This design comes from an exercise in tuning for small area, a short achievable clock period and few clock cycles on the open sky130 flow, not from production work. At most, simulation tests tie the RTL to the original design; equivalence was not proved. Not every run is shown, and edits may drop behaviour that the tests do not exercise. The RTL of runs 4 to 12 was laid out without a check of its function.

Figure 1. Layout detail (run 1).
Region (141, 141) to (161, 161) um. Cells in grey, sequential cells in the stronger grey; small squares are vias.
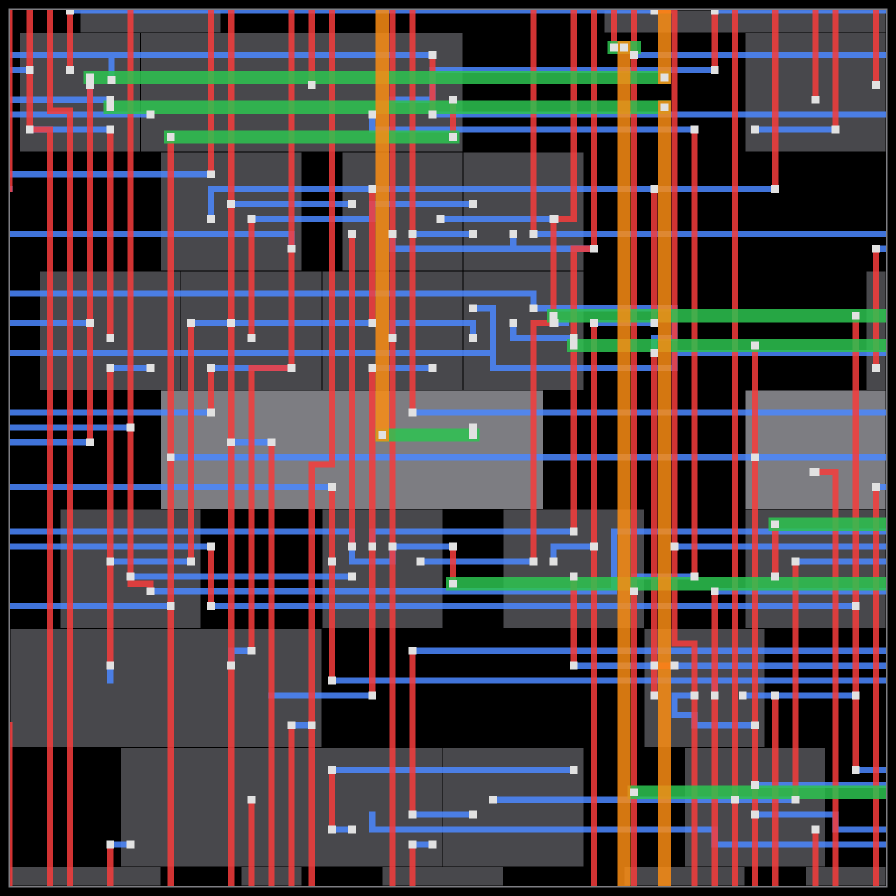
Figure 2. Supply voltage drop heat map (run 1).
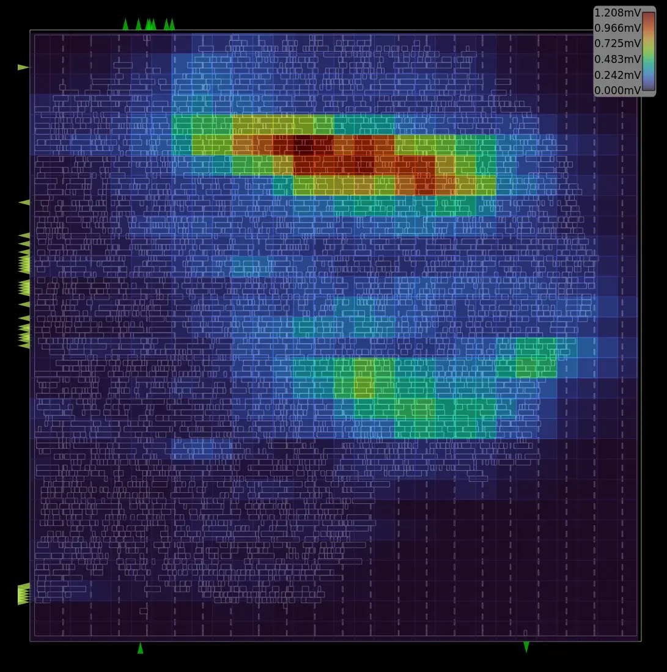
Figure 3. The routed nets (run 1).
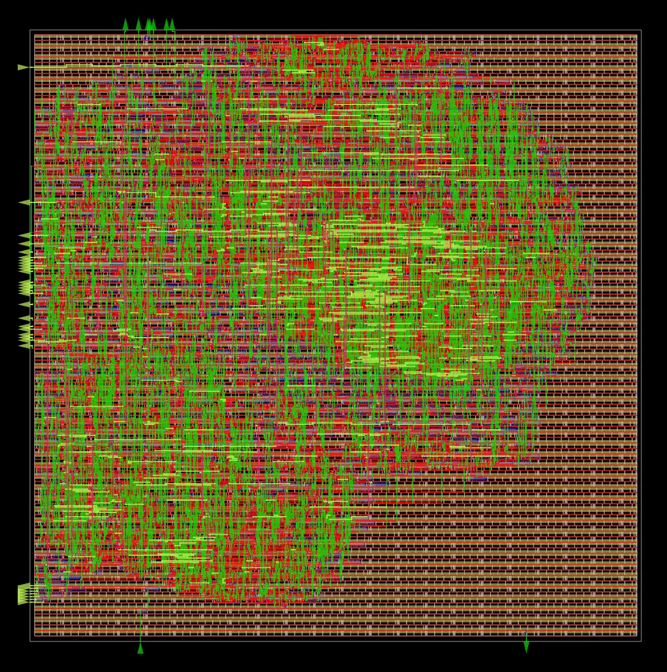
Figure 4. Placed cells, one colour a class (run 1).
Drawn at 2 px/um.
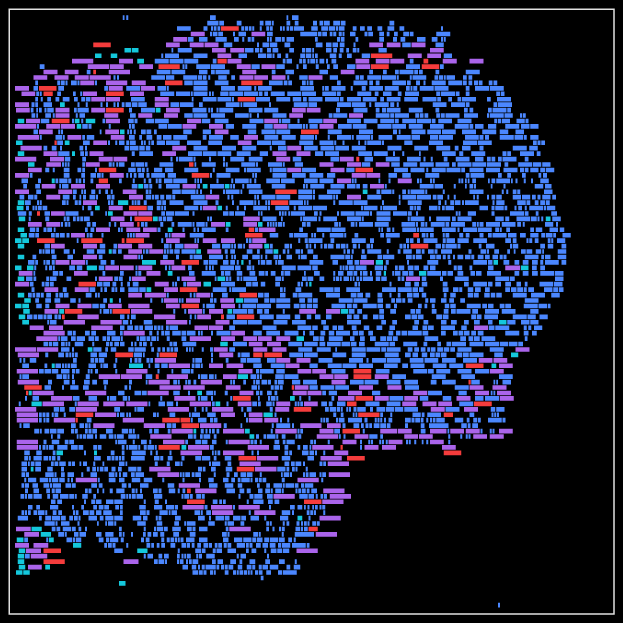
==> flow/design.v <==
module MandelbrotGen(
		input Clk_100M,           
		input  [4:0]BTNS,         
		input  SW0,               
		input  SW15,              
		output reg [18:0] addrA,  
		output reg [11:0] dinA,   
		output reg wea            
    );
reg [4:0] btn_q;
reg sw0_q, rst_q;
always @(posedge Clk_100M) begin
	btn_q <= BTNS;
	sw0_q <= SW0;
	rst_q <= SW15;
end
wire restart     = rst_q | (|btn_q);
wire raw_restart = SW15 | (|BTNS);
reg [17:0] shift, re0, im0;
reg [17:0] nshift, nre0, nim0;
wire [17:0] sh32 = {shift[12:0], 5'b0};
always @* begin
	nshift = shift; nre0 = re0; nim0 = im0;
	if (btn_q[0])      nim0 = im0 - sh32;
	else if (btn_q[1]) nim0 = im0 + sh32;
	else if (btn_q[3]) nre0 = re0 - sh32;
	else if (btn_q[4]) nre0 = re0 + sh32;
	if (btn_q[2]) begin
		if (!sw0_q) begin
			nshift = {shift[16:0], 1'b0};
			nre0   = {nre0[16:0], 1'b0};
			nim0   = {nim0[16:0], 1'b0};
		end else begin
			nshift = {1'b0, shift[17:1]};
			nre0   = {nre0[17], nre0[17:1]};
			nim0   = {nim0[17], nim0[17:1]};
		end
	end
	if (rst_q) begin
		nshift = 18'd64;
		nre0   = 18'h3B000;    
		nim0   = 18'h03C00;    
	end
end
always @(posedge Clk_100M)
	if (restart) begin
		shift <= nshift;
		re0   <= nre0;
		im0   <= nim0;
	end
reg [17:0] crn, cin;    
reg [9:0] xn;           
reg [8:0] yn;           
reg ipar;               
reg [17:0] zr1, zi1, cr1, ci1;
reg [7:0] n1;
reg v1, d1, t1;
reg [17:0] s0_q;
reg [17:0] s1_q;
reg [17:0] d0_q;
reg [17:0] d1_q;
reg [17:0] z0_q;
reg [17:0] z1_q;
reg [0:0] zc_q;
reg [17:0] cr2, ci2;
reg [7:0] n2;
reg v2, d2, t2;
reg hpar;               
wire p0, p1;
mha u_p0 ((zr1[0] & zr1[4]), (zr1[1] & zr1[3]), p0, p1);
wire p2, p3;
mfa u_p2 ((zr1[0] & zr1[5]), (zr1[1] & zr1[4]), (zr1[3] & ~zr1[2]), p2, p3);
wire p4, p5;
mfa u_p4 ((zr1[0] & zr1[6]), (zr1[1] & zr1[5]), (zr1[2] & zr1[4]), p4, p5);
wire p6, p7;
mha u_p6 ((zr1[2] & zr1[3]), p3, p6, p7);
wire p8, p9;
mfa u_p8 ((zr1[0] & zr1[7]), (zr1[1] & zr1[6]), (zr1[2] & zr1[5]), p8, p9);
wire p10, p11;
mfa u_p10 ((zr1[4] & ~zr1[3]), p5, p8, p10, p11);
wire p12, p13;
mfa u_p12 ((zr1[0] & zr1[8]), (zr1[1] & zr1[7]), (zr1[2] & zr1[6]), p12, p13);
wire p14, p15;
mfa u_p14 ((zr1[3] & zr1[5]), (zr1[3] & zr1[4]), p9, p14, p15);
wire p16, p17;
mha u_p16 (p12, p14, p16, p17);
wire p18, p19;
mfa u_p18 ((zr1[0] & zr1[9]), (zr1[1] & zr1[8]), (zr1[2] & zr1[7]), p18, p19);
wire p20, p21;
mfa u_p20 ((zr1[3] & zr1[6]), (zr1[5] & ~zr1[4]), p13, p20, p21);
wire p22, p23;
mfa u_p22 (p18, p15, p20, p22, p23);
wire p24, p25;
mfa u_p24 ((zr1[0] & zr1[10]), (zr1[1] & zr1[9]), (zr1[2] & zr1[8]), p24, p25);
wire p26, p27;
mfa u_p26 ((zr1[3] & zr1[7]), (zr1[4] & zr1[6]), (zr1[4] & zr1[5]), p26, p27);
wire p28, p29;
mfa u_p28 (p19, p24, p26, p28, p29);
wire p30, p31;
mha u_p30 (p21, p28, p30, p31);
wire p32, p33;
mfa u_p32 ((zr1[0] & zr1[11]), (zr1[1] & zr1[10]), (zr1[2] & zr1[9]), p32, p33);
wire p34, p35;
mfa u_p34 ((zr1[3] & zr1[8]), (zr1[4] & zr1[7]), (zr1[6] & ~zr1[5]), p34, p35);
wire p36, p37;
mfa u_p36 (p25, p27, p32, p36, p37);
wire p38, p39;
mfa u_p38 (p34, p29, p36, p38, p39);
wire p40, p41;
mfa u_p40 ((zr1[0] & zr1[12]), (zr1[1] & zr1[11]), (zr1[2] & zr1[10]), p40, p41);
wire p42, p43;
mfa u_p42 ((zr1[3] & zr1[9]), (zr1[4] & zr1[8]), (zr1[5] & zr1[7]), p42, p43);
wire p44, p45;
mfa u_p44 ((zr1[5] & zr1[6]), p33, p35, p44, p45);
wire p46, p47;
mfa u_p46 (p40, p42, p44, p46, p47);
wire p48, p49;
mha u_p48 (p37, p39, p48, p49);
wire p50, p51;
mfa u_p50 ((zr1[0] & zr1[13]), (zr1[1] & zr1[12]), (zr1[2] & zr1[11]), p50, p51);
wire p52, p53;
mfa u_p52 ((zr1[3] & zr1[10]), (zr1[4] & zr1[9]), (zr1[5] & zr1[8]), p52, p53);
wire p54, p55;
mfa u_p54 ((zr1[7] & ~zr1[6]), p41, p43, p54, p55);
wire p56, p57;
mfa u_p56 (p50, p52, p45, p56, p57);
wire p58, p59;
mfa u_p58 (p54, p47, p56, p58, p59);
wire p60, p61;
mfa u_p60 ((zr1[0] & zr1[14]), (zr1[1] & zr1[13]), (zr1[2] & zr1[12]), p60, p61);
wire p62, p63;
mfa u_p62 ((zr1[3] & zr1[11]), (zr1[4] & zr1[10]), (zr1[5] & zr1[9]), p62, p63);
wire p64, p65;
mfa u_p64 ((zr1[6] & zr1[8]), (zr1[6] & zr1[7]), p51, p64, p65);
wire p66, p67;
mfa u_p66 (p53, p60, p62, p66, p67);
wire p68, p69;
mfa u_p68 (p55, p64, p66, p68, p69);
wire p70, p71;
mha u_p70 (p57, p68, p70, p71);
wire p72, p73;
mfa u_p72 ((zr1[0] & zr1[15]), (zr1[1] & zr1[14]), (zr1[2] & zr1[13]), p72, p73);
wire p74, p75;
mfa u_p74 ((zr1[3] & zr1[12]), (zr1[4] & zr1[11]), (zr1[5] & zr1[10]), p74, p75);
wire p76, p77;
mfa u_p76 ((zr1[6] & zr1[9]), (zr1[8] & ~zr1[7]), p61, p76, p77);
wire p78, p79;
mfa u_p78 (p63, p72, p74, p78, p79);
wire p80, p81;
mfa u_p80 (p65, p76, p67, p80, p81);
wire p82, p83;
mfa u_p82 (p78, p69, p80, p82, p83);
wire p84, p85;
mfa u_p84 ((zr1[0] & zr1[16]), (zr1[1] & zr1[15]), (zr1[2] & zr1[14]), p84, p85);
wire p86, p87;
mfa u_p86 ((zr1[3] & zr1[13]), (zr1[4] & zr1[12]), (zr1[5] & zr1[11]), p86, p87);
wire p88, p89;
mfa u_p88 ((zr1[6] & zr1[10]), (zr1[7] & zr1[9]), (zr1[7] & zr1[8]), p88, p89);
wire p90, p91;
mfa u_p90 (p73, p75, p84, p90, p91);
wire p92, p93;
mfa u_p92 (p86, p88, p77, p92, p93);
wire p94, p95;
mfa u_p94 (p79, p90, p81, p94, p95);
wire p96, p97;
mha u_p96 (p92, p83, p96, p97);
wire p98, p99;
mfa u_p98 (1'b1, ~(zr1[0] & zr1[17]), (zr1[1] & zr1[16]), p98, p99);
wire p100, p101;
mfa u_p100 ((zr1[2] & zr1[15]), (zr1[3] & zr1[14]), (zr1[4] & zr1[13]), p100, p101);
wire p102, p103;
mfa u_p102 ((zr1[5] & zr1[12]), (zr1[6] & zr1[11]), (zr1[7] & zr1[10]), p102, p103);
wire p104, p105;
mfa u_p104 ((zr1[9] & ~zr1[8]), p85, p87, p104, p105);
wire p106, p107;
mfa u_p106 (p89, p98, p100, p106, p107);
wire p108, p109;
mfa u_p108 (p102, p104, p91, p108, p109);
wire p110, p111;
mfa u_p110 (p106, p93, p108, p110, p111);
wire p112, p113;
mha u_p112 (p95, p110, p112, p113);
wire p114, p115;
mfa u_p114 (~(zr1[1] & zr1[17]), (zr1[2] & zr1[16]), (zr1[3] & zr1[15]), p114, p115);
wire p116, p117;
mfa u_p116 ((zr1[4] & zr1[14]), (zr1[5] & zr1[13]), (zr1[6] & zr1[12]), p116, p117);
wire p118, p119;
mfa u_p118 ((zr1[7] & zr1[11]), (zr1[8] & zr1[10]), (zr1[8] & zr1[9]), p118, p119);
wire p120, p121;
mfa u_p120 (p99, p101, p103, p120, p121);
wire p122, p123;
mfa u_p122 (p114, p116, p118, p122, p123);
wire p124, p125;
mfa u_p124 (p105, p120, p107, p124, p125);
wire p126, p127;
mfa u_p126 (p122, p109, p124, p126, p127);
wire p128, p129;
mha u_p128 (p111, p126, p128, p129);
wire p130, p131;
mfa u_p130 (~(zr1[2] & zr1[17]), (zr1[3] & zr1[16]), (zr1[4] & zr1[15]), p130, p131);
wire p132, p133;
mfa u_p132 ((zr1[5] & zr1[14]), (zr1[6] & zr1[13]), (zr1[7] & zr1[12]), p132, p133);
wire p134, p135;
mfa u_p134 ((zr1[8] & zr1[11]), (zr1[10] & ~zr1[9]), p115, p134, p135);
wire p136, p137;
mfa u_p136 (p117, p119, p130, p136, p137);
wire p138, p139;
mfa u_p138 (p132, p121, p134, p138, p139);
wire p140, p141;
mfa u_p140 (p123, p136, p125, p140, p141);
wire p142, p143;
mfa u_p142 (p138, p127, p140, p142, p143);
wire p144, p145;
mfa u_p144 (~(zr1[3] & zr1[17]), (zr1[4] & zr1[16]), (zr1[5] & zr1[15]), p144, p145);
wire p146, p147;
mfa u_p146 ((zr1[6] & zr1[14]), (zr1[7] & zr1[13]), (zr1[8] & zr1[12]), p146, p147);
wire p148, p149;
mfa u_p148 ((zr1[9] & zr1[11]), (zr1[9] & zr1[10]), p131, p148, p149);
wire p150, p151;
mfa u_p150 (p133, p144, p146, p150, p151);
wire p152, p153;
mfa u_p152 (p135, p148, p137, p152, p153);
wire p154, p155;
mfa u_p154 (p150, p139, p152, p154, p155);
wire p156, p157;
mha u_p156 (p141, p154, p156, p157);
wire p158, p159;
mfa u_p158 (~(zr1[4] & zr1[17]), (zr1[5] & zr1[16]), (zr1[6] & zr1[15]), p158, p159);
wire p160, p161;
mfa u_p160 ((zr1[7] & zr1[14]), (zr1[8] & zr1[13]), (zr1[9] & zr1[12]), p160, p161);
wire p162, p163;
mfa u_p162 ((zr1[11] & ~zr1[10]), p145, p147, p162, p163);
wire p164, p165;
mfa u_p164 (p158, p160, p149, p164, p165);
wire p166, p167;
mfa u_p166 (p162, p151, p153, p166, p167);
wire p168, p169;
mfa u_p168 (p164, p155, p166, p168, p169);
wire p170, p171;
mfa u_p170 (~(zr1[5] & zr1[17]), (zr1[6] & zr1[16]), (zr1[7] & zr1[15]), p170, p171);
wire p172, p173;
mfa u_p172 ((zr1[8] & zr1[14]), (zr1[9] & zr1[13]), (zr1[10] & zr1[12]), p172, p173);
wire p174, p175;
mfa u_p174 ((zr1[10] & zr1[11]), p159, p161, p174, p175);
wire p176, p177;
mfa u_p176 (p170, p172, p163, p176, p177);
wire p178, p179;
mfa u_p178 (p174, p165, p176, p178, p179);
wire p180, p181;
mha u_p180 (p167, p178, p180, p181);
wire p182, p183;
mfa u_p182 (~(zr1[6] & zr1[17]), (zr1[7] & zr1[16]), (zr1[8] & zr1[15]), p182, p183);
wire p184, p185;
mfa u_p184 ((zr1[9] & zr1[14]), (zr1[10] & zr1[13]), (zr1[12] & ~zr1[11]), p184, p185);
wire p186, p187;
mfa u_p186 (p171, p173, p182, p186, p187);
wire p188, p189;
mfa u_p188 (p184, p175, p186, p188, p189);
wire p190, p191;
mfa u_p190 (p177, p188, p179, p190, p191);
wire p192, p193;
mfa u_p192 (~(zr1[7] & zr1[17]), (zr1[8] & zr1[16]), (zr1[9] & zr1[15]), p192, p193);
wire p194, p195;
mfa u_p194 ((zr1[10] & zr1[14]), (zr1[11] & zr1[13]), (zr1[11] & zr1[12]), p194, p195);
wire p196, p197;
mfa u_p196 (p183, p185, p192, p196, p197);
wire p198, p199;
mfa u_p198 (p194, p187, p196, p198, p199);
wire p200, p201;
mha u_p200 (p189, p198, p200, p201);
wire p202, p203;
mfa u_p202 (~(zr1[8] & zr1[17]), (zr1[9] & zr1[16]), (zr1[10] & zr1[15]), p202, p203);
wire p204, p205;
mfa u_p204 ((zr1[11] & zr1[14]), (zr1[13] & ~zr1[12]), p193, p204, p205);
wire p206, p207;
mfa u_p206 (p195, p202, p204, p206, p207);
wire p208, p209;
mfa u_p208 (p197, p199, p206, p208, p209);
wire p210, p211;
mfa u_p210 (~(zr1[9] & zr1[17]), (zr1[10] & zr1[16]), (zr1[11] & zr1[15]), p210, p211);
wire p212, p213;
mfa u_p212 ((zr1[12] & zr1[14]), (zr1[12] & zr1[13]), p203, p212, p213);
wire p214, p215;
mfa u_p214 (p210, p205, p212, p214, p215);
wire p216, p217;
mha u_p216 (p207, p214, p216, p217);
wire p218, p219;
mfa u_p218 (~(zr1[10] & zr1[17]), (zr1[11] & zr1[16]), (zr1[12] & zr1[15]), p218, p219);
wire p220, p221;
mfa u_p220 ((zr1[14] & ~zr1[13]), p211, p218, p220, p221);
wire p222, p223;
mfa u_p222 (p213, p220, p215, p222, p223);
wire p224, p225;
mfa u_p224 (~(zr1[11] & zr1[17]), (zr1[12] & zr1[16]), (zr1[13] & zr1[15]), p224, p225);
wire p226, p227;
mfa u_p226 ((zr1[13] & zr1[14]), p219, p224, p226, p227);
wire p228, p229;
mha u_p228 (p221, p226, p228, p229);
wire p230, p231;
mfa u_p230 (~(zr1[12] & zr1[17]), (zr1[13] & zr1[16]), (zr1[15] & ~zr1[14]), p230, p231);
wire p232, p233;
mfa u_p232 (p225, p230, p227, p232, p233);
wire p234, p235;
mfa u_p234 (~(zr1[13] & zr1[17]), (zr1[14] & zr1[16]), (zr1[14] & zr1[15]), p234, p235);
wire p236, p237;
mha u_p236 (p231, p234, p236, p237);
wire [14:0] x_lo = {1'b0, {p46, p31, p30, p17, p11, p7, p4, p1, (zr1[1] & zr1[2]), (zr1[0] & zr1[3]), (zr1[0] & zr1[2]), (zr1[1] & ~zr1[0]), 1'b0, zr1[0]}} + {1'b0, {p48, p38, p23, p22, p16, p10, p6, p2, p0, (zr1[2] & ~zr1[1]), (zr1[0] & zr1[1]), 1'b0, 1'b0, 1'b0}};
wire p238, p239;
mha u_p238 ((zi1[0] & zi1[4]), (zi1[1] & zi1[3]), p238, p239);
wire p240, p241;
mfa u_p240 ((zi1[0] & zi1[5]), (zi1[1] & zi1[4]), (zi1[3] & ~zi1[2]), p240, p241);
wire p242, p243;
mfa u_p242 ((zi1[0] & zi1[6]), (zi1[1] & zi1[5]), (zi1[2] & zi1[4]), p242, p243);
wire p244, p245;
mha u_p244 ((zi1[2] & zi1[3]), p241, p244, p245);
wire p246, p247;
mfa u_p246 ((zi1[0] & zi1[7]), (zi1[1] & zi1[6]), (zi1[2] & zi1[5]), p246, p247);
wire p248, p249;
mfa u_p248 ((zi1[4] & ~zi1[3]), p243, p246, p248, p249);
wire p250, p251;
mfa u_p250 ((zi1[0] & zi1[8]), (zi1[1] & zi1[7]), (zi1[2] & zi1[6]), p250, p251);
wire p252, p253;
mfa u_p252 ((zi1[3] & zi1[5]), (zi1[3] & zi1[4]), p247, p252, p253);
wire p254, p255;
mha u_p254 (p250, p252, p254, p255);
wire p256, p257;
mfa u_p256 ((zi1[0] & zi1[9]), (zi1[1] & zi1[8]), (zi1[2] & zi1[7]), p256, p257);
wire p258, p259;
mfa u_p258 ((zi1[3] & zi1[6]), (zi1[5] & ~zi1[4]), p251, p258, p259);
wire p260, p261;
mfa u_p260 (p256, p253, p258, p260, p261);
wire p262, p263;
mfa u_p262 ((zi1[0] & zi1[10]), (zi1[1] & zi1[9]), (zi1[2] & zi1[8]), p262, p263);
wire p264, p265;
mfa u_p264 ((zi1[3] & zi1[7]), (zi1[4] & zi1[6]), (zi1[4] & zi1[5]), p264, p265);
wire p266, p267;
mfa u_p266 (p257, p262, p264, p266, p267);
wire p268, p269;
mha u_p268 (p259, p266, p268, p269);
wire p270, p271;
mfa u_p270 ((zi1[0] & zi1[11]), (zi1[1] & zi1[10]), (zi1[2] & zi1[9]), p270, p271);
wire p272, p273;
mfa u_p272 ((zi1[3] & zi1[8]), (zi1[4] & zi1[7]), (zi1[6] & ~zi1[5]), p272, p273);
wire p274, p275;
mfa u_p274 (p263, p265, p270, p274, p275);
wire p276, p277;
mfa u_p276 (p272, p267, p274, p276, p277);
wire p278, p279;
mfa u_p278 ((zi1[0] & zi1[12]), (zi1[1] & zi1[11]), (zi1[2] & zi1[10]), p278, p279);
wire p280, p281;
mfa u_p280 ((zi1[3] & zi1[9]), (zi1[4] & zi1[8]), (zi1[5] & zi1[7]), p280, p281);
wire p282, p283;
mfa u_p282 ((zi1[5] & zi1[6]), p271, p273, p282, p283);
wire p284, p285;
mfa u_p284 (p278, p280, p282, p284, p285);
wire p286, p287;
mha u_p286 (p275, p277, p286, p287);
wire p288, p289;
mfa u_p288 ((zi1[0] & zi1[13]), (zi1[1] & zi1[12]), (zi1[2] & zi1[11]), p288, p289);
wire p290, p291;
mfa u_p290 ((zi1[3] & zi1[10]), (zi1[4] & zi1[9]), (zi1[5] & zi1[8]), p290, p291);
wire p292, p293;
mfa u_p292 ((zi1[7] & ~zi1[6]), p279, p281, p292, p293);
wire p294, p295;
mfa u_p294 (p288, p290, p283, p294, p295);
wire p296, p297;
mfa u_p296 (p292, p285, p294, p296, p297);
wire p298, p299;
mfa u_p298 ((zi1[0] & zi1[14]), (zi1[1] & zi1[13]), (zi1[2] & zi1[12]), p298, p299);
wire p300, p301;
mfa u_p300 ((zi1[3] & zi1[11]), (zi1[4] & zi1[10]), (zi1[5] & zi1[9]), p300, p301);
wire p302, p303;
mfa u_p302 ((zi1[6] & zi1[8]), (zi1[6] & zi1[7]), p289, p302, p303);
wire p304, p305;
mfa u_p304 (p291, p298, p300, p304, p305);
wire p306, p307;
mfa u_p306 (p293, p302, p304, p306, p307);
wire p308, p309;
mha u_p308 (p295, p306, p308, p309);
wire p310, p311;
mfa u_p310 ((zi1[0] & zi1[15]), (zi1[1] & zi1[14]), (zi1[2] & zi1[13]), p310, p311);
wire p312, p313;
mfa u_p312 ((zi1[3] & zi1[12]), (zi1[4] & zi1[11]), (zi1[5] & zi1[10]), p312, p313);
wire p314, p315;
mfa u_p314 ((zi1[6] & zi1[9]), (zi1[8] & ~zi1[7]), p299, p314, p315);
wire p316, p317;
mfa u_p316 (p301, p310, p312, p316, p317);
wire p318, p319;
mfa u_p318 (p303, p314, p305, p318, p319);
wire p320, p321;
mfa u_p320 (p316, p307, p318, p320, p321);
wire p322, p323;
mfa u_p322 ((zi1[0] & zi1[16]), (zi1[1] & zi1[15]), (zi1[2] & zi1[14]), p322, p323);
wire p324, p325;
mfa u_p324 ((zi1[3] & zi1[13]), (zi1[4] & zi1[12]), (zi1[5] & zi1[11]), p324, p325);
wire p326, p327;
mfa u_p326 ((zi1[6] & zi1[10]), (zi1[7] & zi1[9]), (zi1[7] & zi1[8]), p326, p327);
wire p328, p329;
mfa u_p328 (p311, p313, p322, p328, p329);
wire p330, p331;
mfa u_p330 (p324, p326, p315, p330, p331);
wire p332, p333;
mfa u_p332 (p317, p328, p319, p332, p333);
wire p334, p335;
mha u_p334 (p330, p321, p334, p335);
wire p336, p337;
mfa u_p336 (1'b1, ~(zi1[0] & zi1[17]), (zi1[1] & zi1[16]), p336, p337);
wire p338, p339;
mfa u_p338 ((zi1[2] & zi1[15]), (zi1[3] & zi1[14]), (zi1[4] & zi1[13]), p338, p339);
wire p340, p341;
mfa u_p340 ((zi1[5] & zi1[12]), (zi1[6] & zi1[11]), (zi1[7] & zi1[10]), p340, p341);
wire p342, p343;
mfa u_p342 ((zi1[9] & ~zi1[8]), p323, p325, p342, p343);
wire p344, p345;
mfa u_p344 (p327, p336, p338, p344, p345);
wire p346, p347;
mfa u_p346 (p340, p342, p329, p346, p347);
wire p348, p349;
mfa u_p348 (p344, p331, p346, p348, p349);
wire p350, p351;
mha u_p350 (p333, p348, p350, p351);
wire p352, p353;
mfa u_p352 (~(zi1[1] & zi1[17]), (zi1[2] & zi1[16]), (zi1[3] & zi1[15]), p352, p353);
wire p354, p355;
mfa u_p354 ((zi1[4] & zi1[14]), (zi1[5] & zi1[13]), (zi1[6] & zi1[12]), p354, p355);
wire p356, p357;
mfa u_p356 ((zi1[7] & zi1[11]), (zi1[8] & zi1[10]), (zi1[8] & zi1[9]), p356, p357);
wire p358, p359;
mfa u_p358 (p337, p339, p341, p358, p359);
wire p360, p361;
mfa u_p360 (p352, p354, p356, p360, p361);
wire p362, p363;
mfa u_p362 (p343, p358, p345, p362, p363);
wire p364, p365;
mfa u_p364 (p360, p347, p362, p364, p365);
wire p366, p367;
mha u_p366 (p349, p364, p366, p367);
wire p368, p369;
mfa u_p368 (~(zi1[2] & zi1[17]), (zi1[3] & zi1[16]), (zi1[4] & zi1[15]), p368, p369);
wire p370, p371;
mfa u_p370 ((zi1[5] & zi1[14]), (zi1[6] & zi1[13]), (zi1[7] & zi1[12]), p370, p371);
wire p372, p373;
mfa u_p372 ((zi1[8] & zi1[11]), (zi1[10] & ~zi1[9]), p353, p372, p373);
wire p374, p375;
mfa u_p374 (p355, p357, p368, p374, p375);
wire p376, p377;
mfa u_p376 (p370, p359, p372, p376, p377);
wire p378, p379;
mfa u_p378 (p361, p374, p363, p378, p379);
wire p380, p381;
mfa u_p380 (p376, p365, p378, p380, p381);
wire p382, p383;
mfa u_p382 (~(zi1[3] & zi1[17]), (zi1[4] & zi1[16]), (zi1[5] & zi1[15]), p382, p383);
wire p384, p385;
mfa u_p384 ((zi1[6] & zi1[14]), (zi1[7] & zi1[13]), (zi1[8] & zi1[12]), p384, p385);
wire p386, p387;
mfa u_p386 ((zi1[9] & zi1[11]), (zi1[9] & zi1[10]), p369, p386, p387);
wire p388, p389;
mfa u_p388 (p371, p382, p384, p388, p389);
wire p390, p391;
mfa u_p390 (p373, p386, p375, p390, p391);
wire p392, p393;
mfa u_p392 (p388, p377, p390, p392, p393);
wire p394, p395;
mha u_p394 (p379, p392, p394, p395);
wire p396, p397;
mfa u_p396 (~(zi1[4] & zi1[17]), (zi1[5] & zi1[16]), (zi1[6] & zi1[15]), p396, p397);
wire p398, p399;
mfa u_p398 ((zi1[7] & zi1[14]), (zi1[8] & zi1[13]), (zi1[9] & zi1[12]), p398, p399);
wire p400, p401;
mfa u_p400 ((zi1[11] & ~zi1[10]), p383, p385, p400, p401);
wire p402, p403;
mfa u_p402 (p396, p398, p387, p402, p403);
wire p404, p405;
mfa u_p404 (p400, p389, p391, p404, p405);
wire p406, p407;
mfa u_p406 (p402, p393, p404, p406, p407);
wire p408, p409;
mfa u_p408 (~(zi1[5] & zi1[17]), (zi1[6] & zi1[16]), (zi1[7] & zi1[15]), p408, p409);
wire p410, p411;
mfa u_p410 ((zi1[8] & zi1[14]), (zi1[9] & zi1[13]), (zi1[10] & zi1[12]), p410, p411);
wire p412, p413;
mfa u_p412 ((zi1[10] & zi1[11]), p397, p399, p412, p413);
wire p414, p415;
mfa u_p414 (p408, p410, p401, p414, p415);
wire p416, p417;
mfa u_p416 (p412, p403, p414, p416, p417);
wire p418, p419;
mha u_p418 (p405, p416, p418, p419);
wire p420, p421;
mfa u_p420 (~(zi1[6] & zi1[17]), (zi1[7] & zi1[16]), (zi1[8] & zi1[15]), p420, p421);
wire p422, p423;
mfa u_p422 ((zi1[9] & zi1[14]), (zi1[10] & zi1[13]), (zi1[12] & ~zi1[11]), p422, p423);
wire p424, p425;
mfa u_p424 (p409, p411, p420, p424, p425);
wire p426, p427;
mfa u_p426 (p422, p413, p424, p426, p427);
wire p428, p429;
mfa u_p428 (p415, p426, p417, p428, p429);
wire p430, p431;
mfa u_p430 (~(zi1[7] & zi1[17]), (zi1[8] & zi1[16]), (zi1[9] & zi1[15]), p430, p431);
wire p432, p433;
mfa u_p432 ((zi1[10] & zi1[14]), (zi1[11] & zi1[13]), (zi1[11] & zi1[12]), p432, p433);
wire p434, p435;
mfa u_p434 (p421, p423, p430, p434, p435);
wire p436, p437;
mfa u_p436 (p432, p425, p434, p436, p437);
wire p438, p439;
mha u_p438 (p427, p436, p438, p439);
wire p440, p441;
mfa u_p440 (~(zi1[8] & zi1[17]), (zi1[9] & zi1[16]), (zi1[10] & zi1[15]), p440, p441);
wire p442, p443;
mfa u_p442 ((zi1[11] & zi1[14]), (zi1[13] & ~zi1[12]), p431, p442, p443);
wire p444, p445;
mfa u_p444 (p433, p440, p442, p444, p445);
wire p446, p447;
mfa u_p446 (p435, p437, p444, p446, p447);
wire p448, p449;
mfa u_p448 (~(zi1[9] & zi1[17]), (zi1[10] & zi1[16]), (zi1[11] & zi1[15]), p448, p449);
wire p450, p451;
mfa u_p450 ((zi1[12] & zi1[14]), (zi1[12] & zi1[13]), p441, p450, p451);
wire p452, p453;
mfa u_p452 (p448, p443, p450, p452, p453);
wire p454, p455;
mha u_p454 (p445, p452, p454, p455);
wire p456, p457;
mfa u_p456 (~(zi1[10] & zi1[17]), (zi1[11] & zi1[16]), (zi1[12] & zi1[15]), p456, p457);
wire p458, p459;
mfa u_p458 ((zi1[14] & ~zi1[13]), p449, p456, p458, p459);
wire p460, p461;
mfa u_p460 (p451, p458, p453, p460, p461);
wire p462, p463;
mfa u_p462 (~(zi1[11] & zi1[17]), (zi1[12] & zi1[16]), (zi1[13] & zi1[15]), p462, p463);
wire p464, p465;
mfa u_p464 ((zi1[13] & zi1[14]), p457, p462, p464, p465);
wire p466, p467;
mha u_p466 (p459, p464, p466, p467);
wire p468, p469;
mfa u_p468 (~(zi1[12] & zi1[17]), (zi1[13] & zi1[16]), (zi1[15] & ~zi1[14]), p468, p469);
wire p470, p471;
mfa u_p470 (p463, p468, p465, p470, p471);
wire p472, p473;
mfa u_p472 (~(zi1[13] & zi1[17]), (zi1[14] & zi1[16]), (zi1[14] & zi1[15]), p472, p473);
wire p474, p475;
mha u_p474 (p469, p472, p474, p475);
wire [14:0] y_lo = {1'b0, {p284, p269, p268, p255, p249, p245, p242, p239, (zi1[1] & zi1[2]), (zi1[0] & zi1[3]), (zi1[0] & zi1[2]), (zi1[1] & ~zi1[0]), 1'b0, zi1[0]}} + {1'b0, {p286, p276, p261, p260, p254, p248, p244, p240, p238, (zi1[2] & ~zi1[1]), (zi1[0] & zi1[1]), 1'b0, 1'b0, 1'b0}};
wire p476, p477;
mfa u_p476 (p49, p287, p58, p476, p477);
wire p478, p479;
mfa u_p478 (p296, p476, x_lo[14], p478, p479);
wire p480, p481;
mfa u_p480 (p59, p297, p70, p480, p481);
wire p482, p483;
mfa u_p482 (p308, p477, p480, p482, p483);
wire p484, p485;
mfa u_p484 (p71, p309, p82, p484, p485);
wire p486, p487;
mfa u_p486 (p320, p481, p484, p486, p487);
wire p488, p489;
mfa u_p488 (p94, p332, p96, p488, p489);
wire p490, p491;
mfa u_p490 (p334, p485, p488, p490, p491);
wire p492, p493;
mfa u_p492 (p97, p335, p112, p492, p493);
wire p494, p495;
mfa u_p494 (p350, p489, p492, p494, p495);
wire p496, p497;
mfa u_p496 (p113, p351, p128, p496, p497);
wire p498, p499;
mfa u_p498 (p366, p493, p496, p498, p499);
wire p500, p501;
mfa u_p500 (p129, p367, p142, p500, p501);
wire p502, p503;
mfa u_p502 (p380, p497, p500, p502, p503);
wire p504, p505;
mfa u_p504 (p156, p394, p143, p504, p505);
wire p506, p507;
mfa u_p506 (p381, p501, p504, p506, p507);
wire p508, p509;
mfa u_p508 (p157, p395, p168, p508, p509);
wire p510, p511;
mfa u_p510 (p406, p505, p508, p510, p511);
wire p512, p513;
mfa u_p512 (p180, p418, p169, p512, p513);
wire p514, p515;
mfa u_p514 (p407, p509, p512, p514, p515);
wire p516, p517;
mfa u_p516 (p181, p419, p190, p516, p517);
wire p518, p519;
mfa u_p518 (p428, p513, p516, p518, p519);
wire p520, p521;
mfa u_p520 (p200, p438, p191, p520, p521);
wire p522, p523;
mfa u_p522 (p429, p517, p520, p522, p523);
wire p524, p525;
mfa u_p524 (p201, p439, p208, p524, p525);
wire p526, p527;
mfa u_p526 (p446, p524, p521, p526, p527);
wire p528, p529;
mfa u_p528 (p216, p454, p209, p528, p529);
wire p530, p531;
mfa u_p530 (p447, p525, p528, p530, p531);
wire p532, p533;
mfa u_p532 (p217, p455, p222, p532, p533);
wire p534, p535;
mfa u_p534 (p460, p529, p532, p534, p535);
wire p536, p537;
mfa u_p536 (p228, p466, p223, p536, p537);
wire p538, p539;
mfa u_p538 (p461, p533, p536, p538, p539);
wire p540, p541;
mfa u_p540 (p229, p467, p232, p540, p541);
wire p542, p543;
mfa u_p542 (p470, p540, p537, p542, p543);
wire p544, p545;
mfa u_p544 (p236, p474, p233, p544, p545);
wire p546, p547;
mfa u_p546 (p471, p541, p544, p546, p547);
wire p548, p549;
mfa u_p548 (1'b1, p49, ~p287, p548, p549);
wire p550, p551;
mfa u_p550 (p58, ~p296, p548, p550, p551);
wire p552, p553;
mha u_p552 (x_lo[14], ~y_lo[14], p552, p553);
wire p554, p555;
mfa u_p554 (p59, ~p297, p70, p554, p555);
wire p556, p557;
mfa u_p556 (~p308, p549, p554, p556, p557);
wire p558, p559;
mha u_p558 (p551, p556, p558, p559);
wire p560, p561;
mfa u_p560 (p71, ~p309, p82, p560, p561);
wire p562, p563;
mfa u_p562 (~p320, p555, p560, p562, p563);
wire p564, p565;
mha u_p564 (p557, p562, p564, p565);
wire p566, p567;
mfa u_p566 (p94, ~p332, p96, p566, p567);
wire p568, p569;
mfa u_p568 (~p334, p561, p566, p568, p569);
wire p570, p571;
mha u_p570 (p563, p565, p570, p571);
wire p572, p573;
mfa u_p572 (p97, ~p335, p112, p572, p573);
wire p574, p575;
mfa u_p574 (~p350, p567, p572, p574, p575);
wire p576, p577;
mha u_p576 (p569, p574, p576, p577);
wire p578, p579;
mfa u_p578 (p113, ~p351, p128, p578, p579);
wire p580, p581;
mfa u_p580 (~p366, p573, p578, p580, p581);
wire p582, p583;
mha u_p582 (p575, p580, p582, p583);
wire p584, p585;
mfa u_p584 (p129, ~p367, p142, p584, p585);
wire p586, p587;
mfa u_p586 (~p380, p579, p584, p586, p587);
wire p588, p589;
mha u_p588 (p581, p586, p588, p589);
wire p590, p591;
mfa u_p590 (p156, ~p394, p143, p590, p591);
wire p592, p593;
mfa u_p592 (~p381, p585, p590, p592, p593);
wire p594, p595;
mha u_p594 (p587, p592, p594, p595);
wire p596, p597;
mfa u_p596 (p157, ~p395, p168, p596, p597);
wire p598, p599;
mfa u_p598 (~p406, p591, p596, p598, p599);
wire p600, p601;
mha u_p600 (p593, p598, p600, p601);
wire p602, p603;
mfa u_p602 (p180, ~p418, p169, p602, p603);
wire p604, p605;
mfa u_p604 (~p407, p597, p602, p604, p605);
wire p606, p607;
mha u_p606 (p599, p604, p606, p607);
wire p608, p609;
mfa u_p608 (p181, ~p419, p190, p608, p609);
wire p610, p611;
mfa u_p610 (~p428, p603, p608, p610, p611);
wire p612, p613;
mha u_p612 (p605, p610, p612, p613);
wire p614, p615;
mfa u_p614 (p200, ~p438, p191, p614, p615);
wire p616, p617;
mfa u_p616 (~p429, p609, p614, p616, p617);
wire p618, p619;
mha u_p618 (p611, p616, p618, p619);
wire p620, p621;
mfa u_p620 (p201, ~p439, p208, p620, p621);
wire p622, p623;
mfa u_p622 (~p446, p620, p615, p622, p623);
wire p624, p625;
mha u_p624 (p617, p622, p624, p625);
wire p626, p627;
mfa u_p626 (p216, ~p454, p209, p626, p627);
wire p628, p629;
mfa u_p628 (~p447, p621, p626, p628, p629);
wire p630, p631;
mha u_p630 (p628, p623, p630, p631);
wire p632, p633;
mfa u_p632 (p217, ~p455, p222, p632, p633);
wire p634, p635;
mfa u_p634 (~p460, p627, p632, p634, p635);
wire p636, p637;
mha u_p636 (p629, p634, p636, p637);
wire p638, p639;
mfa u_p638 (p228, ~p466, p223, p638, p639);
wire p640, p641;
mfa u_p640 (~p461, p633, p638, p640, p641);
wire p642, p643;
mha u_p642 (p635, p640, p642, p643);
wire p644, p645;
mfa u_p644 (p229, ~p467, p232, p644, p645);
wire p646, p647;
mfa u_p646 (~p470, p644, p639, p646, p647);
wire p648, p649;
mha u_p648 (p641, p646, p648, p649);
wire p650, p651;
mfa u_p650 (p236, ~p474, p233, p650, p651);
wire p652, p653;
mfa u_p652 (~p471, p645, p650, p652, p653);
wire p654, p655;
mha u_p654 (p652, p647, p654, p655);
wire p656 = zi1[0] ^ 1'b0;
wire p657 = (zi1[1] & ~zi1[0] & ~1'b0) | (~zi1[1] & zi1[0] & 1'b0);
wire p658 = zi1[1] ^ (p656 & zr1[0]);
wire p659 = zi1[1] ^ ((p656 & zr1[1]) | (p657 & zr1[0]));
wire p660 = zi1[1] ^ ((p656 & zr1[2]) | (p657 & zr1[1]));
wire p661 = zi1[1] ^ ((p656 & zr1[3]) | (p657 & zr1[2]));
wire p662 = zi1[1] ^ ((p656 & zr1[4]) | (p657 & zr1[3]));
wire p663 = zi1[1] ^ ((p656 & zr1[5]) | (p657 & zr1[4]));
wire p664 = zi1[1] ^ ((p656 & zr1[6]) | (p657 & zr1[5]));
wire p665 = zi1[1] ^ ((p656 & zr1[7]) | (p657 & zr1[6]));
wire p666 = zi1[1] ^ ((p656 & zr1[8]) | (p657 & zr1[7]));
wire p667 = zi1[1] ^ ((p656 & zr1[9]) | (p657 & zr1[8]));
wire p668 = zi1[1] ^ ((p656 & zr1[10]) | (p657 & zr1[9]));
wire p669 = zi1[1] ^ ((p656 & zr1[11]) | (p657 & zr1[10]));
wire p670 = zi1[1] ^ ((p656 & zr1[12]) | (p657 & zr1[11]));
wire p671 = zi1[1] ^ ((p656 & zr1[13]) | (p657 & zr1[12]));
wire p672 = zi1[1] ^ ((p656 & zr1[14]) | (p657 & zr1[13]));
wire p673 = zi1[1] ^ ((p656 & zr1[15]) | (p657 & zr1[14]));
wire p674 = zi1[1] ^ ((p656 & zr1[16]) | (p657 & zr1[15]));
wire p675 = zi1[1] ^ ((p656 & zr1[17]) | (p657 & zr1[16]));
wire p676 = ~(zi1[1] ^ ((p656 | p657) & zr1[17]));
wire p677 = zi1[2] ^ zi1[1];
wire p678 = (zi1[3] & ~zi1[2] & ~zi1[1]) | (~zi1[3] & zi1[2] & zi1[1]);
wire p679 = zi1[3] ^ (p677 & zr1[0]);
wire p680 = zi1[3] ^ ((p677 & zr1[1]) | (p678 & zr1[0]));
wire p681 = zi1[3] ^ ((p677 & zr1[2]) | (p678 & zr1[1]));
wire p682 = zi1[3] ^ ((p677 & zr1[3]) | (p678 & zr1[2]));
wire p683 = zi1[3] ^ ((p677 & zr1[4]) | (p678 & zr1[3]));
wire p684 = zi1[3] ^ ((p677 & zr1[5]) | (p678 & zr1[4]));
wire p685 = zi1[3] ^ ((p677 & zr1[6]) | (p678 & zr1[5]));
wire p686 = zi1[3] ^ ((p677 & zr1[7]) | (p678 & zr1[6]));
wire p687 = zi1[3] ^ ((p677 & zr1[8]) | (p678 & zr1[7]));
wire p688 = zi1[3] ^ ((p677 & zr1[9]) | (p678 & zr1[8]));
wire p689 = zi1[3] ^ ((p677 & zr1[10]) | (p678 & zr1[9]));
wire p690 = zi1[3] ^ ((p677 & zr1[11]) | (p678 & zr1[10]));
wire p691 = zi1[3] ^ ((p677 & zr1[12]) | (p678 & zr1[11]));
wire p692 = zi1[3] ^ ((p677 & zr1[13]) | (p678 & zr1[12]));
wire p693 = zi1[3] ^ ((p677 & zr1[14]) | (p678 & zr1[13]));
wire p694 = zi1[3] ^ ((p677 & zr1[15]) | (p678 & zr1[14]));
wire p695 = zi1[3] ^ ((p677 & zr1[16]) | (p678 & zr1[15]));
wire p696 = zi1[3] ^ ((p677 & zr1[17]) | (p678 & zr1[16]));
wire p697 = ~(zi1[3] ^ ((p677 | p678) & zr1[17]));
wire p698 = zi1[4] ^ zi1[3];
wire p699 = (zi1[5] & ~zi1[4] & ~zi1[3]) | (~zi1[5] & zi1[4] & zi1[3]);
wire p700 = zi1[5] ^ (p698 & zr1[0]);
wire p701 = zi1[5] ^ ((p698 & zr1[1]) | (p699 & zr1[0]));
wire p702 = zi1[5] ^ ((p698 & zr1[2]) | (p699 & zr1[1]));
wire p703 = zi1[5] ^ ((p698 & zr1[3]) | (p699 & zr1[2]));
wire p704 = zi1[5] ^ ((p698 & zr1[4]) | (p699 & zr1[3]));
wire p705 = zi1[5] ^ ((p698 & zr1[5]) | (p699 & zr1[4]));
wire p706 = zi1[5] ^ ((p698 & zr1[6]) | (p699 & zr1[5]));
wire p707 = zi1[5] ^ ((p698 & zr1[7]) | (p699 & zr1[6]));
wire p708 = zi1[5] ^ ((p698 & zr1[8]) | (p699 & zr1[7]));
wire p709 = zi1[5] ^ ((p698 & zr1[9]) | (p699 & zr1[8]));
wire p710 = zi1[5] ^ ((p698 & zr1[10]) | (p699 & zr1[9]));
wire p711 = zi1[5] ^ ((p698 & zr1[11]) | (p699 & zr1[10]));
wire p712 = zi1[5] ^ ((p698 & zr1[12]) | (p699 & zr1[11]));
wire p713 = zi1[5] ^ ((p698 & zr1[13]) | (p699 & zr1[12]));
wire p714 = zi1[5] ^ ((p698 & zr1[14]) | (p699 & zr1[13]));
wire p715 = zi1[5] ^ ((p698 & zr1[15]) | (p699 & zr1[14]));
wire p716 = zi1[5] ^ ((p698 & zr1[16]) | (p699 & zr1[15]));
wire p717 = zi1[5] ^ ((p698 & zr1[17]) | (p699 & zr1[16]));
wire p718 = ~(zi1[5] ^ ((p698 | p699) & zr1[17]));
wire p719 = zi1[6] ^ zi1[5];
wire p720 = (zi1[7] & ~zi1[6] & ~zi1[5]) | (~zi1[7] & zi1[6] & zi1[5]);
wire p721 = zi1[7] ^ (p719 & zr1[0]);
wire p722 = zi1[7] ^ ((p719 & zr1[1]) | (p720 & zr1[0]));
wire p723 = zi1[7] ^ ((p719 & zr1[2]) | (p720 & zr1[1]));
wire p724 = zi1[7] ^ ((p719 & zr1[3]) | (p720 & zr1[2]));
wire p725 = zi1[7] ^ ((p719 & zr1[4]) | (p720 & zr1[3]));
wire p726 = zi1[7] ^ ((p719 & zr1[5]) | (p720 & zr1[4]));
wire p727 = zi1[7] ^ ((p719 & zr1[6]) | (p720 & zr1[5]));
wire p728 = zi1[7] ^ ((p719 & zr1[7]) | (p720 & zr1[6]));
wire p729 = zi1[7] ^ ((p719 & zr1[8]) | (p720 & zr1[7]));
wire p730 = zi1[7] ^ ((p719 & zr1[9]) | (p720 & zr1[8]));
wire p731 = zi1[7] ^ ((p719 & zr1[10]) | (p720 & zr1[9]));
wire p732 = zi1[7] ^ ((p719 & zr1[11]) | (p720 & zr1[10]));
wire p733 = zi1[7] ^ ((p719 & zr1[12]) | (p720 & zr1[11]));
wire p734 = zi1[7] ^ ((p719 & zr1[13]) | (p720 & zr1[12]));
wire p735 = zi1[7] ^ ((p719 & zr1[14]) | (p720 & zr1[13]));
wire p736 = zi1[7] ^ ((p719 & zr1[15]) | (p720 & zr1[14]));
wire p737 = zi1[7] ^ ((p719 & zr1[16]) | (p720 & zr1[15]));
wire p738 = zi1[7] ^ ((p719 & zr1[17]) | (p720 & zr1[16]));
wire p739 = ~(zi1[7] ^ ((p719 | p720) & zr1[17]));
wire p740 = zi1[8] ^ zi1[7];
wire p741 = (zi1[9] & ~zi1[8] & ~zi1[7]) | (~zi1[9] & zi1[8] & zi1[7]);
wire p742 = zi1[9] ^ (p740 & zr1[0]);
wire p743 = zi1[9] ^ ((p740 & zr1[1]) | (p741 & zr1[0]));
wire p744 = zi1[9] ^ ((p740 & zr1[2]) | (p741 & zr1[1]));
wire p745 = zi1[9] ^ ((p740 & zr1[3]) | (p741 & zr1[2]));
wire p746 = zi1[9] ^ ((p740 & zr1[4]) | (p741 & zr1[3]));
wire p747 = zi1[9] ^ ((p740 & zr1[5]) | (p741 & zr1[4]));
wire p748 = zi1[9] ^ ((p740 & zr1[6]) | (p741 & zr1[5]));
wire p749 = zi1[9] ^ ((p740 & zr1[7]) | (p741 & zr1[6]));
wire p750 = zi1[9] ^ ((p740 & zr1[8]) | (p741 & zr1[7]));
wire p751 = zi1[9] ^ ((p740 & zr1[9]) | (p741 & zr1[8]));
wire p752 = zi1[9] ^ ((p740 & zr1[10]) | (p741 & zr1[9]));
wire p753 = zi1[9] ^ ((p740 & zr1[11]) | (p741 & zr1[10]));
wire p754 = zi1[9] ^ ((p740 & zr1[12]) | (p741 & zr1[11]));
wire p755 = zi1[9] ^ ((p740 & zr1[13]) | (p741 & zr1[12]));
wire p756 = zi1[9] ^ ((p740 & zr1[14]) | (p741 & zr1[13]));
wire p757 = zi1[9] ^ ((p740 & zr1[15]) | (p741 & zr1[14]));
wire p758 = zi1[9] ^ ((p740 & zr1[16]) | (p741 & zr1[15]));
wire p759 = zi1[9] ^ ((p740 & zr1[17]) | (p741 & zr1[16]));
wire p760 = ~(zi1[9] ^ ((p740 | p741) & zr1[17]));
wire p761 = zi1[10] ^ zi1[9];
wire p762 = (zi1[11] & ~zi1[10] & ~zi1[9]) | (~zi1[11] & zi1[10] & zi1[9]);
wire p763 = zi1[11] ^ (p761 & zr1[0]);
wire p764 = zi1[11] ^ ((p761 & zr1[1]) | (p762 & zr1[0]));
wire p765 = zi1[11] ^ ((p761 & zr1[2]) | (p762 & zr1[1]));
wire p766 = zi1[11] ^ ((p761 & zr1[3]) | (p762 & zr1[2]));
wire p767 = zi1[11] ^ ((p761 & zr1[4]) | (p762 & zr1[3]));
wire p768 = zi1[11] ^ ((p761 & zr1[5]) | (p762 & zr1[4]));
wire p769 = zi1[11] ^ ((p761 & zr1[6]) | (p762 & zr1[5]));
wire p770 = zi1[11] ^ ((p761 & zr1[7]) | (p762 & zr1[6]));
wire p771 = zi1[11] ^ ((p761 & zr1[8]) | (p762 & zr1[7]));
wire p772 = zi1[11] ^ ((p761 & zr1[9]) | (p762 & zr1[8]));
wire p773 = zi1[11] ^ ((p761 & zr1[10]) | (p762 & zr1[9]));
wire p774 = zi1[11] ^ ((p761 & zr1[11]) | (p762 & zr1[10]));
wire p775 = zi1[11] ^ ((p761 & zr1[12]) | (p762 & zr1[11]));
wire p776 = zi1[11] ^ ((p761 & zr1[13]) | (p762 & zr1[12]));
wire p777 = zi1[11] ^ ((p761 & zr1[14]) | (p762 & zr1[13]));
wire p778 = zi1[11] ^ ((p761 & zr1[15]) | (p762 & zr1[14]));
wire p779 = zi1[11] ^ ((p761 & zr1[16]) | (p762 & zr1[15]));
wire p780 = zi1[11] ^ ((p761 & zr1[17]) | (p762 & zr1[16]));
wire p781 = ~(zi1[11] ^ ((p761 | p762) & zr1[17]));
wire p782 = zi1[12] ^ zi1[11];
wire p783 = (zi1[13] & ~zi1[12] & ~zi1[11]) | (~zi1[13] & zi1[12] & zi1[11]);
wire p784 = zi1[13] ^ (p782 & zr1[0]);
wire p785 = zi1[13] ^ ((p782 & zr1[1]) | (p783 & zr1[0]));
wire p786 = zi1[13] ^ ((p782 & zr1[2]) | (p783 & zr1[1]));
wire p787 = zi1[13] ^ ((p782 & zr1[3]) | (p783 & zr1[2]));
wire p788 = zi1[13] ^ ((p782 & zr1[4]) | (p783 & zr1[3]));
wire p789 = zi1[13] ^ ((p782 & zr1[5]) | (p783 & zr1[4]));
wire p790 = zi1[13] ^ ((p782 & zr1[6]) | (p783 & zr1[5]));
wire p791 = zi1[13] ^ ((p782 & zr1[7]) | (p783 & zr1[6]));
wire p792 = zi1[13] ^ ((p782 & zr1[8]) | (p783 & zr1[7]));
wire p793 = zi1[13] ^ ((p782 & zr1[9]) | (p783 & zr1[8]));
wire p794 = zi1[13] ^ ((p782 & zr1[10]) | (p783 & zr1[9]));
wire p795 = zi1[13] ^ ((p782 & zr1[11]) | (p783 & zr1[10]));
wire p796 = zi1[13] ^ ((p782 & zr1[12]) | (p783 & zr1[11]));
wire p797 = zi1[13] ^ ((p782 & zr1[13]) | (p783 & zr1[12]));
wire p798 = zi1[13] ^ ((p782 & zr1[14]) | (p783 & zr1[13]));
wire p799 = zi1[13] ^ ((p782 & zr1[15]) | (p783 & zr1[14]));
wire p800 = zi1[13] ^ ((p782 & zr1[16]) | (p783 & zr1[15]));
wire p801 = zi1[13] ^ ((p782 & zr1[17]) | (p783 & zr1[16]));
wire p802 = ~(zi1[13] ^ ((p782 | p783) & zr1[17]));
wire p803 = zi1[14] ^ zi1[13];
wire p804 = (zi1[15] & ~zi1[14] & ~zi1[13]) | (~zi1[15] & zi1[14] & zi1[13]);
wire p805 = zi1[15] ^ (p803 & zr1[0]);
wire p806 = zi1[15] ^ ((p803 & zr1[1]) | (p804 & zr1[0]));
wire p807 = zi1[15] ^ ((p803 & zr1[2]) | (p804 & zr1[1]));
wire p808 = zi1[15] ^ ((p803 & zr1[3]) | (p804 & zr1[2]));
wire p809 = zi1[15] ^ ((p803 & zr1[4]) | (p804 & zr1[3]));
wire p810 = zi1[15] ^ ((p803 & zr1[5]) | (p804 & zr1[4]));
wire p811 = zi1[15] ^ ((p803 & zr1[6]) | (p804 & zr1[5]));
wire p812 = zi1[15] ^ ((p803 & zr1[7]) | (p804 & zr1[6]));
wire p813 = zi1[15] ^ ((p803 & zr1[8]) | (p804 & zr1[7]));
wire p814 = zi1[15] ^ ((p803 & zr1[9]) | (p804 & zr1[8]));
wire p815 = zi1[15] ^ ((p803 & zr1[10]) | (p804 & zr1[9]));
wire p816 = zi1[15] ^ ((p803 & zr1[11]) | (p804 & zr1[10]));
wire p817 = zi1[15] ^ ((p803 & zr1[12]) | (p804 & zr1[11]));
wire p818 = zi1[15] ^ ((p803 & zr1[13]) | (p804 & zr1[12]));
wire p819 = zi1[15] ^ ((p803 & zr1[14]) | (p804 & zr1[13]));
wire p820 = zi1[15] ^ ((p803 & zr1[15]) | (p804 & zr1[14]));
wire p821 = zi1[15] ^ ((p803 & zr1[16]) | (p804 & zr1[15]));
wire p822 = zi1[16] ^ zi1[15];
wire p823 = (zi1[17] & ~zi1[16] & ~zi1[15]) | (~zi1[17] & zi1[16] & zi1[15]);
wire p824 = zi1[17] ^ (p822 & zr1[0]);
wire p825 = zi1[17] ^ ((p822 & zr1[1]) | (p823 & zr1[0]));
wire p826 = zi1[17] ^ ((p822 & zr1[2]) | (p823 & zr1[1]));
wire p827 = zi1[17] ^ ((p822 & zr1[3]) | (p823 & zr1[2]));
wire p828 = zi1[17] ^ ((p822 & zr1[4]) | (p823 & zr1[3]));
wire p829 = zi1[17] ^ ((p822 & zr1[5]) | (p823 & zr1[4]));
wire p830 = zi1[17] ^ ((p822 & zr1[6]) | (p823 & zr1[5]));
wire p831 = zi1[17] ^ ((p822 & zr1[7]) | (p823 & zr1[6]));
wire p832 = zi1[17] ^ ((p822 & zr1[8]) | (p823 & zr1[7]));
wire p833 = zi1[17] ^ ((p822 & zr1[9]) | (p823 & zr1[8]));
wire p834 = zi1[17] ^ ((p822 & zr1[10]) | (p823 & zr1[9]));
wire p835 = zi1[17] ^ ((p822 & zr1[11]) | (p823 & zr1[10]));
wire p836 = zi1[17] ^ ((p822 & zr1[12]) | (p823 & zr1[11]));
wire p837 = zi1[17] ^ ((p822 & zr1[13]) | (p823 & zr1[12]));
wire p838 = zi1[17] ^ ((p822 & zr1[14]) | (p823 & zr1[13]));
wire p839, p840;
mha u_p839 (zi1[3], p660, p839, p840);
wire p841, p842;
mha u_p841 (p661, p680, p841, p842);
wire p843, p844;
mfa u_p843 (zi1[5], p662, p681, p843, p844);
wire p845, p846;
mha u_p845 (p700, p842, p845, p846);
wire p847, p848;
mfa u_p847 (p663, p682, p701, p847, p848);
wire p849, p850;
mha u_p849 (p844, p846, p849, p850);
wire p851, p852;
mfa u_p851 (zi1[7], p664, p683, p851, p852);
wire p853, p854;
mfa u_p853 (p702, p721, p848, p853, p854);
wire p855, p856;
mha u_p855 (p851, p850, p855, p856);
wire p857, p858;
mfa u_p857 (p665, p684, p703, p857, p858);
wire p859, p860;
mfa u_p859 (p722, p852, p857, p859, p860);
wire p861, p862;
mha u_p861 (p854, p856, p861, p862);
wire p863, p864;
mfa u_p863 (zi1[9], p666, p685, p863, p864);
wire p865, p866;
mfa u_p865 (p704, p723, p742, p865, p866);
wire p867, p868;
mfa u_p867 (p858, p863, p865, p867, p868);
wire p869, p870;
mha u_p869 (p860, p867, p869, p870);
wire p871, p872;
mfa u_p871 (p667, p686, p705, p871, p872);
wire p873, p874;
mfa u_p873 (p724, p743, p864, p873, p874);
wire p875, p876;
mfa u_p875 (p866, p871, p868, p875, p876);
wire p877, p878;
mha u_p877 (p873, p870, p877, p878);
wire p879, p880;
mfa u_p879 (zi1[11], p668, p687, p879, p880);
wire p881, p882;
mfa u_p881 (p706, p725, p744, p881, p882);
wire p883, p884;
mfa u_p883 (p763, p872, p879, p883, p884);
wire p885, p886;
mfa u_p885 (p881, p874, p883, p885, p886);
wire p887, p888;
mha u_p887 (p876, p878, p887, p888);
wire p889, p890;
mfa u_p889 (p669, p688, p707, p889, p890);
wire p891, p892;
mfa u_p891 (p726, p745, p764, p891, p892);
wire p893, p894;
mfa u_p893 (p880, p882, p889, p893, p894);
wire p895, p896;
mfa u_p895 (p891, p884, p893, p895, p896);
wire p897, p898;
mha u_p897 (p886, p895, p897, p898);
wire p899, p900;
mfa u_p899 (zi1[13], p670, p689, p899, p900);
wire p901, p902;
mfa u_p901 (p708, p727, p746, p901, p902);
wire p903, p904;
mfa u_p903 (p765, p784, p890, p903, p904);
wire p905, p906;
mfa u_p905 (p892, p899, p901, p905, p906);
wire p907, p908;
mfa u_p907 (p894, p903, p905, p907, p908);
wire p909, p910;
mha u_p909 (p896, p907, p909, p910);
wire p911, p912;
mfa u_p911 (p671, p690, p709, p911, p912);
wire p913, p914;
mfa u_p913 (p728, p747, p766, p913, p914);
wire p915, p916;
mfa u_p915 (p785, p900, p902, p915, p916);
wire p917, p918;
mfa u_p917 (p911, p913, p904, p917, p918);
wire p919, p920;
mfa u_p919 (p906, p915, p917, p919, p920);
wire p921, p922;
mha u_p921 (p908, p910, p921, p922);
wire p923, p924;
mfa u_p923 (zi1[15], p672, p691, p923, p924);
wire p925, p926;
mfa u_p925 (p710, p729, p748, p925, p926);
wire p927, p928;
mfa u_p927 (p767, p786, p805, p927, p928);
wire p929, p930;
mfa u_p929 (p912, p914, p923, p929, p930);
wire p931, p932;
mfa u_p931 (p925, p927, p916, p931, p932);
wire p933, p934;
mfa u_p933 (p929, p918, p931, p933, p934);
wire p935, p936;
mha u_p935 (p920, p933, p935, p936);
wire p937, p938;
mfa u_p937 (p673, p692, p711, p937, p938);
wire p939, p940;
mfa u_p939 (p730, p749, p768, p939, p940);
wire p941, p942;
mfa u_p941 (p787, p806, p924, p941, p942);
wire p943, p944;
mfa u_p943 (p926, p928, p937, p943, p944);
wire p945, p946;
mfa u_p945 (p939, p930, p941, p945, p946);
wire p947, p948;
mfa u_p947 (p943, p932, p945, p947, p948);
wire p949, p950;
mha u_p949 (p934, p947, p949, p950);
wire p951, p952;
mfa u_p951 (zi1[17], p674, p693, p951, p952);
wire p953, p954;
mfa u_p953 (p712, p731, p750, p953, p954);
wire p955, p956;
mfa u_p955 (p769, p788, p807, p955, p956);
wire p957, p958;
mfa u_p957 (p824, p938, p940, p957, p958);
wire p959, p960;
mfa u_p959 (p951, p953, p955, p959, p960);
wire p961, p962;
mfa u_p961 (p942, p944, p957, p961, p962);
wire p963, p964;
mfa u_p963 (p959, p946, p961, p963, p964);
wire p965, p966;
mha u_p965 (p948, p963, p965, p966);
wire p967, p968;
mfa u_p967 (p675, p694, p713, p967, p968);
wire p969, p970;
mfa u_p969 (p732, p751, p770, p969, p970);
wire p971, p972;
mfa u_p971 (p789, p808, p825, p971, p972);
wire p973, p974;
mfa u_p973 (p952, p954, p956, p973, p974);
wire p975, p976;
mfa u_p975 (p967, p969, p971, p975, p976);
wire p977, p978;
mfa u_p977 (p958, p960, p973, p977, p978);
wire p979, p980;
mfa u_p979 (p975, p962, p977, p979, p980);
wire p981, p982;
mha u_p981 (p964, p979, p981, p982);
wire p983, p984;
mfa u_p983 (1'b1, p676, p695, p983, p984);
wire p985, p986;
mfa u_p985 (p714, p733, p752, p985, p986);
wire p987, p988;
mfa u_p987 (p771, p790, p809, p987, p988);
wire p989, p990;
mfa u_p989 (p826, p968, p970, p989, p990);
wire p991, p992;
mfa u_p991 (p972, p983, p985, p991, p992);
wire p993, p994;
mfa u_p993 (p987, p974, p976, p993, p994);
wire p995, p996;
mfa u_p995 (p989, p991, p978, p995, p996);
wire p997, p998;
mfa u_p997 (p993, p980, p995, p997, p998);
wire p999, p1000;
mfa u_p999 (1'b1, p696, p715, p999, p1000);
wire p1001, p1002;
mfa u_p1001 (p734, p753, p772, p1001, p1002);
wire p1003, p1004;
mfa u_p1003 (p791, p810, p827, p1003, p1004);
wire p1005, p1006;
mfa u_p1005 (p984, p986, p988, p1005, p1006);
wire p1007, p1008;
mfa u_p1007 (p999, p1001, p1003, p1007, p1008);
wire p1009, p1010;
mfa u_p1009 (p990, p992, p1005, p1009, p1010);
wire p1011, p1012;
mfa u_p1011 (p1007, p994, p1009, p1011, p1012);
wire p1013, p1014;
mha u_p1013 (p996, p1011, p1013, p1014);
wire p1015, p1016;
mfa u_p1015 (p697, p716, p735, p1015, p1016);
wire p1017, p1018;
mfa u_p1017 (p754, p773, p792, p1017, p1018);
wire p1019, p1020;
mfa u_p1019 (p811, p828, p1000, p1019, p1020);
wire p1021, p1022;
mfa u_p1021 (p1002, p1004, p1015, p1021, p1022);
wire p1023, p1024;
mfa u_p1023 (p1017, p1006, p1008, p1023, p1024);
wire p1025, p1026;
mfa u_p1025 (p1019, p1021, p1010, p1025, p1026);
wire p1027, p1028;
mfa u_p1027 (p1023, p1012, p1025, p1027, p1028);
wire p1029, p1030;
mfa u_p1029 (1'b1, p717, p736, p1029, p1030);
wire p1031, p1032;
mfa u_p1031 (p755, p774, p793, p1031, p1032);
wire p1033, p1034;
mfa u_p1033 (p812, p829, p1016, p1033, p1034);
wire p1035, p1036;
mfa u_p1035 (p1018, p1029, p1031, p1035, p1036);
wire p1037, p1038;
mfa u_p1037 (p1020, p1022, p1033, p1037, p1038);
wire p1039, p1040;
mfa u_p1039 (p1035, p1024, p1037, p1039, p1040);
wire p1041, p1042;
mha u_p1041 (p1026, p1039, p1041, p1042);
wire p1043, p1044;
mfa u_p1043 (p718, p737, p756, p1043, p1044);
wire p1045, p1046;
mfa u_p1045 (p775, p794, p813, p1045, p1046);
wire p1047, p1048;
mfa u_p1047 (p830, p1030, p1032, p1047, p1048);
wire p1049, p1050;
mfa u_p1049 (p1043, p1045, p1034, p1049, p1050);
wire p1051, p1052;
mfa u_p1051 (p1036, p1047, p1038, p1051, p1052);
wire p1053, p1054;
mfa u_p1053 (p1049, p1040, p1051, p1053, p1054);
wire p1055, p1056;
mfa u_p1055 (1'b1, p738, p757, p1055, p1056);
wire p1057, p1058;
mfa u_p1057 (p776, p795, p814, p1057, p1058);
wire p1059, p1060;
mfa u_p1059 (p831, p1044, p1046, p1059, p1060);
wire p1061, p1062;
mfa u_p1061 (p1055, p1057, p1048, p1061, p1062);
wire p1063, p1064;
mfa u_p1063 (p1059, p1050, p1061, p1063, p1064);
wire p1065, p1066;
mha u_p1065 (p1052, p1063, p1065, p1066);
wire p1067, p1068;
mfa u_p1067 (p739, p758, p777, p1067, p1068);
wire p1069, p1070;
mfa u_p1069 (p796, p815, p832, p1069, p1070);
wire p1071, p1072;
mfa u_p1071 (p1056, p1058, p1067, p1071, p1072);
wire p1073, p1074;
mfa u_p1073 (p1069, p1060, p1071, p1073, p1074);
wire p1075, p1076;
mfa u_p1075 (p1062, p1073, p1064, p1075, p1076);
wire p1077, p1078;
mfa u_p1077 (1'b1, p759, p778, p1077, p1078);
wire p1079, p1080;
mfa u_p1079 (p797, p816, p833, p1079, p1080);
wire p1081, p1082;
mfa u_p1081 (p1068, p1070, p1077, p1081, p1082);
wire p1083, p1084;
mfa u_p1083 (p1079, p1072, p1081, p1083, p1084);
wire p1085, p1086;
mha u_p1085 (p1074, p1083, p1085, p1086);
wire p1087, p1088;
mfa u_p1087 (p760, p779, p798, p1087, p1088);
wire p1089, p1090;
mfa u_p1089 (p817, p834, p1078, p1089, p1090);
wire p1091, p1092;
mfa u_p1091 (p1080, p1087, p1082, p1091, p1092);
wire p1093, p1094;
mfa u_p1093 (p1089, p1084, p1091, p1093, p1094);
wire p1095, p1096;
mfa u_p1095 (1'b1, p780, p799, p1095, p1096);
wire p1097, p1098;
mfa u_p1097 (p818, p835, p1088, p1097, p1098);
wire p1099, p1100;
mfa u_p1099 (p1095, p1090, p1097, p1099, p1100);
wire p1101, p1102;
mha u_p1101 (p1092, p1099, p1101, p1102);
wire p1103, p1104;
mfa u_p1103 (p781, p800, p819, p1103, p1104);
wire p1105, p1106;
mfa u_p1105 (p836, p1096, p1103, p1105, p1106);
wire p1107, p1108;
mfa u_p1107 (p1098, p1105, p1100, p1107, p1108);
wire p1109, p1110;
mfa u_p1109 (1'b1, p801, p820, p1109, p1110);
wire p1111, p1112;
mfa u_p1111 (p837, p1104, p1109, p1111, p1112);
wire p1113, p1114;
mha u_p1113 (p1106, p1111, p1113, p1114);
wire p1115, p1116;
mfa u_p1115 (p802, p821, p838, p1115, p1116);
wire p1117, p1118;
mfa u_p1117 (p1110, p1115, p1112, p1117, p1118);
wire [13:0] z_lo = {1'b0, {p898, p888, p885, p875, p862, p859, p853, p847, p843, p840, p679, p659, zi1[1]}} + {1'b0, {p909, p897, p887, p877, p869, p861, p855, p849, p845, p841, p839, 1'b0, p658}};
wire [17:0] s0_w = {p546, p539, p535, p531, p530, p523, p519, p515, p511, p507, p503, p499, p495, p491, p487, p483, p482, y_lo[14]};
wire [17:0] s1_w = {p543, p542, p538, p534, p527, p526, p522, p518, p514, p510, p506, p502, p498, p494, p490, p486, p479, p478};
wire [17:0] d0_w = {p649, p643, p637, p636, p625, p619, p613, p607, p601, p595, p589, p583, p577, p571, p568, p559, p553, p550};
wire [17:0] d1_w = {p654, p648, p642, p631, p630, p624, p618, p612, p606, p600, p594, p588, p582, p576, p570, p564, p558, p552};
wire [17:0] z0_w = {p1114, p1113, p1102, p1101, p1086, p1085, p1066, p1065, p1042, p1041, p1014, p1013, p982, p966, p950, p936, p922, p919};
wire [17:0] z1_w = {p1117, p1108, p1107, p1094, p1093, p1076, p1075, p1054, p1053, p1028, p1027, p998, p997, p981, p965, p949, p935, p921};
wire [0:0] zc_w = {z_lo[13]};
wire [17:0] s_sum = s0_q + s1_q;
wire q0, q1;
mha u_q0 (d0_q[0], d1_q[0], q0, q1);
wire q2, q3;
mfa u_q2 (d0_q[1], d1_q[1], cr2[1], q2, q3);
wire q4, q5;
mfa u_q4 (d0_q[2], d1_q[2], cr2[2], q4, q5);
wire q6, q7;
mfa u_q6 (d0_q[3], d1_q[3], cr2[3], q6, q7);
wire q8, q9;
mfa u_q8 (d0_q[4], d1_q[4], cr2[4], q8, q9);
wire q10, q11;
mfa u_q10 (d0_q[5], d1_q[5], cr2[5], q10, q11);
wire q12, q13;
mfa u_q12 (d0_q[6], d1_q[6], cr2[6], q12, q13);
wire q14, q15;
mfa u_q14 (d0_q[7], d1_q[7], cr2[7], q14, q15);
wire q16, q17;
mfa u_q16 (d0_q[8], d1_q[8], cr2[8], q16, q17);
wire q18, q19;
mfa u_q18 (d0_q[9], d1_q[9], cr2[9], q18, q19);
wire q20, q21;
mfa u_q20 (d0_q[10], d1_q[10], cr2[10], q20, q21);
wire q22, q23;
mfa u_q22 (d0_q[11], d1_q[11], cr2[11], q22, q23);
wire q24, q25;
mfa u_q24 (d0_q[12], d1_q[12], cr2[12], q24, q25);
wire q26, q27;
mfa u_q26 (d0_q[13], d1_q[13], cr2[13], q26, q27);
wire q28, q29;
mfa u_q28 (d0_q[14], d1_q[14], cr2[14], q28, q29);
wire q30, q31;
mfa u_q30 (d0_q[15], d1_q[15], cr2[15], q30, q31);
wire q32, q33;
mfa u_q32 (d0_q[16], d1_q[16], cr2[16], q32, q33);
wire q34, q35;
mfa u_q34 (d0_q[17], d1_q[17], cr2[17], q34, q35);
wire [17:0] nzr = {q33, q31, q29, q27, q25, q23, q21, q19, q17, q15, q13, q11, q9, q7, q5, q3, q1, cr2[0]} + {q34, q32, q30, q28, q26, q24, q22, q20, q18, q16, q14, q12, q10, q8, q6, q4, q2, q0};
wire q36, q37;
mfa u_q36 (z0_q[0], z1_q[0], ci2[0], q36, q37);
wire q38, q39;
mfa u_q38 (z0_q[1], z1_q[1], ci2[1], q38, q39);
wire q40, q41;
mfa u_q40 (z0_q[2], z1_q[2], ci2[2], q40, q41);
wire q42, q43;
mfa u_q42 (z0_q[3], z1_q[3], ci2[3], q42, q43);
wire q44, q45;
mfa u_q44 (z0_q[4], z1_q[4], ci2[4], q44, q45);
wire q46, q47;
mfa u_q46 (z0_q[5], z1_q[5], ci2[5], q46, q47);
wire q48, q49;
mfa u_q48 (z0_q[6], z1_q[6], ci2[6], q48, q49);
wire q50, q51;
mfa u_q50 (z0_q[7], z1_q[7], ci2[7], q50, q51);
wire q52, q53;
mfa u_q52 (z0_q[8], z1_q[8], ci2[8], q52, q53);
wire q54, q55;
mfa u_q54 (z0_q[9], z1_q[9], ci2[9], q54, q55);
wire q56, q57;
mfa u_q56 (z0_q[10], z1_q[10], ci2[10], q56, q57);
wire q58, q59;
mfa u_q58 (z0_q[11], z1_q[11], ci2[11], q58, q59);
wire q60, q61;
mfa u_q60 (z0_q[12], z1_q[12], ci2[12], q60, q61);
wire q62, q63;
mfa u_q62 (z0_q[13], z1_q[13], ci2[13], q62, q63);
wire q64, q65;
mfa u_q64 (z0_q[14], z1_q[14], ci2[14], q64, q65);
wire q66, q67;
mfa u_q66 (z0_q[15], z1_q[15], ci2[15], q66, q67);
wire q68, q69;
mfa u_q68 (z0_q[16], z1_q[16], ci2[16], q68, q69);
wire q70, q71;
mfa u_q70 (z0_q[17], z1_q[17], ci2[17], q70, q71);
wire [17:0] nzi = {q69, q67, q65, q63, q61, q59, q57, q55, q53, q51, q49, q47, q45, q43, q41, q39, q37, zc_q[0]} + {q70, q68, q66, q64, q62, q60, q58, q56, q54, q52, q50, q48, q46, q44, q42, q40, q38, q36};
wire esc_s = ~s_sum[17] & s_sum[16] & (|s_sum[15:0]);
wire fin    = v2 & (d2 | esc_s | (n2 == 8'd150));
wire retire = fin & (t2 == hpar) & ~restart;
wire take   = (~v2 | retire) & ~restart;
always @(posedge Clk_100M) begin
	s0_q <= s0_w;
	s1_q <= s1_w;
	d0_q <= d0_w;
	d1_q <= d1_w;
	z0_q <= z0_w;
	z1_q <= z1_w;
	zc_q <= zc_w;
	cr2 <= cr1; ci2 <= ci1; n2 <= n1; d2 <= d1; t2 <= t1;
	v2 <= v1 & ~restart;
	if (take) begin
		zr1 <= crn; zi1 <= cin; cr1 <= crn; ci1 <= cin;
		n1 <= 8'd1; d1 <= 1'b0; t1 <= ipar;
	end else begin
		zr1 <= nzr; zi1 <= nzi; cr1 <= cr2; ci1 <= ci2;
		n1 <= fin ? n2 : n2 + 8'd1;
		d1 <= fin; t1 <= t2;
	end
	v1 <= ~restart & (v2 | take);
	if (restart) begin
		crn <= nre0; cin <= nim0; xn <= 10'd0; yn <= 9'd0; ipar <= 1'b0;
	end else if (take) begin
		ipar <= ~ipar;
		if (xn == 10'd639) begin
			xn  <= 10'd0;
			crn <= re0;
			if (yn == 9'd479) begin
				yn  <= 9'd0;
				cin <= im0;
			end else begin
				yn  <= yn + 9'd1;
				cin <= cin - shift;
			end
		end else begin
			xn  <= xn + 10'd1;
			crn <= crn + shift;
		end
	end
	wea <= retire & ~raw_restart;
	if (restart) begin
		addrA <= 19'd307199;
		hpar  <= 1'b0;
	end else if (retire) begin
		addrA <= (addrA == 19'd307199) ? 19'd0 : addrA + 19'd1;
		dinA  <= (n2 == 8'd150) ? 12'h000 : {4'b0100, n2};
		hpar  <= ~hpar;
	end
end
endmodule
module mfa(input a, input b, input c, output s, output co);
	assign s  = a ^ b ^ c;
	assign co = (a & b) | (a & c) | (b & c);
endmodule
module mha(input a, input b, output s, output co);
	assign s  = a ^ b;
	assign co = a & b;
endmodule
==> flow/run.sh <==
#!/bin/bash
# synth_recipe.tcl (not shown) runs the flow's synth.tcl, then flattens the netlist and writes it again
# the make line also repeats each setting of config.mk as NAME=value (left out here)
make -C /OpenROAD-flow-scripts/flow DESIGN_CONFIG=/design/flow/config.mk WORK_HOME=/design/flow/orfs CLKGATE_MAP_FILE= SYNTH_SCRIPT=/design/flow/synth_recipe.tcl finish
==> flow/config.mk <==
export PLATFORM = sky130hd
export DESIGN_NAME = MandelbrotGen
export DESIGN_NICKNAME = MandelbrotGen
export VERILOG_FILES = /design/flow/design.v
export SDC_FILE = /design/flow/constraint.sdc
export NUM_CORES = 8
export LEC_CHECK = 0
export ABC_CLOCK_PERIOD_IN_PS = 3000
export CAP_MARGIN = 70
export CORE_MARGIN = 2
export CORE_UTILIZATION = 40
export SETUP_SLACK_MARGIN = 5
export SLEW_MARGIN = 70
export SYNTH_HIERARCHICAL = 1
export SYNTH_MINIMUM_KEEP_SIZE = 0
==> flow/constraint.sdc <==
create_clock -name core_clock -period 11.0 [get_ports {Clk_100M}]
set_input_delay 2.2000 -clock core_clock [delete_from_list [all_inputs] [get_ports {Clk_100M}]]
set_output_delay 2.2000 -clock core_clock [all_outputs]
set_load 0.01 [all_outputs]
==> impl_results.md, run 1 <==
* Run status: no timing/DRC/antenna violations
* CLK BUF at 66
* Sum Neg Setup Slack at 0 ps
* Initial antenna violation count at 0
* Crit path cell chain: buf_4, clkinv_2, nor2_1, fa_1, fa_1, fa_1, fa_1, fa_1, fa_1, fa_1, ha_1
* CTS tree: built
* Clock Skews at 40.26 ps
* Clk buf depth at 3
* Routed vias/inst at 5.664
* Most used cell, CP: fa_1
* FF-to-FF setup slack at 6160 ps
* GPL Wtd Cong at 0.8738
* CTS sink count at 386
* Die Area at 91,000 um2
* H-tree Lvls at 2
* Multi-input gate area at 25,440 um2
* Hold endpoint: cr2[1]
* Die Width at 301.7 um
* Max-slew headroom at 66.55%
* Clk latency of the worst-skew pair at 610 ps
* Dominant class by area: multi-input gates
* Commonest cells post-synth: 442 x fa_1, 326 x nor2_1, 287 x dfxtp_1
* Critical path's top delay family: adder cells
* # IOs at 40
* Worst-path fanout max at 23
* Tightest Pin Transition at 501.7 ps
* Clk slew on worst S/H paths at 60 ps
* Crit path time final at 4845 ps
* Max frequency at 0.2064 GHz
* Die Y at 301.7 um
* Post-Route M1 WL at 44,450 um
* Initial core utilization at 40.22%
* Drt first pass iters at 6
* Post_cts resized at 0
* Buffers, non-clock at 109
* Avg WL per Cell at 21.01 um
* Synth Flop Type: dfxtp_1
* Final Hold Fails at 0
* CP required at 11,490 ps
* Vias in the first global route at 27,120
* Number of DRC markers in iteration 0 at 2,109
* Mapped cell area at 35,440 um2
* Most flop-heavy register: addrA
* Max Cap Viol at 0
* Slew Limit Fails at 0
* FILL cells at 8,502
* Crit path capture type: flop
* R2r startpoint: zr1[11]
* Multi-input gates at 2,873
* Met1 usage at 31.06%
* Sequential portion of the cell area at 22.44%
* Critical Path Stages at 11
* Layout clock area frac at 4.424%
* CP Launch Type: flop
* Crit. Startpoint: zr1[11]
Testbench counts for the RTL of run 1, summed over its fixed seeds: cycles 10,588,466.
## Picture notes: Figure 1
| colour | layer |
|---|---|
| green | met3 |
| blue | met1 |
| red | met2 |
| orange | met4 |
netlist names of flops here include: `zi1` (1)
sequential cells in the window: 1
cells with their middle in the window: 19
most frequent: xnor2_1 (9), a22oi_1 (6), fa_1 (3)

## Picture notes: Figure 2

## Picture notes: Figure 3
final WL: 100,400 um
GRT Total Usage: 22.18%
top sig layer: met4

## Picture notes: Figure 4
| colour | class | cells | share of their area |
|---|---|---|---|
| purple | flip-flops | 386 | 23% |
| cyan | other buffers and delay cells | 109 | 2.7% |
| red | clock drivers and dummy loads | 86 | 4.6% |
| blue | all other logic | 3,033 | 69% |

run 1: worst register-to-register path, cell delays in order, from the launching register on:
cell and delay [ps]:
dfxtp_1 320, buf_4 360, clkinv_2 460, nor2_1 280, fa_1 230, fa_1 460
fa_1 490, fa_1 400, fa_1 580, fa_1 440, fa_1 440, ha_1 280
run 1: stage by stage:
step / setup WS [ps] / cell area [um2] / cells / hold slack [ps] / util [%]
2_1_floorplan: 6186 / 35480 / 3648 / 309.6 / -
3_3_place_gp: 5652 / 36730 / 4670 / 309.5 / 41.69
3_5_place_dp: 6172 / 37150 / 4690 / 312.1 / 42.17
4_1_cts: 6138 / 38880 / 4776 / 321.6 / 44.13
5_1_grt: 5870 / 39020 / 4779 / 331.2 / 44.30
6_report: 6155 / 39020 / 4779 / 323.6 / 44.30
run 1: cell families (layout without fill, tap and decap cells):
logic type | count (synthesis) | in the layout | share of synthesized area (%)
and+or+nand+nor | 1101 | 1101 | 15.01
AOI/OAI and AO/OA | 769 | 769 | 14.58
adders and majority gates | 696 | 696 | 33.94
buffers and inverters | 389 | 355 | 4.396
DFF | 386 | 386 | 24.60
xor gates and xnor gates | 243 | 243 | 6.006
muxes | 51 | 51 | 1.455
other | 2 | 13 | 0.02119
==> inputs of run 2 (changes only) <==
--- a/flow/config.mk
+++ b/flow/config.mk
@@ -6,10 +6,10 @@
 export NUM_CORES = 8
 export LEC_CHECK = 0
 export ABC_CLOCK_PERIOD_IN_PS = 3000
-export CAP_MARGIN = 70
+export CAP_MARGIN = 20
 export CORE_MARGIN = 2
 export CORE_UTILIZATION = 40
 export SETUP_SLACK_MARGIN = 5
-export SLEW_MARGIN = 70
+export SLEW_MARGIN = 20
 export SYNTH_HIERARCHICAL = 1
 export SYNTH_MINIMUM_KEEP_SIZE = 0
Figure 5. Placed cells, one colour a class (run 2).
Drawn at 2 px/um.
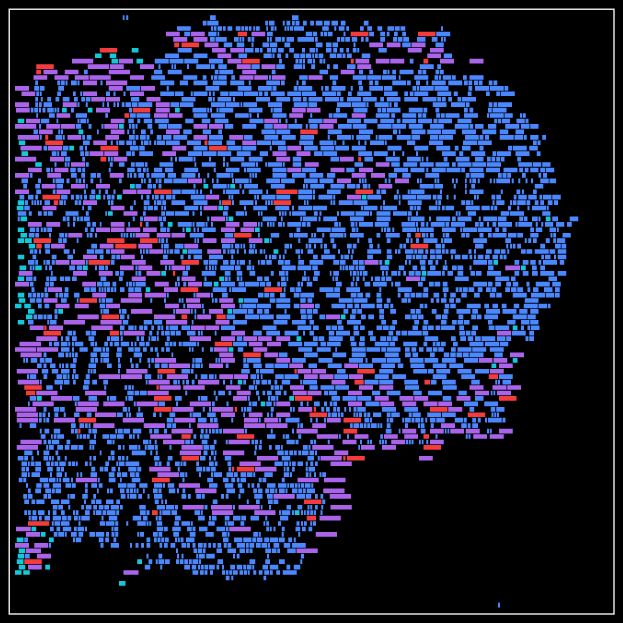
| colour | class | cells | share of their area |
|---|---|---|---|
| blue | all other logic | 3,033 | 70% |
| cyan | other buffers and delay cells | 86 | 2.0% |
| red | clock drivers and dummy loads | 88 | 4.4% |
| purple | flip-flops | 386 | 24% |
post-route cell area: 38,350 um2
sequential portion of the cell area: 22.75%
row count: 109
Final Util: 43.53%
Core Area: 88,100 um2

Figure 6. Supply voltage drop heat map (run 2).
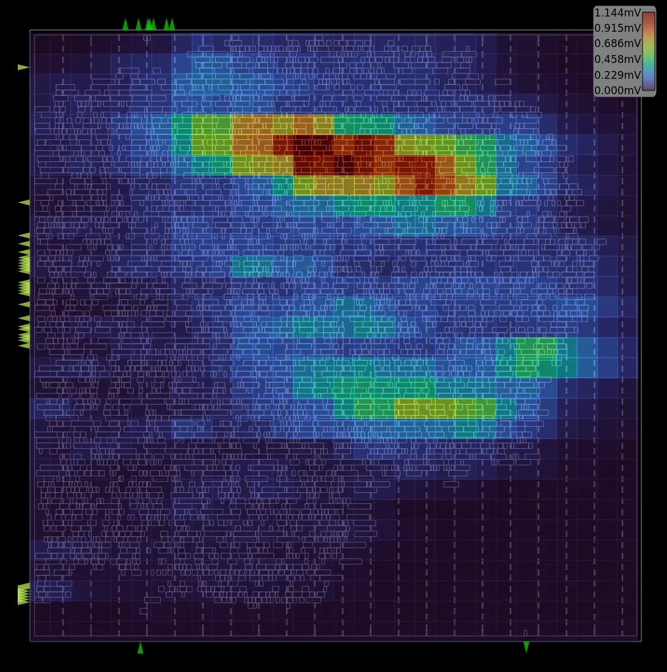

==> impl_results.md, run 2 <==
* Placed insts at 4,670
* Sum Neg Setup Slack at 0 ps
* Mapped cell area at 35,440 um2
* Finished Layout Cells at 4,758
* Largest cells by area after synthesis: fa_1 25%, dfxtp_1 16%, ha_1 9.0%
* First-pass GRT wire length at 157,300 um
* Most frequent cells in the layout: 442 x fa_1, 326 x nor2_1, 285 x nand2_1
* Multi-input gates at 2,873
* Nets at 4,258
* Synth cell types at 100
* Tap Cells at 1,165
* Max frequency at 0.1800 GHz
* FILL cells at 8,595
* CLK BUF at 66
* Pre-CTS setup slack at 5573 ps
* Most flop-heavy register: addrA
* Buffers, non-clock at 86
* Layout cells sized above 1 at 5.093%
* DP Area at 36,730 um2
* H-tree Lvls at 2
* Clk slew on worst S/H paths at 60 ps
* Die Width at 301.7 um
* Setup Fix Bufs, Post-CTS at 0
* Layout area overhead at 8.226%
* Dominant class by area: multi-input gates
* Post-Syn Area per Cell at 9.744 um2
* Die Area at 91,000 um2
* Cts hold-fix bufs at 0
* CP required at 11,480 ps
* Most common cell in the netlist: fa_1
* Worst Hold Class: reg2reg
* FF+latch area at 8725 um2
* Final setup vio count at 0
* Largest net degree at the start of global routing at 78
* Run status: no timing/DRC/antenna violations
* Post_cts resized at 0
* Yosys top cell area share at 24.97%
* Most used cell, CP: fa_1
* Antenna Nets Post-Route at 0
* DP HPWL at 73,080 um
* Number of DRC markers in iteration 0 at 2,291
* Initial antenna violation count at 0
* Worst-path fanout max at 23
* Hold_ws at 319.7 ps
* Congestion Overflow GR at 0
* Synth Register Bits at 386
* CTS sink count at 386
* Initial core utilization at 40.22%
* Crit path cell chain: clkinv_1, nor2_1, fa_1, fa_1, fa_1, fa_1, fa_1, fa_1, ha_1
* Synth Flop Type: dfxtp_1
* Clk buf depth at 3
* YS warnings at 7
* Post-synth EDFFs at 99
* Max-slew headroom at 24.06%
* Drt first pass iters at 5
* CTS Buf Count at 47
* DR vias at 26,840
* Crit path max-delay cell type: dfxtp_1
* Crit path time final at 5557 ps
* Clk latency of the worst-skew pair at 610 ps
* Vias in the first global route at 27,030
* Non-clock inverters at 160
* Max reg flops at 19
* DRC at 0
* Die Y at 301.7 um
* Number of sequential cells at 386
* Buffer share of cell area at 1.918%
* Crit path capture type: flop
* RSZ-0062 raised after global routing: false
* Layout clock area frac at 4.228%
* Final WL at 99,710 um
* Tightest Pin Transition at 1138 ps
* Most common cell after layout, fill and taps aside: fa_1
* Slowest stage delay, CP at 1070 ps
* Multi-input gate area at 25,210 um2
* Slew Limit Fails at 0
* Final Hold Fails at 0
* Post-route setup slack at 5443 ps
* Sequential share of the synthesized area at 24.60%
* Routed vias/inst at 5.641
* Commonest cells post-synth: 442 x fa_1, 326 x nor2_1, 287 x dfxtp_1
* Antenna cells at 0
* Clock Skews at 48.48 ps
* Worst EP arrival at 6040 ps
* GPL Wtd Cong at 0.8738
* CTS tree: built
* CP Launch Type: flop
* Crit share post-route at 50.51%
* Max Cap Viol at 0
* # IOs at 40
* Fraction of area in multi-input gates at 65.74%
Figure 7. The routed nets (run 2).
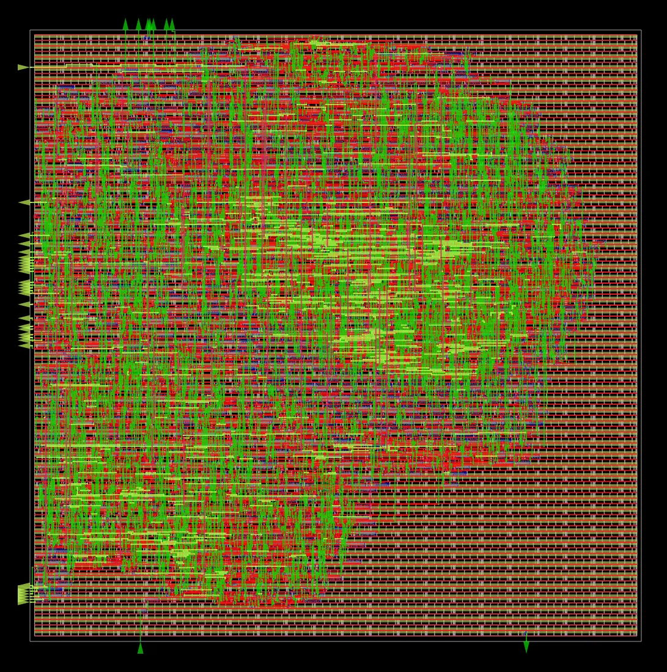
Avg WL per Cell: 20.96 um
GRT Total Usage: 22.10%

-- run 2: cell counts after synthesis --
Identical to the previous run, type by type.
-- run 2: worst max-delay path, delay by kind of cell (launching register included) --
family | cells | cell delay [ps]
adder cells (fa/ha/maj) | 7 | 3130
flip-flops | 1 | 1070
buffers and inverters | 1 | 890
AND/OR/NAND/NOR | 1 | 340
-- run 2: metal layers --
layer / track usage [%] / share of wire [%]
met3: 3.076 / 6.5
met1: 30.81 / 44
met5: 0 / 0
met2: 35.87 / 47
met4: 6.188 / 2.7
-- run 2: path summary, 6_finish.rpt --
path / cells after the start / start / end / slack (ps)
worst max-delay path: 9 / zr1[8] / d1_q[12] / 5440
worst min-delay path: 0 / n1[6] / n2[6] / 320
worst max register to register: 9 / zr1[8] / d1_q[12] / 5440
worst min register to register: 0 / n1[6] / n2[6] / 320
-- run 2: kinds of logic (layout without fill, tap and decap cells) --
kind of cell | Yosys count | in the layout | share of synthesized area (%)
mux | 51 | 51 | 1.455
buf+inv | 389 | 334 | 4.396
flops | 386 | 386 | 24.60
fa+ha+maj | 696 | 696 | 33.94
compound gates | 769 | 769 | 14.58
other cells | 2 | 13 | 0.02119
simple gates | 1101 | 1101 | 15.01
xor+xnor | 243 | 243 | 6.006
Figure 8. Floorplan with the power grid (run 2).
Drawn at 1.5 px/um. Pins as bars on the die edge.
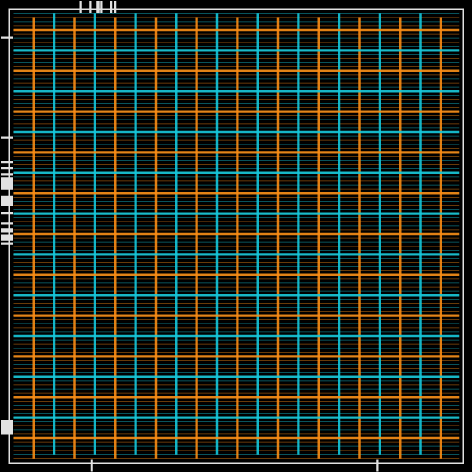

==> inputs of run 3 (changes only) <==
==> flow/flow/run.sh (new file) <==
#!/bin/bash
# Standard synthesis, then the standard layout steps with a larger setup
# margin for the resizer's timing repair.
set -euo pipefail
MARGIN=${MARGIN:-7}
bash standard.sh synth > synth.log 2>&1
sed "s/SETUP_SLACK_MARGIN=[0-9.]*/SETUP_SLACK_MARGIN=$MARGIN/" standard.sh > layout.sh
bash layout.sh > layout.log 2>&1
==> flow/standard.sh (new file) <==
#!/bin/bash
# synth_recipe.tcl (not shown) runs the flow's synth.tcl, then flattens the netlist and writes it again
# the make line also repeats each setting of config.mk as NAME=value (left out here)
make -C /OpenROAD-flow-scripts/flow DESIGN_CONFIG=/design/flow/config.mk WORK_HOME=/design/flow/orfs CLKGATE_MAP_FILE= SYNTH_SCRIPT=/design/flow/synth_recipe.tcl "${@:-finish}"
--- a/flow/config.mk
+++ b/flow/config.mk
@@ -6,10 +6,10 @@
 export NUM_CORES = 8
 export LEC_CHECK = 0
 export ABC_CLOCK_PERIOD_IN_PS = 3000
-export CAP_MARGIN = 20
+export CAP_MARGIN = 70
 export CORE_MARGIN = 2
 export CORE_UTILIZATION = 40
 export SETUP_SLACK_MARGIN = 5
-export SLEW_MARGIN = 20
+export SLEW_MARGIN = 70
 export SYNTH_HIERARCHICAL = 1
 export SYNTH_MINIMUM_KEEP_SIZE = 0
removed: flow/run.sh
Figure 9. Floorplan with the power grid (run 3).
Drawn at 1.5 px/um. Pins as bars on the die edge.
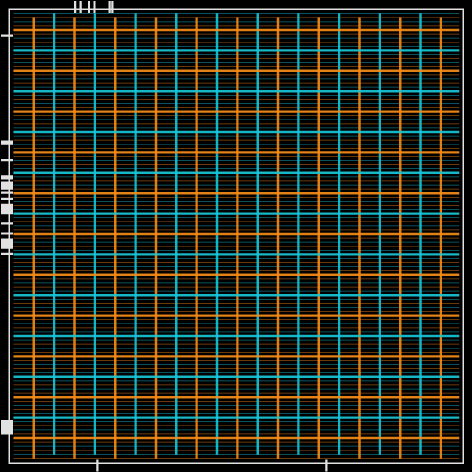
| colour | net |
|---|---|
| orange | VSS |
| cyan | VDD |
met4 straps: 21
met1 rails: 110
rows: 109
met5 straps: 21
Die Y: 301.7 um

Figure 10. Placed cells, one colour a class (run 3).
Drawn at 2 px/um.
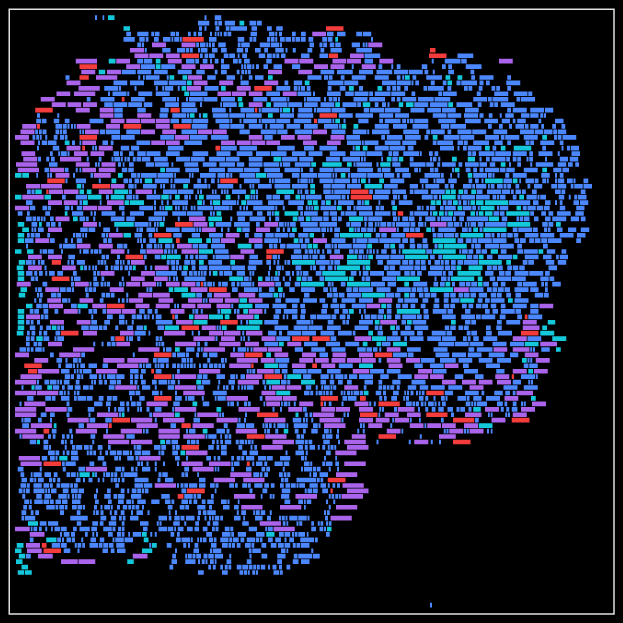
| colour | class | cells | share of their area |
|---|---|---|---|
| cyan | other buffers and delay cells | 321 | 9.3% |
| red | clock drivers and dummy loads | 87 | 3.9% |
| purple | flip-flops | 386 | 21% |
| blue | all other logic | 3,035 | 66% |
post-route cell area: 43,040 um2
Final Util: 48.85%

Figure 11. Sizing map (run 3).
Drawn at 2 px/um.
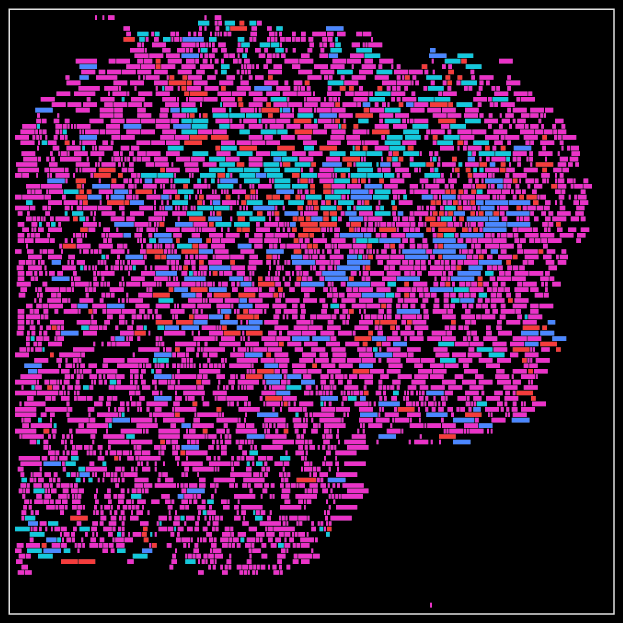
| colour | size | cells | share | most used |
|---|---|---|---|---|
| blue | drive 6 and up | 178 | 4.6% | clkbuf_16 |
| cyan | drive 2 | 258 | 6.7% | fa_2 |
| red | drive 3 to 4 | 294 | 7.7% | buf_4 |
| magenta | drive 1 or less | 3,099 | 81% | fa_1 |
Buffers, non-clock: 321
Layout area overhead: 21.44%

==> impl_results.md, run 3 <==
* Run status: no timing/DRC/antenna violations
* Drt first pass iters at 8
* DR WL met3 at 10,600 um
* Synth Area in XOR/XNOR at 6.006%
* Multi-input gates at 2,873
* Largest family of logic cells by synthesized area: adder cells
* Synth cell types at 100
* Post-synthesis simple-gate area fraction at 15.01%
* Layout clock area frac at 3.788%
* Congestion Overflow GR at 0
* Worst-path fanout max at 6
* CTS sink count at 386
* Clk buf depth at 3
* Bufs and invs on worst path at 3
* Cells on worst reg2reg path at 12
* CP required at 11,480 ps
* Sequential portion of the cell area at 20.58%
* Clk latency of the worst-skew pair at 620 ps
* Most flop-heavy register: addrA
* Met1 usage at 33.38%
* # IOs at 40
* Largest net degree at the start of global routing at 64
* GRT Total Usage at 24.60%
* Routed vias/inst at 5.749
* Clk slew on worst S/H paths at 60 ps
* FILL cells at 8,021
* Tightest Pin Transition at 492.2 ps
* Mux cell area share after synthesis at 1.455%
* Synth Register Bits at 386
* Crit share post-route at 38.56%
* Initial core utilization at 40.22%
* Sequential share of the synthesized area at 24.60%
* Max frequency at 0.2358 GHz
* YS warnings at 7
* Cts hold-fix bufs at 0
* Mapped cell area at 35,440 um2
* Critical path's top delay family: adder cells
* Avg WL per Cell at 22.67 um
* CP Launch Type: flop
* Hold endpoint: cr2[1]
* Antenna Nets Post-Route at 0
* CLK BUF at 60
* Synth Flop Type: dfxtp_1
* Buffer share of cell area at 8.937%
* Sum Neg Setup Slack at 0 ps
* Layout cells sized above 1 at 19.07%
* RSZ-0062 raised after global routing: true
* H-tree Lvls at 2
* Met2 global-route usage at 37.87%
* Slowest stage delay, CP at 570 ps
* Commonest cells post-synth: 442 x fa_1, 326 x nor2_1, 287 x dfxtp_1
* Yosys top cell area share at 24.97%
* Largest cells by area after synthesis: fa_1 25%, dfxtp_1 16%, ha_1 9.0%
* CTS tree: built
* Post-Route M1 WL at 46,890 um
* Initial antenna violation count at 0
* Die Width at 301.7 um
* Most common cell after layout, fill and taps aside: fa_1
* Row count at 109
* Multi-input gate area at 26,280 um2
* Tap Cells at 1,165
* DRC at 0
* Die Area at 91,000 um2
* Met2 Wirelength at 50,370 um
* Fraction of area in multi-input gates at 61.05%
* Hold depth at 0
* Max reg flops at 19
* Most common cell in the netlist: fa_1
* Top sig layer: met5
* Antenna cells at 0
* Clock Skews at 38.81 ps
* First-pass GRT wire length at 172,400 um
* Non-clock inverters at 162
* Slew Limit Fails at 0
* Max-slew headroom at 66.84%
* FF+latch area at 8855 um2
* Post-synth EDFFs at 99
* Core Area at 88,100 um2
* Crit path time final at 4242 ps
* Nets at 4,495
* R2r startpoint: zr1[4]
* Final WL at 113,200 um
* Number of sequential cells at 386
* Crit path max-delay cell type: fa_1
* Worst Hold Class: reg2reg
* Crit path capture type: flop
* Critical Path End: d1_q[4]
* Crit path cell chain: buf_12, clkinv_16, buf_8, nor2_4, fa_2, fa_2, fa_2, fa_1, ha_4, fa_2, fa_1, ha_4
* Post-synthesis adder-cell area fraction at 33.94%
* Vias in the first global route at 28,860
* Crit Reg-Reg Endpoint: d1_q[4]
## run 3: cell counts after synthesis
No cell type changed its count.
## run 3: what timing repair did
action / CTS / global route
pin swaps: 56 / 78
resized for setup: 248 / 153
buffers inserted: 116 / 66
endpoints found under the setup margin: 177 / 185
endpoints found under the hold margin: 0 / 0
cloned: 30 / 5
## run 3: logic make-up (layout without fill, tap and decap cells)
logic type | Yosys count | after routing
AOI/OAI and AO/OA | 769 | 769
xor gates and xnor gates | 243 | 243
adders and majority gates | 696 | 696
buffers and inverters | 389 | 570
DFF | 386 | 386
muxes | 51 | 51
other | 2 | 13
and+or+nand+nor | 1101 | 1101
## run 3: per-stage QoR
step | hold slack, ps | setup slack (ps) | instances | instance area, um2
final | 320.3 | 6758 | 4994 | 43040
after global routing | 328.4 | 6662 | 4994 | 43040
after CTS | 324.1 | 6775 | 4921 | 41790
after detailed placement | 312.1 | 6145 | 4688 | 37380
after global placement | 309.7 | 6009 | 4669 | 36970
after floorplan | 309.6 | 6732 | 3648 | 36140
==> run 4: a larger rewrite; changed files in full <==
removed: flow/flow/run.sh
removed: flow/standard.sh
==> flow/design.v <==
module MandelbrotGen(
		input Clk_100M,           
		input  [4:0]BTNS,         
		input  SW0,               
		input  SW15,              
		output reg [18:0] addrA,  
		output reg [11:0] dinA,   
		output reg wea            
    );
reg [9:0] x_count;                  
reg [18:0] pix_addr;                
reg signed[17:0] shift_val;         
reg signed[17:0] C_real_start;      
reg signed[17:0] C_imag_start;      
reg signed [17:0] C_real;           
reg signed[17:0] C_imag ;           
reg [11:0] iterations;              
reg signed [17:0] Z_real;           
reg signed [17:0] Z_imag;           
reg signed[35:0] Temp_Z_imag_real;  
reg signed [35:0] temp_imag;        
reg signed [35:0] temp_real;        
reg signed[17:0] Z_real2;           
reg signed[17:0] Z_imag2;           
reg signed[17:0] Z_imag2_re2_sum;   
reg Count;                          
always @(posedge Clk_100M) begin
wea <= 1'b0;
if (SW15 == 1) begin
	x_count           = 0;
	pix_addr         <= 0;
	addrA            <= 0;
	dinA             <= 0;
	shift_val         = 18'sb0000_0000_0001_0000_00;  
	C_real            = 18'sb1110_1100_0000_0000_00;  
	C_imag            = 18'sb0000_1111_0000_0000_00;  
	C_real_start      = C_real;
	C_imag_start      = C_imag;
	Z_real            = C_real;
	Z_imag            = C_imag; 
	iterations       <= 1;
	Count            <= 0;
end  
else if (|BTNS) begin                                       
		pix_addr    <= 0;                                        
		x_count      = 0;                                        
		iterations  <= 1;                                        
		Count       <= Count + 1'b1;
		if (BTNS[0] == 1) begin                                  
			C_imag_start       = C_imag_start - (shift_val<<5);   
		end
		else if (BTNS[1] == 1) begin                             
			C_imag_start       = C_imag_start + (shift_val<<5) ;  
		end 
		else if (BTNS[3] == 1) begin                             
			C_real_start       = C_real_start  - (shift_val<<5);  
		end
		else if (BTNS[4] == 1) begin                             
			C_real_start       = C_real_start  + (shift_val<<5);  
		end
		if (SW0 == 0) begin                                     
			if(BTNS[2] == 1) begin                               
				shift_val          = shift_val <<1;               
				C_imag_start       = C_imag_start  <<1;
				C_real_start       = C_real_start  <<1;
			end
		end else begin                                          
			if(BTNS[2] == 1) begin		                          
				shift_val          = shift_val >> 1;              
				C_imag_start       = C_imag_start  >>>1;
				C_real_start       = C_real_start  >>>1;
			end
		end
		C_real           = C_real_start;                       
		C_imag           = C_imag_start;  
		Z_real           = C_real_start;
		Z_imag           = C_imag_start;   
end  
else begin
	Count <= Count + 1'b1;
	if (Count) begin
					temp_real       = Z_real*Z_real;             
					Z_real2         = temp_real[31:14];          
					temp_imag       = Z_imag*Z_imag;             
					Z_imag2         = temp_imag[31:14];			   
					Z_imag2_re2_sum = Z_real2 + Z_imag2;         
					if ((Z_imag2_re2_sum > (18'sb0100_0000_0000_0000_00)) || (iterations == 150)) begin   
						wea        <= 1'b1;                                      
						addrA      <= pix_addr;
						if (iterations == 150) begin                             
							dinA       <= 12'h000;                               
						end else begin
							dinA       <= iterations +12'b0100_0000_0000;        
						end
						C_real = C_real + shift_val;                            
						if (x_count == 639) begin                               
							x_count = 0;
							C_imag  = C_imag - shift_val;                        
							C_real  = C_real_start;                              
							if (pix_addr == 307199) begin                        
								C_imag = C_imag_start;                            
							end
						end else begin                                          
							x_count = x_count + 1;
						end
						if (pix_addr == 307199) pix_addr <= 0;                  
						else                    pix_addr <= pix_addr + 1'b1;
						Z_real      = C_real;                                   
						Z_imag      = C_imag;
						iterations <= 1;
					end else begin                                              
						Temp_Z_imag_real = Z_real*Z_imag;                        
						Temp_Z_imag_real = Temp_Z_imag_real<<1;                  
						Z_imag           = (Temp_Z_imag_real[31:14]) + C_imag;   
						Z_real           = Z_real2 - Z_imag2 + C_real;           
						iterations      <= iterations + 1'b1;                    
					end
	end 
end  
end
endmodule
==> flow/run.sh <==
#!/bin/bash
# synth_recipe.tcl (not shown) runs the flow's synth.tcl, then flattens the netlist and writes it again
# the make line also repeats each setting of config.mk as NAME=value (left out here)
make -C /OpenROAD-flow-scripts/flow DESIGN_CONFIG=/design/flow/config.mk WORK_HOME=/design/flow/orfs CLKGATE_MAP_FILE= SYNTH_SCRIPT=/design/flow/synth_recipe.tcl finish
==> flow/config.mk <==
export PLATFORM = sky130hd
export DESIGN_NAME = MandelbrotGen
export DESIGN_NICKNAME = MandelbrotGen
export VERILOG_FILES = /design/flow/design.v
export SDC_FILE = /design/flow/constraint.sdc
export NUM_CORES = 8
export LEC_CHECK = 0
export CAP_MARGIN = 20
export CORE_MARGIN = 2
export CORE_UTILIZATION = 40
export SLEW_MARGIN = 20
==> impl_results.md, run 4 <==
* CP Launch Type: flop
* Slowest stage delay, CP at 680 ps
* Yosys top cell area share at 37.29%
* Crit. Startpoint: Z_imag[2]
* Mux cell area share after synthesis at 1.449%
* Met2 Wirelength at 61,960 um
* Pre-CTS setup slack at 358.3 ps
* Vias in the first global route at 36,660
* Tightest Pin Transition at 1011 ps
* Congestion Overflow GR at 0
* DP Area at 47,450 um2
* Post-synthesis simple-gate area fraction at 14.68%
* Antenna Nets Post-Route at 0
* CTS sink count at 200
* Largest net degree at the start of global routing at 101
* Most common cell after layout, fill and taps aside: inv_1
* Die Y at 340.4 um
* Most used cell, CP: inv_1
* Core Area at 112,300 um2
* Synth Flop Type: dfxtp_1
* Number of DRC markers in iteration 0 at 2,341
* Hold_sp: addrA[8]
* Most frequent cells in the layout: 1,160 x inv_1, 843 x fa_1, 592 x nand2_1
* R2r startpoint: Z_imag[2]
* Setup Fix Bufs, Post-CTS at 0
* Clk slew on worst S/H paths at 90 ps
* FILL cells at 11,370
* Routed vias/inst at 5.209
* Slew Limit Fails at 0
* Top sig layer: met4
* Layout cells sized above 1 at 4.014%
* Initial antenna violation count at 4
* Final Hold Fails at 0
* Crit path time final at 10,390 ps
* Crit path capture type: flop
* Run status: no timing/DRC/antenna violations
* Commonest cells post-synth: 1,160 x inv_1, 843 x fa_1, 592 x nand2_1
* Largest cells by area after synthesis: fa_1 37%, ha_1 11%, inv_1 9.6%
* Clk buf depth at 2
* Finished Layout Cells at 6,757
* Max-slew headroom at 32.63%
* CTS tree: built
* Largest family of logic cells by synthesized area: adder cells
* Sequential share of the synthesized area at 8.848%
* Synth cell types at 93
* H-tree Lvls at 4
* Most common cell in the netlist: inv_1
* Sum Neg Setup Slack at 0 ps
* CTS Buf Count at 17
* Layout area overhead at 6.102%
* Worst Hold Class: reg2reg
* Crit share post-route at 94.43%
* Synth Register Bits at 200
* Final WL at 131,500 um
* Crit path max-delay cell type: dfxtp_1
* Multi-input gate area at 35,950 um2
* Post-route setup slack at 613.2 ps
* Clk latency of the worst-skew pair at 480 ps
* FF+latch area at 4014 um2
* Bufs and invs on worst path at 6
## run 4: changes by cell type in the layout (fill, tap and decap cells not counted), sizes merged, moves of 24 or more
cell | before | now
nand2 | 286 | 594
nor2 | 326 | 350
bufbuf | 27 | 0
ha | 254 | 409
clkbuf | 66 | 18
inv | 142 | 1168
fa | 442 | 843
a22oi | 104 | 6
dfxtp | 287 | 200
and2 | 163 | 193
a21oi | 169 | 232
edfxtp | 99 | 0
buf | 250 | 116
clkinv | 36 | 11
## run 4: path summary, 6_finish.rpt
path | depth (start not counted) | slack, ps | end
worst max-delay path | 36 | 610 | Z_real[4]
worst min-delay path | 2 | 460 | addrA[8]
worst max register to register | 36 | 610 | Z_real[4]
worst min register to register | 2 | 460 | addrA[8]
## run 4: layer usage
metal / track usage, % / up-vias
met5: 0 / -
met4: 7.324 / 0
met3: 3.586 / 205
met2: 38.38 / 1070
met1: 31.29 / 17640
li1: - / 16280
## run 4: area by class of cell
type                    instances  share of cell area, %
diodes                          1               0.005212
clock buffers                  18                 0.9147
clock inverters                12                 0.2319
inverters                    1168                  9.131
multi-input cells            3706                  74.87
flip-flops and latches        200                  8.360
well taps                    1500                  3.909
repair buffers                152                  2.580
Figure 12. Placed cells, one colour a class (run 4).
Drawn at 1.5 px/um.
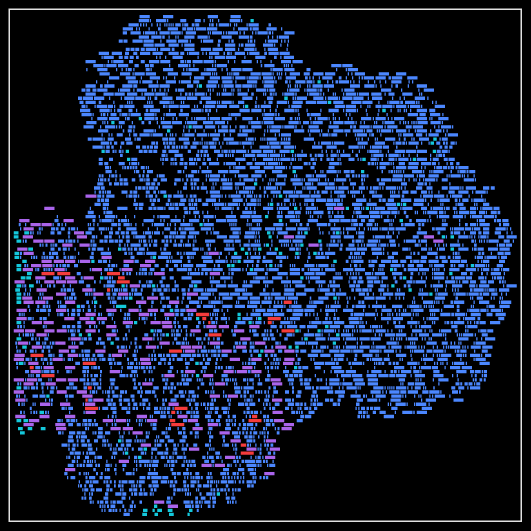
| colour | class | cells | share of their area |
|---|---|---|---|
| cyan | other buffers and delay cells | 152 | 2.7% |
| red | clock drivers and dummy loads | 30 | 1.2% |
| blue | all other logic | 4,874 | 87% |
| purple | flip-flops | 200 | 8.7% |
row count: 123
Final Util: 42.74%

Figure 13. The routed nets (run 4).
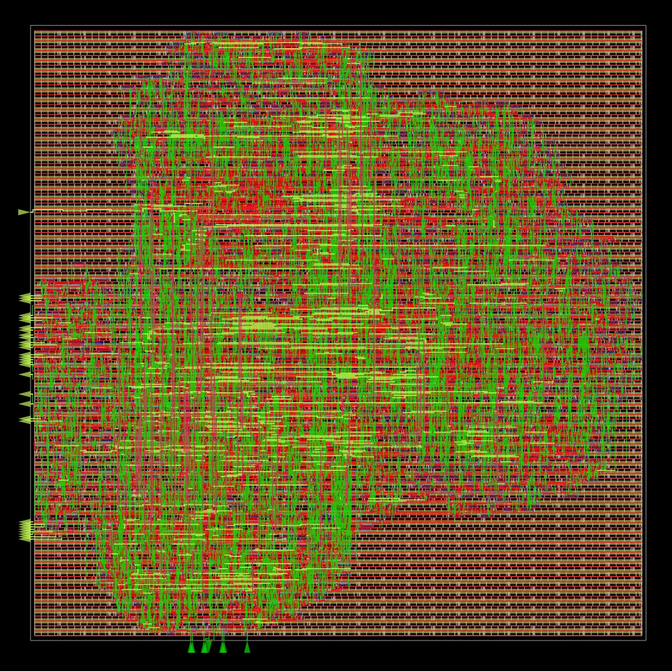
DR WL met3: 8585 um
GRT Total Usage: 23.24%
Avg WL per Cell: 19.46 um
Post-Route M1 WL: 56,470 um

Figure 14. Layout detail (run 4).
Region (160, 160) to (180, 180) um. Cells in grey, sequential cells in the stronger grey; small squares are vias.
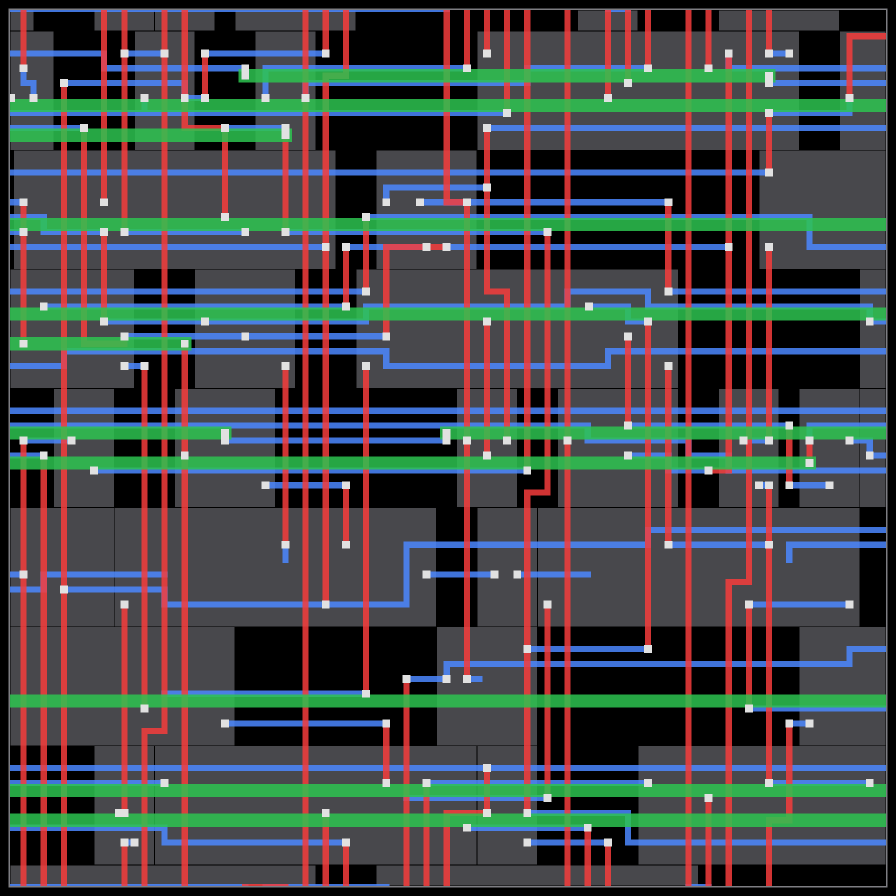
| colour | layer |
|---|---|
| red | met2 |
| blue | met1 |
| green | met3 |
cells with their middle in the window: 24
sequential cells in the window: 0
most frequent: fa_1 (8), nand2_1 (5), inv_1 (5)

## Run 5: files that changed since run 4, shown whole
==> flow/design.v <==
module MandelbrotGen(
		input Clk_100M,           
		input  [4:0]BTNS,         
		input  SW0,               
		input  SW15,              
		output reg [18:0] addrA,  
		output reg [11:0] dinA,   
		output reg wea            
    );
reg [4:0] btn_q;
reg sw0_q, rst_q;
always @(posedge Clk_100M) begin
	btn_q <= BTNS;
	sw0_q <= SW0;
	rst_q <= SW15;
end
wire restart     = rst_q | (|btn_q);
wire raw_restart = SW15 | (|BTNS);
reg [17:0] shift, re0, im0;    
reg [17:0] crn, cin;           
reg [9:0] xn;                  
reg [8:0] yn;                  
reg ipar;                      
reg hpar;                      
reg [17:0] zr1, zi1, cr1, ci1;
reg [7:0] n1;
reg v1, d1, t1;
reg [17:0] xh0_q;
reg [17:0] xh1_q;
reg [0:0] xc_q;
reg [17:0] yh0_q;
reg [17:0] yh1_q;
reg [0:0] yc_q;
reg [17:0] zh0_q;
reg [17:0] zh1_q;
reg [0:0] zc_q;
reg [17:0] cr2, ci2;
reg [7:0] n2;
reg v2, d2, t2;
wire p0, p1;
mha u_p0 ((zr1[0] & zr1[4]), (zr1[1] & zr1[3]), p0, p1);
wire p2, p3;
mfa u_p2 ((zr1[0] & zr1[5]), (zr1[1] & zr1[4]), (zr1[3] & ~zr1[2]), p2, p3);
wire p4, p5;
mfa u_p4 ((zr1[0] & zr1[6]), (zr1[1] & zr1[5]), (zr1[2] & zr1[4]), p4, p5);
wire p6, p7;
mha u_p6 ((zr1[2] & zr1[3]), p3, p6, p7);
wire p8, p9;
mfa u_p8 ((zr1[0] & zr1[7]), (zr1[1] & zr1[6]), (zr1[2] & zr1[5]), p8, p9);
wire p10, p11;
mfa u_p10 ((zr1[4] & ~zr1[3]), p5, p8, p10, p11);
wire p12, p13;
mfa u_p12 ((zr1[0] & zr1[8]), (zr1[1] & zr1[7]), (zr1[2] & zr1[6]), p12, p13);
wire p14, p15;
mfa u_p14 ((zr1[3] & zr1[5]), (zr1[3] & zr1[4]), p9, p14, p15);
wire p16, p17;
mha u_p16 (p12, p14, p16, p17);
wire p18, p19;
mfa u_p18 ((zr1[0] & zr1[9]), (zr1[1] & zr1[8]), (zr1[2] & zr1[7]), p18, p19);
wire p20, p21;
mfa u_p20 ((zr1[3] & zr1[6]), (zr1[5] & ~zr1[4]), p13, p20, p21);
wire p22, p23;
mfa u_p22 (p18, p15, p20, p22, p23);
wire p24, p25;
mfa u_p24 ((zr1[0] & zr1[10]), (zr1[1] & zr1[9]), (zr1[2] & zr1[8]), p24, p25);
wire p26, p27;
mfa u_p26 ((zr1[3] & zr1[7]), (zr1[4] & zr1[6]), (zr1[4] & zr1[5]), p26, p27);
wire p28, p29;
mfa u_p28 (p19, p24, p26, p28, p29);
wire p30, p31;
mha u_p30 (p21, p28, p30, p31);
wire p32, p33;
mfa u_p32 ((zr1[0] & zr1[11]), (zr1[1] & zr1[10]), (zr1[2] & zr1[9]), p32, p33);
wire p34, p35;
mfa u_p34 ((zr1[3] & zr1[8]), (zr1[4] & zr1[7]), (zr1[6] & ~zr1[5]), p34, p35);
wire p36, p37;
mfa u_p36 (p25, p27, p32, p36, p37);
wire p38, p39;
mfa u_p38 (p34, p29, p36, p38, p39);
wire p40, p41;
mfa u_p40 ((zr1[0] & zr1[12]), (zr1[1] & zr1[11]), (zr1[2] & zr1[10]), p40, p41);
wire p42, p43;
mfa u_p42 ((zr1[3] & zr1[9]), (zr1[4] & zr1[8]), (zr1[5] & zr1[7]), p42, p43);
wire p44, p45;
mfa u_p44 ((zr1[5] & zr1[6]), p33, p35, p44, p45);
wire p46, p47;
mfa u_p46 (p40, p42, p44, p46, p47);
wire p48, p49;
mha u_p48 (p37, p39, p48, p49);
wire p50, p51;
mfa u_p50 ((zr1[0] & zr1[13]), (zr1[1] & zr1[12]), (zr1[2] & zr1[11]), p50, p51);
wire p52, p53;
mfa u_p52 ((zr1[3] & zr1[10]), (zr1[4] & zr1[9]), (zr1[5] & zr1[8]), p52, p53);
wire p54, p55;
mfa u_p54 ((zr1[7] & ~zr1[6]), p41, p43, p54, p55);
wire p56, p57;
mfa u_p56 (p50, p52, p45, p56, p57);
wire p58, p59;
mfa u_p58 (p54, p47, p56, p58, p59);
wire p60, p61;
mfa u_p60 ((zr1[0] & zr1[14]), (zr1[1] & zr1[13]), (zr1[2] & zr1[12]), p60, p61);
wire p62, p63;
mfa u_p62 ((zr1[3] & zr1[11]), (zr1[4] & zr1[10]), (zr1[5] & zr1[9]), p62, p63);
wire p64, p65;
mfa u_p64 ((zr1[6] & zr1[8]), (zr1[6] & zr1[7]), p51, p64, p65);
wire p66, p67;
mfa u_p66 (p53, p60, p62, p66, p67);
wire p68, p69;
mfa u_p68 (p55, p64, p66, p68, p69);
wire p70, p71;
mha u_p70 (p57, p68, p70, p71);
wire p72, p73;
mfa u_p72 ((zr1[0] & zr1[15]), (zr1[1] & zr1[14]), (zr1[2] & zr1[13]), p72, p73);
wire p74, p75;
mfa u_p74 ((zr1[3] & zr1[12]), (zr1[4] & zr1[11]), (zr1[5] & zr1[10]), p74, p75);
wire p76, p77;
mfa u_p76 ((zr1[6] & zr1[9]), (zr1[8] & ~zr1[7]), p61, p76, p77);
wire p78, p79;
mfa u_p78 (p63, p72, p74, p78, p79);
wire p80, p81;
mfa u_p80 (p65, p76, p67, p80, p81);
wire p82, p83;
mfa u_p82 (p78, p69, p80, p82, p83);
wire p84, p85;
mfa u_p84 ((zr1[0] & zr1[16]), (zr1[1] & zr1[15]), (zr1[2] & zr1[14]), p84, p85);
wire p86, p87;
mfa u_p86 ((zr1[3] & zr1[13]), (zr1[4] & zr1[12]), (zr1[5] & zr1[11]), p86, p87);
wire p88, p89;
mfa u_p88 ((zr1[6] & zr1[10]), (zr1[7] & zr1[9]), (zr1[7] & zr1[8]), p88, p89);
wire p90, p91;
mfa u_p90 (p73, p75, p84, p90, p91);
wire p92, p93;
mfa u_p92 (p86, p88, p77, p92, p93);
wire p94, p95;
mfa u_p94 (p79, p90, p81, p94, p95);
wire p96, p97;
mha u_p96 (p92, p83, p96, p97);
wire p98, p99;
mfa u_p98 (1'b1, ~(zr1[0] & zr1[17]), (zr1[1] & zr1[16]), p98, p99);
wire p100, p101;
mfa u_p100 ((zr1[2] & zr1[15]), (zr1[3] & zr1[14]), (zr1[4] & zr1[13]), p100, p101);
wire p102, p103;
mfa u_p102 ((zr1[5] & zr1[12]), (zr1[6] & zr1[11]), (zr1[7] & zr1[10]), p102, p103);
wire p104, p105;
mfa u_p104 ((zr1[9] & ~zr1[8]), p85, p87, p104, p105);
wire p106, p107;
mfa u_p106 (p89, p98, p100, p106, p107);
wire p108, p109;
mfa u_p108 (p102, p104, p91, p108, p109);
wire p110, p111;
mfa u_p110 (p106, p93, p108, p110, p111);
wire p112, p113;
mha u_p112 (p95, p110, p112, p113);
wire p114, p115;
mfa u_p114 (~(zr1[1] & zr1[17]), (zr1[2] & zr1[16]), (zr1[3] & zr1[15]), p114, p115);
wire p116, p117;
mfa u_p116 ((zr1[4] & zr1[14]), (zr1[5] & zr1[13]), (zr1[6] & zr1[12]), p116, p117);
wire p118, p119;
mfa u_p118 ((zr1[7] & zr1[11]), (zr1[8] & zr1[10]), (zr1[8] & zr1[9]), p118, p119);
wire p120, p121;
mfa u_p120 (p99, p101, p103, p120, p121);
wire p122, p123;
mfa u_p122 (p114, p116, p118, p122, p123);
wire p124, p125;
mfa u_p124 (p105, p120, p107, p124, p125);
wire p126, p127;
mfa u_p126 (p122, p109, p124, p126, p127);
wire p128, p129;
mha u_p128 (p111, p126, p128, p129);
wire p130, p131;
mfa u_p130 (~(zr1[2] & zr1[17]), (zr1[3] & zr1[16]), (zr1[4] & zr1[15]), p130, p131);
wire p132, p133;
mfa u_p132 ((zr1[5] & zr1[14]), (zr1[6] & zr1[13]), (zr1[7] & zr1[12]), p132, p133);
wire p134, p135;
mfa u_p134 ((zr1[8] & zr1[11]), (zr1[10] & ~zr1[9]), p115, p134, p135);
wire p136, p137;
mfa u_p136 (p117, p119, p130, p136, p137);
wire p138, p139;
mfa u_p138 (p132, p121, p134, p138, p139);
wire p140, p141;
mfa u_p140 (p123, p136, p125, p140, p141);
wire p142, p143;
mfa u_p142 (p138, p127, p140, p142, p143);
wire p144, p145;
mfa u_p144 (~(zr1[3] & zr1[17]), (zr1[4] & zr1[16]), (zr1[5] & zr1[15]), p144, p145);
wire p146, p147;
mfa u_p146 ((zr1[6] & zr1[14]), (zr1[7] & zr1[13]), (zr1[8] & zr1[12]), p146, p147);
wire p148, p149;
mfa u_p148 ((zr1[9] & zr1[11]), (zr1[9] & zr1[10]), p131, p148, p149);
wire p150, p151;
mfa u_p150 (p133, p144, p146, p150, p151);
wire p152, p153;
mfa u_p152 (p135, p148, p137, p152, p153);
wire p154, p155;
mfa u_p154 (p150, p139, p152, p154, p155);
wire p156, p157;
mha u_p156 (p141, p154, p156, p157);
wire p158, p159;
mfa u_p158 (~(zr1[4] & zr1[17]), (zr1[5] & zr1[16]), (zr1[6] & zr1[15]), p158, p159);
wire p160, p161;
mfa u_p160 ((zr1[7] & zr1[14]), (zr1[8] & zr1[13]), (zr1[9] & zr1[12]), p160, p161);
wire p162, p163;
mfa u_p162 ((zr1[11] & ~zr1[10]), p145, p147, p162, p163);
wire p164, p165;
mfa u_p164 (p158, p160, p149, p164, p165);
wire p166, p167;
mfa u_p166 (p162, p151, p153, p166, p167);
wire p168, p169;
mfa u_p168 (p164, p155, p166, p168, p169);
wire p170, p171;
mfa u_p170 (~(zr1[5] & zr1[17]), (zr1[6] & zr1[16]), (zr1[7] & zr1[15]), p170, p171);
wire p172, p173;
mfa u_p172 ((zr1[8] & zr1[14]), (zr1[9] & zr1[13]), (zr1[10] & zr1[12]), p172, p173);
wire p174, p175;
mfa u_p174 ((zr1[10] & zr1[11]), p159, p161, p174, p175);
wire p176, p177;
mfa u_p176 (p170, p172, p163, p176, p177);
wire p178, p179;
mfa u_p178 (p174, p165, p176, p178, p179);
wire p180, p181;
mha u_p180 (p167, p178, p180, p181);
wire p182, p183;
mfa u_p182 (~(zr1[6] & zr1[17]), (zr1[7] & zr1[16]), (zr1[8] & zr1[15]), p182, p183);
wire p184, p185;
mfa u_p184 ((zr1[9] & zr1[14]), (zr1[10] & zr1[13]), (zr1[12] & ~zr1[11]), p184, p185);
wire p186, p187;
mfa u_p186 (p171, p173, p182, p186, p187);
wire p188, p189;
mfa u_p188 (p184, p175, p186, p188, p189);
wire p190, p191;
mfa u_p190 (p177, p188, p179, p190, p191);
wire p192, p193;
mfa u_p192 (~(zr1[7] & zr1[17]), (zr1[8] & zr1[16]), (zr1[9] & zr1[15]), p192, p193);
wire p194, p195;
mfa u_p194 ((zr1[10] & zr1[14]), (zr1[11] & zr1[13]), (zr1[11] & zr1[12]), p194, p195);
wire p196, p197;
mfa u_p196 (p183, p185, p192, p196, p197);
wire p198, p199;
mfa u_p198 (p194, p187, p196, p198, p199);
wire p200, p201;
mha u_p200 (p189, p198, p200, p201);
wire p202, p203;
mfa u_p202 (~(zr1[8] & zr1[17]), (zr1[9] & zr1[16]), (zr1[10] & zr1[15]), p202, p203);
wire p204, p205;
mfa u_p204 ((zr1[11] & zr1[14]), (zr1[13] & ~zr1[12]), p193, p204, p205);
wire p206, p207;
mfa u_p206 (p195, p202, p204, p206, p207);
wire p208, p209;
mfa u_p208 (p197, p199, p206, p208, p209);
wire p210, p211;
mfa u_p210 (~(zr1[9] & zr1[17]), (zr1[10] & zr1[16]), (zr1[11] & zr1[15]), p210, p211);
wire p212, p213;
mfa u_p212 ((zr1[12] & zr1[14]), (zr1[12] & zr1[13]), p203, p212, p213);
wire p214, p215;
mfa u_p214 (p210, p205, p212, p214, p215);
wire p216, p217;
mha u_p216 (p207, p214, p216, p217);
wire p218, p219;
mfa u_p218 (~(zr1[10] & zr1[17]), (zr1[11] & zr1[16]), (zr1[12] & zr1[15]), p218, p219);
wire p220, p221;
mfa u_p220 ((zr1[14] & ~zr1[13]), p211, p218, p220, p221);
wire p222, p223;
mfa u_p222 (p213, p220, p215, p222, p223);
wire p224, p225;
mfa u_p224 (~(zr1[11] & zr1[17]), (zr1[12] & zr1[16]), (zr1[13] & zr1[15]), p224, p225);
wire p226, p227;
mfa u_p226 ((zr1[13] & zr1[14]), p219, p224, p226, p227);
wire p228, p229;
mha u_p228 (p221, p226, p228, p229);
wire p230, p231;
mfa u_p230 (~(zr1[12] & zr1[17]), (zr1[13] & zr1[16]), (zr1[15] & ~zr1[14]), p230, p231);
wire p232, p233;
mfa u_p232 (p225, p230, p227, p232, p233);
wire p234, p235;
mfa u_p234 (~(zr1[13] & zr1[17]), (zr1[14] & zr1[16]), (zr1[14] & zr1[15]), p234, p235);
wire p236, p237;
mha u_p236 (p231, p234, p236, p237);
wire [14:0] x_lo = {1'b0, {p46, p31, p30, p17, p11, p7, p4, p1, (zr1[1] & zr1[2]), (zr1[0] & zr1[3]), (zr1[0] & zr1[2]), (zr1[1] & ~zr1[0]), 1'b0, zr1[0]}} + {1'b0, {p48, p38, p23, p22, p16, p10, p6, p2, p0, (zr1[2] & ~zr1[1]), (zr1[0] & zr1[1]), 1'b0, 1'b0, 1'b0}};
wire p238, p239;
mha u_p238 ((zi1[0] & zi1[4]), (zi1[1] & zi1[3]), p238, p239);
wire p240, p241;
mfa u_p240 ((zi1[0] & zi1[5]), (zi1[1] & zi1[4]), (zi1[3] & ~zi1[2]), p240, p241);
wire p242, p243;
mfa u_p242 ((zi1[0] & zi1[6]), (zi1[1] & zi1[5]), (zi1[2] & zi1[4]), p242, p243);
wire p244, p245;
mha u_p244 ((zi1[2] & zi1[3]), p241, p244, p245);
wire p246, p247;
mfa u_p246 ((zi1[0] & zi1[7]), (zi1[1] & zi1[6]), (zi1[2] & zi1[5]), p246, p247);
wire p248, p249;
mfa u_p248 ((zi1[4] & ~zi1[3]), p243, p246, p248, p249);
wire p250, p251;
mfa u_p250 ((zi1[0] & zi1[8]), (zi1[1] & zi1[7]), (zi1[2] & zi1[6]), p250, p251);
wire p252, p253;
mfa u_p252 ((zi1[3] & zi1[5]), (zi1[3] & zi1[4]), p247, p252, p253);
wire p254, p255;
mha u_p254 (p250, p252, p254, p255);
wire p256, p257;
mfa u_p256 ((zi1[0] & zi1[9]), (zi1[1] & zi1[8]), (zi1[2] & zi1[7]), p256, p257);
wire p258, p259;
mfa u_p258 ((zi1[3] & zi1[6]), (zi1[5] & ~zi1[4]), p251, p258, p259);
wire p260, p261;
mfa u_p260 (p256, p253, p258, p260, p261);
wire p262, p263;
mfa u_p262 ((zi1[0] & zi1[10]), (zi1[1] & zi1[9]), (zi1[2] & zi1[8]), p262, p263);
wire p264, p265;
mfa u_p264 ((zi1[3] & zi1[7]), (zi1[4] & zi1[6]), (zi1[4] & zi1[5]), p264, p265);
wire p266, p267;
mfa u_p266 (p257, p262, p264, p266, p267);
wire p268, p269;
mha u_p268 (p259, p266, p268, p269);
wire p270, p271;
mfa u_p270 ((zi1[0] & zi1[11]), (zi1[1] & zi1[10]), (zi1[2] & zi1[9]), p270, p271);
wire p272, p273;
mfa u_p272 ((zi1[3] & zi1[8]), (zi1[4] & zi1[7]), (zi1[6] & ~zi1[5]), p272, p273);
wire p274, p275;
mfa u_p274 (p263, p265, p270, p274, p275);
wire p276, p277;
mfa u_p276 (p272, p267, p274, p276, p277);
wire p278, p279;
mfa u_p278 ((zi1[0] & zi1[12]), (zi1[1] & zi1[11]), (zi1[2] & zi1[10]), p278, p279);
wire p280, p281;
mfa u_p280 ((zi1[3] & zi1[9]), (zi1[4] & zi1[8]), (zi1[5] & zi1[7]), p280, p281);
wire p282, p283;
mfa u_p282 ((zi1[5] & zi1[6]), p271, p273, p282, p283);
wire p284, p285;
mfa u_p284 (p278, p280, p282, p284, p285);
wire p286, p287;
mha u_p286 (p275, p277, p286, p287);
wire p288, p289;
mfa u_p288 ((zi1[0] & zi1[13]), (zi1[1] & zi1[12]), (zi1[2] & zi1[11]), p288, p289);
wire p290, p291;
mfa u_p290 ((zi1[3] & zi1[10]), (zi1[4] & zi1[9]), (zi1[5] & zi1[8]), p290, p291);
wire p292, p293;
mfa u_p292 ((zi1[7] & ~zi1[6]), p279, p281, p292, p293);
wire p294, p295;
mfa u_p294 (p288, p290, p283, p294, p295);
wire p296, p297;
mfa u_p296 (p292, p285, p294, p296, p297);
wire p298, p299;
mfa u_p298 ((zi1[0] & zi1[14]), (zi1[1] & zi1[13]), (zi1[2] & zi1[12]), p298, p299);
wire p300, p301;
mfa u_p300 ((zi1[3] & zi1[11]), (zi1[4] & zi1[10]), (zi1[5] & zi1[9]), p300, p301);
wire p302, p303;
mfa u_p302 ((zi1[6] & zi1[8]), (zi1[6] & zi1[7]), p289, p302, p303);
wire p304, p305;
mfa u_p304 (p291, p298, p300, p304, p305);
wire p306, p307;
mfa u_p306 (p293, p302, p304, p306, p307);
wire p308, p309;
mha u_p308 (p295, p306, p308, p309);
wire p310, p311;
mfa u_p310 ((zi1[0] & zi1[15]), (zi1[1] & zi1[14]), (zi1[2] & zi1[13]), p310, p311);
wire p312, p313;
mfa u_p312 ((zi1[3] & zi1[12]), (zi1[4] & zi1[11]), (zi1[5] & zi1[10]), p312, p313);
wire p314, p315;
mfa u_p314 ((zi1[6] & zi1[9]), (zi1[8] & ~zi1[7]), p299, p314, p315);
wire p316, p317;
mfa u_p316 (p301, p310, p312, p316, p317);
wire p318, p319;
mfa u_p318 (p303, p314, p305, p318, p319);
wire p320, p321;
mfa u_p320 (p316, p307, p318, p320, p321);
wire p322, p323;
mfa u_p322 ((zi1[0] & zi1[16]), (zi1[1] & zi1[15]), (zi1[2] & zi1[14]), p322, p323);
wire p324, p325;
mfa u_p324 ((zi1[3] & zi1[13]), (zi1[4] & zi1[12]), (zi1[5] & zi1[11]), p324, p325);
wire p326, p327;
mfa u_p326 ((zi1[6] & zi1[10]), (zi1[7] & zi1[9]), (zi1[7] & zi1[8]), p326, p327);
wire p328, p329;
mfa u_p328 (p311, p313, p322, p328, p329);
wire p330, p331;
mfa u_p330 (p324, p326, p315, p330, p331);
wire p332, p333;
mfa u_p332 (p317, p328, p319, p332, p333);
wire p334, p335;
mha u_p334 (p330, p321, p334, p335);
wire p336, p337;
mfa u_p336 (1'b1, ~(zi1[0] & zi1[17]), (zi1[1] & zi1[16]), p336, p337);
wire p338, p339;
mfa u_p338 ((zi1[2] & zi1[15]), (zi1[3] & zi1[14]), (zi1[4] & zi1[13]), p338, p339);
wire p340, p341;
mfa u_p340 ((zi1[5] & zi1[12]), (zi1[6] & zi1[11]), (zi1[7] & zi1[10]), p340, p341);
wire p342, p343;
mfa u_p342 ((zi1[9] & ~zi1[8]), p323, p325, p342, p343);
wire p344, p345;
mfa u_p344 (p327, p336, p338, p344, p345);
wire p346, p347;
mfa u_p346 (p340, p342, p329, p346, p347);
wire p348, p349;
mfa u_p348 (p344, p331, p346, p348, p349);
wire p350, p351;
mha u_p350 (p333, p348, p350, p351);
wire p352, p353;
mfa u_p352 (~(zi1[1] & zi1[17]), (zi1[2] & zi1[16]), (zi1[3] & zi1[15]), p352, p353);
wire p354, p355;
mfa u_p354 ((zi1[4] & zi1[14]), (zi1[5] & zi1[13]), (zi1[6] & zi1[12]), p354, p355);
wire p356, p357;
mfa u_p356 ((zi1[7] & zi1[11]), (zi1[8] & zi1[10]), (zi1[8] & zi1[9]), p356, p357);
wire p358, p359;
mfa u_p358 (p337, p339, p341, p358, p359);
wire p360, p361;
mfa u_p360 (p352, p354, p356, p360, p361);
wire p362, p363;
mfa u_p362 (p343, p358, p345, p362, p363);
wire p364, p365;
mfa u_p364 (p360, p347, p362, p364, p365);
wire p366, p367;
mha u_p366 (p349, p364, p366, p367);
wire p368, p369;
mfa u_p368 (~(zi1[2] & zi1[17]), (zi1[3] & zi1[16]), (zi1[4] & zi1[15]), p368, p369);
wire p370, p371;
mfa u_p370 ((zi1[5] & zi1[14]), (zi1[6] & zi1[13]), (zi1[7] & zi1[12]), p370, p371);
wire p372, p373;
mfa u_p372 ((zi1[8] & zi1[11]), (zi1[10] & ~zi1[9]), p353, p372, p373);
wire p374, p375;
mfa u_p374 (p355, p357, p368, p374, p375);
wire p376, p377;
mfa u_p376 (p370, p359, p372, p376, p377);
wire p378, p379;
mfa u_p378 (p361, p374, p363, p378, p379);
wire p380, p381;
mfa u_p380 (p376, p365, p378, p380, p381);
wire p382, p383;
mfa u_p382 (~(zi1[3] & zi1[17]), (zi1[4] & zi1[16]), (zi1[5] & zi1[15]), p382, p383);
wire p384, p385;
mfa u_p384 ((zi1[6] & zi1[14]), (zi1[7] & zi1[13]), (zi1[8] & zi1[12]), p384, p385);
wire p386, p387;
mfa u_p386 ((zi1[9] & zi1[11]), (zi1[9] & zi1[10]), p369, p386, p387);
wire p388, p389;
mfa u_p388 (p371, p382, p384, p388, p389);
wire p390, p391;
mfa u_p390 (p373, p386, p375, p390, p391);
wire p392, p393;
mfa u_p392 (p388, p377, p390, p392, p393);
wire p394, p395;
mha u_p394 (p379, p392, p394, p395);
wire p396, p397;
mfa u_p396 (~(zi1[4] & zi1[17]), (zi1[5] & zi1[16]), (zi1[6] & zi1[15]), p396, p397);
wire p398, p399;
mfa u_p398 ((zi1[7] & zi1[14]), (zi1[8] & zi1[13]), (zi1[9] & zi1[12]), p398, p399);
wire p400, p401;
mfa u_p400 ((zi1[11] & ~zi1[10]), p383, p385, p400, p401);
wire p402, p403;
mfa u_p402 (p396, p398, p387, p402, p403);
wire p404, p405;
mfa u_p404 (p400, p389, p391, p404, p405);
wire p406, p407;
mfa u_p406 (p402, p393, p404, p406, p407);
wire p408, p409;
mfa u_p408 (~(zi1[5] & zi1[17]), (zi1[6] & zi1[16]), (zi1[7] & zi1[15]), p408, p409);
wire p410, p411;
mfa u_p410 ((zi1[8] & zi1[14]), (zi1[9] & zi1[13]), (zi1[10] & zi1[12]), p410, p411);
wire p412, p413;
mfa u_p412 ((zi1[10] & zi1[11]), p397, p399, p412, p413);
wire p414, p415;
mfa u_p414 (p408, p410, p401, p414, p415);
wire p416, p417;
mfa u_p416 (p412, p403, p414, p416, p417);
wire p418, p419;
mha u_p418 (p405, p416, p418, p419);
wire p420, p421;
mfa u_p420 (~(zi1[6] & zi1[17]), (zi1[7] & zi1[16]), (zi1[8] & zi1[15]), p420, p421);
wire p422, p423;
mfa u_p422 ((zi1[9] & zi1[14]), (zi1[10] & zi1[13]), (zi1[12] & ~zi1[11]), p422, p423);
wire p424, p425;
mfa u_p424 (p409, p411, p420, p424, p425);
wire p426, p427;
mfa u_p426 (p422, p413, p424, p426, p427);
wire p428, p429;
mfa u_p428 (p415, p426, p417, p428, p429);
wire p430, p431;
mfa u_p430 (~(zi1[7] & zi1[17]), (zi1[8] & zi1[16]), (zi1[9] & zi1[15]), p430, p431);
wire p432, p433;
mfa u_p432 ((zi1[10] & zi1[14]), (zi1[11] & zi1[13]), (zi1[11] & zi1[12]), p432, p433);
wire p434, p435;
mfa u_p434 (p421, p423, p430, p434, p435);
wire p436, p437;
mfa u_p436 (p432, p425, p434, p436, p437);
wire p438, p439;
mha u_p438 (p427, p436, p438, p439);
wire p440, p441;
mfa u_p440 (~(zi1[8] & zi1[17]), (zi1[9] & zi1[16]), (zi1[10] & zi1[15]), p440, p441);
wire p442, p443;
mfa u_p442 ((zi1[11] & zi1[14]), (zi1[13] & ~zi1[12]), p431, p442, p443);
wire p444, p445;
mfa u_p444 (p433, p440, p442, p444, p445);
wire p446, p447;
mfa u_p446 (p435, p437, p444, p446, p447);
wire p448, p449;
mfa u_p448 (~(zi1[9] & zi1[17]), (zi1[10] & zi1[16]), (zi1[11] & zi1[15]), p448, p449);
wire p450, p451;
mfa u_p450 ((zi1[12] & zi1[14]), (zi1[12] & zi1[13]), p441, p450, p451);
wire p452, p453;
mfa u_p452 (p448, p443, p450, p452, p453);
wire p454, p455;
mha u_p454 (p445, p452, p454, p455);
wire p456, p457;
mfa u_p456 (~(zi1[10] & zi1[17]), (zi1[11] & zi1[16]), (zi1[12] & zi1[15]), p456, p457);
wire p458, p459;
mfa u_p458 ((zi1[14] & ~zi1[13]), p449, p456, p458, p459);
wire p460, p461;
mfa u_p460 (p451, p458, p453, p460, p461);
wire p462, p463;
mfa u_p462 (~(zi1[11] & zi1[17]), (zi1[12] & zi1[16]), (zi1[13] & zi1[15]), p462, p463);
wire p464, p465;
mfa u_p464 ((zi1[13] & zi1[14]), p457, p462, p464, p465);
wire p466, p467;
mha u_p466 (p459, p464, p466, p467);
wire p468, p469;
mfa u_p468 (~(zi1[12] & zi1[17]), (zi1[13] & zi1[16]), (zi1[15] & ~zi1[14]), p468, p469);
wire p470, p471;
mfa u_p470 (p463, p468, p465, p470, p471);
wire p472, p473;
mfa u_p472 (~(zi1[13] & zi1[17]), (zi1[14] & zi1[16]), (zi1[14] & zi1[15]), p472, p473);
wire p474, p475;
mha u_p474 (p469, p472, p474, p475);
wire [14:0] y_lo = {1'b0, {p284, p269, p268, p255, p249, p245, p242, p239, (zi1[1] & zi1[2]), (zi1[0] & zi1[3]), (zi1[0] & zi1[2]), (zi1[1] & ~zi1[0]), 1'b0, zi1[0]}} + {1'b0, {p286, p276, p261, p260, p254, p248, p244, p240, p238, (zi1[2] & ~zi1[1]), (zi1[0] & zi1[1]), 1'b0, 1'b0, 1'b0}};
wire p476 = zi1[0] ^ 1'b0;
wire p477 = (zi1[1] & ~zi1[0] & ~1'b0) | (~zi1[1] & zi1[0] & 1'b0);
wire p478 = zi1[1] ^ (p476 & zr1[0]);
wire p479 = zi1[1] ^ ((p476 & zr1[1]) | (p477 & zr1[0]));
wire p480 = zi1[1] ^ ((p476 & zr1[2]) | (p477 & zr1[1]));
wire p481 = zi1[1] ^ ((p476 & zr1[3]) | (p477 & zr1[2]));
wire p482 = zi1[1] ^ ((p476 & zr1[4]) | (p477 & zr1[3]));
wire p483 = zi1[1] ^ ((p476 & zr1[5]) | (p477 & zr1[4]));
wire p484 = zi1[1] ^ ((p476 & zr1[6]) | (p477 & zr1[5]));
wire p485 = zi1[1] ^ ((p476 & zr1[7]) | (p477 & zr1[6]));
wire p486 = zi1[1] ^ ((p476 & zr1[8]) | (p477 & zr1[7]));
wire p487 = zi1[1] ^ ((p476 & zr1[9]) | (p477 & zr1[8]));
wire p488 = zi1[1] ^ ((p476 & zr1[10]) | (p477 & zr1[9]));
wire p489 = zi1[1] ^ ((p476 & zr1[11]) | (p477 & zr1[10]));
wire p490 = zi1[1] ^ ((p476 & zr1[12]) | (p477 & zr1[11]));
wire p491 = zi1[1] ^ ((p476 & zr1[13]) | (p477 & zr1[12]));
wire p492 = zi1[1] ^ ((p476 & zr1[14]) | (p477 & zr1[13]));
wire p493 = zi1[1] ^ ((p476 & zr1[15]) | (p477 & zr1[14]));
wire p494 = zi1[1] ^ ((p476 & zr1[16]) | (p477 & zr1[15]));
wire p495 = zi1[1] ^ ((p476 & zr1[17]) | (p477 & zr1[16]));
wire p496 = ~(zi1[1] ^ ((p476 | p477) & zr1[17]));
wire p497 = zi1[2] ^ zi1[1];
wire p498 = (zi1[3] & ~zi1[2] & ~zi1[1]) | (~zi1[3] & zi1[2] & zi1[1]);
wire p499 = zi1[3] ^ (p497 & zr1[0]);
wire p500 = zi1[3] ^ ((p497 & zr1[1]) | (p498 & zr1[0]));
wire p501 = zi1[3] ^ ((p497 & zr1[2]) | (p498 & zr1[1]));
wire p502 = zi1[3] ^ ((p497 & zr1[3]) | (p498 & zr1[2]));
wire p503 = zi1[3] ^ ((p497 & zr1[4]) | (p498 & zr1[3]));
wire p504 = zi1[3] ^ ((p497 & zr1[5]) | (p498 & zr1[4]));
wire p505 = zi1[3] ^ ((p497 & zr1[6]) | (p498 & zr1[5]));
wire p506 = zi1[3] ^ ((p497 & zr1[7]) | (p498 & zr1[6]));
wire p507 = zi1[3] ^ ((p497 & zr1[8]) | (p498 & zr1[7]));
wire p508 = zi1[3] ^ ((p497 & zr1[9]) | (p498 & zr1[8]));
wire p509 = zi1[3] ^ ((p497 & zr1[10]) | (p498 & zr1[9]));
wire p510 = zi1[3] ^ ((p497 & zr1[11]) | (p498 & zr1[10]));
wire p511 = zi1[3] ^ ((p497 & zr1[12]) | (p498 & zr1[11]));
wire p512 = zi1[3] ^ ((p497 & zr1[13]) | (p498 & zr1[12]));
wire p513 = zi1[3] ^ ((p497 & zr1[14]) | (p498 & zr1[13]));
wire p514 = zi1[3] ^ ((p497 & zr1[15]) | (p498 & zr1[14]));
wire p515 = zi1[3] ^ ((p497 & zr1[16]) | (p498 & zr1[15]));
wire p516 = zi1[3] ^ ((p497 & zr1[17]) | (p498 & zr1[16]));
wire p517 = ~(zi1[3] ^ ((p497 | p498) & zr1[17]));
wire p518 = zi1[4] ^ zi1[3];
wire p519 = (zi1[5] & ~zi1[4] & ~zi1[3]) | (~zi1[5] & zi1[4] & zi1[3]);
wire p520 = zi1[5] ^ (p518 & zr1[0]);
wire p521 = zi1[5] ^ ((p518 & zr1[1]) | (p519 & zr1[0]));
wire p522 = zi1[5] ^ ((p518 & zr1[2]) | (p519 & zr1[1]));
wire p523 = zi1[5] ^ ((p518 & zr1[3]) | (p519 & zr1[2]));
wire p524 = zi1[5] ^ ((p518 & zr1[4]) | (p519 & zr1[3]));
wire p525 = zi1[5] ^ ((p518 & zr1[5]) | (p519 & zr1[4]));
wire p526 = zi1[5] ^ ((p518 & zr1[6]) | (p519 & zr1[5]));
wire p527 = zi1[5] ^ ((p518 & zr1[7]) | (p519 & zr1[6]));
wire p528 = zi1[5] ^ ((p518 & zr1[8]) | (p519 & zr1[7]));
wire p529 = zi1[5] ^ ((p518 & zr1[9]) | (p519 & zr1[8]));
wire p530 = zi1[5] ^ ((p518 & zr1[10]) | (p519 & zr1[9]));
wire p531 = zi1[5] ^ ((p518 & zr1[11]) | (p519 & zr1[10]));
wire p532 = zi1[5] ^ ((p518 & zr1[12]) | (p519 & zr1[11]));
wire p533 = zi1[5] ^ ((p518 & zr1[13]) | (p519 & zr1[12]));
wire p534 = zi1[5] ^ ((p518 & zr1[14]) | (p519 & zr1[13]));
wire p535 = zi1[5] ^ ((p518 & zr1[15]) | (p519 & zr1[14]));
wire p536 = zi1[5] ^ ((p518 & zr1[16]) | (p519 & zr1[15]));
wire p537 = zi1[5] ^ ((p518 & zr1[17]) | (p519 & zr1[16]));
wire p538 = ~(zi1[5] ^ ((p518 | p519) & zr1[17]));
wire p539 = zi1[6] ^ zi1[5];
wire p540 = (zi1[7] & ~zi1[6] & ~zi1[5]) | (~zi1[7] & zi1[6] & zi1[5]);
wire p541 = zi1[7] ^ (p539 & zr1[0]);
wire p542 = zi1[7] ^ ((p539 & zr1[1]) | (p540 & zr1[0]));
wire p543 = zi1[7] ^ ((p539 & zr1[2]) | (p540 & zr1[1]));
wire p544 = zi1[7] ^ ((p539 & zr1[3]) | (p540 & zr1[2]));
wire p545 = zi1[7] ^ ((p539 & zr1[4]) | (p540 & zr1[3]));
wire p546 = zi1[7] ^ ((p539 & zr1[5]) | (p540 & zr1[4]));
wire p547 = zi1[7] ^ ((p539 & zr1[6]) | (p540 & zr1[5]));
wire p548 = zi1[7] ^ ((p539 & zr1[7]) | (p540 & zr1[6]));
wire p549 = zi1[7] ^ ((p539 & zr1[8]) | (p540 & zr1[7]));
wire p550 = zi1[7] ^ ((p539 & zr1[9]) | (p540 & zr1[8]));
wire p551 = zi1[7] ^ ((p539 & zr1[10]) | (p540 & zr1[9]));
wire p552 = zi1[7] ^ ((p539 & zr1[11]) | (p540 & zr1[10]));
wire p553 = zi1[7] ^ ((p539 & zr1[12]) | (p540 & zr1[11]));
wire p554 = zi1[7] ^ ((p539 & zr1[13]) | (p540 & zr1[12]));
wire p555 = zi1[7] ^ ((p539 & zr1[14]) | (p540 & zr1[13]));
wire p556 = zi1[7] ^ ((p539 & zr1[15]) | (p540 & zr1[14]));
wire p557 = zi1[7] ^ ((p539 & zr1[16]) | (p540 & zr1[15]));
wire p558 = zi1[7] ^ ((p539 & zr1[17]) | (p540 & zr1[16]));
wire p559 = ~(zi1[7] ^ ((p539 | p540) & zr1[17]));
wire p560 = zi1[8] ^ zi1[7];
wire p561 = (zi1[9] & ~zi1[8] & ~zi1[7]) | (~zi1[9] & zi1[8] & zi1[7]);
wire p562 = zi1[9] ^ (p560 & zr1[0]);
wire p563 = zi1[9] ^ ((p560 & zr1[1]) | (p561 & zr1[0]));
wire p564 = zi1[9] ^ ((p560 & zr1[2]) | (p561 & zr1[1]));
wire p565 = zi1[9] ^ ((p560 & zr1[3]) | (p561 & zr1[2]));
wire p566 = zi1[9] ^ ((p560 & zr1[4]) | (p561 & zr1[3]));
wire p567 = zi1[9] ^ ((p560 & zr1[5]) | (p561 & zr1[4]));
wire p568 = zi1[9] ^ ((p560 & zr1[6]) | (p561 & zr1[5]));
wire p569 = zi1[9] ^ ((p560 & zr1[7]) | (p561 & zr1[6]));
wire p570 = zi1[9] ^ ((p560 & zr1[8]) | (p561 & zr1[7]));
wire p571 = zi1[9] ^ ((p560 & zr1[9]) | (p561 & zr1[8]));
wire p572 = zi1[9] ^ ((p560 & zr1[10]) | (p561 & zr1[9]));
wire p573 = zi1[9] ^ ((p560 & zr1[11]) | (p561 & zr1[10]));
wire p574 = zi1[9] ^ ((p560 & zr1[12]) | (p561 & zr1[11]));
wire p575 = zi1[9] ^ ((p560 & zr1[13]) | (p561 & zr1[12]));
wire p576 = zi1[9] ^ ((p560 & zr1[14]) | (p561 & zr1[13]));
wire p577 = zi1[9] ^ ((p560 & zr1[15]) | (p561 & zr1[14]));
wire p578 = zi1[9] ^ ((p560 & zr1[16]) | (p561 & zr1[15]));
wire p579 = zi1[9] ^ ((p560 & zr1[17]) | (p561 & zr1[16]));
wire p580 = ~(zi1[9] ^ ((p560 | p561) & zr1[17]));
wire p581 = zi1[10] ^ zi1[9];
wire p582 = (zi1[11] & ~zi1[10] & ~zi1[9]) | (~zi1[11] & zi1[10] & zi1[9]);
wire p583 = zi1[11] ^ (p581 & zr1[0]);
wire p584 = zi1[11] ^ ((p581 & zr1[1]) | (p582 & zr1[0]));
wire p585 = zi1[11] ^ ((p581 & zr1[2]) | (p582 & zr1[1]));
wire p586 = zi1[11] ^ ((p581 & zr1[3]) | (p582 & zr1[2]));
wire p587 = zi1[11] ^ ((p581 & zr1[4]) | (p582 & zr1[3]));
wire p588 = zi1[11] ^ ((p581 & zr1[5]) | (p582 & zr1[4]));
wire p589 = zi1[11] ^ ((p581 & zr1[6]) | (p582 & zr1[5]));
wire p590 = zi1[11] ^ ((p581 & zr1[7]) | (p582 & zr1[6]));
wire p591 = zi1[11] ^ ((p581 & zr1[8]) | (p582 & zr1[7]));
wire p592 = zi1[11] ^ ((p581 & zr1[9]) | (p582 & zr1[8]));
wire p593 = zi1[11] ^ ((p581 & zr1[10]) | (p582 & zr1[9]));
wire p594 = zi1[11] ^ ((p581 & zr1[11]) | (p582 & zr1[10]));
wire p595 = zi1[11] ^ ((p581 & zr1[12]) | (p582 & zr1[11]));
wire p596 = zi1[11] ^ ((p581 & zr1[13]) | (p582 & zr1[12]));
wire p597 = zi1[11] ^ ((p581 & zr1[14]) | (p582 & zr1[13]));
wire p598 = zi1[11] ^ ((p581 & zr1[15]) | (p582 & zr1[14]));
wire p599 = zi1[11] ^ ((p581 & zr1[16]) | (p582 & zr1[15]));
wire p600 = zi1[11] ^ ((p581 & zr1[17]) | (p582 & zr1[16]));
wire p601 = ~(zi1[11] ^ ((p581 | p582) & zr1[17]));
wire p602 = zi1[12] ^ zi1[11];
wire p603 = (zi1[13] & ~zi1[12] & ~zi1[11]) | (~zi1[13] & zi1[12] & zi1[11]);
wire p604 = zi1[13] ^ (p602 & zr1[0]);
wire p605 = zi1[13] ^ ((p602 & zr1[1]) | (p603 & zr1[0]));
wire p606 = zi1[13] ^ ((p602 & zr1[2]) | (p603 & zr1[1]));
wire p607 = zi1[13] ^ ((p602 & zr1[3]) | (p603 & zr1[2]));
wire p608 = zi1[13] ^ ((p602 & zr1[4]) | (p603 & zr1[3]));
wire p609 = zi1[13] ^ ((p602 & zr1[5]) | (p603 & zr1[4]));
wire p610 = zi1[13] ^ ((p602 & zr1[6]) | (p603 & zr1[5]));
wire p611 = zi1[13] ^ ((p602 & zr1[7]) | (p603 & zr1[6]));
wire p612 = zi1[13] ^ ((p602 & zr1[8]) | (p603 & zr1[7]));
wire p613 = zi1[13] ^ ((p602 & zr1[9]) | (p603 & zr1[8]));
wire p614 = zi1[13] ^ ((p602 & zr1[10]) | (p603 & zr1[9]));
wire p615 = zi1[13] ^ ((p602 & zr1[11]) | (p603 & zr1[10]));
wire p616 = zi1[13] ^ ((p602 & zr1[12]) | (p603 & zr1[11]));
wire p617 = zi1[13] ^ ((p602 & zr1[13]) | (p603 & zr1[12]));
wire p618 = zi1[13] ^ ((p602 & zr1[14]) | (p603 & zr1[13]));
wire p619 = zi1[13] ^ ((p602 & zr1[15]) | (p603 & zr1[14]));
wire p620 = zi1[13] ^ ((p602 & zr1[16]) | (p603 & zr1[15]));
wire p621 = zi1[13] ^ ((p602 & zr1[17]) | (p603 & zr1[16]));
wire p622 = ~(zi1[13] ^ ((p602 | p603) & zr1[17]));
wire p623 = zi1[14] ^ zi1[13];
wire p624 = (zi1[15] & ~zi1[14] & ~zi1[13]) | (~zi1[15] & zi1[14] & zi1[13]);
wire p625 = zi1[15] ^ (p623 & zr1[0]);
wire p626 = zi1[15] ^ ((p623 & zr1[1]) | (p624 & zr1[0]));
wire p627 = zi1[15] ^ ((p623 & zr1[2]) | (p624 & zr1[1]));
wire p628 = zi1[15] ^ ((p623 & zr1[3]) | (p624 & zr1[2]));
wire p629 = zi1[15] ^ ((p623 & zr1[4]) | (p624 & zr1[3]));
wire p630 = zi1[15] ^ ((p623 & zr1[5]) | (p624 & zr1[4]));
wire p631 = zi1[15] ^ ((p623 & zr1[6]) | (p624 & zr1[5]));
wire p632 = zi1[15] ^ ((p623 & zr1[7]) | (p624 & zr1[6]));
wire p633 = zi1[15] ^ ((p623 & zr1[8]) | (p624 & zr1[7]));
wire p634 = zi1[15] ^ ((p623 & zr1[9]) | (p624 & zr1[8]));
wire p635 = zi1[15] ^ ((p623 & zr1[10]) | (p624 & zr1[9]));
wire p636 = zi1[15] ^ ((p623 & zr1[11]) | (p624 & zr1[10]));
wire p637 = zi1[15] ^ ((p623 & zr1[12]) | (p624 & zr1[11]));
wire p638 = zi1[15] ^ ((p623 & zr1[13]) | (p624 & zr1[12]));
wire p639 = zi1[15] ^ ((p623 & zr1[14]) | (p624 & zr1[13]));
wire p640 = zi1[15] ^ ((p623 & zr1[15]) | (p624 & zr1[14]));
wire p641 = zi1[15] ^ ((p623 & zr1[16]) | (p624 & zr1[15]));
wire p642 = zi1[16] ^ zi1[15];
wire p643 = (zi1[17] & ~zi1[16] & ~zi1[15]) | (~zi1[17] & zi1[16] & zi1[15]);
wire p644 = zi1[17] ^ (p642 & zr1[0]);
wire p645 = zi1[17] ^ ((p642 & zr1[1]) | (p643 & zr1[0]));
wire p646 = zi1[17] ^ ((p642 & zr1[2]) | (p643 & zr1[1]));
wire p647 = zi1[17] ^ ((p642 & zr1[3]) | (p643 & zr1[2]));
wire p648 = zi1[17] ^ ((p642 & zr1[4]) | (p643 & zr1[3]));
wire p649 = zi1[17] ^ ((p642 & zr1[5]) | (p643 & zr1[4]));
wire p650 = zi1[17] ^ ((p642 & zr1[6]) | (p643 & zr1[5]));
wire p651 = zi1[17] ^ ((p642 & zr1[7]) | (p643 & zr1[6]));
wire p652 = zi1[17] ^ ((p642 & zr1[8]) | (p643 & zr1[7]));
wire p653 = zi1[17] ^ ((p642 & zr1[9]) | (p643 & zr1[8]));
wire p654 = zi1[17] ^ ((p642 & zr1[10]) | (p643 & zr1[9]));
wire p655 = zi1[17] ^ ((p642 & zr1[11]) | (p643 & zr1[10]));
wire p656 = zi1[17] ^ ((p642 & zr1[12]) | (p643 & zr1[11]));
wire p657 = zi1[17] ^ ((p642 & zr1[13]) | (p643 & zr1[12]));
wire p658 = zi1[17] ^ ((p642 & zr1[14]) | (p643 & zr1[13]));
wire p659, p660;
mha u_p659 (zi1[3], p480, p659, p660);
wire p661, p662;
mha u_p661 (p481, p500, p661, p662);
wire p663, p664;
mfa u_p663 (zi1[5], p482, p501, p663, p664);
wire p665, p666;
mha u_p665 (p520, p662, p665, p666);
wire p667, p668;
mfa u_p667 (p483, p502, p521, p667, p668);
wire p669, p670;
mha u_p669 (p664, p666, p669, p670);
wire p671, p672;
mfa u_p671 (zi1[7], p484, p503, p671, p672);
wire p673, p674;
mfa u_p673 (p522, p541, p668, p673, p674);
wire p675, p676;
mha u_p675 (p671, p670, p675, p676);
wire p677, p678;
mfa u_p677 (p485, p504, p523, p677, p678);
wire p679, p680;
mfa u_p679 (p542, p672, p677, p679, p680);
wire p681, p682;
mha u_p681 (p674, p676, p681, p682);
wire p683, p684;
mfa u_p683 (zi1[9], p486, p505, p683, p684);
wire p685, p686;
mfa u_p685 (p524, p543, p562, p685, p686);
wire p687, p688;
mfa u_p687 (p678, p683, p685, p687, p688);
wire p689, p690;
mha u_p689 (p680, p687, p689, p690);
wire p691, p692;
mfa u_p691 (p487, p506, p525, p691, p692);
wire p693, p694;
mfa u_p693 (p544, p563, p684, p693, p694);
wire p695, p696;
mfa u_p695 (p686, p691, p688, p695, p696);
wire p697, p698;
mha u_p697 (p693, p690, p697, p698);
wire p699, p700;
mfa u_p699 (zi1[11], p488, p507, p699, p700);
wire p701, p702;
mfa u_p701 (p526, p545, p564, p701, p702);
wire p703, p704;
mfa u_p703 (p583, p692, p699, p703, p704);
wire p705, p706;
mfa u_p705 (p701, p694, p703, p705, p706);
wire p707, p708;
mha u_p707 (p696, p698, p707, p708);
wire p709, p710;
mfa u_p709 (p489, p508, p527, p709, p710);
wire p711, p712;
mfa u_p711 (p546, p565, p584, p711, p712);
wire p713, p714;
mfa u_p713 (p700, p702, p709, p713, p714);
wire p715, p716;
mfa u_p715 (p711, p704, p713, p715, p716);
wire p717, p718;
mha u_p717 (p706, p715, p717, p718);
wire p719, p720;
mfa u_p719 (zi1[13], p490, p509, p719, p720);
wire p721, p722;
mfa u_p721 (p528, p547, p566, p721, p722);
wire p723, p724;
mfa u_p723 (p585, p604, p710, p723, p724);
wire p725, p726;
mfa u_p725 (p712, p719, p721, p725, p726);
wire p727, p728;
mfa u_p727 (p714, p723, p725, p727, p728);
wire p729, p730;
mha u_p729 (p716, p727, p729, p730);
wire p731, p732;
mfa u_p731 (p491, p510, p529, p731, p732);
wire p733, p734;
mfa u_p733 (p548, p567, p586, p733, p734);
wire p735, p736;
mfa u_p735 (p605, p720, p722, p735, p736);
wire p737, p738;
mfa u_p737 (p731, p733, p724, p737, p738);
wire p739, p740;
mfa u_p739 (p726, p735, p737, p739, p740);
wire p741, p742;
mha u_p741 (p728, p730, p741, p742);
wire p743, p744;
mfa u_p743 (zi1[15], p492, p511, p743, p744);
wire p745, p746;
mfa u_p745 (p530, p549, p568, p745, p746);
wire p747, p748;
mfa u_p747 (p587, p606, p625, p747, p748);
wire p749, p750;
mfa u_p749 (p732, p734, p743, p749, p750);
wire p751, p752;
mfa u_p751 (p745, p747, p736, p751, p752);
wire p753, p754;
mfa u_p753 (p749, p738, p751, p753, p754);
wire p755, p756;
mha u_p755 (p740, p753, p755, p756);
wire p757, p758;
mfa u_p757 (p493, p512, p531, p757, p758);
wire p759, p760;
mfa u_p759 (p550, p569, p588, p759, p760);
wire p761, p762;
mfa u_p761 (p607, p626, p744, p761, p762);
wire p763, p764;
mfa u_p763 (p746, p748, p757, p763, p764);
wire p765, p766;
mfa u_p765 (p759, p750, p761, p765, p766);
wire p767, p768;
mfa u_p767 (p763, p752, p765, p767, p768);
wire p769, p770;
mha u_p769 (p754, p767, p769, p770);
wire p771, p772;
mfa u_p771 (zi1[17], p494, p513, p771, p772);
wire p773, p774;
mfa u_p773 (p532, p551, p570, p773, p774);
wire p775, p776;
mfa u_p775 (p589, p608, p627, p775, p776);
wire p777, p778;
mfa u_p777 (p644, p758, p760, p777, p778);
wire p779, p780;
mfa u_p779 (p771, p773, p775, p779, p780);
wire p781, p782;
mfa u_p781 (p762, p764, p777, p781, p782);
wire p783, p784;
mfa u_p783 (p779, p766, p781, p783, p784);
wire p785, p786;
mha u_p785 (p768, p783, p785, p786);
wire p787, p788;
mfa u_p787 (p495, p514, p533, p787, p788);
wire p789, p790;
mfa u_p789 (p552, p571, p590, p789, p790);
wire p791, p792;
mfa u_p791 (p609, p628, p645, p791, p792);
wire p793, p794;
mfa u_p793 (p772, p774, p776, p793, p794);
wire p795, p796;
mfa u_p795 (p787, p789, p791, p795, p796);
wire p797, p798;
mfa u_p797 (p778, p780, p793, p797, p798);
wire p799, p800;
mfa u_p799 (p795, p782, p797, p799, p800);
wire p801, p802;
mha u_p801 (p784, p799, p801, p802);
wire p803, p804;
mfa u_p803 (1'b1, p496, p515, p803, p804);
wire p805, p806;
mfa u_p805 (p534, p553, p572, p805, p806);
wire p807, p808;
mfa u_p807 (p591, p610, p629, p807, p808);
wire p809, p810;
mfa u_p809 (p646, p788, p790, p809, p810);
wire p811, p812;
mfa u_p811 (p792, p803, p805, p811, p812);
wire p813, p814;
mfa u_p813 (p807, p794, p796, p813, p814);
wire p815, p816;
mfa u_p815 (p809, p811, p798, p815, p816);
wire p817, p818;
mfa u_p817 (p813, p800, p815, p817, p818);
wire p819, p820;
mfa u_p819 (1'b1, p516, p535, p819, p820);
wire p821, p822;
mfa u_p821 (p554, p573, p592, p821, p822);
wire p823, p824;
mfa u_p823 (p611, p630, p647, p823, p824);
wire p825, p826;
mfa u_p825 (p804, p806, p808, p825, p826);
wire p827, p828;
mfa u_p827 (p819, p821, p823, p827, p828);
wire p829, p830;
mfa u_p829 (p810, p812, p825, p829, p830);
wire p831, p832;
mfa u_p831 (p827, p814, p829, p831, p832);
wire p833, p834;
mha u_p833 (p816, p831, p833, p834);
wire p835, p836;
mfa u_p835 (p517, p536, p555, p835, p836);
wire p837, p838;
mfa u_p837 (p574, p593, p612, p837, p838);
wire p839, p840;
mfa u_p839 (p631, p648, p820, p839, p840);
wire p841, p842;
mfa u_p841 (p822, p824, p835, p841, p842);
wire p843, p844;
mfa u_p843 (p837, p826, p828, p843, p844);
wire p845, p846;
mfa u_p845 (p839, p841, p830, p845, p846);
wire p847, p848;
mfa u_p847 (p843, p832, p845, p847, p848);
wire p849, p850;
mfa u_p849 (1'b1, p537, p556, p849, p850);
wire p851, p852;
mfa u_p851 (p575, p594, p613, p851, p852);
wire p853, p854;
mfa u_p853 (p632, p649, p836, p853, p854);
wire p855, p856;
mfa u_p855 (p838, p849, p851, p855, p856);
wire p857, p858;
mfa u_p857 (p840, p842, p853, p857, p858);
wire p859, p860;
mfa u_p859 (p855, p844, p857, p859, p860);
wire p861, p862;
mha u_p861 (p846, p859, p861, p862);
wire p863, p864;
mfa u_p863 (p538, p557, p576, p863, p864);
wire p865, p866;
mfa u_p865 (p595, p614, p633, p865, p866);
wire p867, p868;
mfa u_p867 (p650, p850, p852, p867, p868);
wire p869, p870;
mfa u_p869 (p863, p865, p854, p869, p870);
wire p871, p872;
mfa u_p871 (p856, p867, p858, p871, p872);
wire p873, p874;
mfa u_p873 (p869, p860, p871, p873, p874);
wire p875, p876;
mfa u_p875 (1'b1, p558, p577, p875, p876);
wire p877, p878;
mfa u_p877 (p596, p615, p634, p877, p878);
wire p879, p880;
mfa u_p879 (p651, p864, p866, p879, p880);
wire p881, p882;
mfa u_p881 (p875, p877, p868, p881, p882);
wire p883, p884;
mfa u_p883 (p879, p870, p881, p883, p884);
wire p885, p886;
mha u_p885 (p872, p883, p885, p886);
wire p887, p888;
mfa u_p887 (p559, p578, p597, p887, p888);
wire p889, p890;
mfa u_p889 (p616, p635, p652, p889, p890);
wire p891, p892;
mfa u_p891 (p876, p878, p887, p891, p892);
wire p893, p894;
mfa u_p893 (p889, p880, p891, p893, p894);
wire p895, p896;
mfa u_p895 (p882, p893, p884, p895, p896);
wire p897, p898;
mfa u_p897 (1'b1, p579, p598, p897, p898);
wire p899, p900;
mfa u_p899 (p617, p636, p653, p899, p900);
wire p901, p902;
mfa u_p901 (p888, p890, p897, p901, p902);
wire p903, p904;
mfa u_p903 (p899, p892, p901, p903, p904);
wire p905, p906;
mha u_p905 (p894, p903, p905, p906);
wire p907, p908;
mfa u_p907 (p580, p599, p618, p907, p908);
wire p909, p910;
mfa u_p909 (p637, p654, p898, p909, p910);
wire p911, p912;
mfa u_p911 (p900, p907, p902, p911, p912);
wire p913, p914;
mfa u_p913 (p909, p904, p911, p913, p914);
wire p915, p916;
mfa u_p915 (1'b1, p600, p619, p915, p916);
wire p917, p918;
mfa u_p917 (p638, p655, p908, p917, p918);
wire p919, p920;
mfa u_p919 (p915, p910, p917, p919, p920);
wire p921, p922;
mha u_p921 (p912, p919, p921, p922);
wire p923, p924;
mfa u_p923 (p601, p620, p639, p923, p924);
wire p925, p926;
mfa u_p925 (p656, p916, p923, p925, p926);
wire p927, p928;
mfa u_p927 (p918, p925, p920, p927, p928);
wire p929, p930;
mfa u_p929 (1'b1, p621, p640, p929, p930);
wire p931, p932;
mfa u_p931 (p657, p924, p929, p931, p932);
wire p933, p934;
mha u_p933 (p926, p931, p933, p934);
wire p935, p936;
mfa u_p935 (p622, p641, p658, p935, p936);
wire p937, p938;
mfa u_p937 (p930, p935, p932, p937, p938);
wire [13:0] z_lo = {1'b0, {p718, p708, p705, p695, p682, p679, p673, p667, p663, p660, p499, p479, zi1[1]}} + {1'b0, {p729, p717, p707, p697, p689, p681, p675, p669, p665, p661, p659, 1'b0, p478}};
wire [17:0] xh0_w = {p236, p229, p228, p217, p216, p201, p200, p181, p180, p157, p156, p129, p113, p97, p94, p71, p59, p49};
wire [17:0] xh1_w = {p233, p232, p223, p222, p209, p208, p191, p190, p169, p168, p143, p142, p128, p112, p96, p82, p70, p58};
wire [0:0] xc_w = {x_lo[14]};
wire [17:0] yh0_w = {p474, p467, p466, p455, p454, p439, p438, p419, p418, p395, p394, p367, p351, p335, p332, p309, p297, p287};
wire [17:0] yh1_w = {p471, p470, p461, p460, p447, p446, p429, p428, p407, p406, p381, p380, p366, p350, p334, p320, p308, p296};
wire [0:0] yc_w = {y_lo[14]};
wire [17:0] zh0_w = {p934, p933, p922, p921, p906, p905, p886, p885, p862, p861, p834, p833, p802, p786, p770, p756, p742, p739};
wire [17:0] zh1_w = {p937, p928, p927, p914, p913, p896, p895, p874, p873, p848, p847, p818, p817, p801, p785, p769, p755, p741};
wire [0:0] zc_w = {z_lo[13]};
wire q0, q1;
mfa u_q0 (xh0_q[0], xh1_q[0], yh0_q[0], q0, q1);
wire q2, q3;
mfa u_q2 (xh0_q[1], xh1_q[1], yh0_q[1], q2, q3);
wire q4, q5;
mfa u_q4 (xh0_q[2], xh1_q[2], yh0_q[2], q4, q5);
wire q6, q7;
mfa u_q6 (xh0_q[3], xh1_q[3], yh0_q[3], q6, q7);
wire q8, q9;
mfa u_q8 (xh0_q[4], xh1_q[4], yh0_q[4], q8, q9);
wire q10, q11;
mfa u_q10 (xh0_q[5], xh1_q[5], yh0_q[5], q10, q11);
wire q12, q13;
mfa u_q12 (xh0_q[6], xh1_q[6], yh0_q[6], q12, q13);
wire q14, q15;
mfa u_q14 (xh0_q[7], xh1_q[7], yh0_q[7], q14, q15);
wire q16, q17;
mfa u_q16 (xh0_q[8], xh1_q[8], yh0_q[8], q16, q17);
wire q18, q19;
mfa u_q18 (xh0_q[9], xh1_q[9], yh0_q[9], q18, q19);
wire q20, q21;
mfa u_q20 (xh0_q[10], xh1_q[10], yh0_q[10], q20, q21);
wire q22, q23;
mfa u_q22 (xh0_q[11], xh1_q[11], yh0_q[11], q22, q23);
wire q24, q25;
mfa u_q24 (xh0_q[12], xh1_q[12], yh0_q[12], q24, q25);
wire q26, q27;
mfa u_q26 (xh0_q[13], xh1_q[13], yh0_q[13], q26, q27);
wire q28, q29;
mfa u_q28 (xh0_q[14], xh1_q[14], yh0_q[14], q28, q29);
wire q30, q31;
mfa u_q30 (xh0_q[15], xh1_q[15], yh0_q[15], q30, q31);
wire q32, q33;
mfa u_q32 (xh0_q[16], xh1_q[16], yh0_q[16], q32, q33);
wire q34, q35;
mfa u_q34 (xh0_q[17], xh1_q[17], yh0_q[17], q34, q35);
wire q36, q37;
mha u_q36 (q0, yh1_q[0], q36, q37);
wire q38, q39;
mfa u_q38 (q2, q1, yh1_q[1], q38, q39);
wire q40, q41;
mfa u_q40 (q4, q3, yh1_q[2], q40, q41);
wire q42, q43;
mfa u_q42 (q6, q5, yh1_q[3], q42, q43);
wire q44, q45;
mfa u_q44 (q8, q7, yh1_q[4], q44, q45);
wire q46, q47;
mfa u_q46 (q10, q9, yh1_q[5], q46, q47);
wire q48, q49;
mfa u_q48 (q12, q11, yh1_q[6], q48, q49);
wire q50, q51;
mfa u_q50 (q14, q13, yh1_q[7], q50, q51);
wire q52, q53;
mfa u_q52 (q16, q15, yh1_q[8], q52, q53);
wire q54, q55;
mfa u_q54 (q18, q17, yh1_q[9], q54, q55);
wire q56, q57;
mfa u_q56 (q20, q19, yh1_q[10], q56, q57);
wire q58, q59;
mfa u_q58 (q22, q21, yh1_q[11], q58, q59);
wire q60, q61;
mfa u_q60 (q24, q23, yh1_q[12], q60, q61);
wire q62, q63;
mfa u_q62 (q26, q25, yh1_q[13], q62, q63);
wire q64, q65;
mfa u_q64 (q28, q27, yh1_q[14], q64, q65);
wire q66, q67;
mfa u_q66 (q30, q29, yh1_q[15], q66, q67);
wire q68, q69;
mfa u_q68 (q32, q31, yh1_q[16], q68, q69);
wire q70, q71;
mfa u_q70 (q34, q33, yh1_q[17], q70, q71);
wire q72, q73;
mfa u_q72 (xh0_q[0], xh1_q[0], ~yh0_q[0], q72, q73);
wire q74, q75;
mfa u_q74 (xh0_q[1], xh1_q[1], ~yh0_q[1], q74, q75);
wire q76, q77;
mfa u_q76 (xh0_q[2], xh1_q[2], ~yh0_q[2], q76, q77);
wire q78, q79;
mfa u_q78 (xh0_q[3], xh1_q[3], ~yh0_q[3], q78, q79);
wire q80, q81;
mfa u_q80 (xh0_q[4], xh1_q[4], ~yh0_q[4], q80, q81);
wire q82, q83;
mfa u_q82 (xh0_q[5], xh1_q[5], ~yh0_q[5], q82, q83);
wire q84, q85;
mfa u_q84 (xh0_q[6], xh1_q[6], ~yh0_q[6], q84, q85);
wire q86, q87;
mfa u_q86 (xh0_q[7], xh1_q[7], ~yh0_q[7], q86, q87);
wire q88, q89;
mfa u_q88 (xh0_q[8], xh1_q[8], ~yh0_q[8], q88, q89);
wire q90, q91;
mfa u_q90 (xh0_q[9], xh1_q[9], ~yh0_q[9], q90, q91);
wire q92, q93;
mfa u_q92 (xh0_q[10], xh1_q[10], ~yh0_q[10], q92, q93);
wire q94, q95;
mfa u_q94 (xh0_q[11], xh1_q[11], ~yh0_q[11], q94, q95);
wire q96, q97;
mfa u_q96 (xh0_q[12], xh1_q[12], ~yh0_q[12], q96, q97);
wire q98, q99;
mfa u_q98 (xh0_q[13], xh1_q[13], ~yh0_q[13], q98, q99);
wire q100, q101;
mfa u_q100 (xh0_q[14], xh1_q[14], ~yh0_q[14], q100, q101);
wire q102, q103;
mfa u_q102 (xh0_q[15], xh1_q[15], ~yh0_q[15], q102, q103);
wire q104, q105;
mfa u_q104 (xh0_q[16], xh1_q[16], ~yh0_q[16], q104, q105);
wire q106, q107;
mfa u_q106 (xh0_q[17], xh1_q[17], ~yh0_q[17], q106, q107);
wire q108, q109;
mfa u_q108 (q72, 1'b1, ~yh1_q[0], q108, q109);
wire q110, q111;
mfa u_q110 (q74, q73, ~yh1_q[1], q110, q111);
wire q112, q113;
mfa u_q112 (q76, q75, ~yh1_q[2], q112, q113);
wire q114, q115;
mfa u_q114 (q78, q77, ~yh1_q[3], q114, q115);
wire q116, q117;
mfa u_q116 (q80, q79, ~yh1_q[4], q116, q117);
wire q118, q119;
mfa u_q118 (q82, q81, ~yh1_q[5], q118, q119);
wire q120, q121;
mfa u_q120 (q84, q83, ~yh1_q[6], q120, q121);
wire q122, q123;
mfa u_q122 (q86, q85, ~yh1_q[7], q122, q123);
wire q124, q125;
mfa u_q124 (q88, q87, ~yh1_q[8], q124, q125);
wire q126, q127;
mfa u_q126 (q90, q89, ~yh1_q[9], q126, q127);
wire q128, q129;
mfa u_q128 (q92, q91, ~yh1_q[10], q128, q129);
wire q130, q131;
mfa u_q130 (q94, q93, ~yh1_q[11], q130, q131);
wire q132, q133;
mfa u_q132 (q96, q95, ~yh1_q[12], q132, q133);
wire q134, q135;
mfa u_q134 (q98, q97, ~yh1_q[13], q134, q135);
wire q136, q137;
mfa u_q136 (q100, q99, ~yh1_q[14], q136, q137);
wire q138, q139;
mfa u_q138 (q102, q101, ~yh1_q[15], q138, q139);
wire q140, q141;
mfa u_q140 (q104, q103, ~yh1_q[16], q140, q141);
wire q142, q143;
mfa u_q142 (q106, q105, ~yh1_q[17], q142, q143);
wire q144, q145;
mfa u_q144 (q108, xc_q[0], cr2[0], q144, q145);
wire q146, q147;
mfa u_q146 (q110, q109, cr2[1], q146, q147);
wire q148, q149;
mfa u_q148 (q112, q111, cr2[2], q148, q149);
wire q150, q151;
mfa u_q150 (q114, q113, cr2[3], q150, q151);
wire q152, q153;
mfa u_q152 (q116, q115, cr2[4], q152, q153);
wire q154, q155;
mfa u_q154 (q118, q117, cr2[5], q154, q155);
wire q156, q157;
mfa u_q156 (q120, q119, cr2[6], q156, q157);
wire q158, q159;
mfa u_q158 (q122, q121, cr2[7], q158, q159);
wire q160, q161;
mfa u_q160 (q124, q123, cr2[8], q160, q161);
wire q162, q163;
mfa u_q162 (q126, q125, cr2[9], q162, q163);
wire q164, q165;
mfa u_q164 (q128, q127, cr2[10], q164, q165);
wire q166, q167;
mfa u_q166 (q130, q129, cr2[11], q166, q167);
wire q168, q169;
mfa u_q168 (q132, q131, cr2[12], q168, q169);
wire q170, q171;
mfa u_q170 (q134, q133, cr2[13], q170, q171);
wire q172, q173;
mfa u_q172 (q136, q135, cr2[14], q172, q173);
wire q174, q175;
mfa u_q174 (q138, q137, cr2[15], q174, q175);
wire q176, q177;
mfa u_q176 (q140, q139, cr2[16], q176, q177);
wire q178, q179;
mfa u_q178 (q142, q141, cr2[17], q178, q179);
wire q180, q181;
mfa u_q180 (zh0_q[0], zh1_q[0], ci2[0], q180, q181);
wire q182, q183;
mfa u_q182 (zh0_q[1], zh1_q[1], ci2[1], q182, q183);
wire q184, q185;
mfa u_q184 (zh0_q[2], zh1_q[2], ci2[2], q184, q185);
wire q186, q187;
mfa u_q186 (zh0_q[3], zh1_q[3], ci2[3], q186, q187);
wire q188, q189;
mfa u_q188 (zh0_q[4], zh1_q[4], ci2[4], q188, q189);
wire q190, q191;
mfa u_q190 (zh0_q[5], zh1_q[5], ci2[5], q190, q191);
wire q192, q193;
mfa u_q192 (zh0_q[6], zh1_q[6], ci2[6], q192, q193);
wire q194, q195;
mfa u_q194 (zh0_q[7], zh1_q[7], ci2[7], q194, q195);
wire q196, q197;
mfa u_q196 (zh0_q[8], zh1_q[8], ci2[8], q196, q197);
wire q198, q199;
mfa u_q198 (zh0_q[9], zh1_q[9], ci2[9], q198, q199);
wire q200, q201;
mfa u_q200 (zh0_q[10], zh1_q[10], ci2[10], q200, q201);
wire q202, q203;
mfa u_q202 (zh0_q[11], zh1_q[11], ci2[11], q202, q203);
wire q204, q205;
mfa u_q204 (zh0_q[12], zh1_q[12], ci2[12], q204, q205);
wire q206, q207;
mfa u_q206 (zh0_q[13], zh1_q[13], ci2[13], q206, q207);
wire q208, q209;
mfa u_q208 (zh0_q[14], zh1_q[14], ci2[14], q208, q209);
wire q210, q211;
mfa u_q210 (zh0_q[15], zh1_q[15], ci2[15], q210, q211);
wire q212, q213;
mfa u_q212 (zh0_q[16], zh1_q[16], ci2[16], q212, q213);
wire q214, q215;
mfa u_q214 (zh0_q[17], zh1_q[17], ci2[17], q214, q215);
wire [18:0] s_sum_t = {{q70, q68, q66, q64, q62, q60, q58, q56, q54, q52, q50, q48, q46, q44, q42, q40, q38, q36}, yc_q[0]} + {{q69, q67, q65, q63, q61, q59, q57, q55, q53, q51, q49, q47, q45, q43, q41, q39, q37, xc_q[0]}, yc_q[0]};
wire [17:0] s_sum = s_sum_t[18:1];
wire [18:0] nzr_t = {{q178, q176, q174, q172, q170, q168, q166, q164, q162, q160, q158, q156, q154, q152, q150, q148, q146, q144}, 1'b0} + {{q177, q175, q173, q171, q169, q167, q165, q163, q161, q159, q157, q155, q153, q151, q149, q147, q145, ~yc_q[0]}, 1'b0};
wire [17:0] nzr = nzr_t[18:1];
wire [18:0] nzi_t = {{q214, q212, q210, q208, q206, q204, q202, q200, q198, q196, q194, q192, q190, q188, q186, q184, q182, q180}, 1'b0} + {{q213, q211, q209, q207, q205, q203, q201, q199, q197, q195, q193, q191, q189, q187, q185, q183, q181, zc_q[0]}, 1'b0};
wire [17:0] nzi = nzi_t[18:1];
wire esc_s  = ~s_sum[17] & s_sum[16] & (|s_sum[15:0]);
wire fin    = v2 & (d2 | esc_s | (n2 == 8'd150));
wire retire = fin & (t2 == hpar) & ~restart;
wire take   = (~v2 | retire) & ~restart;
wire pan_im  = ~rst_q & (btn_q[0] | btn_q[1]);
wire pan_re  = ~rst_q & ~btn_q[0] & ~btn_q[1] & (btn_q[3] | btn_q[4]);
wire row_end = (xn == 10'd639);
wire [17:0] add_a = restart ? (pan_im ? im0 : re0) : (row_end ? cin : crn);
wire [17:0] add_b = restart ? {shift[12:0], 5'b0} : shift;
wire add_sub = restart ? (btn_q[0] | (~btn_q[1] & btn_q[3])) : row_end;
wire [17:0] add_r = add_a + (add_b ^ {18{add_sub}}) + {17'b0, add_sub};
wire [17:0] pre0 = pan_re ? add_r : re0;
wire [17:0] pim0 = pan_im ? add_r : im0;
reg [17:0] nshift, nre0, nim0;
always @* begin
	nshift = shift; nre0 = pre0; nim0 = pim0;
	if (btn_q[2]) begin
		if (!sw0_q) begin
			nshift = {shift[16:0], 1'b0};
			nre0   = {pre0[16:0], 1'b0};
			nim0   = {pim0[16:0], 1'b0};
		end else begin
			nshift = {1'b0, shift[17:1]};
			nre0   = {pre0[17], pre0[17:1]};
			nim0   = {pim0[17], pim0[17:1]};
		end
	end
	if (rst_q) begin
		nshift = 18'd64;
		nre0   = 18'h3B000;    
		nim0   = 18'h03C00;    
	end
end
wire [17:0] zr_nx = take ? crn : nzr;
wire [17:0] zi_nx = take ? cin : nzi;
always @(posedge Clk_100M) begin
	xh0_q <= xh0_w;
	xh1_q <= xh1_w;
	xc_q <= xc_w;
	yh0_q <= yh0_w;
	yh1_q <= yh1_w;
	yc_q <= yc_w;
	zh0_q <= zh0_w;
	zh1_q <= zh1_w;
	zc_q <= zc_w;
	cr2 <= cr1; ci2 <= ci1; n2 <= n1; d2 <= d1; t2 <= t1;
	v2 <= v1 & ~restart;
	zr1 <= zr_nx;
	zi1 <= zi_nx;
		if (take) begin
		cr1 <= crn; ci1 <= cin;
		n1 <= 8'd1; d1 <= 1'b0; t1 <= ipar;
	end else begin
		cr1 <= cr2; ci1 <= ci2;
		n1 <= fin ? n2 : n2 + 8'd1;
		d1 <= fin; t1 <= t2;
	end
	v1 <= ~restart & (v2 | take);
	if (restart) begin
		shift <= nshift; re0 <= nre0; im0 <= nim0;
		crn <= nre0; cin <= nim0; xn <= 10'd0; yn <= 9'd0; ipar <= 1'b0;
	end else if (take) begin
		ipar <= ~ipar;
		if (row_end) begin
			xn  <= 10'd0;
			crn <= re0;
			if (yn == 9'd479) begin
				yn  <= 9'd0;
				cin <= im0;
			end else begin
				yn  <= yn + 9'd1;
				cin <= add_r;
			end
		end else begin
			xn  <= xn + 10'd1;
			crn <= add_r;
		end
	end
	wea <= retire & ~raw_restart;
	if (restart) begin
		addrA <= 19'd307199;
		hpar  <= 1'b0;
	end else if (retire) begin
		addrA <= (addrA == 19'd307199) ? 19'd0 : addrA + 19'd1;
		dinA  <= (n2 == 8'd150) ? 12'h000 : {4'b0100, n2};
		hpar  <= ~hpar;
	end
end
endmodule
module mfa(input a, input b, input c, output s, output co);
	assign s  = a ^ b ^ c;
	assign co = (a & b) | (a & c) | (b & c);
endmodule
module mha(input a, input b, output s, output co);
	assign s  = a ^ b;
	assign co = a & b;
endmodule
==> flow/config.mk <==
export PLATFORM = sky130hd
export DESIGN_NAME = MandelbrotGen
export DESIGN_NICKNAME = MandelbrotGen
export VERILOG_FILES = /design/flow/design.v
export SDC_FILE = /design/flow/constraint.sdc
export NUM_CORES = 8
export LEC_CHECK = 0
export ABC_CLOCK_PERIOD_IN_PS = 3000
export CAP_MARGIN = 70
export CORE_MARGIN = 2
export CORE_UTILIZATION = 40
export SETUP_SLACK_MARGIN = 5
export SLEW_MARGIN = 70
export SYNTH_HIERARCHICAL = 1
export SYNTH_MINIMUM_KEEP_SIZE = 0
Figure 15. Placed cells, one colour a class (run 5).
Drawn at 2 px/um.
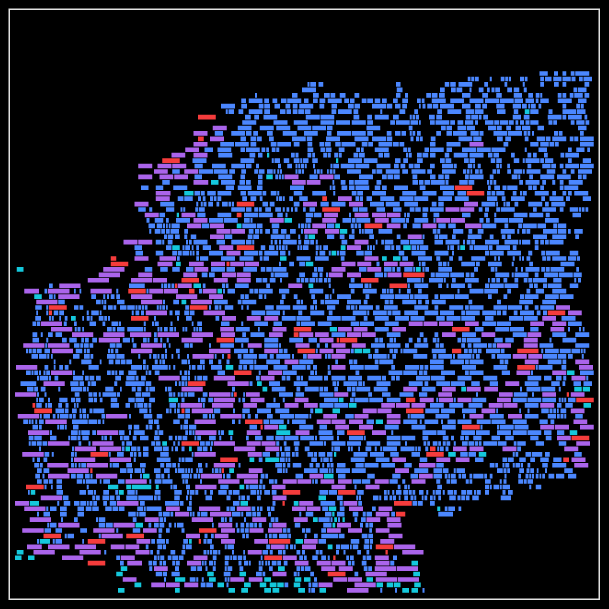
| colour | class | cells | share of their area |
|---|---|---|---|
| cyan | other buffers and delay cells | 122 | 3.3% |
| purple | flip-flops | 388 | 24% |
| red | clock drivers and dummy loads | 78 | 4.1% |
| blue | all other logic | 2,714 | 68% |

Figure 16. The routed nets (run 5).
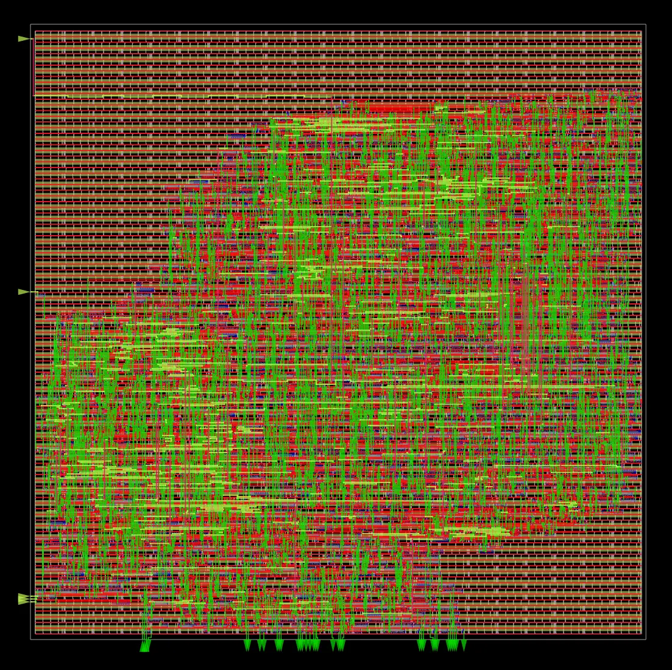
DR WL met3: 6180 um
Met2 Wirelength: 44,270 um
Post-Route M1 WL: 41,240 um

Figure 17. Floorplan with the power grid (run 5).
Drawn at 1.5 px/um. Pins as bars on the die edge.
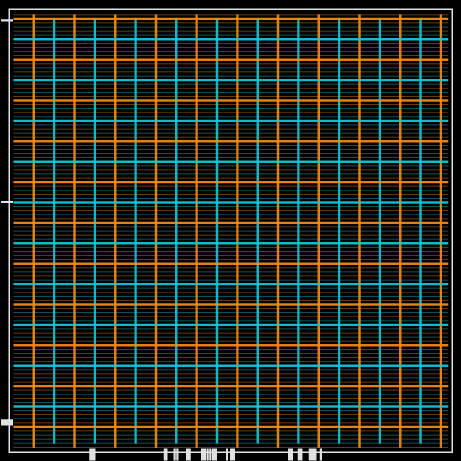
| colour | net |
|---|---|
| orange | VSS |
| cyan | VDD |
met4 straps: 21
met5 straps: 21
met1 rails: 107
signal pins: 40
Die Width: 294.3 um
Die Y: 294.3 um

==> impl_results.md, run 5 <==
* Sequential share of the synthesized area at 25.99%
* Final Util at 44.55%
* Bufs and invs on worst path at 6
* Worst Hold Class: reg2reg
* Met1 usage at 30.59%
* Clock Skews at 29.32 ps
* Post-Syn Area per Cell at 10.13 um2
* Core Area at 83,560 um2
* YS warnings at 7
* Clk latency of the worst-skew pair at 600 ps
* CTS sink count at 388
* Crit Reg-Reg Endpoint: zi1[0]
* Layout area overhead at 10.47%
* Layout cells sized above 1 at 9.721%
* Post-route setup slack at 5385 ps
* Critical Path Stages at 19
* GRT busiest layer: met2
* First-pass GRT wire length at 147,600 um
* Synth Flop Type: dfxtp_1
* Final Hold Fails at 0
* H-tree Lvls at 2
* Slowest stage delay, CP at 540 ps
* Nets at 3,885
* CP Launch Type: flop
* DP Area at 35,570 um2
* # IOs at 40
* Pre-CTS setup slack at 5379 ps
* Synth cell types at 87
* Crit. Startpoint: xh0_q[1]
* Routed vias/inst at 5.678
* Crit share post-route at 51.05%
* Largest net degree at the start of global routing at 62
* Critical path's top delay family: compound AO/OA/AOI/OAI gates
* DP HPWL at 65,570 um
* CTS tree: built
* Crit path capture type: flop
* Antenna cells at 0
* Max frequency at 0.1781 GHz
* Number of DRC markers in iteration 0 at 2,100
* Run status: no timing/DRC/antenna violations
==> run 5: changes by cell type in the layout (fill, tap and decap cells not counted), sizes merged, moves of 91 or more <==
cell,before,now
a22oi,6,105
fa,843,437
edfxtp,0,99
ha,409,170
a21oi,232,141
nand2,594,278
inv,1168,90
nor2,350,166
==> run 5: layout make-up <==
class                           instances  area [um2]
Clock inverter                         17       186.4
Multi-Input combinational cell       2622       24090
Sequential cell                       388        8778
Fill cell                            7870       46330
Clock buffer                           61        1280
Inverter                               92       360.3
Timing Repair Buffer                  122        1184
Tap cell                             1080        1351
==> run 5: cell families after synthesis <==
| group | Yosys count | share of synthesized area (%) |
|---|---|---|
| adders and majority gates | 607 | 32.27 |
| xor gates and xnor gates | 205 | 5.328 |
| muxes | 118 | 3.924 |
| AOI/OAI and AO/OA | 655 | 12.95 |
| other | 2 | 0.02228 |
| and+or+nand+nor | 1024 | 15.69 |
| DFF | 388 | 25.99 |
| buffers and inverters | 329 | 3.820 |
==> inputs of run 6 (changes only) <==
--- a/flow/design.v
+++ b/flow/design.v
@@ -7,20 +7,29 @@
 		output reg [11:0] dinA,   
 		output reg wea            
     );
-reg [4:0] btn_q;
-reg sw0_q, rst_q;
+reg rst_q;        
+reg restart;      
+reg pan_im;       
+reg pan_re;       
+reg pan_sub;      
+reg zoom;         
+reg sw0_q;        
+wire raw_restart = SW15 | (|BTNS);
 always @(posedge Clk_100M) begin
-	btn_q <= BTNS;
-	sw0_q <= SW0;
-	rst_q <= SW15;
+	rst_q   <= SW15;
+	restart <= raw_restart;
+	pan_im  <= ~SW15 & (BTNS[0] | BTNS[1]);
+	pan_re  <= ~SW15 & ~BTNS[0] & ~BTNS[1] & (BTNS[3] | BTNS[4]);
+	pan_sub <= BTNS[0] | (~BTNS[1] & BTNS[3]);
+	zoom    <= BTNS[2];
+	sw0_q   <= SW0;
 end
-wire restart     = rst_q | (|btn_q);
-wire raw_restart = SW15 | (|BTNS);
 reg [17:0] shift, re0, im0;    
 reg [17:0] crn, cin;           
 reg [9:0] xn;                  
 reg [8:0] yn;                  
 reg ipar;                      
+reg row_end;                   
 reg hpar;                      
 reg [17:0] zr1, zi1, cr1, ci1;
 reg [7:0] n1;
@@ -1211,22 +1220,19 @@
 wire [18:0] nzi_t = {{q214, q212, q210, q208, q206, q204, q202, q200, q198, q196, q194, q192, q190, q188, q186, q184, q182, q180}, 1'b0} + {{q213, q211, q209, q207, q205, q203, q201, q199, q197, q195, q193, q191, q189, q187, q185, q183, q181, zc_q[0]}, 1'b0};
 wire [17:0] nzi = nzi_t[18:1];
 wire esc_s  = ~s_sum[17] & s_sum[16] & (|s_sum[15:0]);
-wire fin    = v2 & (d2 | esc_s | (n2 == 8'd150));
-wire retire = fin & (t2 == hpar) & ~restart;
+wire stop   = d2 | esc_s | (n2 == 8'd150);
+wire retire = v2 & d2 & (t2 == hpar) & ~restart;
 wire take   = (~v2 | retire) & ~restart;
-wire pan_im  = ~rst_q & (btn_q[0] | btn_q[1]);
-wire pan_re  = ~rst_q & ~btn_q[0] & ~btn_q[1] & (btn_q[3] | btn_q[4]);
-wire row_end = (xn == 10'd639);
 wire [17:0] add_a = restart ? (pan_im ? im0 : re0) : (row_end ? cin : crn);
 wire [17:0] add_b = restart ? {shift[12:0], 5'b0} : shift;
-wire add_sub = restart ? (btn_q[0] | (~btn_q[1] & btn_q[3])) : row_end;
+wire add_sub = restart ? pan_sub : row_end;
 wire [17:0] add_r = add_a + (add_b ^ {18{add_sub}}) + {17'b0, add_sub};
 wire [17:0] pre0 = pan_re ? add_r : re0;
 wire [17:0] pim0 = pan_im ? add_r : im0;
 reg [17:0] nshift, nre0, nim0;
 always @* begin
 	nshift = shift; nre0 = pre0; nim0 = pim0;
-	if (btn_q[2]) begin
+	if (zoom) begin
 		if (!sw0_q) begin
 			nshift = {shift[16:0], 1'b0};
 			nre0   = {pre0[16:0], 1'b0};
@@ -1264,15 +1270,17 @@
 		n1 <= 8'd1; d1 <= 1'b0; t1 <= ipar;
 	end else begin
 		cr1 <= cr2; ci1 <= ci2;
-		n1 <= fin ? n2 : n2 + 8'd1;
-		d1 <= fin; t1 <= t2;
+		n1 <= stop ? n2 : n2 + 8'd1;
+		d1 <= stop; t1 <= t2;
 	end
 	v1 <= ~restart & (v2 | take);
 	if (restart) begin
 		shift <= nshift; re0 <= nre0; im0 <= nim0;
 		crn <= nre0; cin <= nim0; xn <= 10'd0; yn <= 9'd0; ipar <= 1'b0;
+		row_end <= 1'b0;
 	end else if (take) begin
 		ipar <= ~ipar;
+		row_end <= (xn == 10'd638);
 		if (row_end) begin
 			xn  <= 10'd0;
 			crn <= re0;
--- a/flow/config.mk
+++ b/flow/config.mk
@@ -5,7 +5,6 @@
 export SDC_FILE = /design/flow/constraint.sdc
 export NUM_CORES = 8
 export LEC_CHECK = 0
-export ABC_CLOCK_PERIOD_IN_PS = 3000
 export CAP_MARGIN = 70
 export CORE_MARGIN = 2
 export CORE_UTILIZATION = 40
Figure 18. Supply voltage drop heat map (run 6).
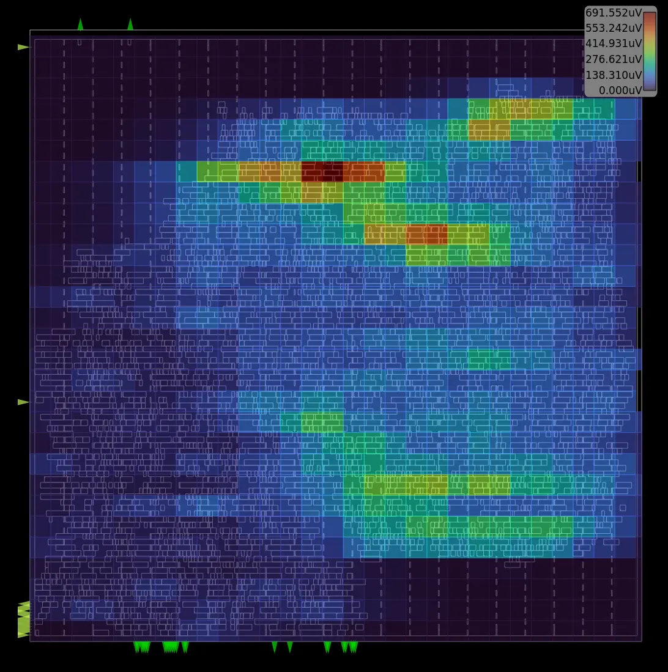

Figure 19. Sizing map (run 6).
Drawn at 2 px/um.
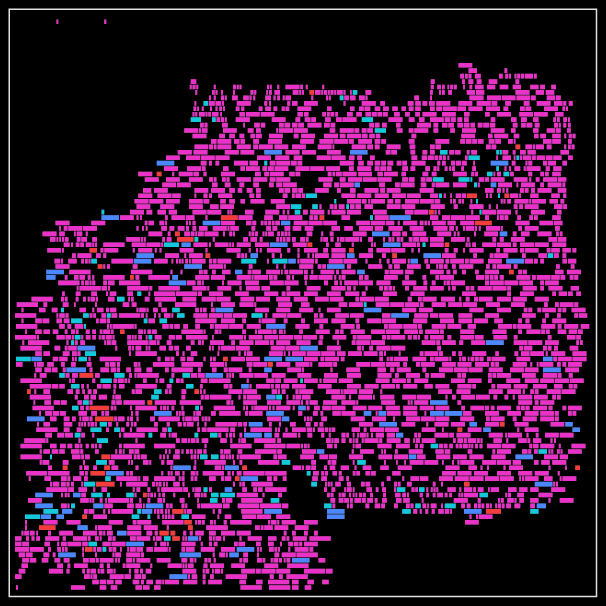
| colour | size | cells | share | most used |
|---|---|---|---|---|
| blue | drive 6 and up | 100 | 3.0% | clkbuf_16 |
| red | drive 3 to 4 | 51 | 1.5% | buf_4 |
| cyan | drive 2 | 119 | 3.6% | mux2_2 |
| magenta | drive 1 or less | 3,044 | 92% | fa_1 |
post-route cell area: 36,870 um2
post-route setup slack: 6378 ps
Layout area overhead: 10.49%
Buffers, non-clock: 103

Figure 20. Placed cells, one colour a class (run 6).
Drawn at 2 px/um.
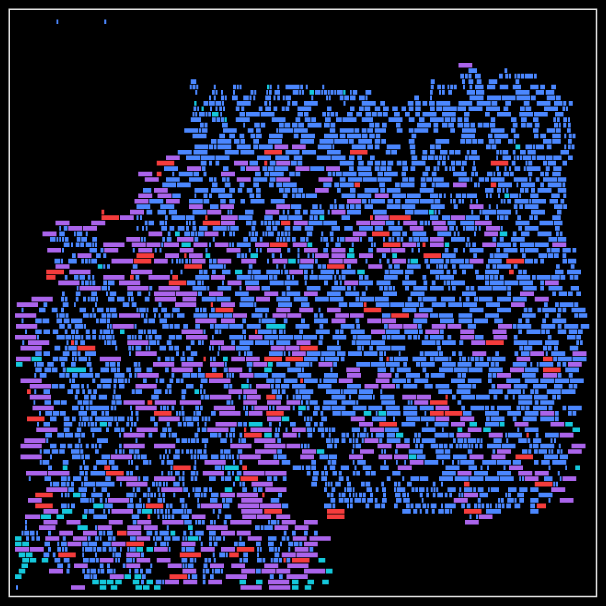
| colour | class | cells | share of their area |
|---|---|---|---|
| blue | all other logic | 2,731 | 68% |
| cyan | other buffers and delay cells | 103 | 3.0% |
| purple | flip-flops | 389 | 25% |
| red | clock drivers and dummy loads | 91 | 4.6% |

==> impl_results.md, run 6 <==
* Run status: no timing/DRC/antenna violations
* Post-synth EDFFs at 99
* # IOs at 40
* DP HPWL at 62,460 um
* Max Cap Viol at 0
* Hold endpoint: cr2[5]
* Worst-path fanout max at 42
* Largest cells by area after synthesis: fa_1 26%, dfxtp_1 17%, edfxtp_1 8.9%
* Setup Fix Bufs, Post-CTS at 0
* Avg WL per Cell at 20.28 um
* H-tree Lvls at 2
* Die Width at 292.8 um
* Vias in the first global route at 24,790
* Worst Hold Class: reg2reg
* Worst EP arrival at 4960 ps
* Cells on worst reg2reg path at 14
* DR WL met3 at 5822 um
* Routed vias/inst at 5.515
* Largest area contributor in the netlist: fa_1
* Clock Skews at 29.53 ps
* Max reg flops at 19
* Core Area at 82,370 um2
* Critical Path End: cin[14]
* Post-Route M1 WL at 39,980 um
* Async S/R FF share, synth at 0%
* Initial antenna violation count at 1
* IO buf count at 36
* Clk slew on worst S/H paths at 60 ps
* GPL Wtd Cong at 0.8550
* Final Util at 44.76%
* Most flop-heavy register: addrA
* Cts hold-fix bufs at 0
* YS warnings at 7
* Nets at 3,890
* Crit share post-route at 42.01%
* Drt first pass iters at 6
* Mux cell area share after synthesis at 2.734%
* Met3 Use GR at 3.081%
* Crit path capture type: flop
* Number of DRC markers in iteration 0 at 2,129
* Top sig layer: met4
* CTS tree: built
* Max frequency at 0.2164 GHz
* Synth Register Bits at 389
* Hold_ws at 315.9 ps
* RSZ-0062 raised after global routing: false
* FF-to-FF setup slack at 6380 ps
* Largest family of logic cells by synthesized area: adder cells
* Final WL at 88,900 um
* Yosys top cell area share at 26.22%
* Met2 global-route usage at 33.33%
* Synth cell types at 83
* Final setup vio count at 0
* Clk latency of the worst-skew pair at 610 ps
* Sum Neg Setup Slack at 0 ps
* Synth Area in Compound Gates at 12.55%
* Crit Reg-Reg Endpoint: cin[14]
* Post-synthesis simple-gate area fraction at 15.94%
* Antenna Nets Post-Route at 0
* First-pass GRT wire length at 142,900 um
* Hold depth at 0
* Met1 usage at 30.28%
* Clk buf depth at 3
* Layout cells sized above 1 at 8.147%
* Crit path time final at 4622 ps
* CTS Buf Count at 49
* Mapped cell area at 33,370 um2
* Slew Limit Fails at 0
* Post_cts resized at 0
* Sequential share of the synthesized area at 26.31%
* DR vias at 24,180
* Most common cell in the netlist: fa_1
* Pre-CTS setup slack at 6339 ps
* Congestion Overflow GR at 0
* R2r startpoint: row_end
* GRT Total Usage at 21.08%
* Die Y at 292.8 um
* CP Launch Type: flop
* CTS sink count at 389
* Post-Syn Area per Cell at 9.984 um2
* Final Hold Fails at 0
* Initial core utilization at 40.51%
* GRT busiest layer: met2
* Largest net degree at the start of global routing at 63
* Commonest cells post-synth: 437 x fa_1, 337 x nand2_1, 290 x dfxtp_1
* Clk root buf: clkbuf_16
* Post-synthesis adder-cell area fraction at 32.63%
* Finished Layout Cells at 4,384
* Most common cell after layout, fill and taps aside: fa_1
* Row count at 105
* Crit. Startpoint: row_end
* Synth Area in XOR/XNOR at 6.011%
* Met2 Wirelength at 41,020 um
* Placed insts at 4,290
* Crit path kind: reg2reg
* Most frequent cells in the layout: 437 x fa_1, 335 x nand2_1, 279 x dfxtp_1
* Antenna cells at 0
* Die Area at 85,740 um2
* DRC at 0
* Hold_sp: cr1[5]
* CP required at 11,330 ps
* Synth Flop Type: dfxtp_1
* DP Area at 35,060 um2
## run 6: cell count changes after synthesis, moves of 16 or more
cell | previous run | this run
and3_1 | 50 | 20
nor2_1 | 164 | 188
nand2_1 | 277 | 337
a31oi_1 | 31 | 15
mux2_2 | 58 | 17
mux2i_1 | 50 | 72
nor2b_1 | 47 | 65
xor2_1 | 25 | 66
xnor2_1 | 180 | 163
nand3_1 | 70 | 53
## run 6: layout make-up
| class | instances | area (um2) |
|---|---|---|
| clock buffers | 71 | 1429 |
| clock inverters | 20 | 191.4 |
| fillers | 7817 | 45510 |
| inverters | 95 | 369.1 |
| multi-input cells | 2636 | 23670 |
| flip-flops and latches | 389 | 8802 |
| well taps | 1070 | 1339 |
| repair buffers | 103 | 1065 |
## run 6: critical path, cell delays in order, from the launching register on
cell	delay [ps]
dfxtp_2	570
buf_6	410
a21boi_1	120
buf_4	220
xor2_1	190
ha_1	410
a2111oi_0	440
o21ai_1	130
o21ai_0	130
o21ai_0	160
or4_1	460
and2_1	210
mux2_2	300
a222oi_1	430
a21oi_1	130
Figure 21. The routed nets (run 6).
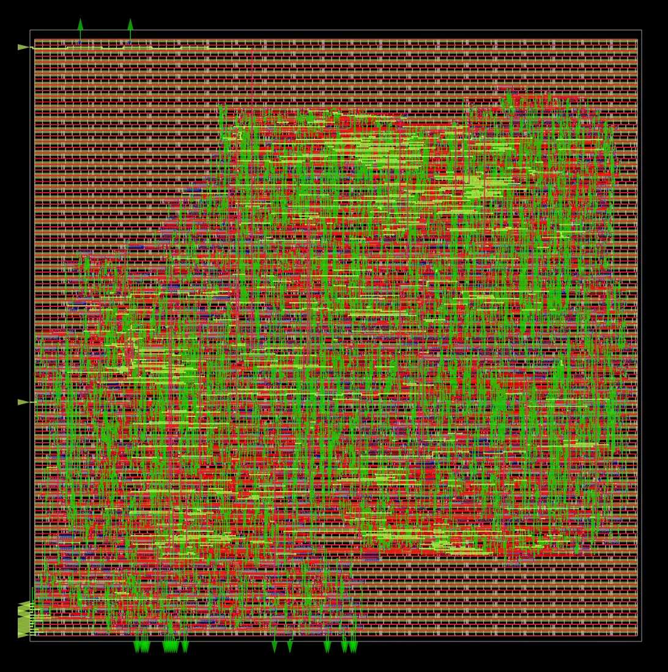

==> inputs of run 7 (changes only) <==
--- a/flow/design.v
+++ b/flow/design.v
@@ -25,15 +25,15 @@
 	sw0_q   <= SW0;
 end
 reg [17:0] shift, re0, im0;    
-reg [17:0] crn, cin;           
 reg [9:0] xn;                  
 reg [8:0] yn;                  
+reg col0;                      
+reg pix0;                      
 reg ipar;                      
-reg row_end;                   
 reg hpar;                      
 reg [17:0] zr1, zi1, cr1, ci1;
-reg [7:0] n1;
-reg v1, d1, t1;
+reg [7:0] n1;                  
+reg v1, d1, t1;                
 reg [17:0] xh0_q;
 reg [17:0] xh1_q;
 reg [0:0] xc_q;
@@ -1220,13 +1220,16 @@
 wire [18:0] nzi_t = {{q214, q212, q210, q208, q206, q204, q202, q200, q198, q196, q194, q192, q190, q188, q186, q184, q182, q180}, 1'b0} + {{q213, q211, q209, q207, q205, q203, q201, q199, q197, q195, q193, q191, q189, q187, q185, q183, q181, zc_q[0]}, 1'b0};
 wire [17:0] nzi = nzi_t[18:1];
 wire esc_s  = ~s_sum[17] & s_sum[16] & (|s_sum[15:0]);
-wire stop   = d2 | esc_s | (n2 == 8'd150);
+wire stop   = esc_s | (n2 == 8'd149);
 wire retire = v2 & d2 & (t2 == hpar) & ~restart;
 wire take   = (~v2 | retire) & ~restart;
-wire [17:0] add_a = restart ? (pan_im ? im0 : re0) : (row_end ? cin : crn);
-wire [17:0] add_b = restart ? {shift[12:0], 5'b0} : shift;
-wire add_sub = restart ? pan_sub : row_end;
+wire pan = pan_im | pan_re;
+wire [17:0] add_a = pan_im ? im0 : pan_re ? re0 : col0 ? ci1 : cr1;
+wire [17:0] add_b = pan ? {shift[12:0], 5'b0} : shift;
+wire add_sub = pan ? pan_sub : col0;
 wire [17:0] add_r = add_a + (add_b ^ {18{add_sub}}) + {17'b0, add_sub};
+wire [17:0] crn = col0 ? re0 : add_r;
+wire [17:0] cin = pix0 ? im0 : col0 ? add_r : ci1;
 wire [17:0] pre0 = pan_re ? add_r : re0;
 wire [17:0] pim0 = pan_im ? add_r : im0;
 reg [17:0] nshift, nre0, nim0;
@@ -1267,33 +1270,31 @@
 	zi1 <= zi_nx;
 		if (take) begin
 		cr1 <= crn; ci1 <= cin;
-		n1 <= 8'd1; d1 <= 1'b0; t1 <= ipar;
+		n1 <= 8'd0; d1 <= 1'b0; t1 <= ipar;
 	end else begin
 		cr1 <= cr2; ci1 <= ci2;
-		n1 <= stop ? n2 : n2 + 8'd1;
-		d1 <= stop; t1 <= t2;
+		n1 <= d2 ? n2 : n2 + 8'd1;
+		d1 <= d2 | stop; t1 <= t2;
 	end
 	v1 <= ~restart & (v2 | take);
 	if (restart) begin
 		shift <= nshift; re0 <= nre0; im0 <= nim0;
-		crn <= nre0; cin <= nim0; xn <= 10'd0; yn <= 9'd0; ipar <= 1'b0;
-		row_end <= 1'b0;
+		xn <= 10'd0; yn <= 9'd0; col0 <= 1'b1; pix0 <= 1'b1; ipar <= 1'b0;
 	end else if (take) begin
 		ipar <= ~ipar;
-		row_end <= (xn == 10'd638);
-		if (row_end) begin
-			xn  <= 10'd0;
-			crn <= re0;
+		pix0 <= 1'b0;
+		if (xn == 10'd639) begin
+			xn   <= 10'd0;
+			col0 <= 1'b1;
 			if (yn == 9'd479) begin
-				yn  <= 9'd0;
-				cin <= im0;
+				yn   <= 9'd0;
+				pix0 <= 1'b1;
 			end else begin
-				yn  <= yn + 9'd1;
-				cin <= add_r;
+				yn   <= yn + 9'd1;
 			end
 		end else begin
-			xn  <= xn + 10'd1;
-			crn <= add_r;
+			xn   <= xn + 10'd1;
+			col0 <= 1'b0;
 		end
 	end
 	wea <= retire & ~raw_restart;
Figure 22. The routed nets (run 7).
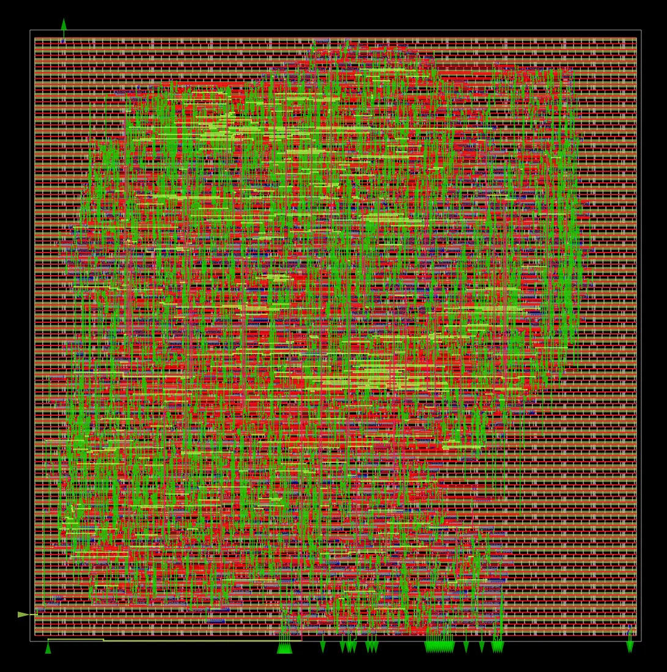
Met2 Wirelength: 39,380 um
DR WL met3: 4708 um
final WL: 85,970 um

Figure 23. Layout detail (run 7).
Region (133, 133) to (153, 153) um. Cells in grey, sequential cells in the stronger grey; small squares are vias.
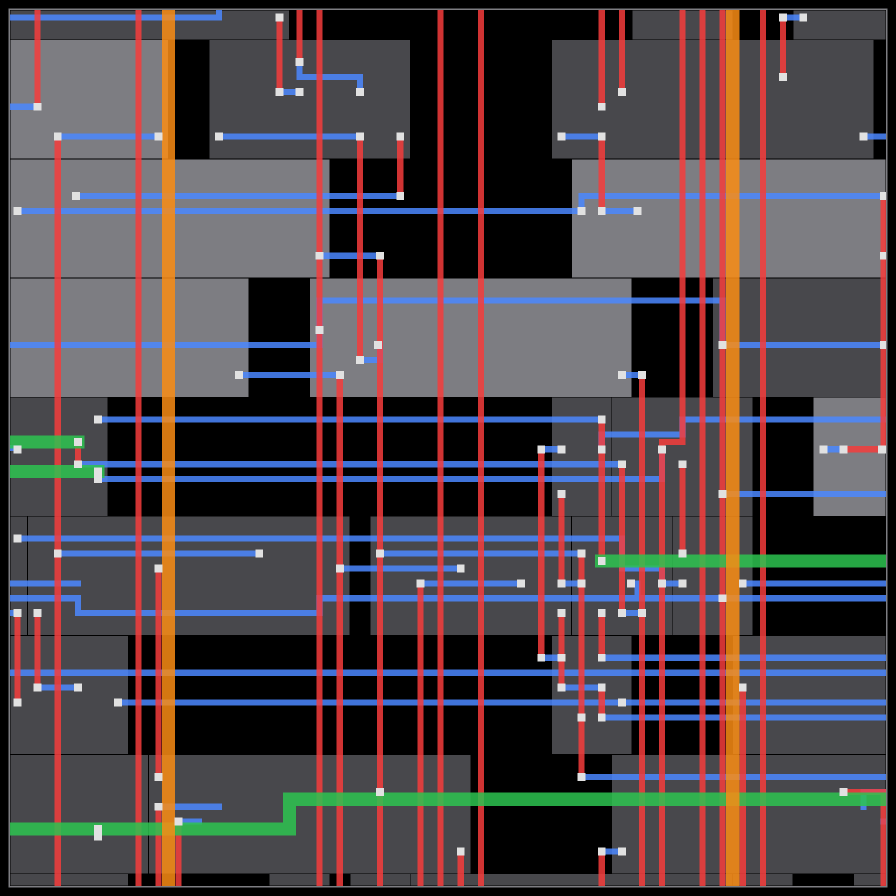
| colour | layer |
|---|---|
| orange | met4 |
| blue | met1 |
| green | met3 |
| red | met2 |
cells with their middle in the window: 18
netlist names of flops here include: `yh0_q` (2), `yh1_q` (2)
most frequent: fa_1 (4), dfxtp_1 (4), ha_1 (3)
sequential cells in the window: 4

Figure 24. Supply voltage drop heat map (run 7).
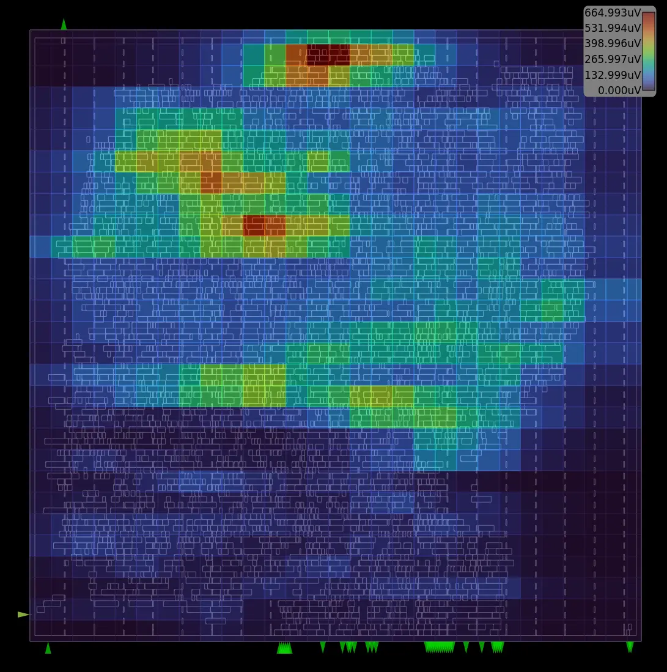

==> impl_results.md, run 7 <==
* IO buf count at 36
* Placed insts at 4,119
* Initial core utilization at 40.44%
* Most frequent cells in the layout: 437 x fa_1, 281 x dfxtp_1, 254 x and2_1
* Max Cap Viol at 0
* Clk buf depth at 3
* Tap Cells at 1,050
* FILL cells at 7,451
* Clk latency of the worst-skew pair at 580 ps
* Run status: no timing/DRC/antenna violations
* Row count at 103
* DRC at 0
* Crit path max-delay cell type: fa_1
* Final Hold Fails at 0
* Post-Syn Area per Cell at 10.02 um2
* Layout clock area frac at 3.961%
* Mapped cell area at 31,950 um2
* RSZ-0062 raised after global routing: false
* DP HPWL at 61,410 um
* CP Launch Type: flop
* Slowest stage delay, CP at 560 ps
* Die Area at 82,140 um2
* First-pass GRT wire length at 136,200 um
* Layout cells sized above 1 at 7.775%
* DP Area at 33,600 um2
* Crit path cell chain: inv_1, fa_1, fa_1, fa_1, ha_1, inv_1, fa_1, nand2b_1, a31oi_1, o221ai_1, a21oi_1, o41ai_2, buf_2, o21ai_0, xor2_1, mux2_2
* Sequential share of the synthesized area at 24.16%
* Final setup vio count at 0
* Post_cts resized at 0
* Synth cell types at 88
* CP required at 11,510 ps
* Avg WL per Cell at 20.45 um
* Sum Neg Setup Slack at 0 ps
* Setup Fix Bufs, Post-CTS at 0
* YS warnings at 7
* Largest cells by area after synthesis: fa_1 27%, dfxtp_1 18%, ha_1 6.7%
## run 7: per-module statistics from Yosys (local to each module, per instance)
module         times used  cell area, um2  flops+latches  cells inside
MandelbrotGen           1           22610            354          2703
mfa                   433           20.02              0             1
mha                    53           12.51              0             1
## run 7: worst paths after layout
check	start	endpoint	slack, ps	cells past startpoint
max	yh0_q[0]	zr1[14]	6150	16
max reg2reg	yh0_q[0]	zr1[14]	6150	16
min	n1[2]	n2[2]	320	0
min reg2reg	n1[2]	n2[2]	320	0
## run 7: cells by family after synthesis
group                      after synthesis  synth area share, %
AOI/OAI and AO/OA                      622                13.12
xor gates and xnor gates               242                6.635
adders and majority gates              608                34.08
buffers and inverters                  318                3.846
DFF                                    354                24.16
muxes                                  103                3.345
other                                    2              0.02351
and+or+nand+nor                        940                14.79
## run 7: metal layers
| layer | track usage, % | wire (um) | vias up | part of all wire (%) |
|---|---|---|---|---|
| met5 | 0 | 0 | - | 0 |
| met4 | 6.898 | 2657 | 0 | 3.1 |
| met3 | 3.490 | 4708 | 133 | 5.5 |
| met2 | 33.36 | 39380 | 624 | 46 |
| met1 | 29.95 | 39220 | 11570 | 46 |
| li1 | - | - | 10680 | - |
==> inputs of run 8 (changes only) <==
--- a/flow/design.v
+++ b/flow/design.v
@@ -42,7 +42,8 @@
 reg [0:0] yc_q;
 reg [17:0] zh0_q;
 reg [17:0] zh1_q;
-reg [0:0] zc_q;
+reg [12:0] zl0_q;
+reg [12:0] zl1_q;
 reg [17:0] cr2, ci2;
 reg [7:0] n2;
 reg v2, d2, t2;
@@ -987,7 +988,6 @@
 mfa u_p935 (p622, p641, p658, p935, p936);
 wire p937, p938;
 mfa u_p937 (p930, p935, p932, p937, p938);
-wire [13:0] z_lo = {1'b0, {p718, p708, p705, p695, p682, p679, p673, p667, p663, p660, p499, p479, zi1[1]}} + {1'b0, {p729, p717, p707, p697, p689, p681, p675, p669, p665, p661, p659, 1'b0, p478}};
 wire [17:0] xh0_w = {p236, p229, p228, p217, p216, p201, p200, p181, p180, p157, p156, p129, p113, p97, p94, p71, p59, p49};
 wire [17:0] xh1_w = {p233, p232, p223, p222, p209, p208, p191, p190, p169, p168, p143, p142, p128, p112, p96, p82, p70, p58};
 wire [0:0] xc_w = {x_lo[14]};
@@ -996,7 +996,9 @@
 wire [0:0] yc_w = {y_lo[14]};
 wire [17:0] zh0_w = {p934, p933, p922, p921, p906, p905, p886, p885, p862, p861, p834, p833, p802, p786, p770, p756, p742, p739};
 wire [17:0] zh1_w = {p937, p928, p927, p914, p913, p896, p895, p874, p873, p848, p847, p818, p817, p801, p785, p769, p755, p741};
-wire [0:0] zc_w = {z_lo[13]};
+wire [12:0] zl0_w = {p718, p708, p705, p695, p682, p679, p673, p667, p663, p660, p499, p479, zi1[1]};
+wire [12:0] zl1_w = {p729, p717, p707, p697, p689, p681, p675, p669, p665, p661, p659, 1'b0, p478};
+wire [13:0] z_lo = {1'b0, zl0_q} + {1'b0, zl1_q};
 wire q0, q1;
 mfa u_q0 (xh0_q[0], xh1_q[0], yh0_q[0], q0, q1);
 wire q2, q3;
@@ -1217,7 +1219,7 @@
 wire [17:0] s_sum = s_sum_t[18:1];
 wire [18:0] nzr_t = {{q178, q176, q174, q172, q170, q168, q166, q164, q162, q160, q158, q156, q154, q152, q150, q148, q146, q144}, 1'b0} + {{q177, q175, q173, q171, q169, q167, q165, q163, q161, q159, q157, q155, q153, q151, q149, q147, q145, ~yc_q[0]}, 1'b0};
 wire [17:0] nzr = nzr_t[18:1];
-wire [18:0] nzi_t = {{q214, q212, q210, q208, q206, q204, q202, q200, q198, q196, q194, q192, q190, q188, q186, q184, q182, q180}, 1'b0} + {{q213, q211, q209, q207, q205, q203, q201, q199, q197, q195, q193, q191, q189, q187, q185, q183, q181, zc_q[0]}, 1'b0};
+wire [18:0] nzi_t = {{q214, q212, q210, q208, q206, q204, q202, q200, q198, q196, q194, q192, q190, q188, q186, q184, q182, q180}, 1'b0} + {{q213, q211, q209, q207, q205, q203, q201, q199, q197, q195, q193, q191, q189, q187, q185, q183, q181, z_lo[13]}, 1'b0};
 wire [17:0] nzi = nzi_t[18:1];
 wire esc_s  = ~s_sum[17] & s_sum[16] & (|s_sum[15:0]);
 wire stop   = esc_s | (n2 == 8'd149);
@@ -1263,7 +1265,8 @@
 	yc_q <= yc_w;
 	zh0_q <= zh0_w;
 	zh1_q <= zh1_w;
-	zc_q <= zc_w;
+	zl0_q <= zl0_w;
+	zl1_q <= zl1_w;
 	cr2 <= cr1; ci2 <= ci1; n2 <= n1; d2 <= d1; t2 <= t1;
 	v2 <= v1 & ~restart;
 	zr1 <= zr_nx;
==> impl_results.md, run 8 <==
* Most common cell after layout, fill and taps aside: fa_1
* Yosys top cell area share at 27.55%
* Largest net degree at the start of global routing at 62
* Hold depth at 0
* Worst-path fanout max at 3
* Slowest stage delay, CP at 360 ps
* Final WL at 85,710 um
* Crit share post-route at 42.68%
* Layout cells sized above 1 at 8.159%
* Antenna Nets Post-Route at 0
* Largest cells by area after synthesis: fa_1 28%, dfxtp_1 20%, ha_1 6.7%
* CTS sink count at 378
* Crit Reg-Reg Endpoint: zi1[17]
* Met3 Use GR at 2.592%
* GRT busiest layer: met2
* CP Launch Type: flop
* Setup Fix Bufs, Post-CTS at 0
* Drt first pass iters at 6
* Clk latency of the worst-skew pair at 590 ps
* YS warnings at 7
* Critical path's top delay family: compound AO/OA/AOI/OAI gates
* GPL Wtd Cong at 0.8847
* Cts hold-fix bufs at 0
* Most frequent cells in the layout: 437 x fa_1, 380 x nor2_1, 299 x dfxtp_1
* Synth Flop Type: dfxtp_1
* Mapped cell area at 31,760 um2
* # IOs at 40
* Synth cell types at 85
* Async S/R FF share, synth at 0%
* Top sig layer: met4
* H-tree Lvls at 2
* Congestion Overflow GR at 0
* Critical Path Stages at 20
* Hold_sp: n1[0]
* Cells on worst reg2reg path at 20
* IO buf count at 36
* Clk slew on worst S/H paths at 60 ps
* Routed vias/inst at 5.460
* Synth Register Bits at 378
* Initial antenna violation count at 0
* FF-to-FF setup slack at 6300 ps
* Worst Hold Class: reg2reg
* CTS Buf Count at 44
* GRT Total Usage at 21.14%
* Final setup vio count at 0
* Clk buf depth at 3
* Bufs and invs on worst path at 0
* Run status: no timing/DRC/antenna violations
* Sequential share of the synthesized area at 25.81%
* Crit path kind: reg2reg
* DP HPWL at 63,030 um
* Met1 usage at 29.76%
* Met2 global-route usage at 34.07%
* Initial core utilization at 40.33%
* DP Area at 33,430 um2
* Final Hold Fails at 0
* Crit path max-delay cell type: a211oi_1
* Vias in the first global route at 23,010
* Hold endpoint: n2[0]
* Nets at 3,731
* Slew Limit Fails at 0
* Row count at 103
* Antenna cells at 0
* Max reg flops at 19
* Layout area overhead at 10.44%
* Clk root buf: clkbuf_16
* Pre-CTS setup slack at 6344 ps
* Sum Neg Setup Slack at 0 ps
* Most flop-heavy register: addrA
* Met2 Wirelength at 40,100 um
* RSZ-0062 raised after global routing: false
* Largest area contributor in the netlist: fa_1
* Hold_ws at 321.8 ps
* Max frequency at 0.2130 GHz
* R2r startpoint: zl0_q[2]
* First-pass GRT wire length at 135,400 um
* Die Area at 81,660 um2
* Post_cts resized at 0
* Critical Path End: zi1[17]
* DRC at 0
* Avg WL per Cell at 20.41 um
* Final Util at 44.54%
* Placed insts at 4,115
* Most used cell, CP: a21o_1
* Number of DRC markers in iteration 0 at 1,656
* Crit path time final at 4695 ps
* Worst EP arrival at 5150 ps
* Max Cap Viol at 0
* Finished Layout Cells at 4,200
* Crit path cell chain: ha_1, a41o_1, a21o_1, a21o_1, a21o_1, a21o_1, a21oi_1, nor2b_1, o211ai_1, a21oi_1, ha_1, a211oi_1, nor2_1, o21a_1, a41o_1, o41ai_2, o2111ai_1, o31ai_1, xnor2_1, o211ai_1
* Commonest cells post-synth: 437 x fa_1, 384 x nor2_1, 315 x dfxtp_1
* Post-route setup slack at 6305 ps
* Post-route cell area at 35,070 um2
* Crit. Startpoint: zl0_q[2]
* Post-synth EDFFs at 63
* Crit path capture type: flop
* Post-Syn Area per Cell at 10.01 um2
* Most common cell in the netlist: fa_1
run 8: logic make-up after synthesis:
| logic type | share of synthesized area, % |
|---|---|
| AND/OR/NAND/NOR | 12.52 |
| AO/OA/AOI/OAI | 12.98 |
| adder cells (fa/ha/maj) | 34.29 |
| flip-flops | 25.81 |
| buffers and inverters | 3.861 |
| XOR/XNOR | 7.060 |
| multiplexers | 3.455 |
| other | 0.02365 |
run 8: per-module statistics from Yosys (local to each module, per instance):
module	flip-flops and latches	cells inside
MandelbrotGen	378	2687
mfa	0	1
mha	0	1
run 8: area by class of cell:
type | instances | area, um2
inverters | 105 | 424.2
flip-flops and latches | 378 | 8230
multi-input cells | 2485 | 22590
repair buffers | 101 | 1002
fillers | 7462 | 43670
clock buffers | 51 | 1167
clock inverters | 30 | 344.1
well taps | 1050 | 1314
Figure 25. The routed nets (run 8).
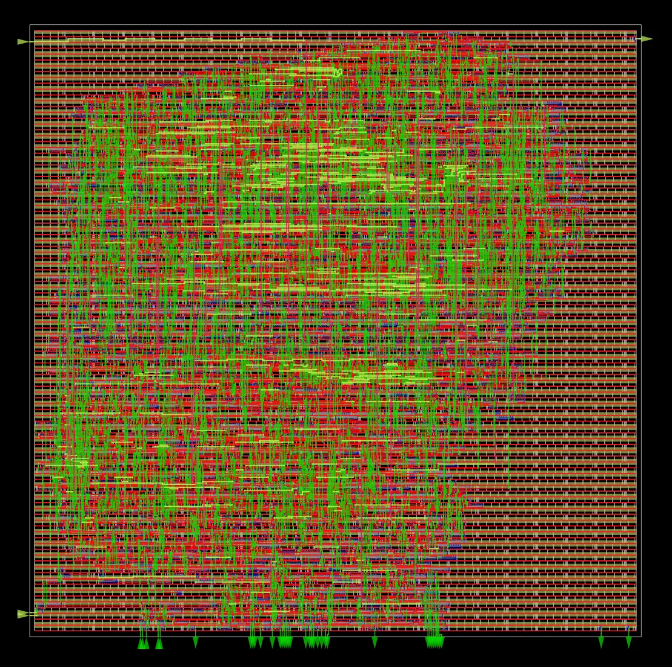
DR WL met3: 4804 um
DR vias: 22,930
Post-Route M1 WL: 38,320 um

Figure 26. Sizing map (run 8).
Drawn at 2 px/um.
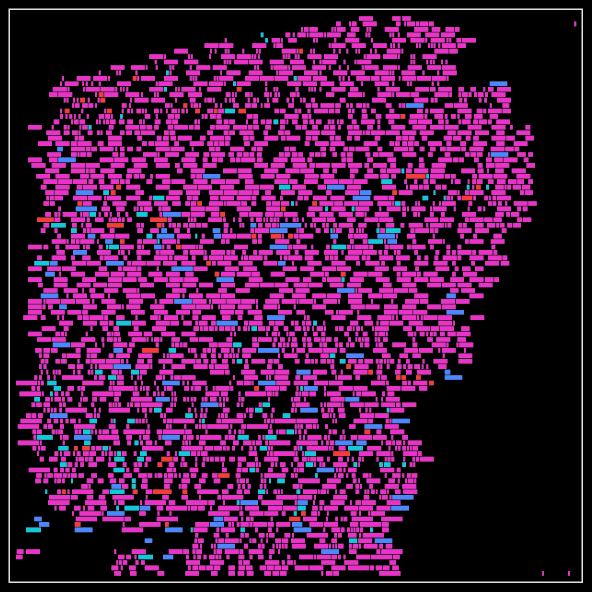
| colour | size | cells | share | most used |
|---|---|---|---|---|
| cyan | drive 2 | 114 | 3.6% | clkinv_2 |
| blue | drive 6 and up | 84 | 2.7% | clkbuf_16 |
| red | drive 3 to 4 | 59 | 1.9% | buf_4 |
| magenta | drive 1 or less | 2,893 | 92% | fa_1 |

Figure 27. Floorplan with the power grid (run 8).
Drawn at 1.5 px/um. Pins as bars on the die edge.
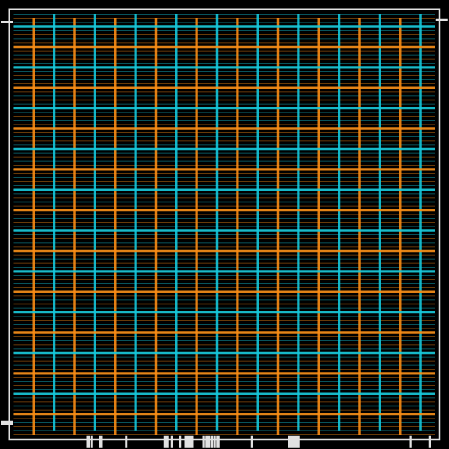
| colour | net |
|---|---|
| orange | VSS |
| cyan | VDD |
met1 rails: 104
met4 straps: 20
Die Y: 285.8 um
Die Width: 285.8 um
Core Area: 78,740 um2

==> inputs of run 9 (changes only) <==
--- a/flow/config.mk
+++ b/flow/config.mk
@@ -8,6 +8,8 @@
 export CAP_MARGIN = 70
 export CORE_MARGIN = 2
 export CORE_UTILIZATION = 40
+export CTS_CLUSTER_DIAMETER = 80
+export CTS_CLUSTER_SIZE = 40
 export SETUP_SLACK_MARGIN = 5
 export SLEW_MARGIN = 70
 export SYNTH_HIERARCHICAL = 1
==> impl_results.md, run 9 <==
* Clk root buf: clkbuf_16
* DP HPWL at 63,030 um
* Max Cap Viol at 0
* Post-synthesis adder-cell area fraction at 34.29%
* Most common cell after layout, fill and taps aside: fa_1
* Number of DRC markers in iteration 0 at 1,628
* Layout area overhead at 9.074%
* Synth Register Bits at 378
* Commonest cells post-synth: 437 x fa_1, 384 x nor2_1, 315 x dfxtp_1
* Most common cell in the netlist: fa_1
* Drt first pass iters at 7
* Post_cts resized at 0
* Yosys top cell area share at 27.55%
* Cts hold-fix bufs at 0
* Vias in the first global route at 22,820
* Synth Area in XOR/XNOR at 7.060%
* Async S/R FF share, synth at 0%
* Post-synthesis simple-gate area fraction at 12.52%
* Crit path max-delay cell type: a211oi_1
* H-tree Lvls at 1
* CTS sink count at 378
* Post-route setup slack at 6245 ps
* Crit path kind: reg2reg
* GPL Wtd Cong at 0.8847
* Crit share post-route at 43.23%
* Most frequent cells in the layout: 437 x fa_1, 380 x nor2_1, 299 x dfxtp_1
* Nets at 3,716
* Slowest stage delay, CP at 360 ps
* DRC at 0
* CP Launch Type: flop
* Post-route cell area at 34,640 um2
* Clk slew on worst S/H paths at 100 ps
* Max reg flops at 19
* Most flop-heavy register: addrA
* Congestion Overflow GR at 0
* Initial antenna violation count at 0
* Avg WL per Cell at 20.37 um
* Largest area contributor in the netlist: fa_1
* Max frequency at 0.2103 GHz
* CP required at 11,480 ps
* Crit path time final at 4755 ps
* RSZ-0062 raised after global routing: false
* Mux cell area share after synthesis at 3.455%
* Routed vias/inst at 5.441
* Bufs and invs on worst path at 0
* Worst Hold Class: reg2reg
* Post-synth EDFFs at 63
* Antenna cells at 0
* Die Width at 285.8 um
* Pre-CTS setup slack at 6344 ps
* Clk latency of the worst-skew pair at 610 ps
* Mapped cell area at 31,760 um2
* Worst-path fanout max at 3
* Slew Limit Fails at 0
* Final Hold Fails at 0
* Clk buf depth at 3
* Hold_ws at 329.0 ps
* DP Area at 33,430 um2
* CTS tree: built
* Cells after Synth at 3,173
* Setup Fix Bufs, Post-CTS at 0
* Largest net degree at the start of global routing at 62
* Layout cells sized above 1 at 7.431%
* Crit path cell chain: ha_1, a41o_1, a21o_1, a21o_1, a21o_1, a21o_1, a21oi_1, nor2b_1, o211ai_1, a21oi_1, ha_1, a211oi_1, nor2_1, o21a_1, a41o_1, o41ai_2, o2111ai_1, o31ai_1, xnor2_1, o211ai_1
* Crit path capture type: flop
* Synth Area in Compound Gates at 12.98%
* CTS Buf Count at 29
* Worst EP arrival at 5240 ps
* Sum Neg Setup Slack at 0 ps
* Run status: no timing/DRC/antenna violations
* YS warnings at 7
* Post-Syn Area per Cell at 10.01 um2
* Critical path's top delay family: compound AO/OA/AOI/OAI gates
* Largest family of logic cells by synthesized area: adder cells
* Finished Layout Cells at 4,172
* Placed insts at 4,115
* First-pass GRT wire length at 134,300 um
* Row count at 103
* Die Area at 81,660 um2
* Most used cell, CP: a21o_1
* # IOs at 40
* Clock Skews at 20.97 ps
* Synth cell types at 85
* GRT Total Usage at 20.85%
* Synth Flop Type: dfxtp_1
* Die Y at 285.8 um
* Core Area at 78,740 um2
* IO buf count at 36
* Sequential share of the synthesized area at 25.81%
* Largest cells by area after synthesis: fa_1 28%, dfxtp_1 20%, ha_1 6.7%
* Final setup vio count at 0
* Initial core utilization at 40.33%
* Final WL at 84,990 um
* Antenna Nets Post-Route at 0
run 9: area by class of cell:
class | instances | area (um2)
fill | 7502 | 44100
multi-input combinational | 2485 | 22600
sequential | 378 | 8230
tap | 1050 | 1314
timing repair buffer | 101 | 998.5
clock buffer | 30 | 729.5
inverter | 105 | 424.2
clock inverter | 23 | 346.6
run 9: worst paths after layout:
| kind | start | cells past startpoint | slack (ps) | to |
|---|---|---|---|---|
| hold / removal | n1[7] | 0 | 330 | n2[7] |
| setup / recovery | zl0_q[2] | 20 | 6240 | zi1[17] |
| setup reg to reg | zl0_q[2] | 20 | 6240 | zi1[17] |
| hold reg to reg | n1[7] | 0 | 330 | n2[7] |
run 9: per-layer routing:
metal | track usage [%] | vias to the layer above | wire (um)
met4 | 5.903 | 0 | 2571
met1 | 29.60 | 11380 | 38200
met2 | 33.70 | 667 | 39790
met5 | 0 | - | 0
li1 | - | 10560 | -
met3 | 2.337 | 98 | 4433
Figure 28. Supply voltage drop heat map (run 9).
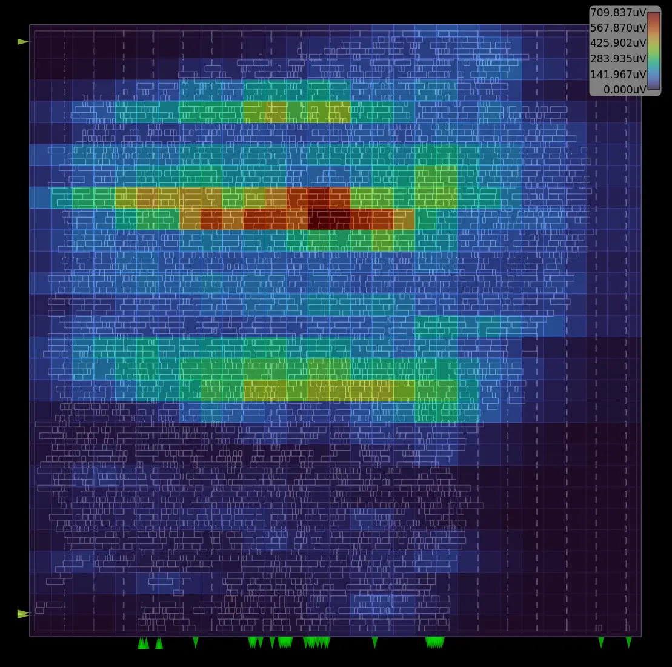

Figure 29. The routed nets (run 9).
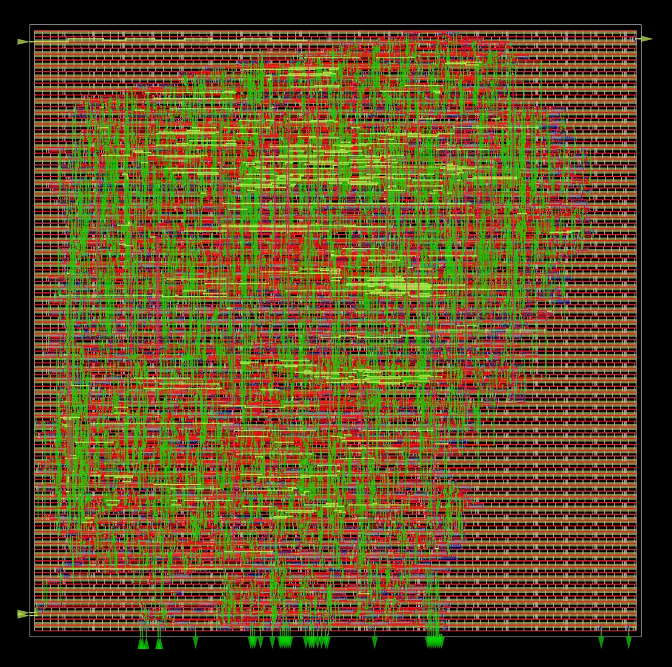
DR WL met3: 4433 um
DR vias: 22,700

Figure 30. Placed cells, one colour a class (run 9).
Drawn at 2 px/um.
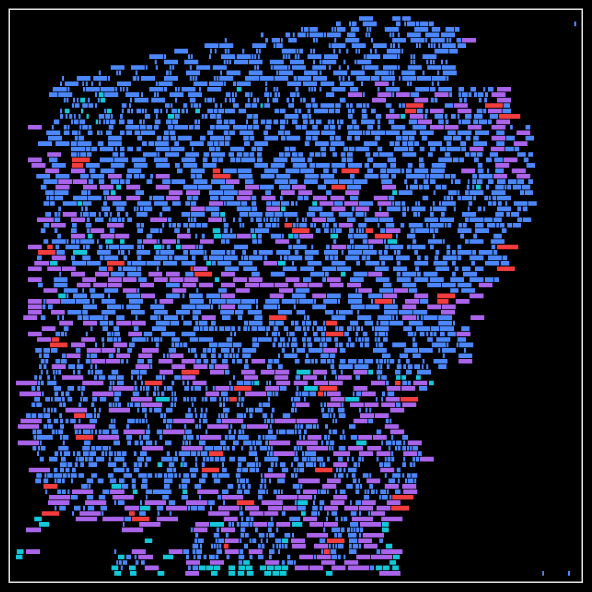
| colour | class | cells | share of their area |
|---|---|---|---|
| cyan | other buffers and delay cells | 101 | 3.0% |
| blue | all other logic | 2,590 | 69% |
| purple | flip-flops | 378 | 25% |
| red | clock drivers and dummy loads | 53 | 3.2% |
sequential portion of the cell area: 23.76%
Final Util: 43.99%

==> inputs of run 10 (changes only) <==
--- a/flow/config.mk
+++ b/flow/config.mk
@@ -7,9 +7,9 @@
 export LEC_CHECK = 0
 export CAP_MARGIN = 70
 export CORE_MARGIN = 2
-export CORE_UTILIZATION = 40
-export CTS_CLUSTER_DIAMETER = 80
-export CTS_CLUSTER_SIZE = 40
+export CORE_UTILIZATION = 55
+export CTS_BUF_LIST = sky130_fd_sc_hd__clkbuf_4 sky130_fd_sc_hd__clkbuf_8
+export PLACE_DENSITY = 0.7
 export SETUP_SLACK_MARGIN = 5
 export SLEW_MARGIN = 70
 export SYNTH_HIERARCHICAL = 1
Figure 31. Floorplan with the power grid (run 10).
Drawn at 2 px/um. Pins as bars on the die edge.
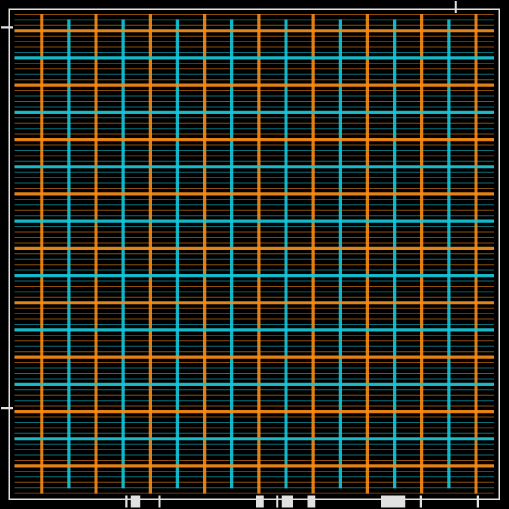
| colour | net |
|---|---|
| orange | VSS |
| cyan | VDD |
met4 straps: 17
signal pins: 40
met1 rails: 89
met5 straps: 17
rows: 88

Figure 32. Supply voltage drop heat map (run 10).
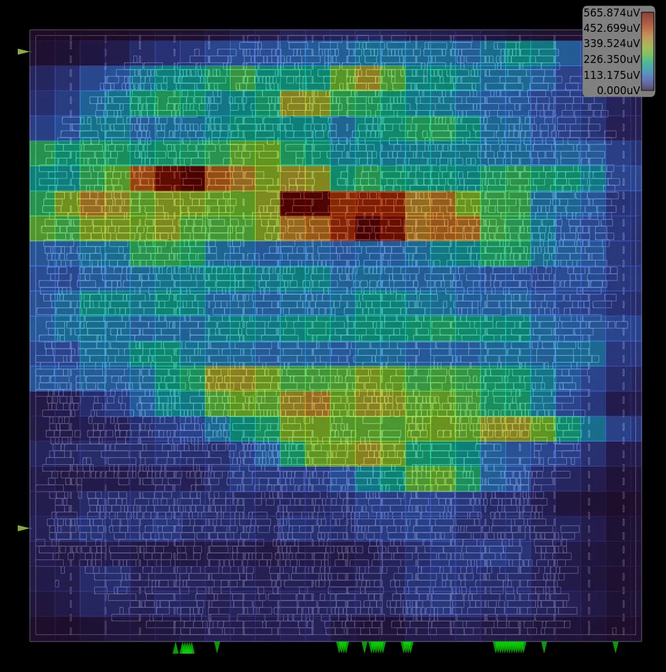

Figure 33. Sizing map (run 10).
Drawn at 3 px/um.
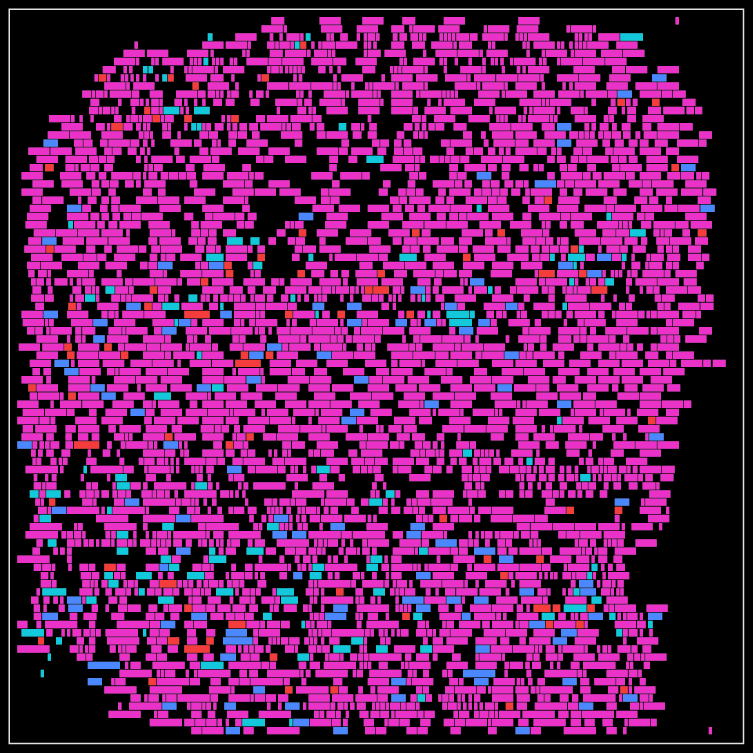
| colour | size | cells | share | most used |
|---|---|---|---|---|
| red | drive 3 to 4 | 82 | 2.6% | buf_4 |
| blue | drive 6 and up | 114 | 3.6% | clkbuf_8 |
| cyan | drive 2 | 117 | 3.7% | clkinv_2 |
| magenta | drive 1 or less | 2,888 | 90% | fa_1 |
post-route setup slack: 6273 ps
Buffers, non-clock: 107
post-route cell area: 34,780 um2
Layout area overhead: 9.535%

==> impl_results.md, run 10 <==
* Hold_sp: n1[2]
* Crit. Startpoint: xh1_q[1]
* Tap Cells at 765
* Buffer share of cell area at 3.065%
* DP Area at 33,120 um2
* Die Area at 59,680 um2
* Worst EP arrival at 5220 ps
* Routed vias/inst at 6.071
* Non-clock inverters at 105
* Crit path time final at 4727 ps
* Mapped cell area at 31,760 um2
* Clk root buf: clkbuf_8
* GRT busiest layer: met2
* FF+latch area at 8222 um2
* GPL Wtd Cong at 0.9286
* Most flop-heavy register: addrA
* FF-to-FF setup slack at 6270 ps
* Final setup vio count at 0
* Congestion Overflow GR at 0
* Multi-input gate area at 22,620 um2
* Most common cell in the netlist: fa_1
* First-pass GRT wire length at 139,500 um
* Largest net degree at the start of global routing at 63
* Slowest stage delay, CP at 560 ps
* Crit share post-route at 42.97%
* Fraction of area in multi-input gates at 65.02%
* CP required at 11,490 ps
* Worst Hold Class: reg2reg
* Avg WL per Cell at 22.35 um
* Most common cell after layout, fill and taps aside: fa_1
* CTS sink count at 378
* DR WL met3 at 7219 um
* Synth cell types at 85
* Antenna Nets Post-Route at 0
* DP HPWL at 64,950 um
* DR vias at 24,090
* CLK BUF at 104
* H-tree Lvls at 3
* Die Y at 244.3 um
* Cells after Synth at 3,173
* Hold_ws at 310.8 ps
* Die Width at 244.3 um
* Pre-CTS setup slack at 6360 ps
* Run status: no timing/DRC/antenna violations
* Worst-path fanout max at 3
* Slew Limit Fails at 0
* Layout cells sized above 1 at 9.778%
* Row count at 88
* CP Launch Type: flop
* Crit path max-delay cell type: fa_1
* Critical Path End: zr1[11]
* Post-Syn Area per Cell at 10.01 um2
* Met3 Use GR at 6.201%
* Crit path kind: reg2reg
* Post_cts resized at 0
* Clk latency of the worst-skew pair at 660 ps
* Met1 usage at 40.76%
* Most frequent cells in the layout: 437 x fa_1, 381 x nor2_1, 304 x dfxtp_1
* Number of DRC markers in iteration 0 at 2,248
* Layout clock area frac at 4.302%
* Finished Layout Cells at 3,967
* GRT Total Usage at 30.20%
* Initial antenna violation count at 1
* CTS tree: built
* Crit path cell chain: fa_1, fa_1, fa_1, ha_1, a211o_1, a211oi_1, o21bai_1, a21oi_1, o21ai_0, a21o_1, a21oi_1, xor2_1, o21ai_0
* Post-Route M1 WL at 36,410 um
* # IOs at 40
* Top sig layer: met4
* Hold depth at 0
* Max Cap Viol at 0
* Setup Fix Bufs, Post-CTS at 0
* IO buf count at 36
==> run 10: cell types whose count changed in the layout (fill, tap and decap cells not counted), sizes merged <==
cell / before / now
clkinvlp: 2 / 4
clkdlybuf4s50: 37 / 36
diode: 0 / 1
inv: 104 / 94
dlymetal6s2s: 0 / 1
buf: 61 / 67
clkdlybuf4s15: 0 / 1
clkinv: 20 / 27
clkbuf: 33 / 106
==> run 10: worst max-delay path: cells and delay by family, from the launching register on <==
| family | cells | cell delay [ps] |
|---|---|---|
| AOI/OAI and AO/OA | 8 | 1820 |
| adders and majority gates | 4 | 1920 |
| DFF | 1 | 500 |
| xor gates and xnor gates | 1 | 310 |
==> run 10: cell families after synthesis <==
logic type / Yosys count / share of synthesized area (%)
adders and majority gates: 608 / 34.29
other: 2 / 0.02365
xor gates and xnor gates: 256 / 7.060
and+or+nand+nor: 874 / 12.52
muxes: 106 / 3.455
AOI/OAI and AO/OA: 628 / 12.98
buffers and inverters: 321 / 3.861
DFF: 378 / 25.81
==> run 10: Yosys stat by module (local to each module, per instance) <==
module         copies in the design  cell area, um2  flip-flops and latches
MandelbrotGen                     1           22430                     378
mfa                             433           20.02                       0
mha                              53           12.51                       0
==> inputs of run 11 (changes only) <==
==> flow/flow/run.sh (new file) <==
#!/bin/bash
# Standard synthesis, then the standard layout steps with a larger setup
# margin for the resizer's timing repair.
set -euo pipefail
MARGIN=7
bash standard.sh synth > synth.log 2>&1
sed "s/SETUP_SLACK_MARGIN=[0-9.]*/SETUP_SLACK_MARGIN=$MARGIN/" standard.sh > layout.sh
bash layout.sh > layout.log 2>&1
==> flow/standard.sh (new file) <==
#!/bin/bash
# synth_recipe.tcl (not shown) runs the flow's synth.tcl, then flattens the netlist and writes it again
# the make line also repeats each setting of config.mk as NAME=value (left out here)
make -C /OpenROAD-flow-scripts/flow DESIGN_CONFIG=/design/flow/config.mk WORK_HOME=/design/flow/orfs CLKGATE_MAP_FILE= SYNTH_SCRIPT=/design/flow/synth_recipe.tcl "${@:-finish}"
--- a/flow/config.mk
+++ b/flow/config.mk
@@ -7,9 +7,7 @@
 export LEC_CHECK = 0
 export CAP_MARGIN = 70
 export CORE_MARGIN = 2
-export CORE_UTILIZATION = 55
-export CTS_BUF_LIST = sky130_fd_sc_hd__clkbuf_4 sky130_fd_sc_hd__clkbuf_8
-export PLACE_DENSITY = 0.7
+export CORE_UTILIZATION = 40
 export SETUP_SLACK_MARGIN = 5
 export SLEW_MARGIN = 70
 export SYNTH_HIERARCHICAL = 1
removed: flow/run.sh
Figure 34. Supply voltage drop heat map (run 11).
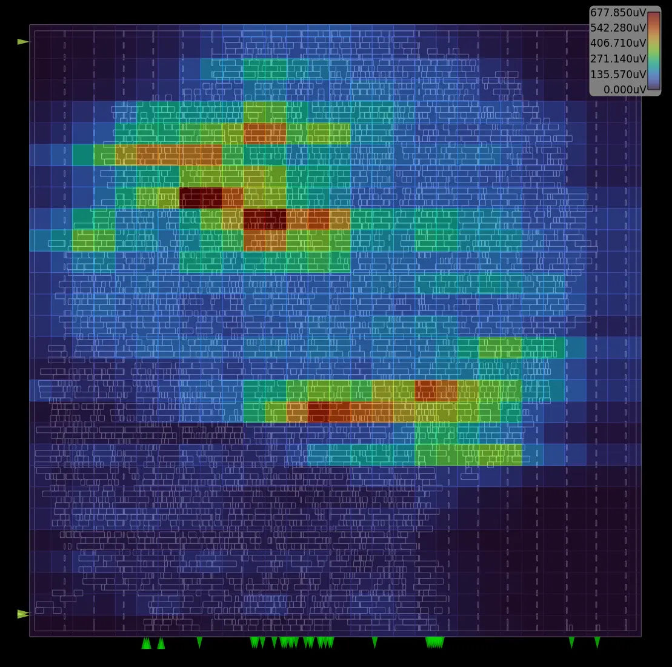

Figure 35. Sizing map (run 11).
Drawn at 2 px/um.
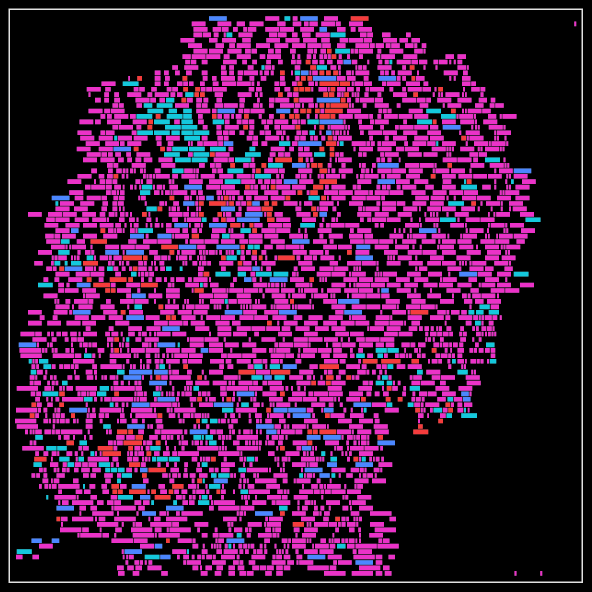
| colour | size | cells | share | most used |
|---|---|---|---|---|
| red | drive 3 to 4 | 218 | 6.6% | buf_4 |
| magenta | drive 1 or less | 2,763 | 84% | fa_1 |
| blue | drive 6 and up | 107 | 3.3% | clkbuf_16 |
| cyan | drive 2 | 198 | 6.0% | fa_2 |

==> impl_results.md, run 11 <==
* Hold depth at 0
* Nets at 3,870
* GRT busiest layer: met2
* Async S/R FF share, synth at 0%
* Crit path max-delay cell type: fa_2
* Crit path kind: reg2reg
* Sequential portion of the cell area at 22.17%
* Layout cells sized above 1 at 15.92%
* Met3 Use GR at 4.673%
* Number of DRC markers in iteration 0 at 1,886
* Die Width at 285.8 um
* Non-clock inverters at 106
* Post-Syn Area per Cell at 10.01 um2
* Buffer share of cell area at 6.623%
* Synth Area in Compound Gates at 12.98%
* Routed vias/inst at 5.598
* # IOs at 40
* Commonest cells post-synth: 437 x fa_1, 384 x nor2_1, 315 x dfxtp_1
* Cells on worst reg2reg path at 16
* Final Hold Fails at 0
* Die Area at 81,660 um2
* Synth cell types at 85
* CP Launch Type: flop
* Yosys top cell area share at 27.55%
* Post_cts resized at 97
* YS warnings at 7
* H-tree Lvls at 2
* Critical Path End: zr1[16]
* Run status: no timing/DRC/antenna violations
* Largest area contributor in the netlist: fa_1
* Multi-input gate area at 23,330 um2
* Multi-input gates at 2,486
* Crit. Startpoint: yh0_q[0]
* Row count at 103
* Critical path's top delay family: adder cells
* Slowest stage delay, CP at 630 ps
* Slew Limit Fails at 0
* Worst EP arrival at 4810 ps
* Post-synthesis simple-gate area fraction at 12.52%
* Crit path capture type: flop
* CTS tree: built
* Fraction of area in multi-input gates at 62.63%
* Setup Fix Bufs, Post-CTS at 60
* CTS Buf Count at 45
* Pre-CTS setup slack at 6435 ps
* GPL Wtd Cong at 0.9055
* Largest cells by area after synthesis: fa_1 28%, dfxtp_1 20%, ha_1 6.7%
* Clock Skews at 23.54 ps
* Most flop-heavy register: addrA
* Cells after Synth at 3,173
* Number of sequential cells at 378
* Core Area at 78,740 um2
* Vias in the first global route at 24,310
* Most common cell in the netlist: fa_1
* Clk root buf: clkbuf_16
* CTS sink count at 378
* FILL cells at 7,239
* Crit share post-route at 39.08%
* Max frequency at 0.2326 GHz
* R2r startpoint: yh0_q[0]
* Top sig layer: met4
* Avg WL per Cell at 22.09 um
* First-pass GRT wire length at 144,900 um
* Drt first pass iters at 6
* Initial antenna violation count at 0
* Cts hold-fix bufs at 0
* Met1 usage at 31.36%
* Synth Register Bits at 378
* Sum Neg Setup Slack at 0 ps
* Mapped cell area at 31,760 um2
* Die Y at 285.8 um
* Clk slew on worst S/H paths at 70 ps
Figure 36. The routed nets (run 11).
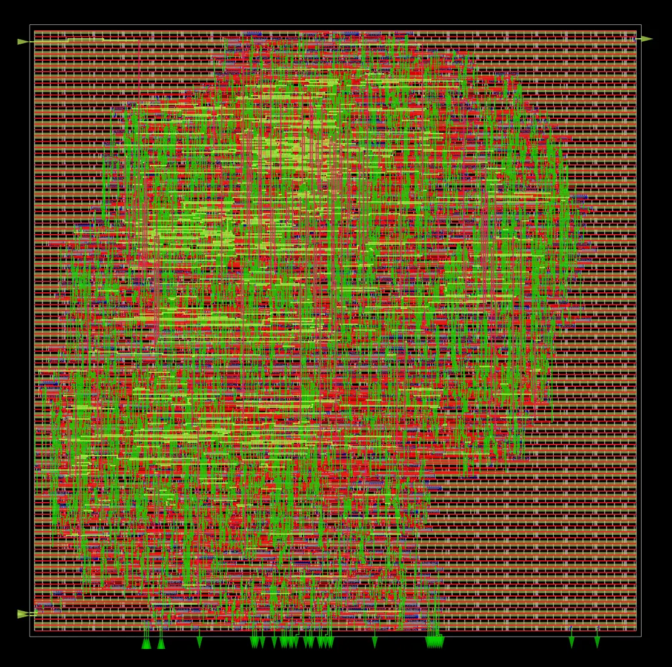
DR vias: 24,270
DR WL met3: 7229 um
Post-Route M1 WL: 41,030 um

[run 11: changes by cell type in the layout (fill, tap and decap cells not counted), moves of 17 or more]
cell / before / now
clkbuf_16: 0 / 51
clkbuf_8: 84 / 3
clkbuf_4: 21 / 0
fa_2: 0 / 29
dfxtp_1: 304 / 287
fa_1: 437 / 408
buf_4: 36 / 142
[run 11: per-module statistics from Yosys (local to each module, per instance)]
| module | cell area [um2] | flops+latches |
|---|---|---|
| mha | 12.51 | 0 |
| mfa | 20.02 | 0 |
| MandelbrotGen | 22430 | 378 |
[run 11: kinds of logic after synthesis]
| logic type | Yosys count |
|---|---|
| compound gates | 628 |
| xor+xnor | 256 |
| fa+ha+maj | 608 |
| buf+inv | 321 |
| flops | 378 |
| mux | 106 |
| other cells | 2 |
| simple gates | 874 |
==> inputs of run 12 (changes only) <==
==> flow/flow/run.sh (replaced) <==
#!/bin/bash
# Standard synthesis, then the standard layout steps with a larger setup
# margin for the resizer's timing repair.
set -euo pipefail
MARGIN=7.5
bash standard.sh synth > synth.log 2>&1
sed "s/SETUP_SLACK_MARGIN=[0-9.]*/SETUP_SLACK_MARGIN=$MARGIN/" standard.sh > layout.sh
bash layout.sh > layout.log 2>&1
Figure 37. Floorplan with the power grid (run 12).
Drawn at 1.5 px/um. Pins as bars on the die edge.
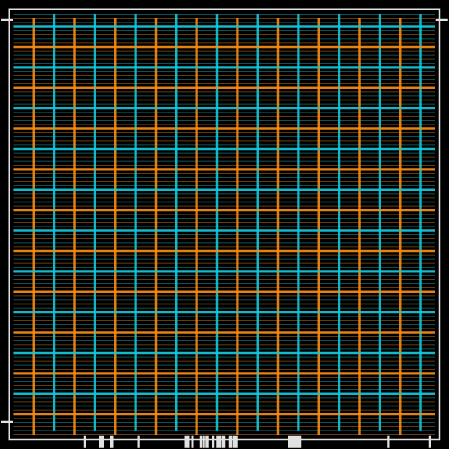
| colour | net |
|---|---|
| orange | VSS |
| cyan | VDD |
met4 straps: 20
rows: 103
met1 rails: 104

Figure 38. The routed nets (run 12).
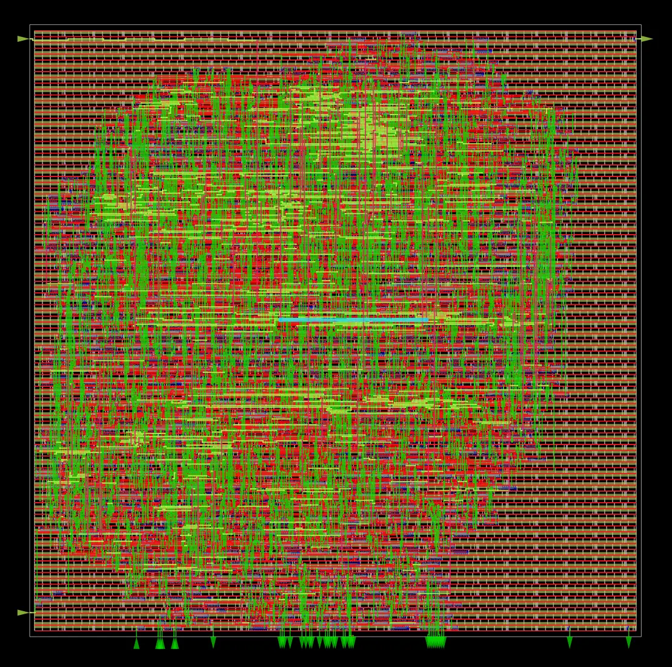
Avg WL per Cell: 21.94 um
top sig layer: met5

Figure 39. Sizing map (run 12).
Drawn at 2 px/um.
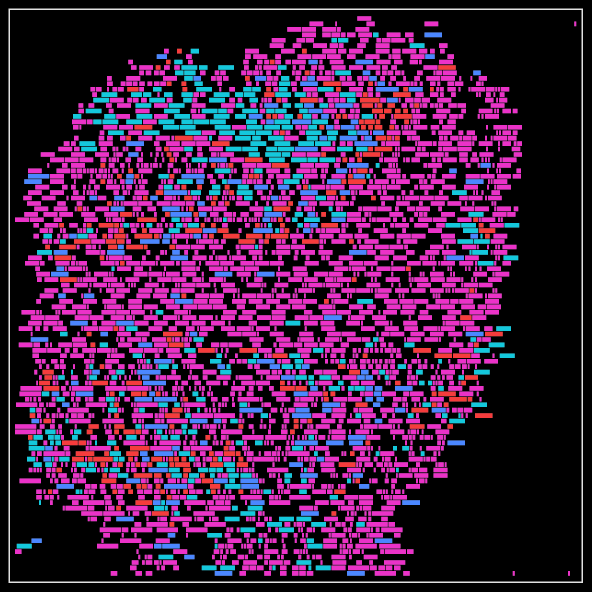
| colour | size | cells | share | most used |
|---|---|---|---|---|
| red | drive 3 to 4 | 290 | 8.6% | buf_4 |
| magenta | drive 1 or less | 2,547 | 76% | nor2_1 |
| cyan | drive 2 | 354 | 10% | fa_2 |
| blue | drive 6 and up | 182 | 5.4% | buf_6 |
Buffers, non-clock: 322
post-route setup slack: 6783 ps
Layout area overhead: 24.81%

==> impl_results.md, run 12 <==
* Row count at 103
* Post-Syn Area per Cell at 10.01 um2
* Async S/R FF share, synth at 0%
* Cells on worst reg2reg path at 15
* Initial core utilization at 40.33%
* Die Y at 285.8 um
* GRT busiest layer: met2
* Drt first pass iters at 6
* Clk buf depth at 3
* Synth Flop Type: dfxtp_1
* Antenna Nets Post-Route at 0
* YS warnings at 7
* Largest net degree at the start of global routing at 64
* Final Hold Fails at 0
* Worst Hold Class: reg2reg
* Yosys top cell area share at 27.55%
* Post-Route M1 WL at 41,890 um
* Sequential portion of the cell area at 20.95%
* RSZ-0062 raised after global routing: true
* Fraction of area in multi-input gates at 61.77%
* Final Util at 50.34%
* Layout cells sized above 1 at 24.49%
* Max Cap Viol at 0
* Worst-path fanout max at 2
* Pre-CTS setup slack at 6585 ps
* Critical path's top delay family: adder cells
* DRC at 0
* CLK BUF at 60
* Critical Path End: zr1[11]
* CTS sink count at 378
* Nets at 3,954
* Die Area at 81,660 um2
* Crit path cell chain: fa_1, fa_2, fa_1, ha_1, a211o_1, a211oi_2, o21bai_1, a21oi_2, buf_4, buf_6, o21ai_4, a21o_1, a21oi_2, xor2_2, o21ai_2
* Critical Path Stages at 15
* GPL Wtd Cong at 0.8471
* Multi-input gate area at 24,480 um2
* Crit path capture type: flop
* Core Area at 78,740 um2
* Routed vias/inst at 5.559
* Clk latency of the worst-skew pair at 620 ps
* # IOs at 40
* DR WL met3 at 7527 um
* Post-synth EDFFs at 63
* Vias in the first global route at 24,240
* Initial antenna violation count at 0
* Commonest cells post-synth: 437 x fa_1, 384 x nor2_1, 315 x dfxtp_1
* Most common cell in the netlist: fa_1
* Synth Register Bits at 378
* Largest area contributor in the netlist: fa_1
* Sum Neg Setup Slack at 0 ps
* Bufs and invs on worst path at 2
* Clk slew on worst S/H paths at 60 ps
* Met2 Wirelength at 44,640 um
* Crit path kind: reg2reg
* Clk root buf: clkbuf_16
* IO buf count at 36
* Multi-input gates at 2,486
* Run status: no timing/DRC/antenna violations
* Slowest stage delay, CP at 600 ps
* Sequential share of the synthesized area at 25.81%
* Largest cells by area after synthesis: fa_1 28%, dfxtp_1 20%, ha_1 6.7%
* Final WL at 97,060 um
* Non-clock inverters at 106
* Met1 usage at 33.14%
* Mapped cell area at 31,760 um2
* Cells after Synth at 3,173
* CP required at 11,500 ps
* DR vias at 24,590
* Worst EP arrival at 4710 ps
* Max reg flops at 19
* Buffer share of cell area at 8.908%
run 12: cell counts after synthesis:
Identical to the previous run, type by type.
run 12: repair_timing:
action	4_1_cts	5_1_grt
pin swaps	143	145
setup buffers	105	90
resized for setup	329	230
cloned	14	1
endpoints found under the setup margin	143	117
run 12: how the worst min path moves through the flow:
stage / from / endpoint / cells after the start
final: n1[3] / n2[3] / 0
after global placement: n1[1] / n2[1] / 0
after CTS: n1[3] / n2[3] / 0
after detailed placement: t1 / t2 / 0
after global routing: n1[0] / n2[0] / 0
after floorplan: d1 / d2 / 0
run 12: logic make-up (layout without fill, tap and decap cells):
logic type,Yosys count,in the layout,synth area share (%)
AO/OA/AOI/OAI,628,629,12.98
XOR/XNOR,256,256,7.060
adder cells (fa/ha/maj),608,608,34.29
buffers and inverters,321,509,3.861
flip-flops,378,378,25.81
multiplexers,106,106,3.455
other,2,14,0.02365
AND/OR/NAND/NOR,874,874,12.52

==> layout pictures side by side <==
Sizing map.
Drawn at 2 px/um.
(a)
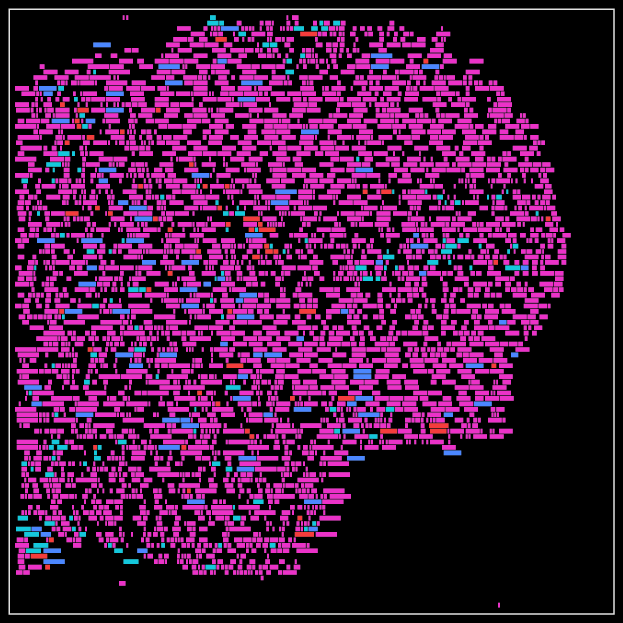
(b)
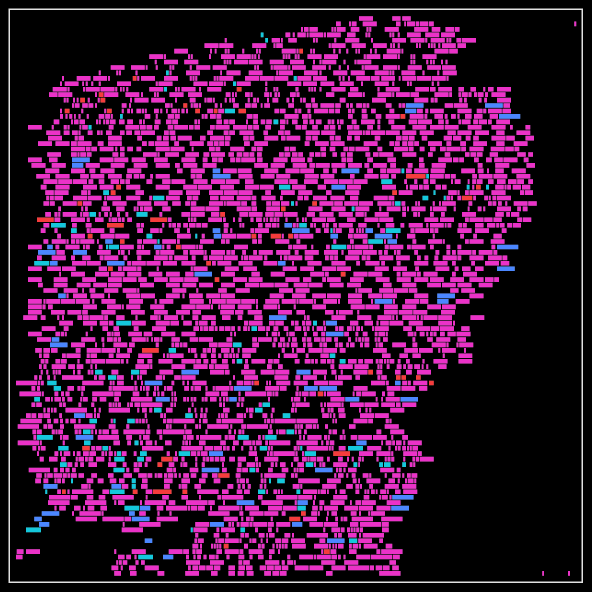
(c)
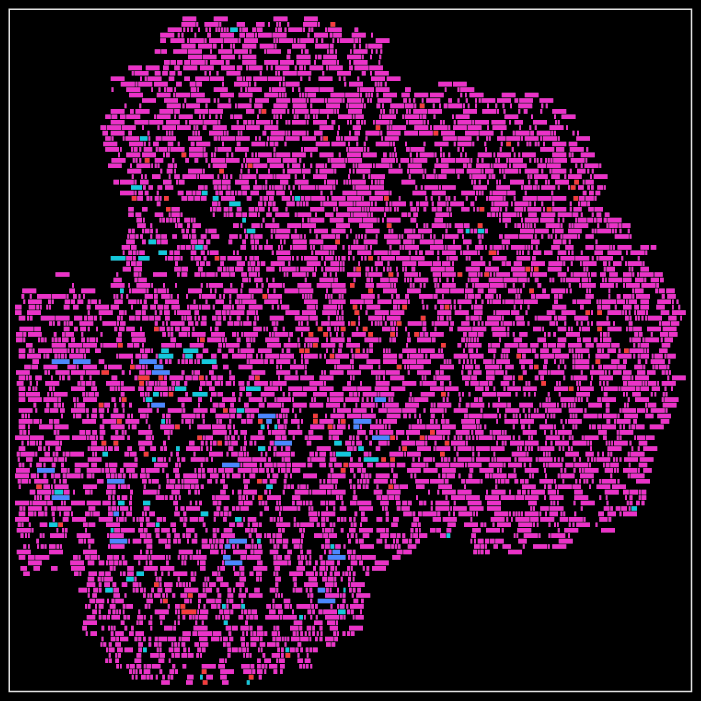
(d)
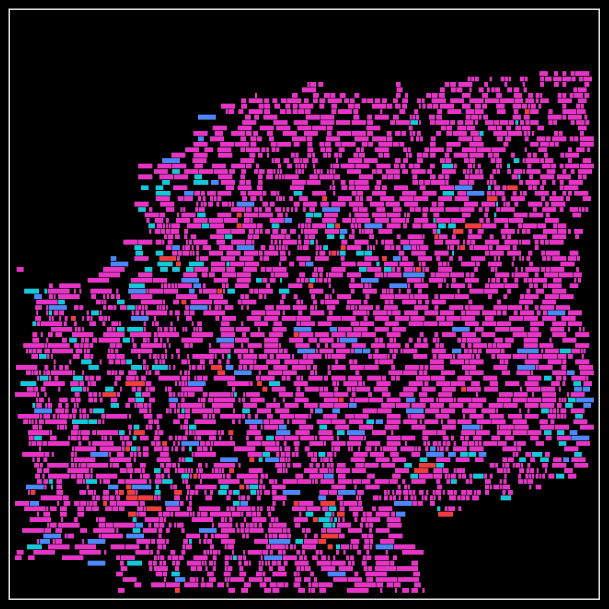
(e)
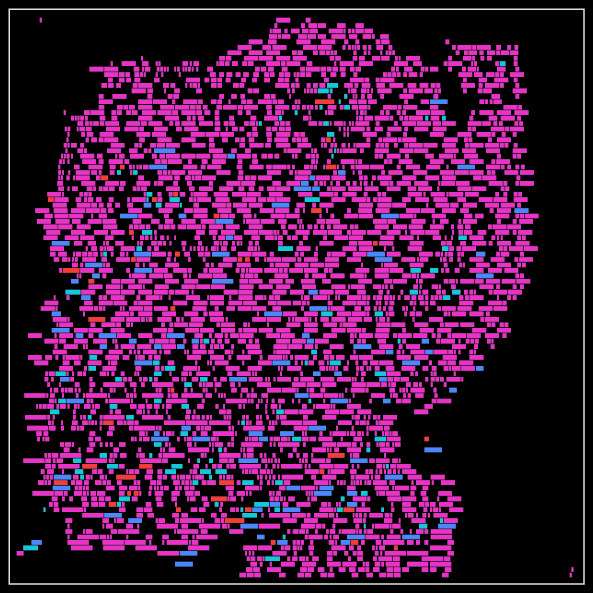
- largest die: (c)
(a) is run 1.
(b) is run 9.
(c) is run 4.
(e) is run 7.
(d) is run 5.

Key to (a):
| colour | size | cells | share | most used |
|---|---|---|---|---|
| red | drive 3 to 4 | 60 | 1.7% | buf_4 |
| cyan | drive 2 | 130 | 3.6% | clkinv_2 |
| magenta | drive 1 or less | 3,334 | 92% | fa_1 |
| blue | drive 6 and up | 90 | 2.5% | clkbuf_16 |


==> layout pictures side by side <==
Floorplan with the power grid.
Drawn at 1.5 px/um. Pins as bars on the die edge.
image #1
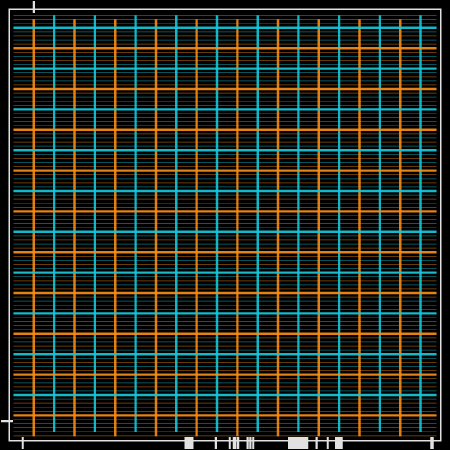
image #2
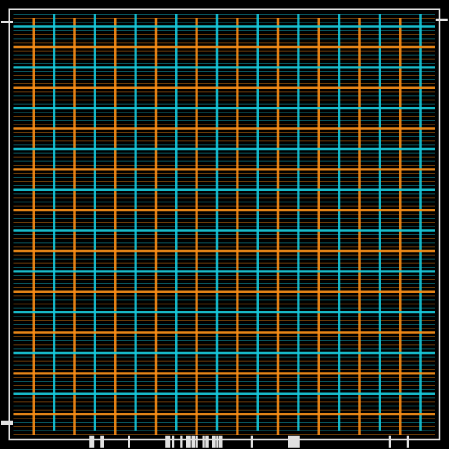
image #3
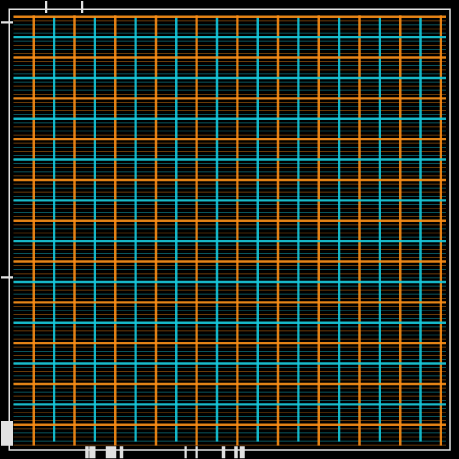
image #4
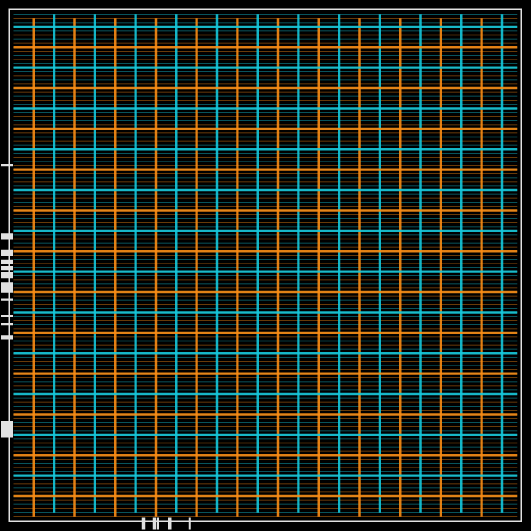
Of these, largest die: image #4
run 7: image #1
run 6: image #3
run 11: image #2
run 4: image #4

==> what the ideal ports hide <==
How much do the figures lean on ideal ports? The routed layouts below were timed once more, with nothing changed but the port constraints. Step 1 sets driving cells, clkbuf_16 on the clock port and buf_2 on the other inputs (assumed; they add their load-dependent delay and slew). Step 2, shift: input delay + t, output delay - t, t = (earliest + latest rising clock arrival at the registers) / 2. This alone moves slack from input paths to output paths. a / b / c = ideal / step 1 / step 2; a / b = the first two.
run | t, ns | slack for setup (ns) | clock arrival spread, ns
run 1 | 0.652 | 6.155 / 6.155 / 6.155 | 0.040 / 0.040
run 2 | 0.651 | 5.443 / 5.443 / 5.443 | 0.049 / 0.049
run 3 | 0.674 | 6.758 / 6.758 / 6.758 | 0.047 / 0.048
run 4 | 0.532 | 0.613 / 0.613 / 0.613 | 0.019 / 0.019
run 5 | 0.650 | 5.385 / 5.385 / 5.385 | 0.031 / 0.032
run 6 | 0.665 | 6.378 / 6.378 / 6.378 | 0.030 / 0.031
run 7 | 0.627 | 6.150 / 6.150 / 6.150 | 0.024 / 0.023
run 8 | 0.649 | 6.305 / 6.305 / 6.305 | 0.012 / 0.011
run 9 | 0.670 | 6.245 / 6.245 / 6.245 | 0.026 / 0.026
run 10 | 0.701 | 6.273 / 6.273 / 6.273 | 0.045 / 0.045
run 11 | 0.657 | 6.701 / 6.701 / 6.701 | 0.024 / 0.024
run 12 | 0.666 | 6.783 / 6.783 / 6.783 | 0.033 / 0.034
After both steps setup and hold are still met in every run listed.
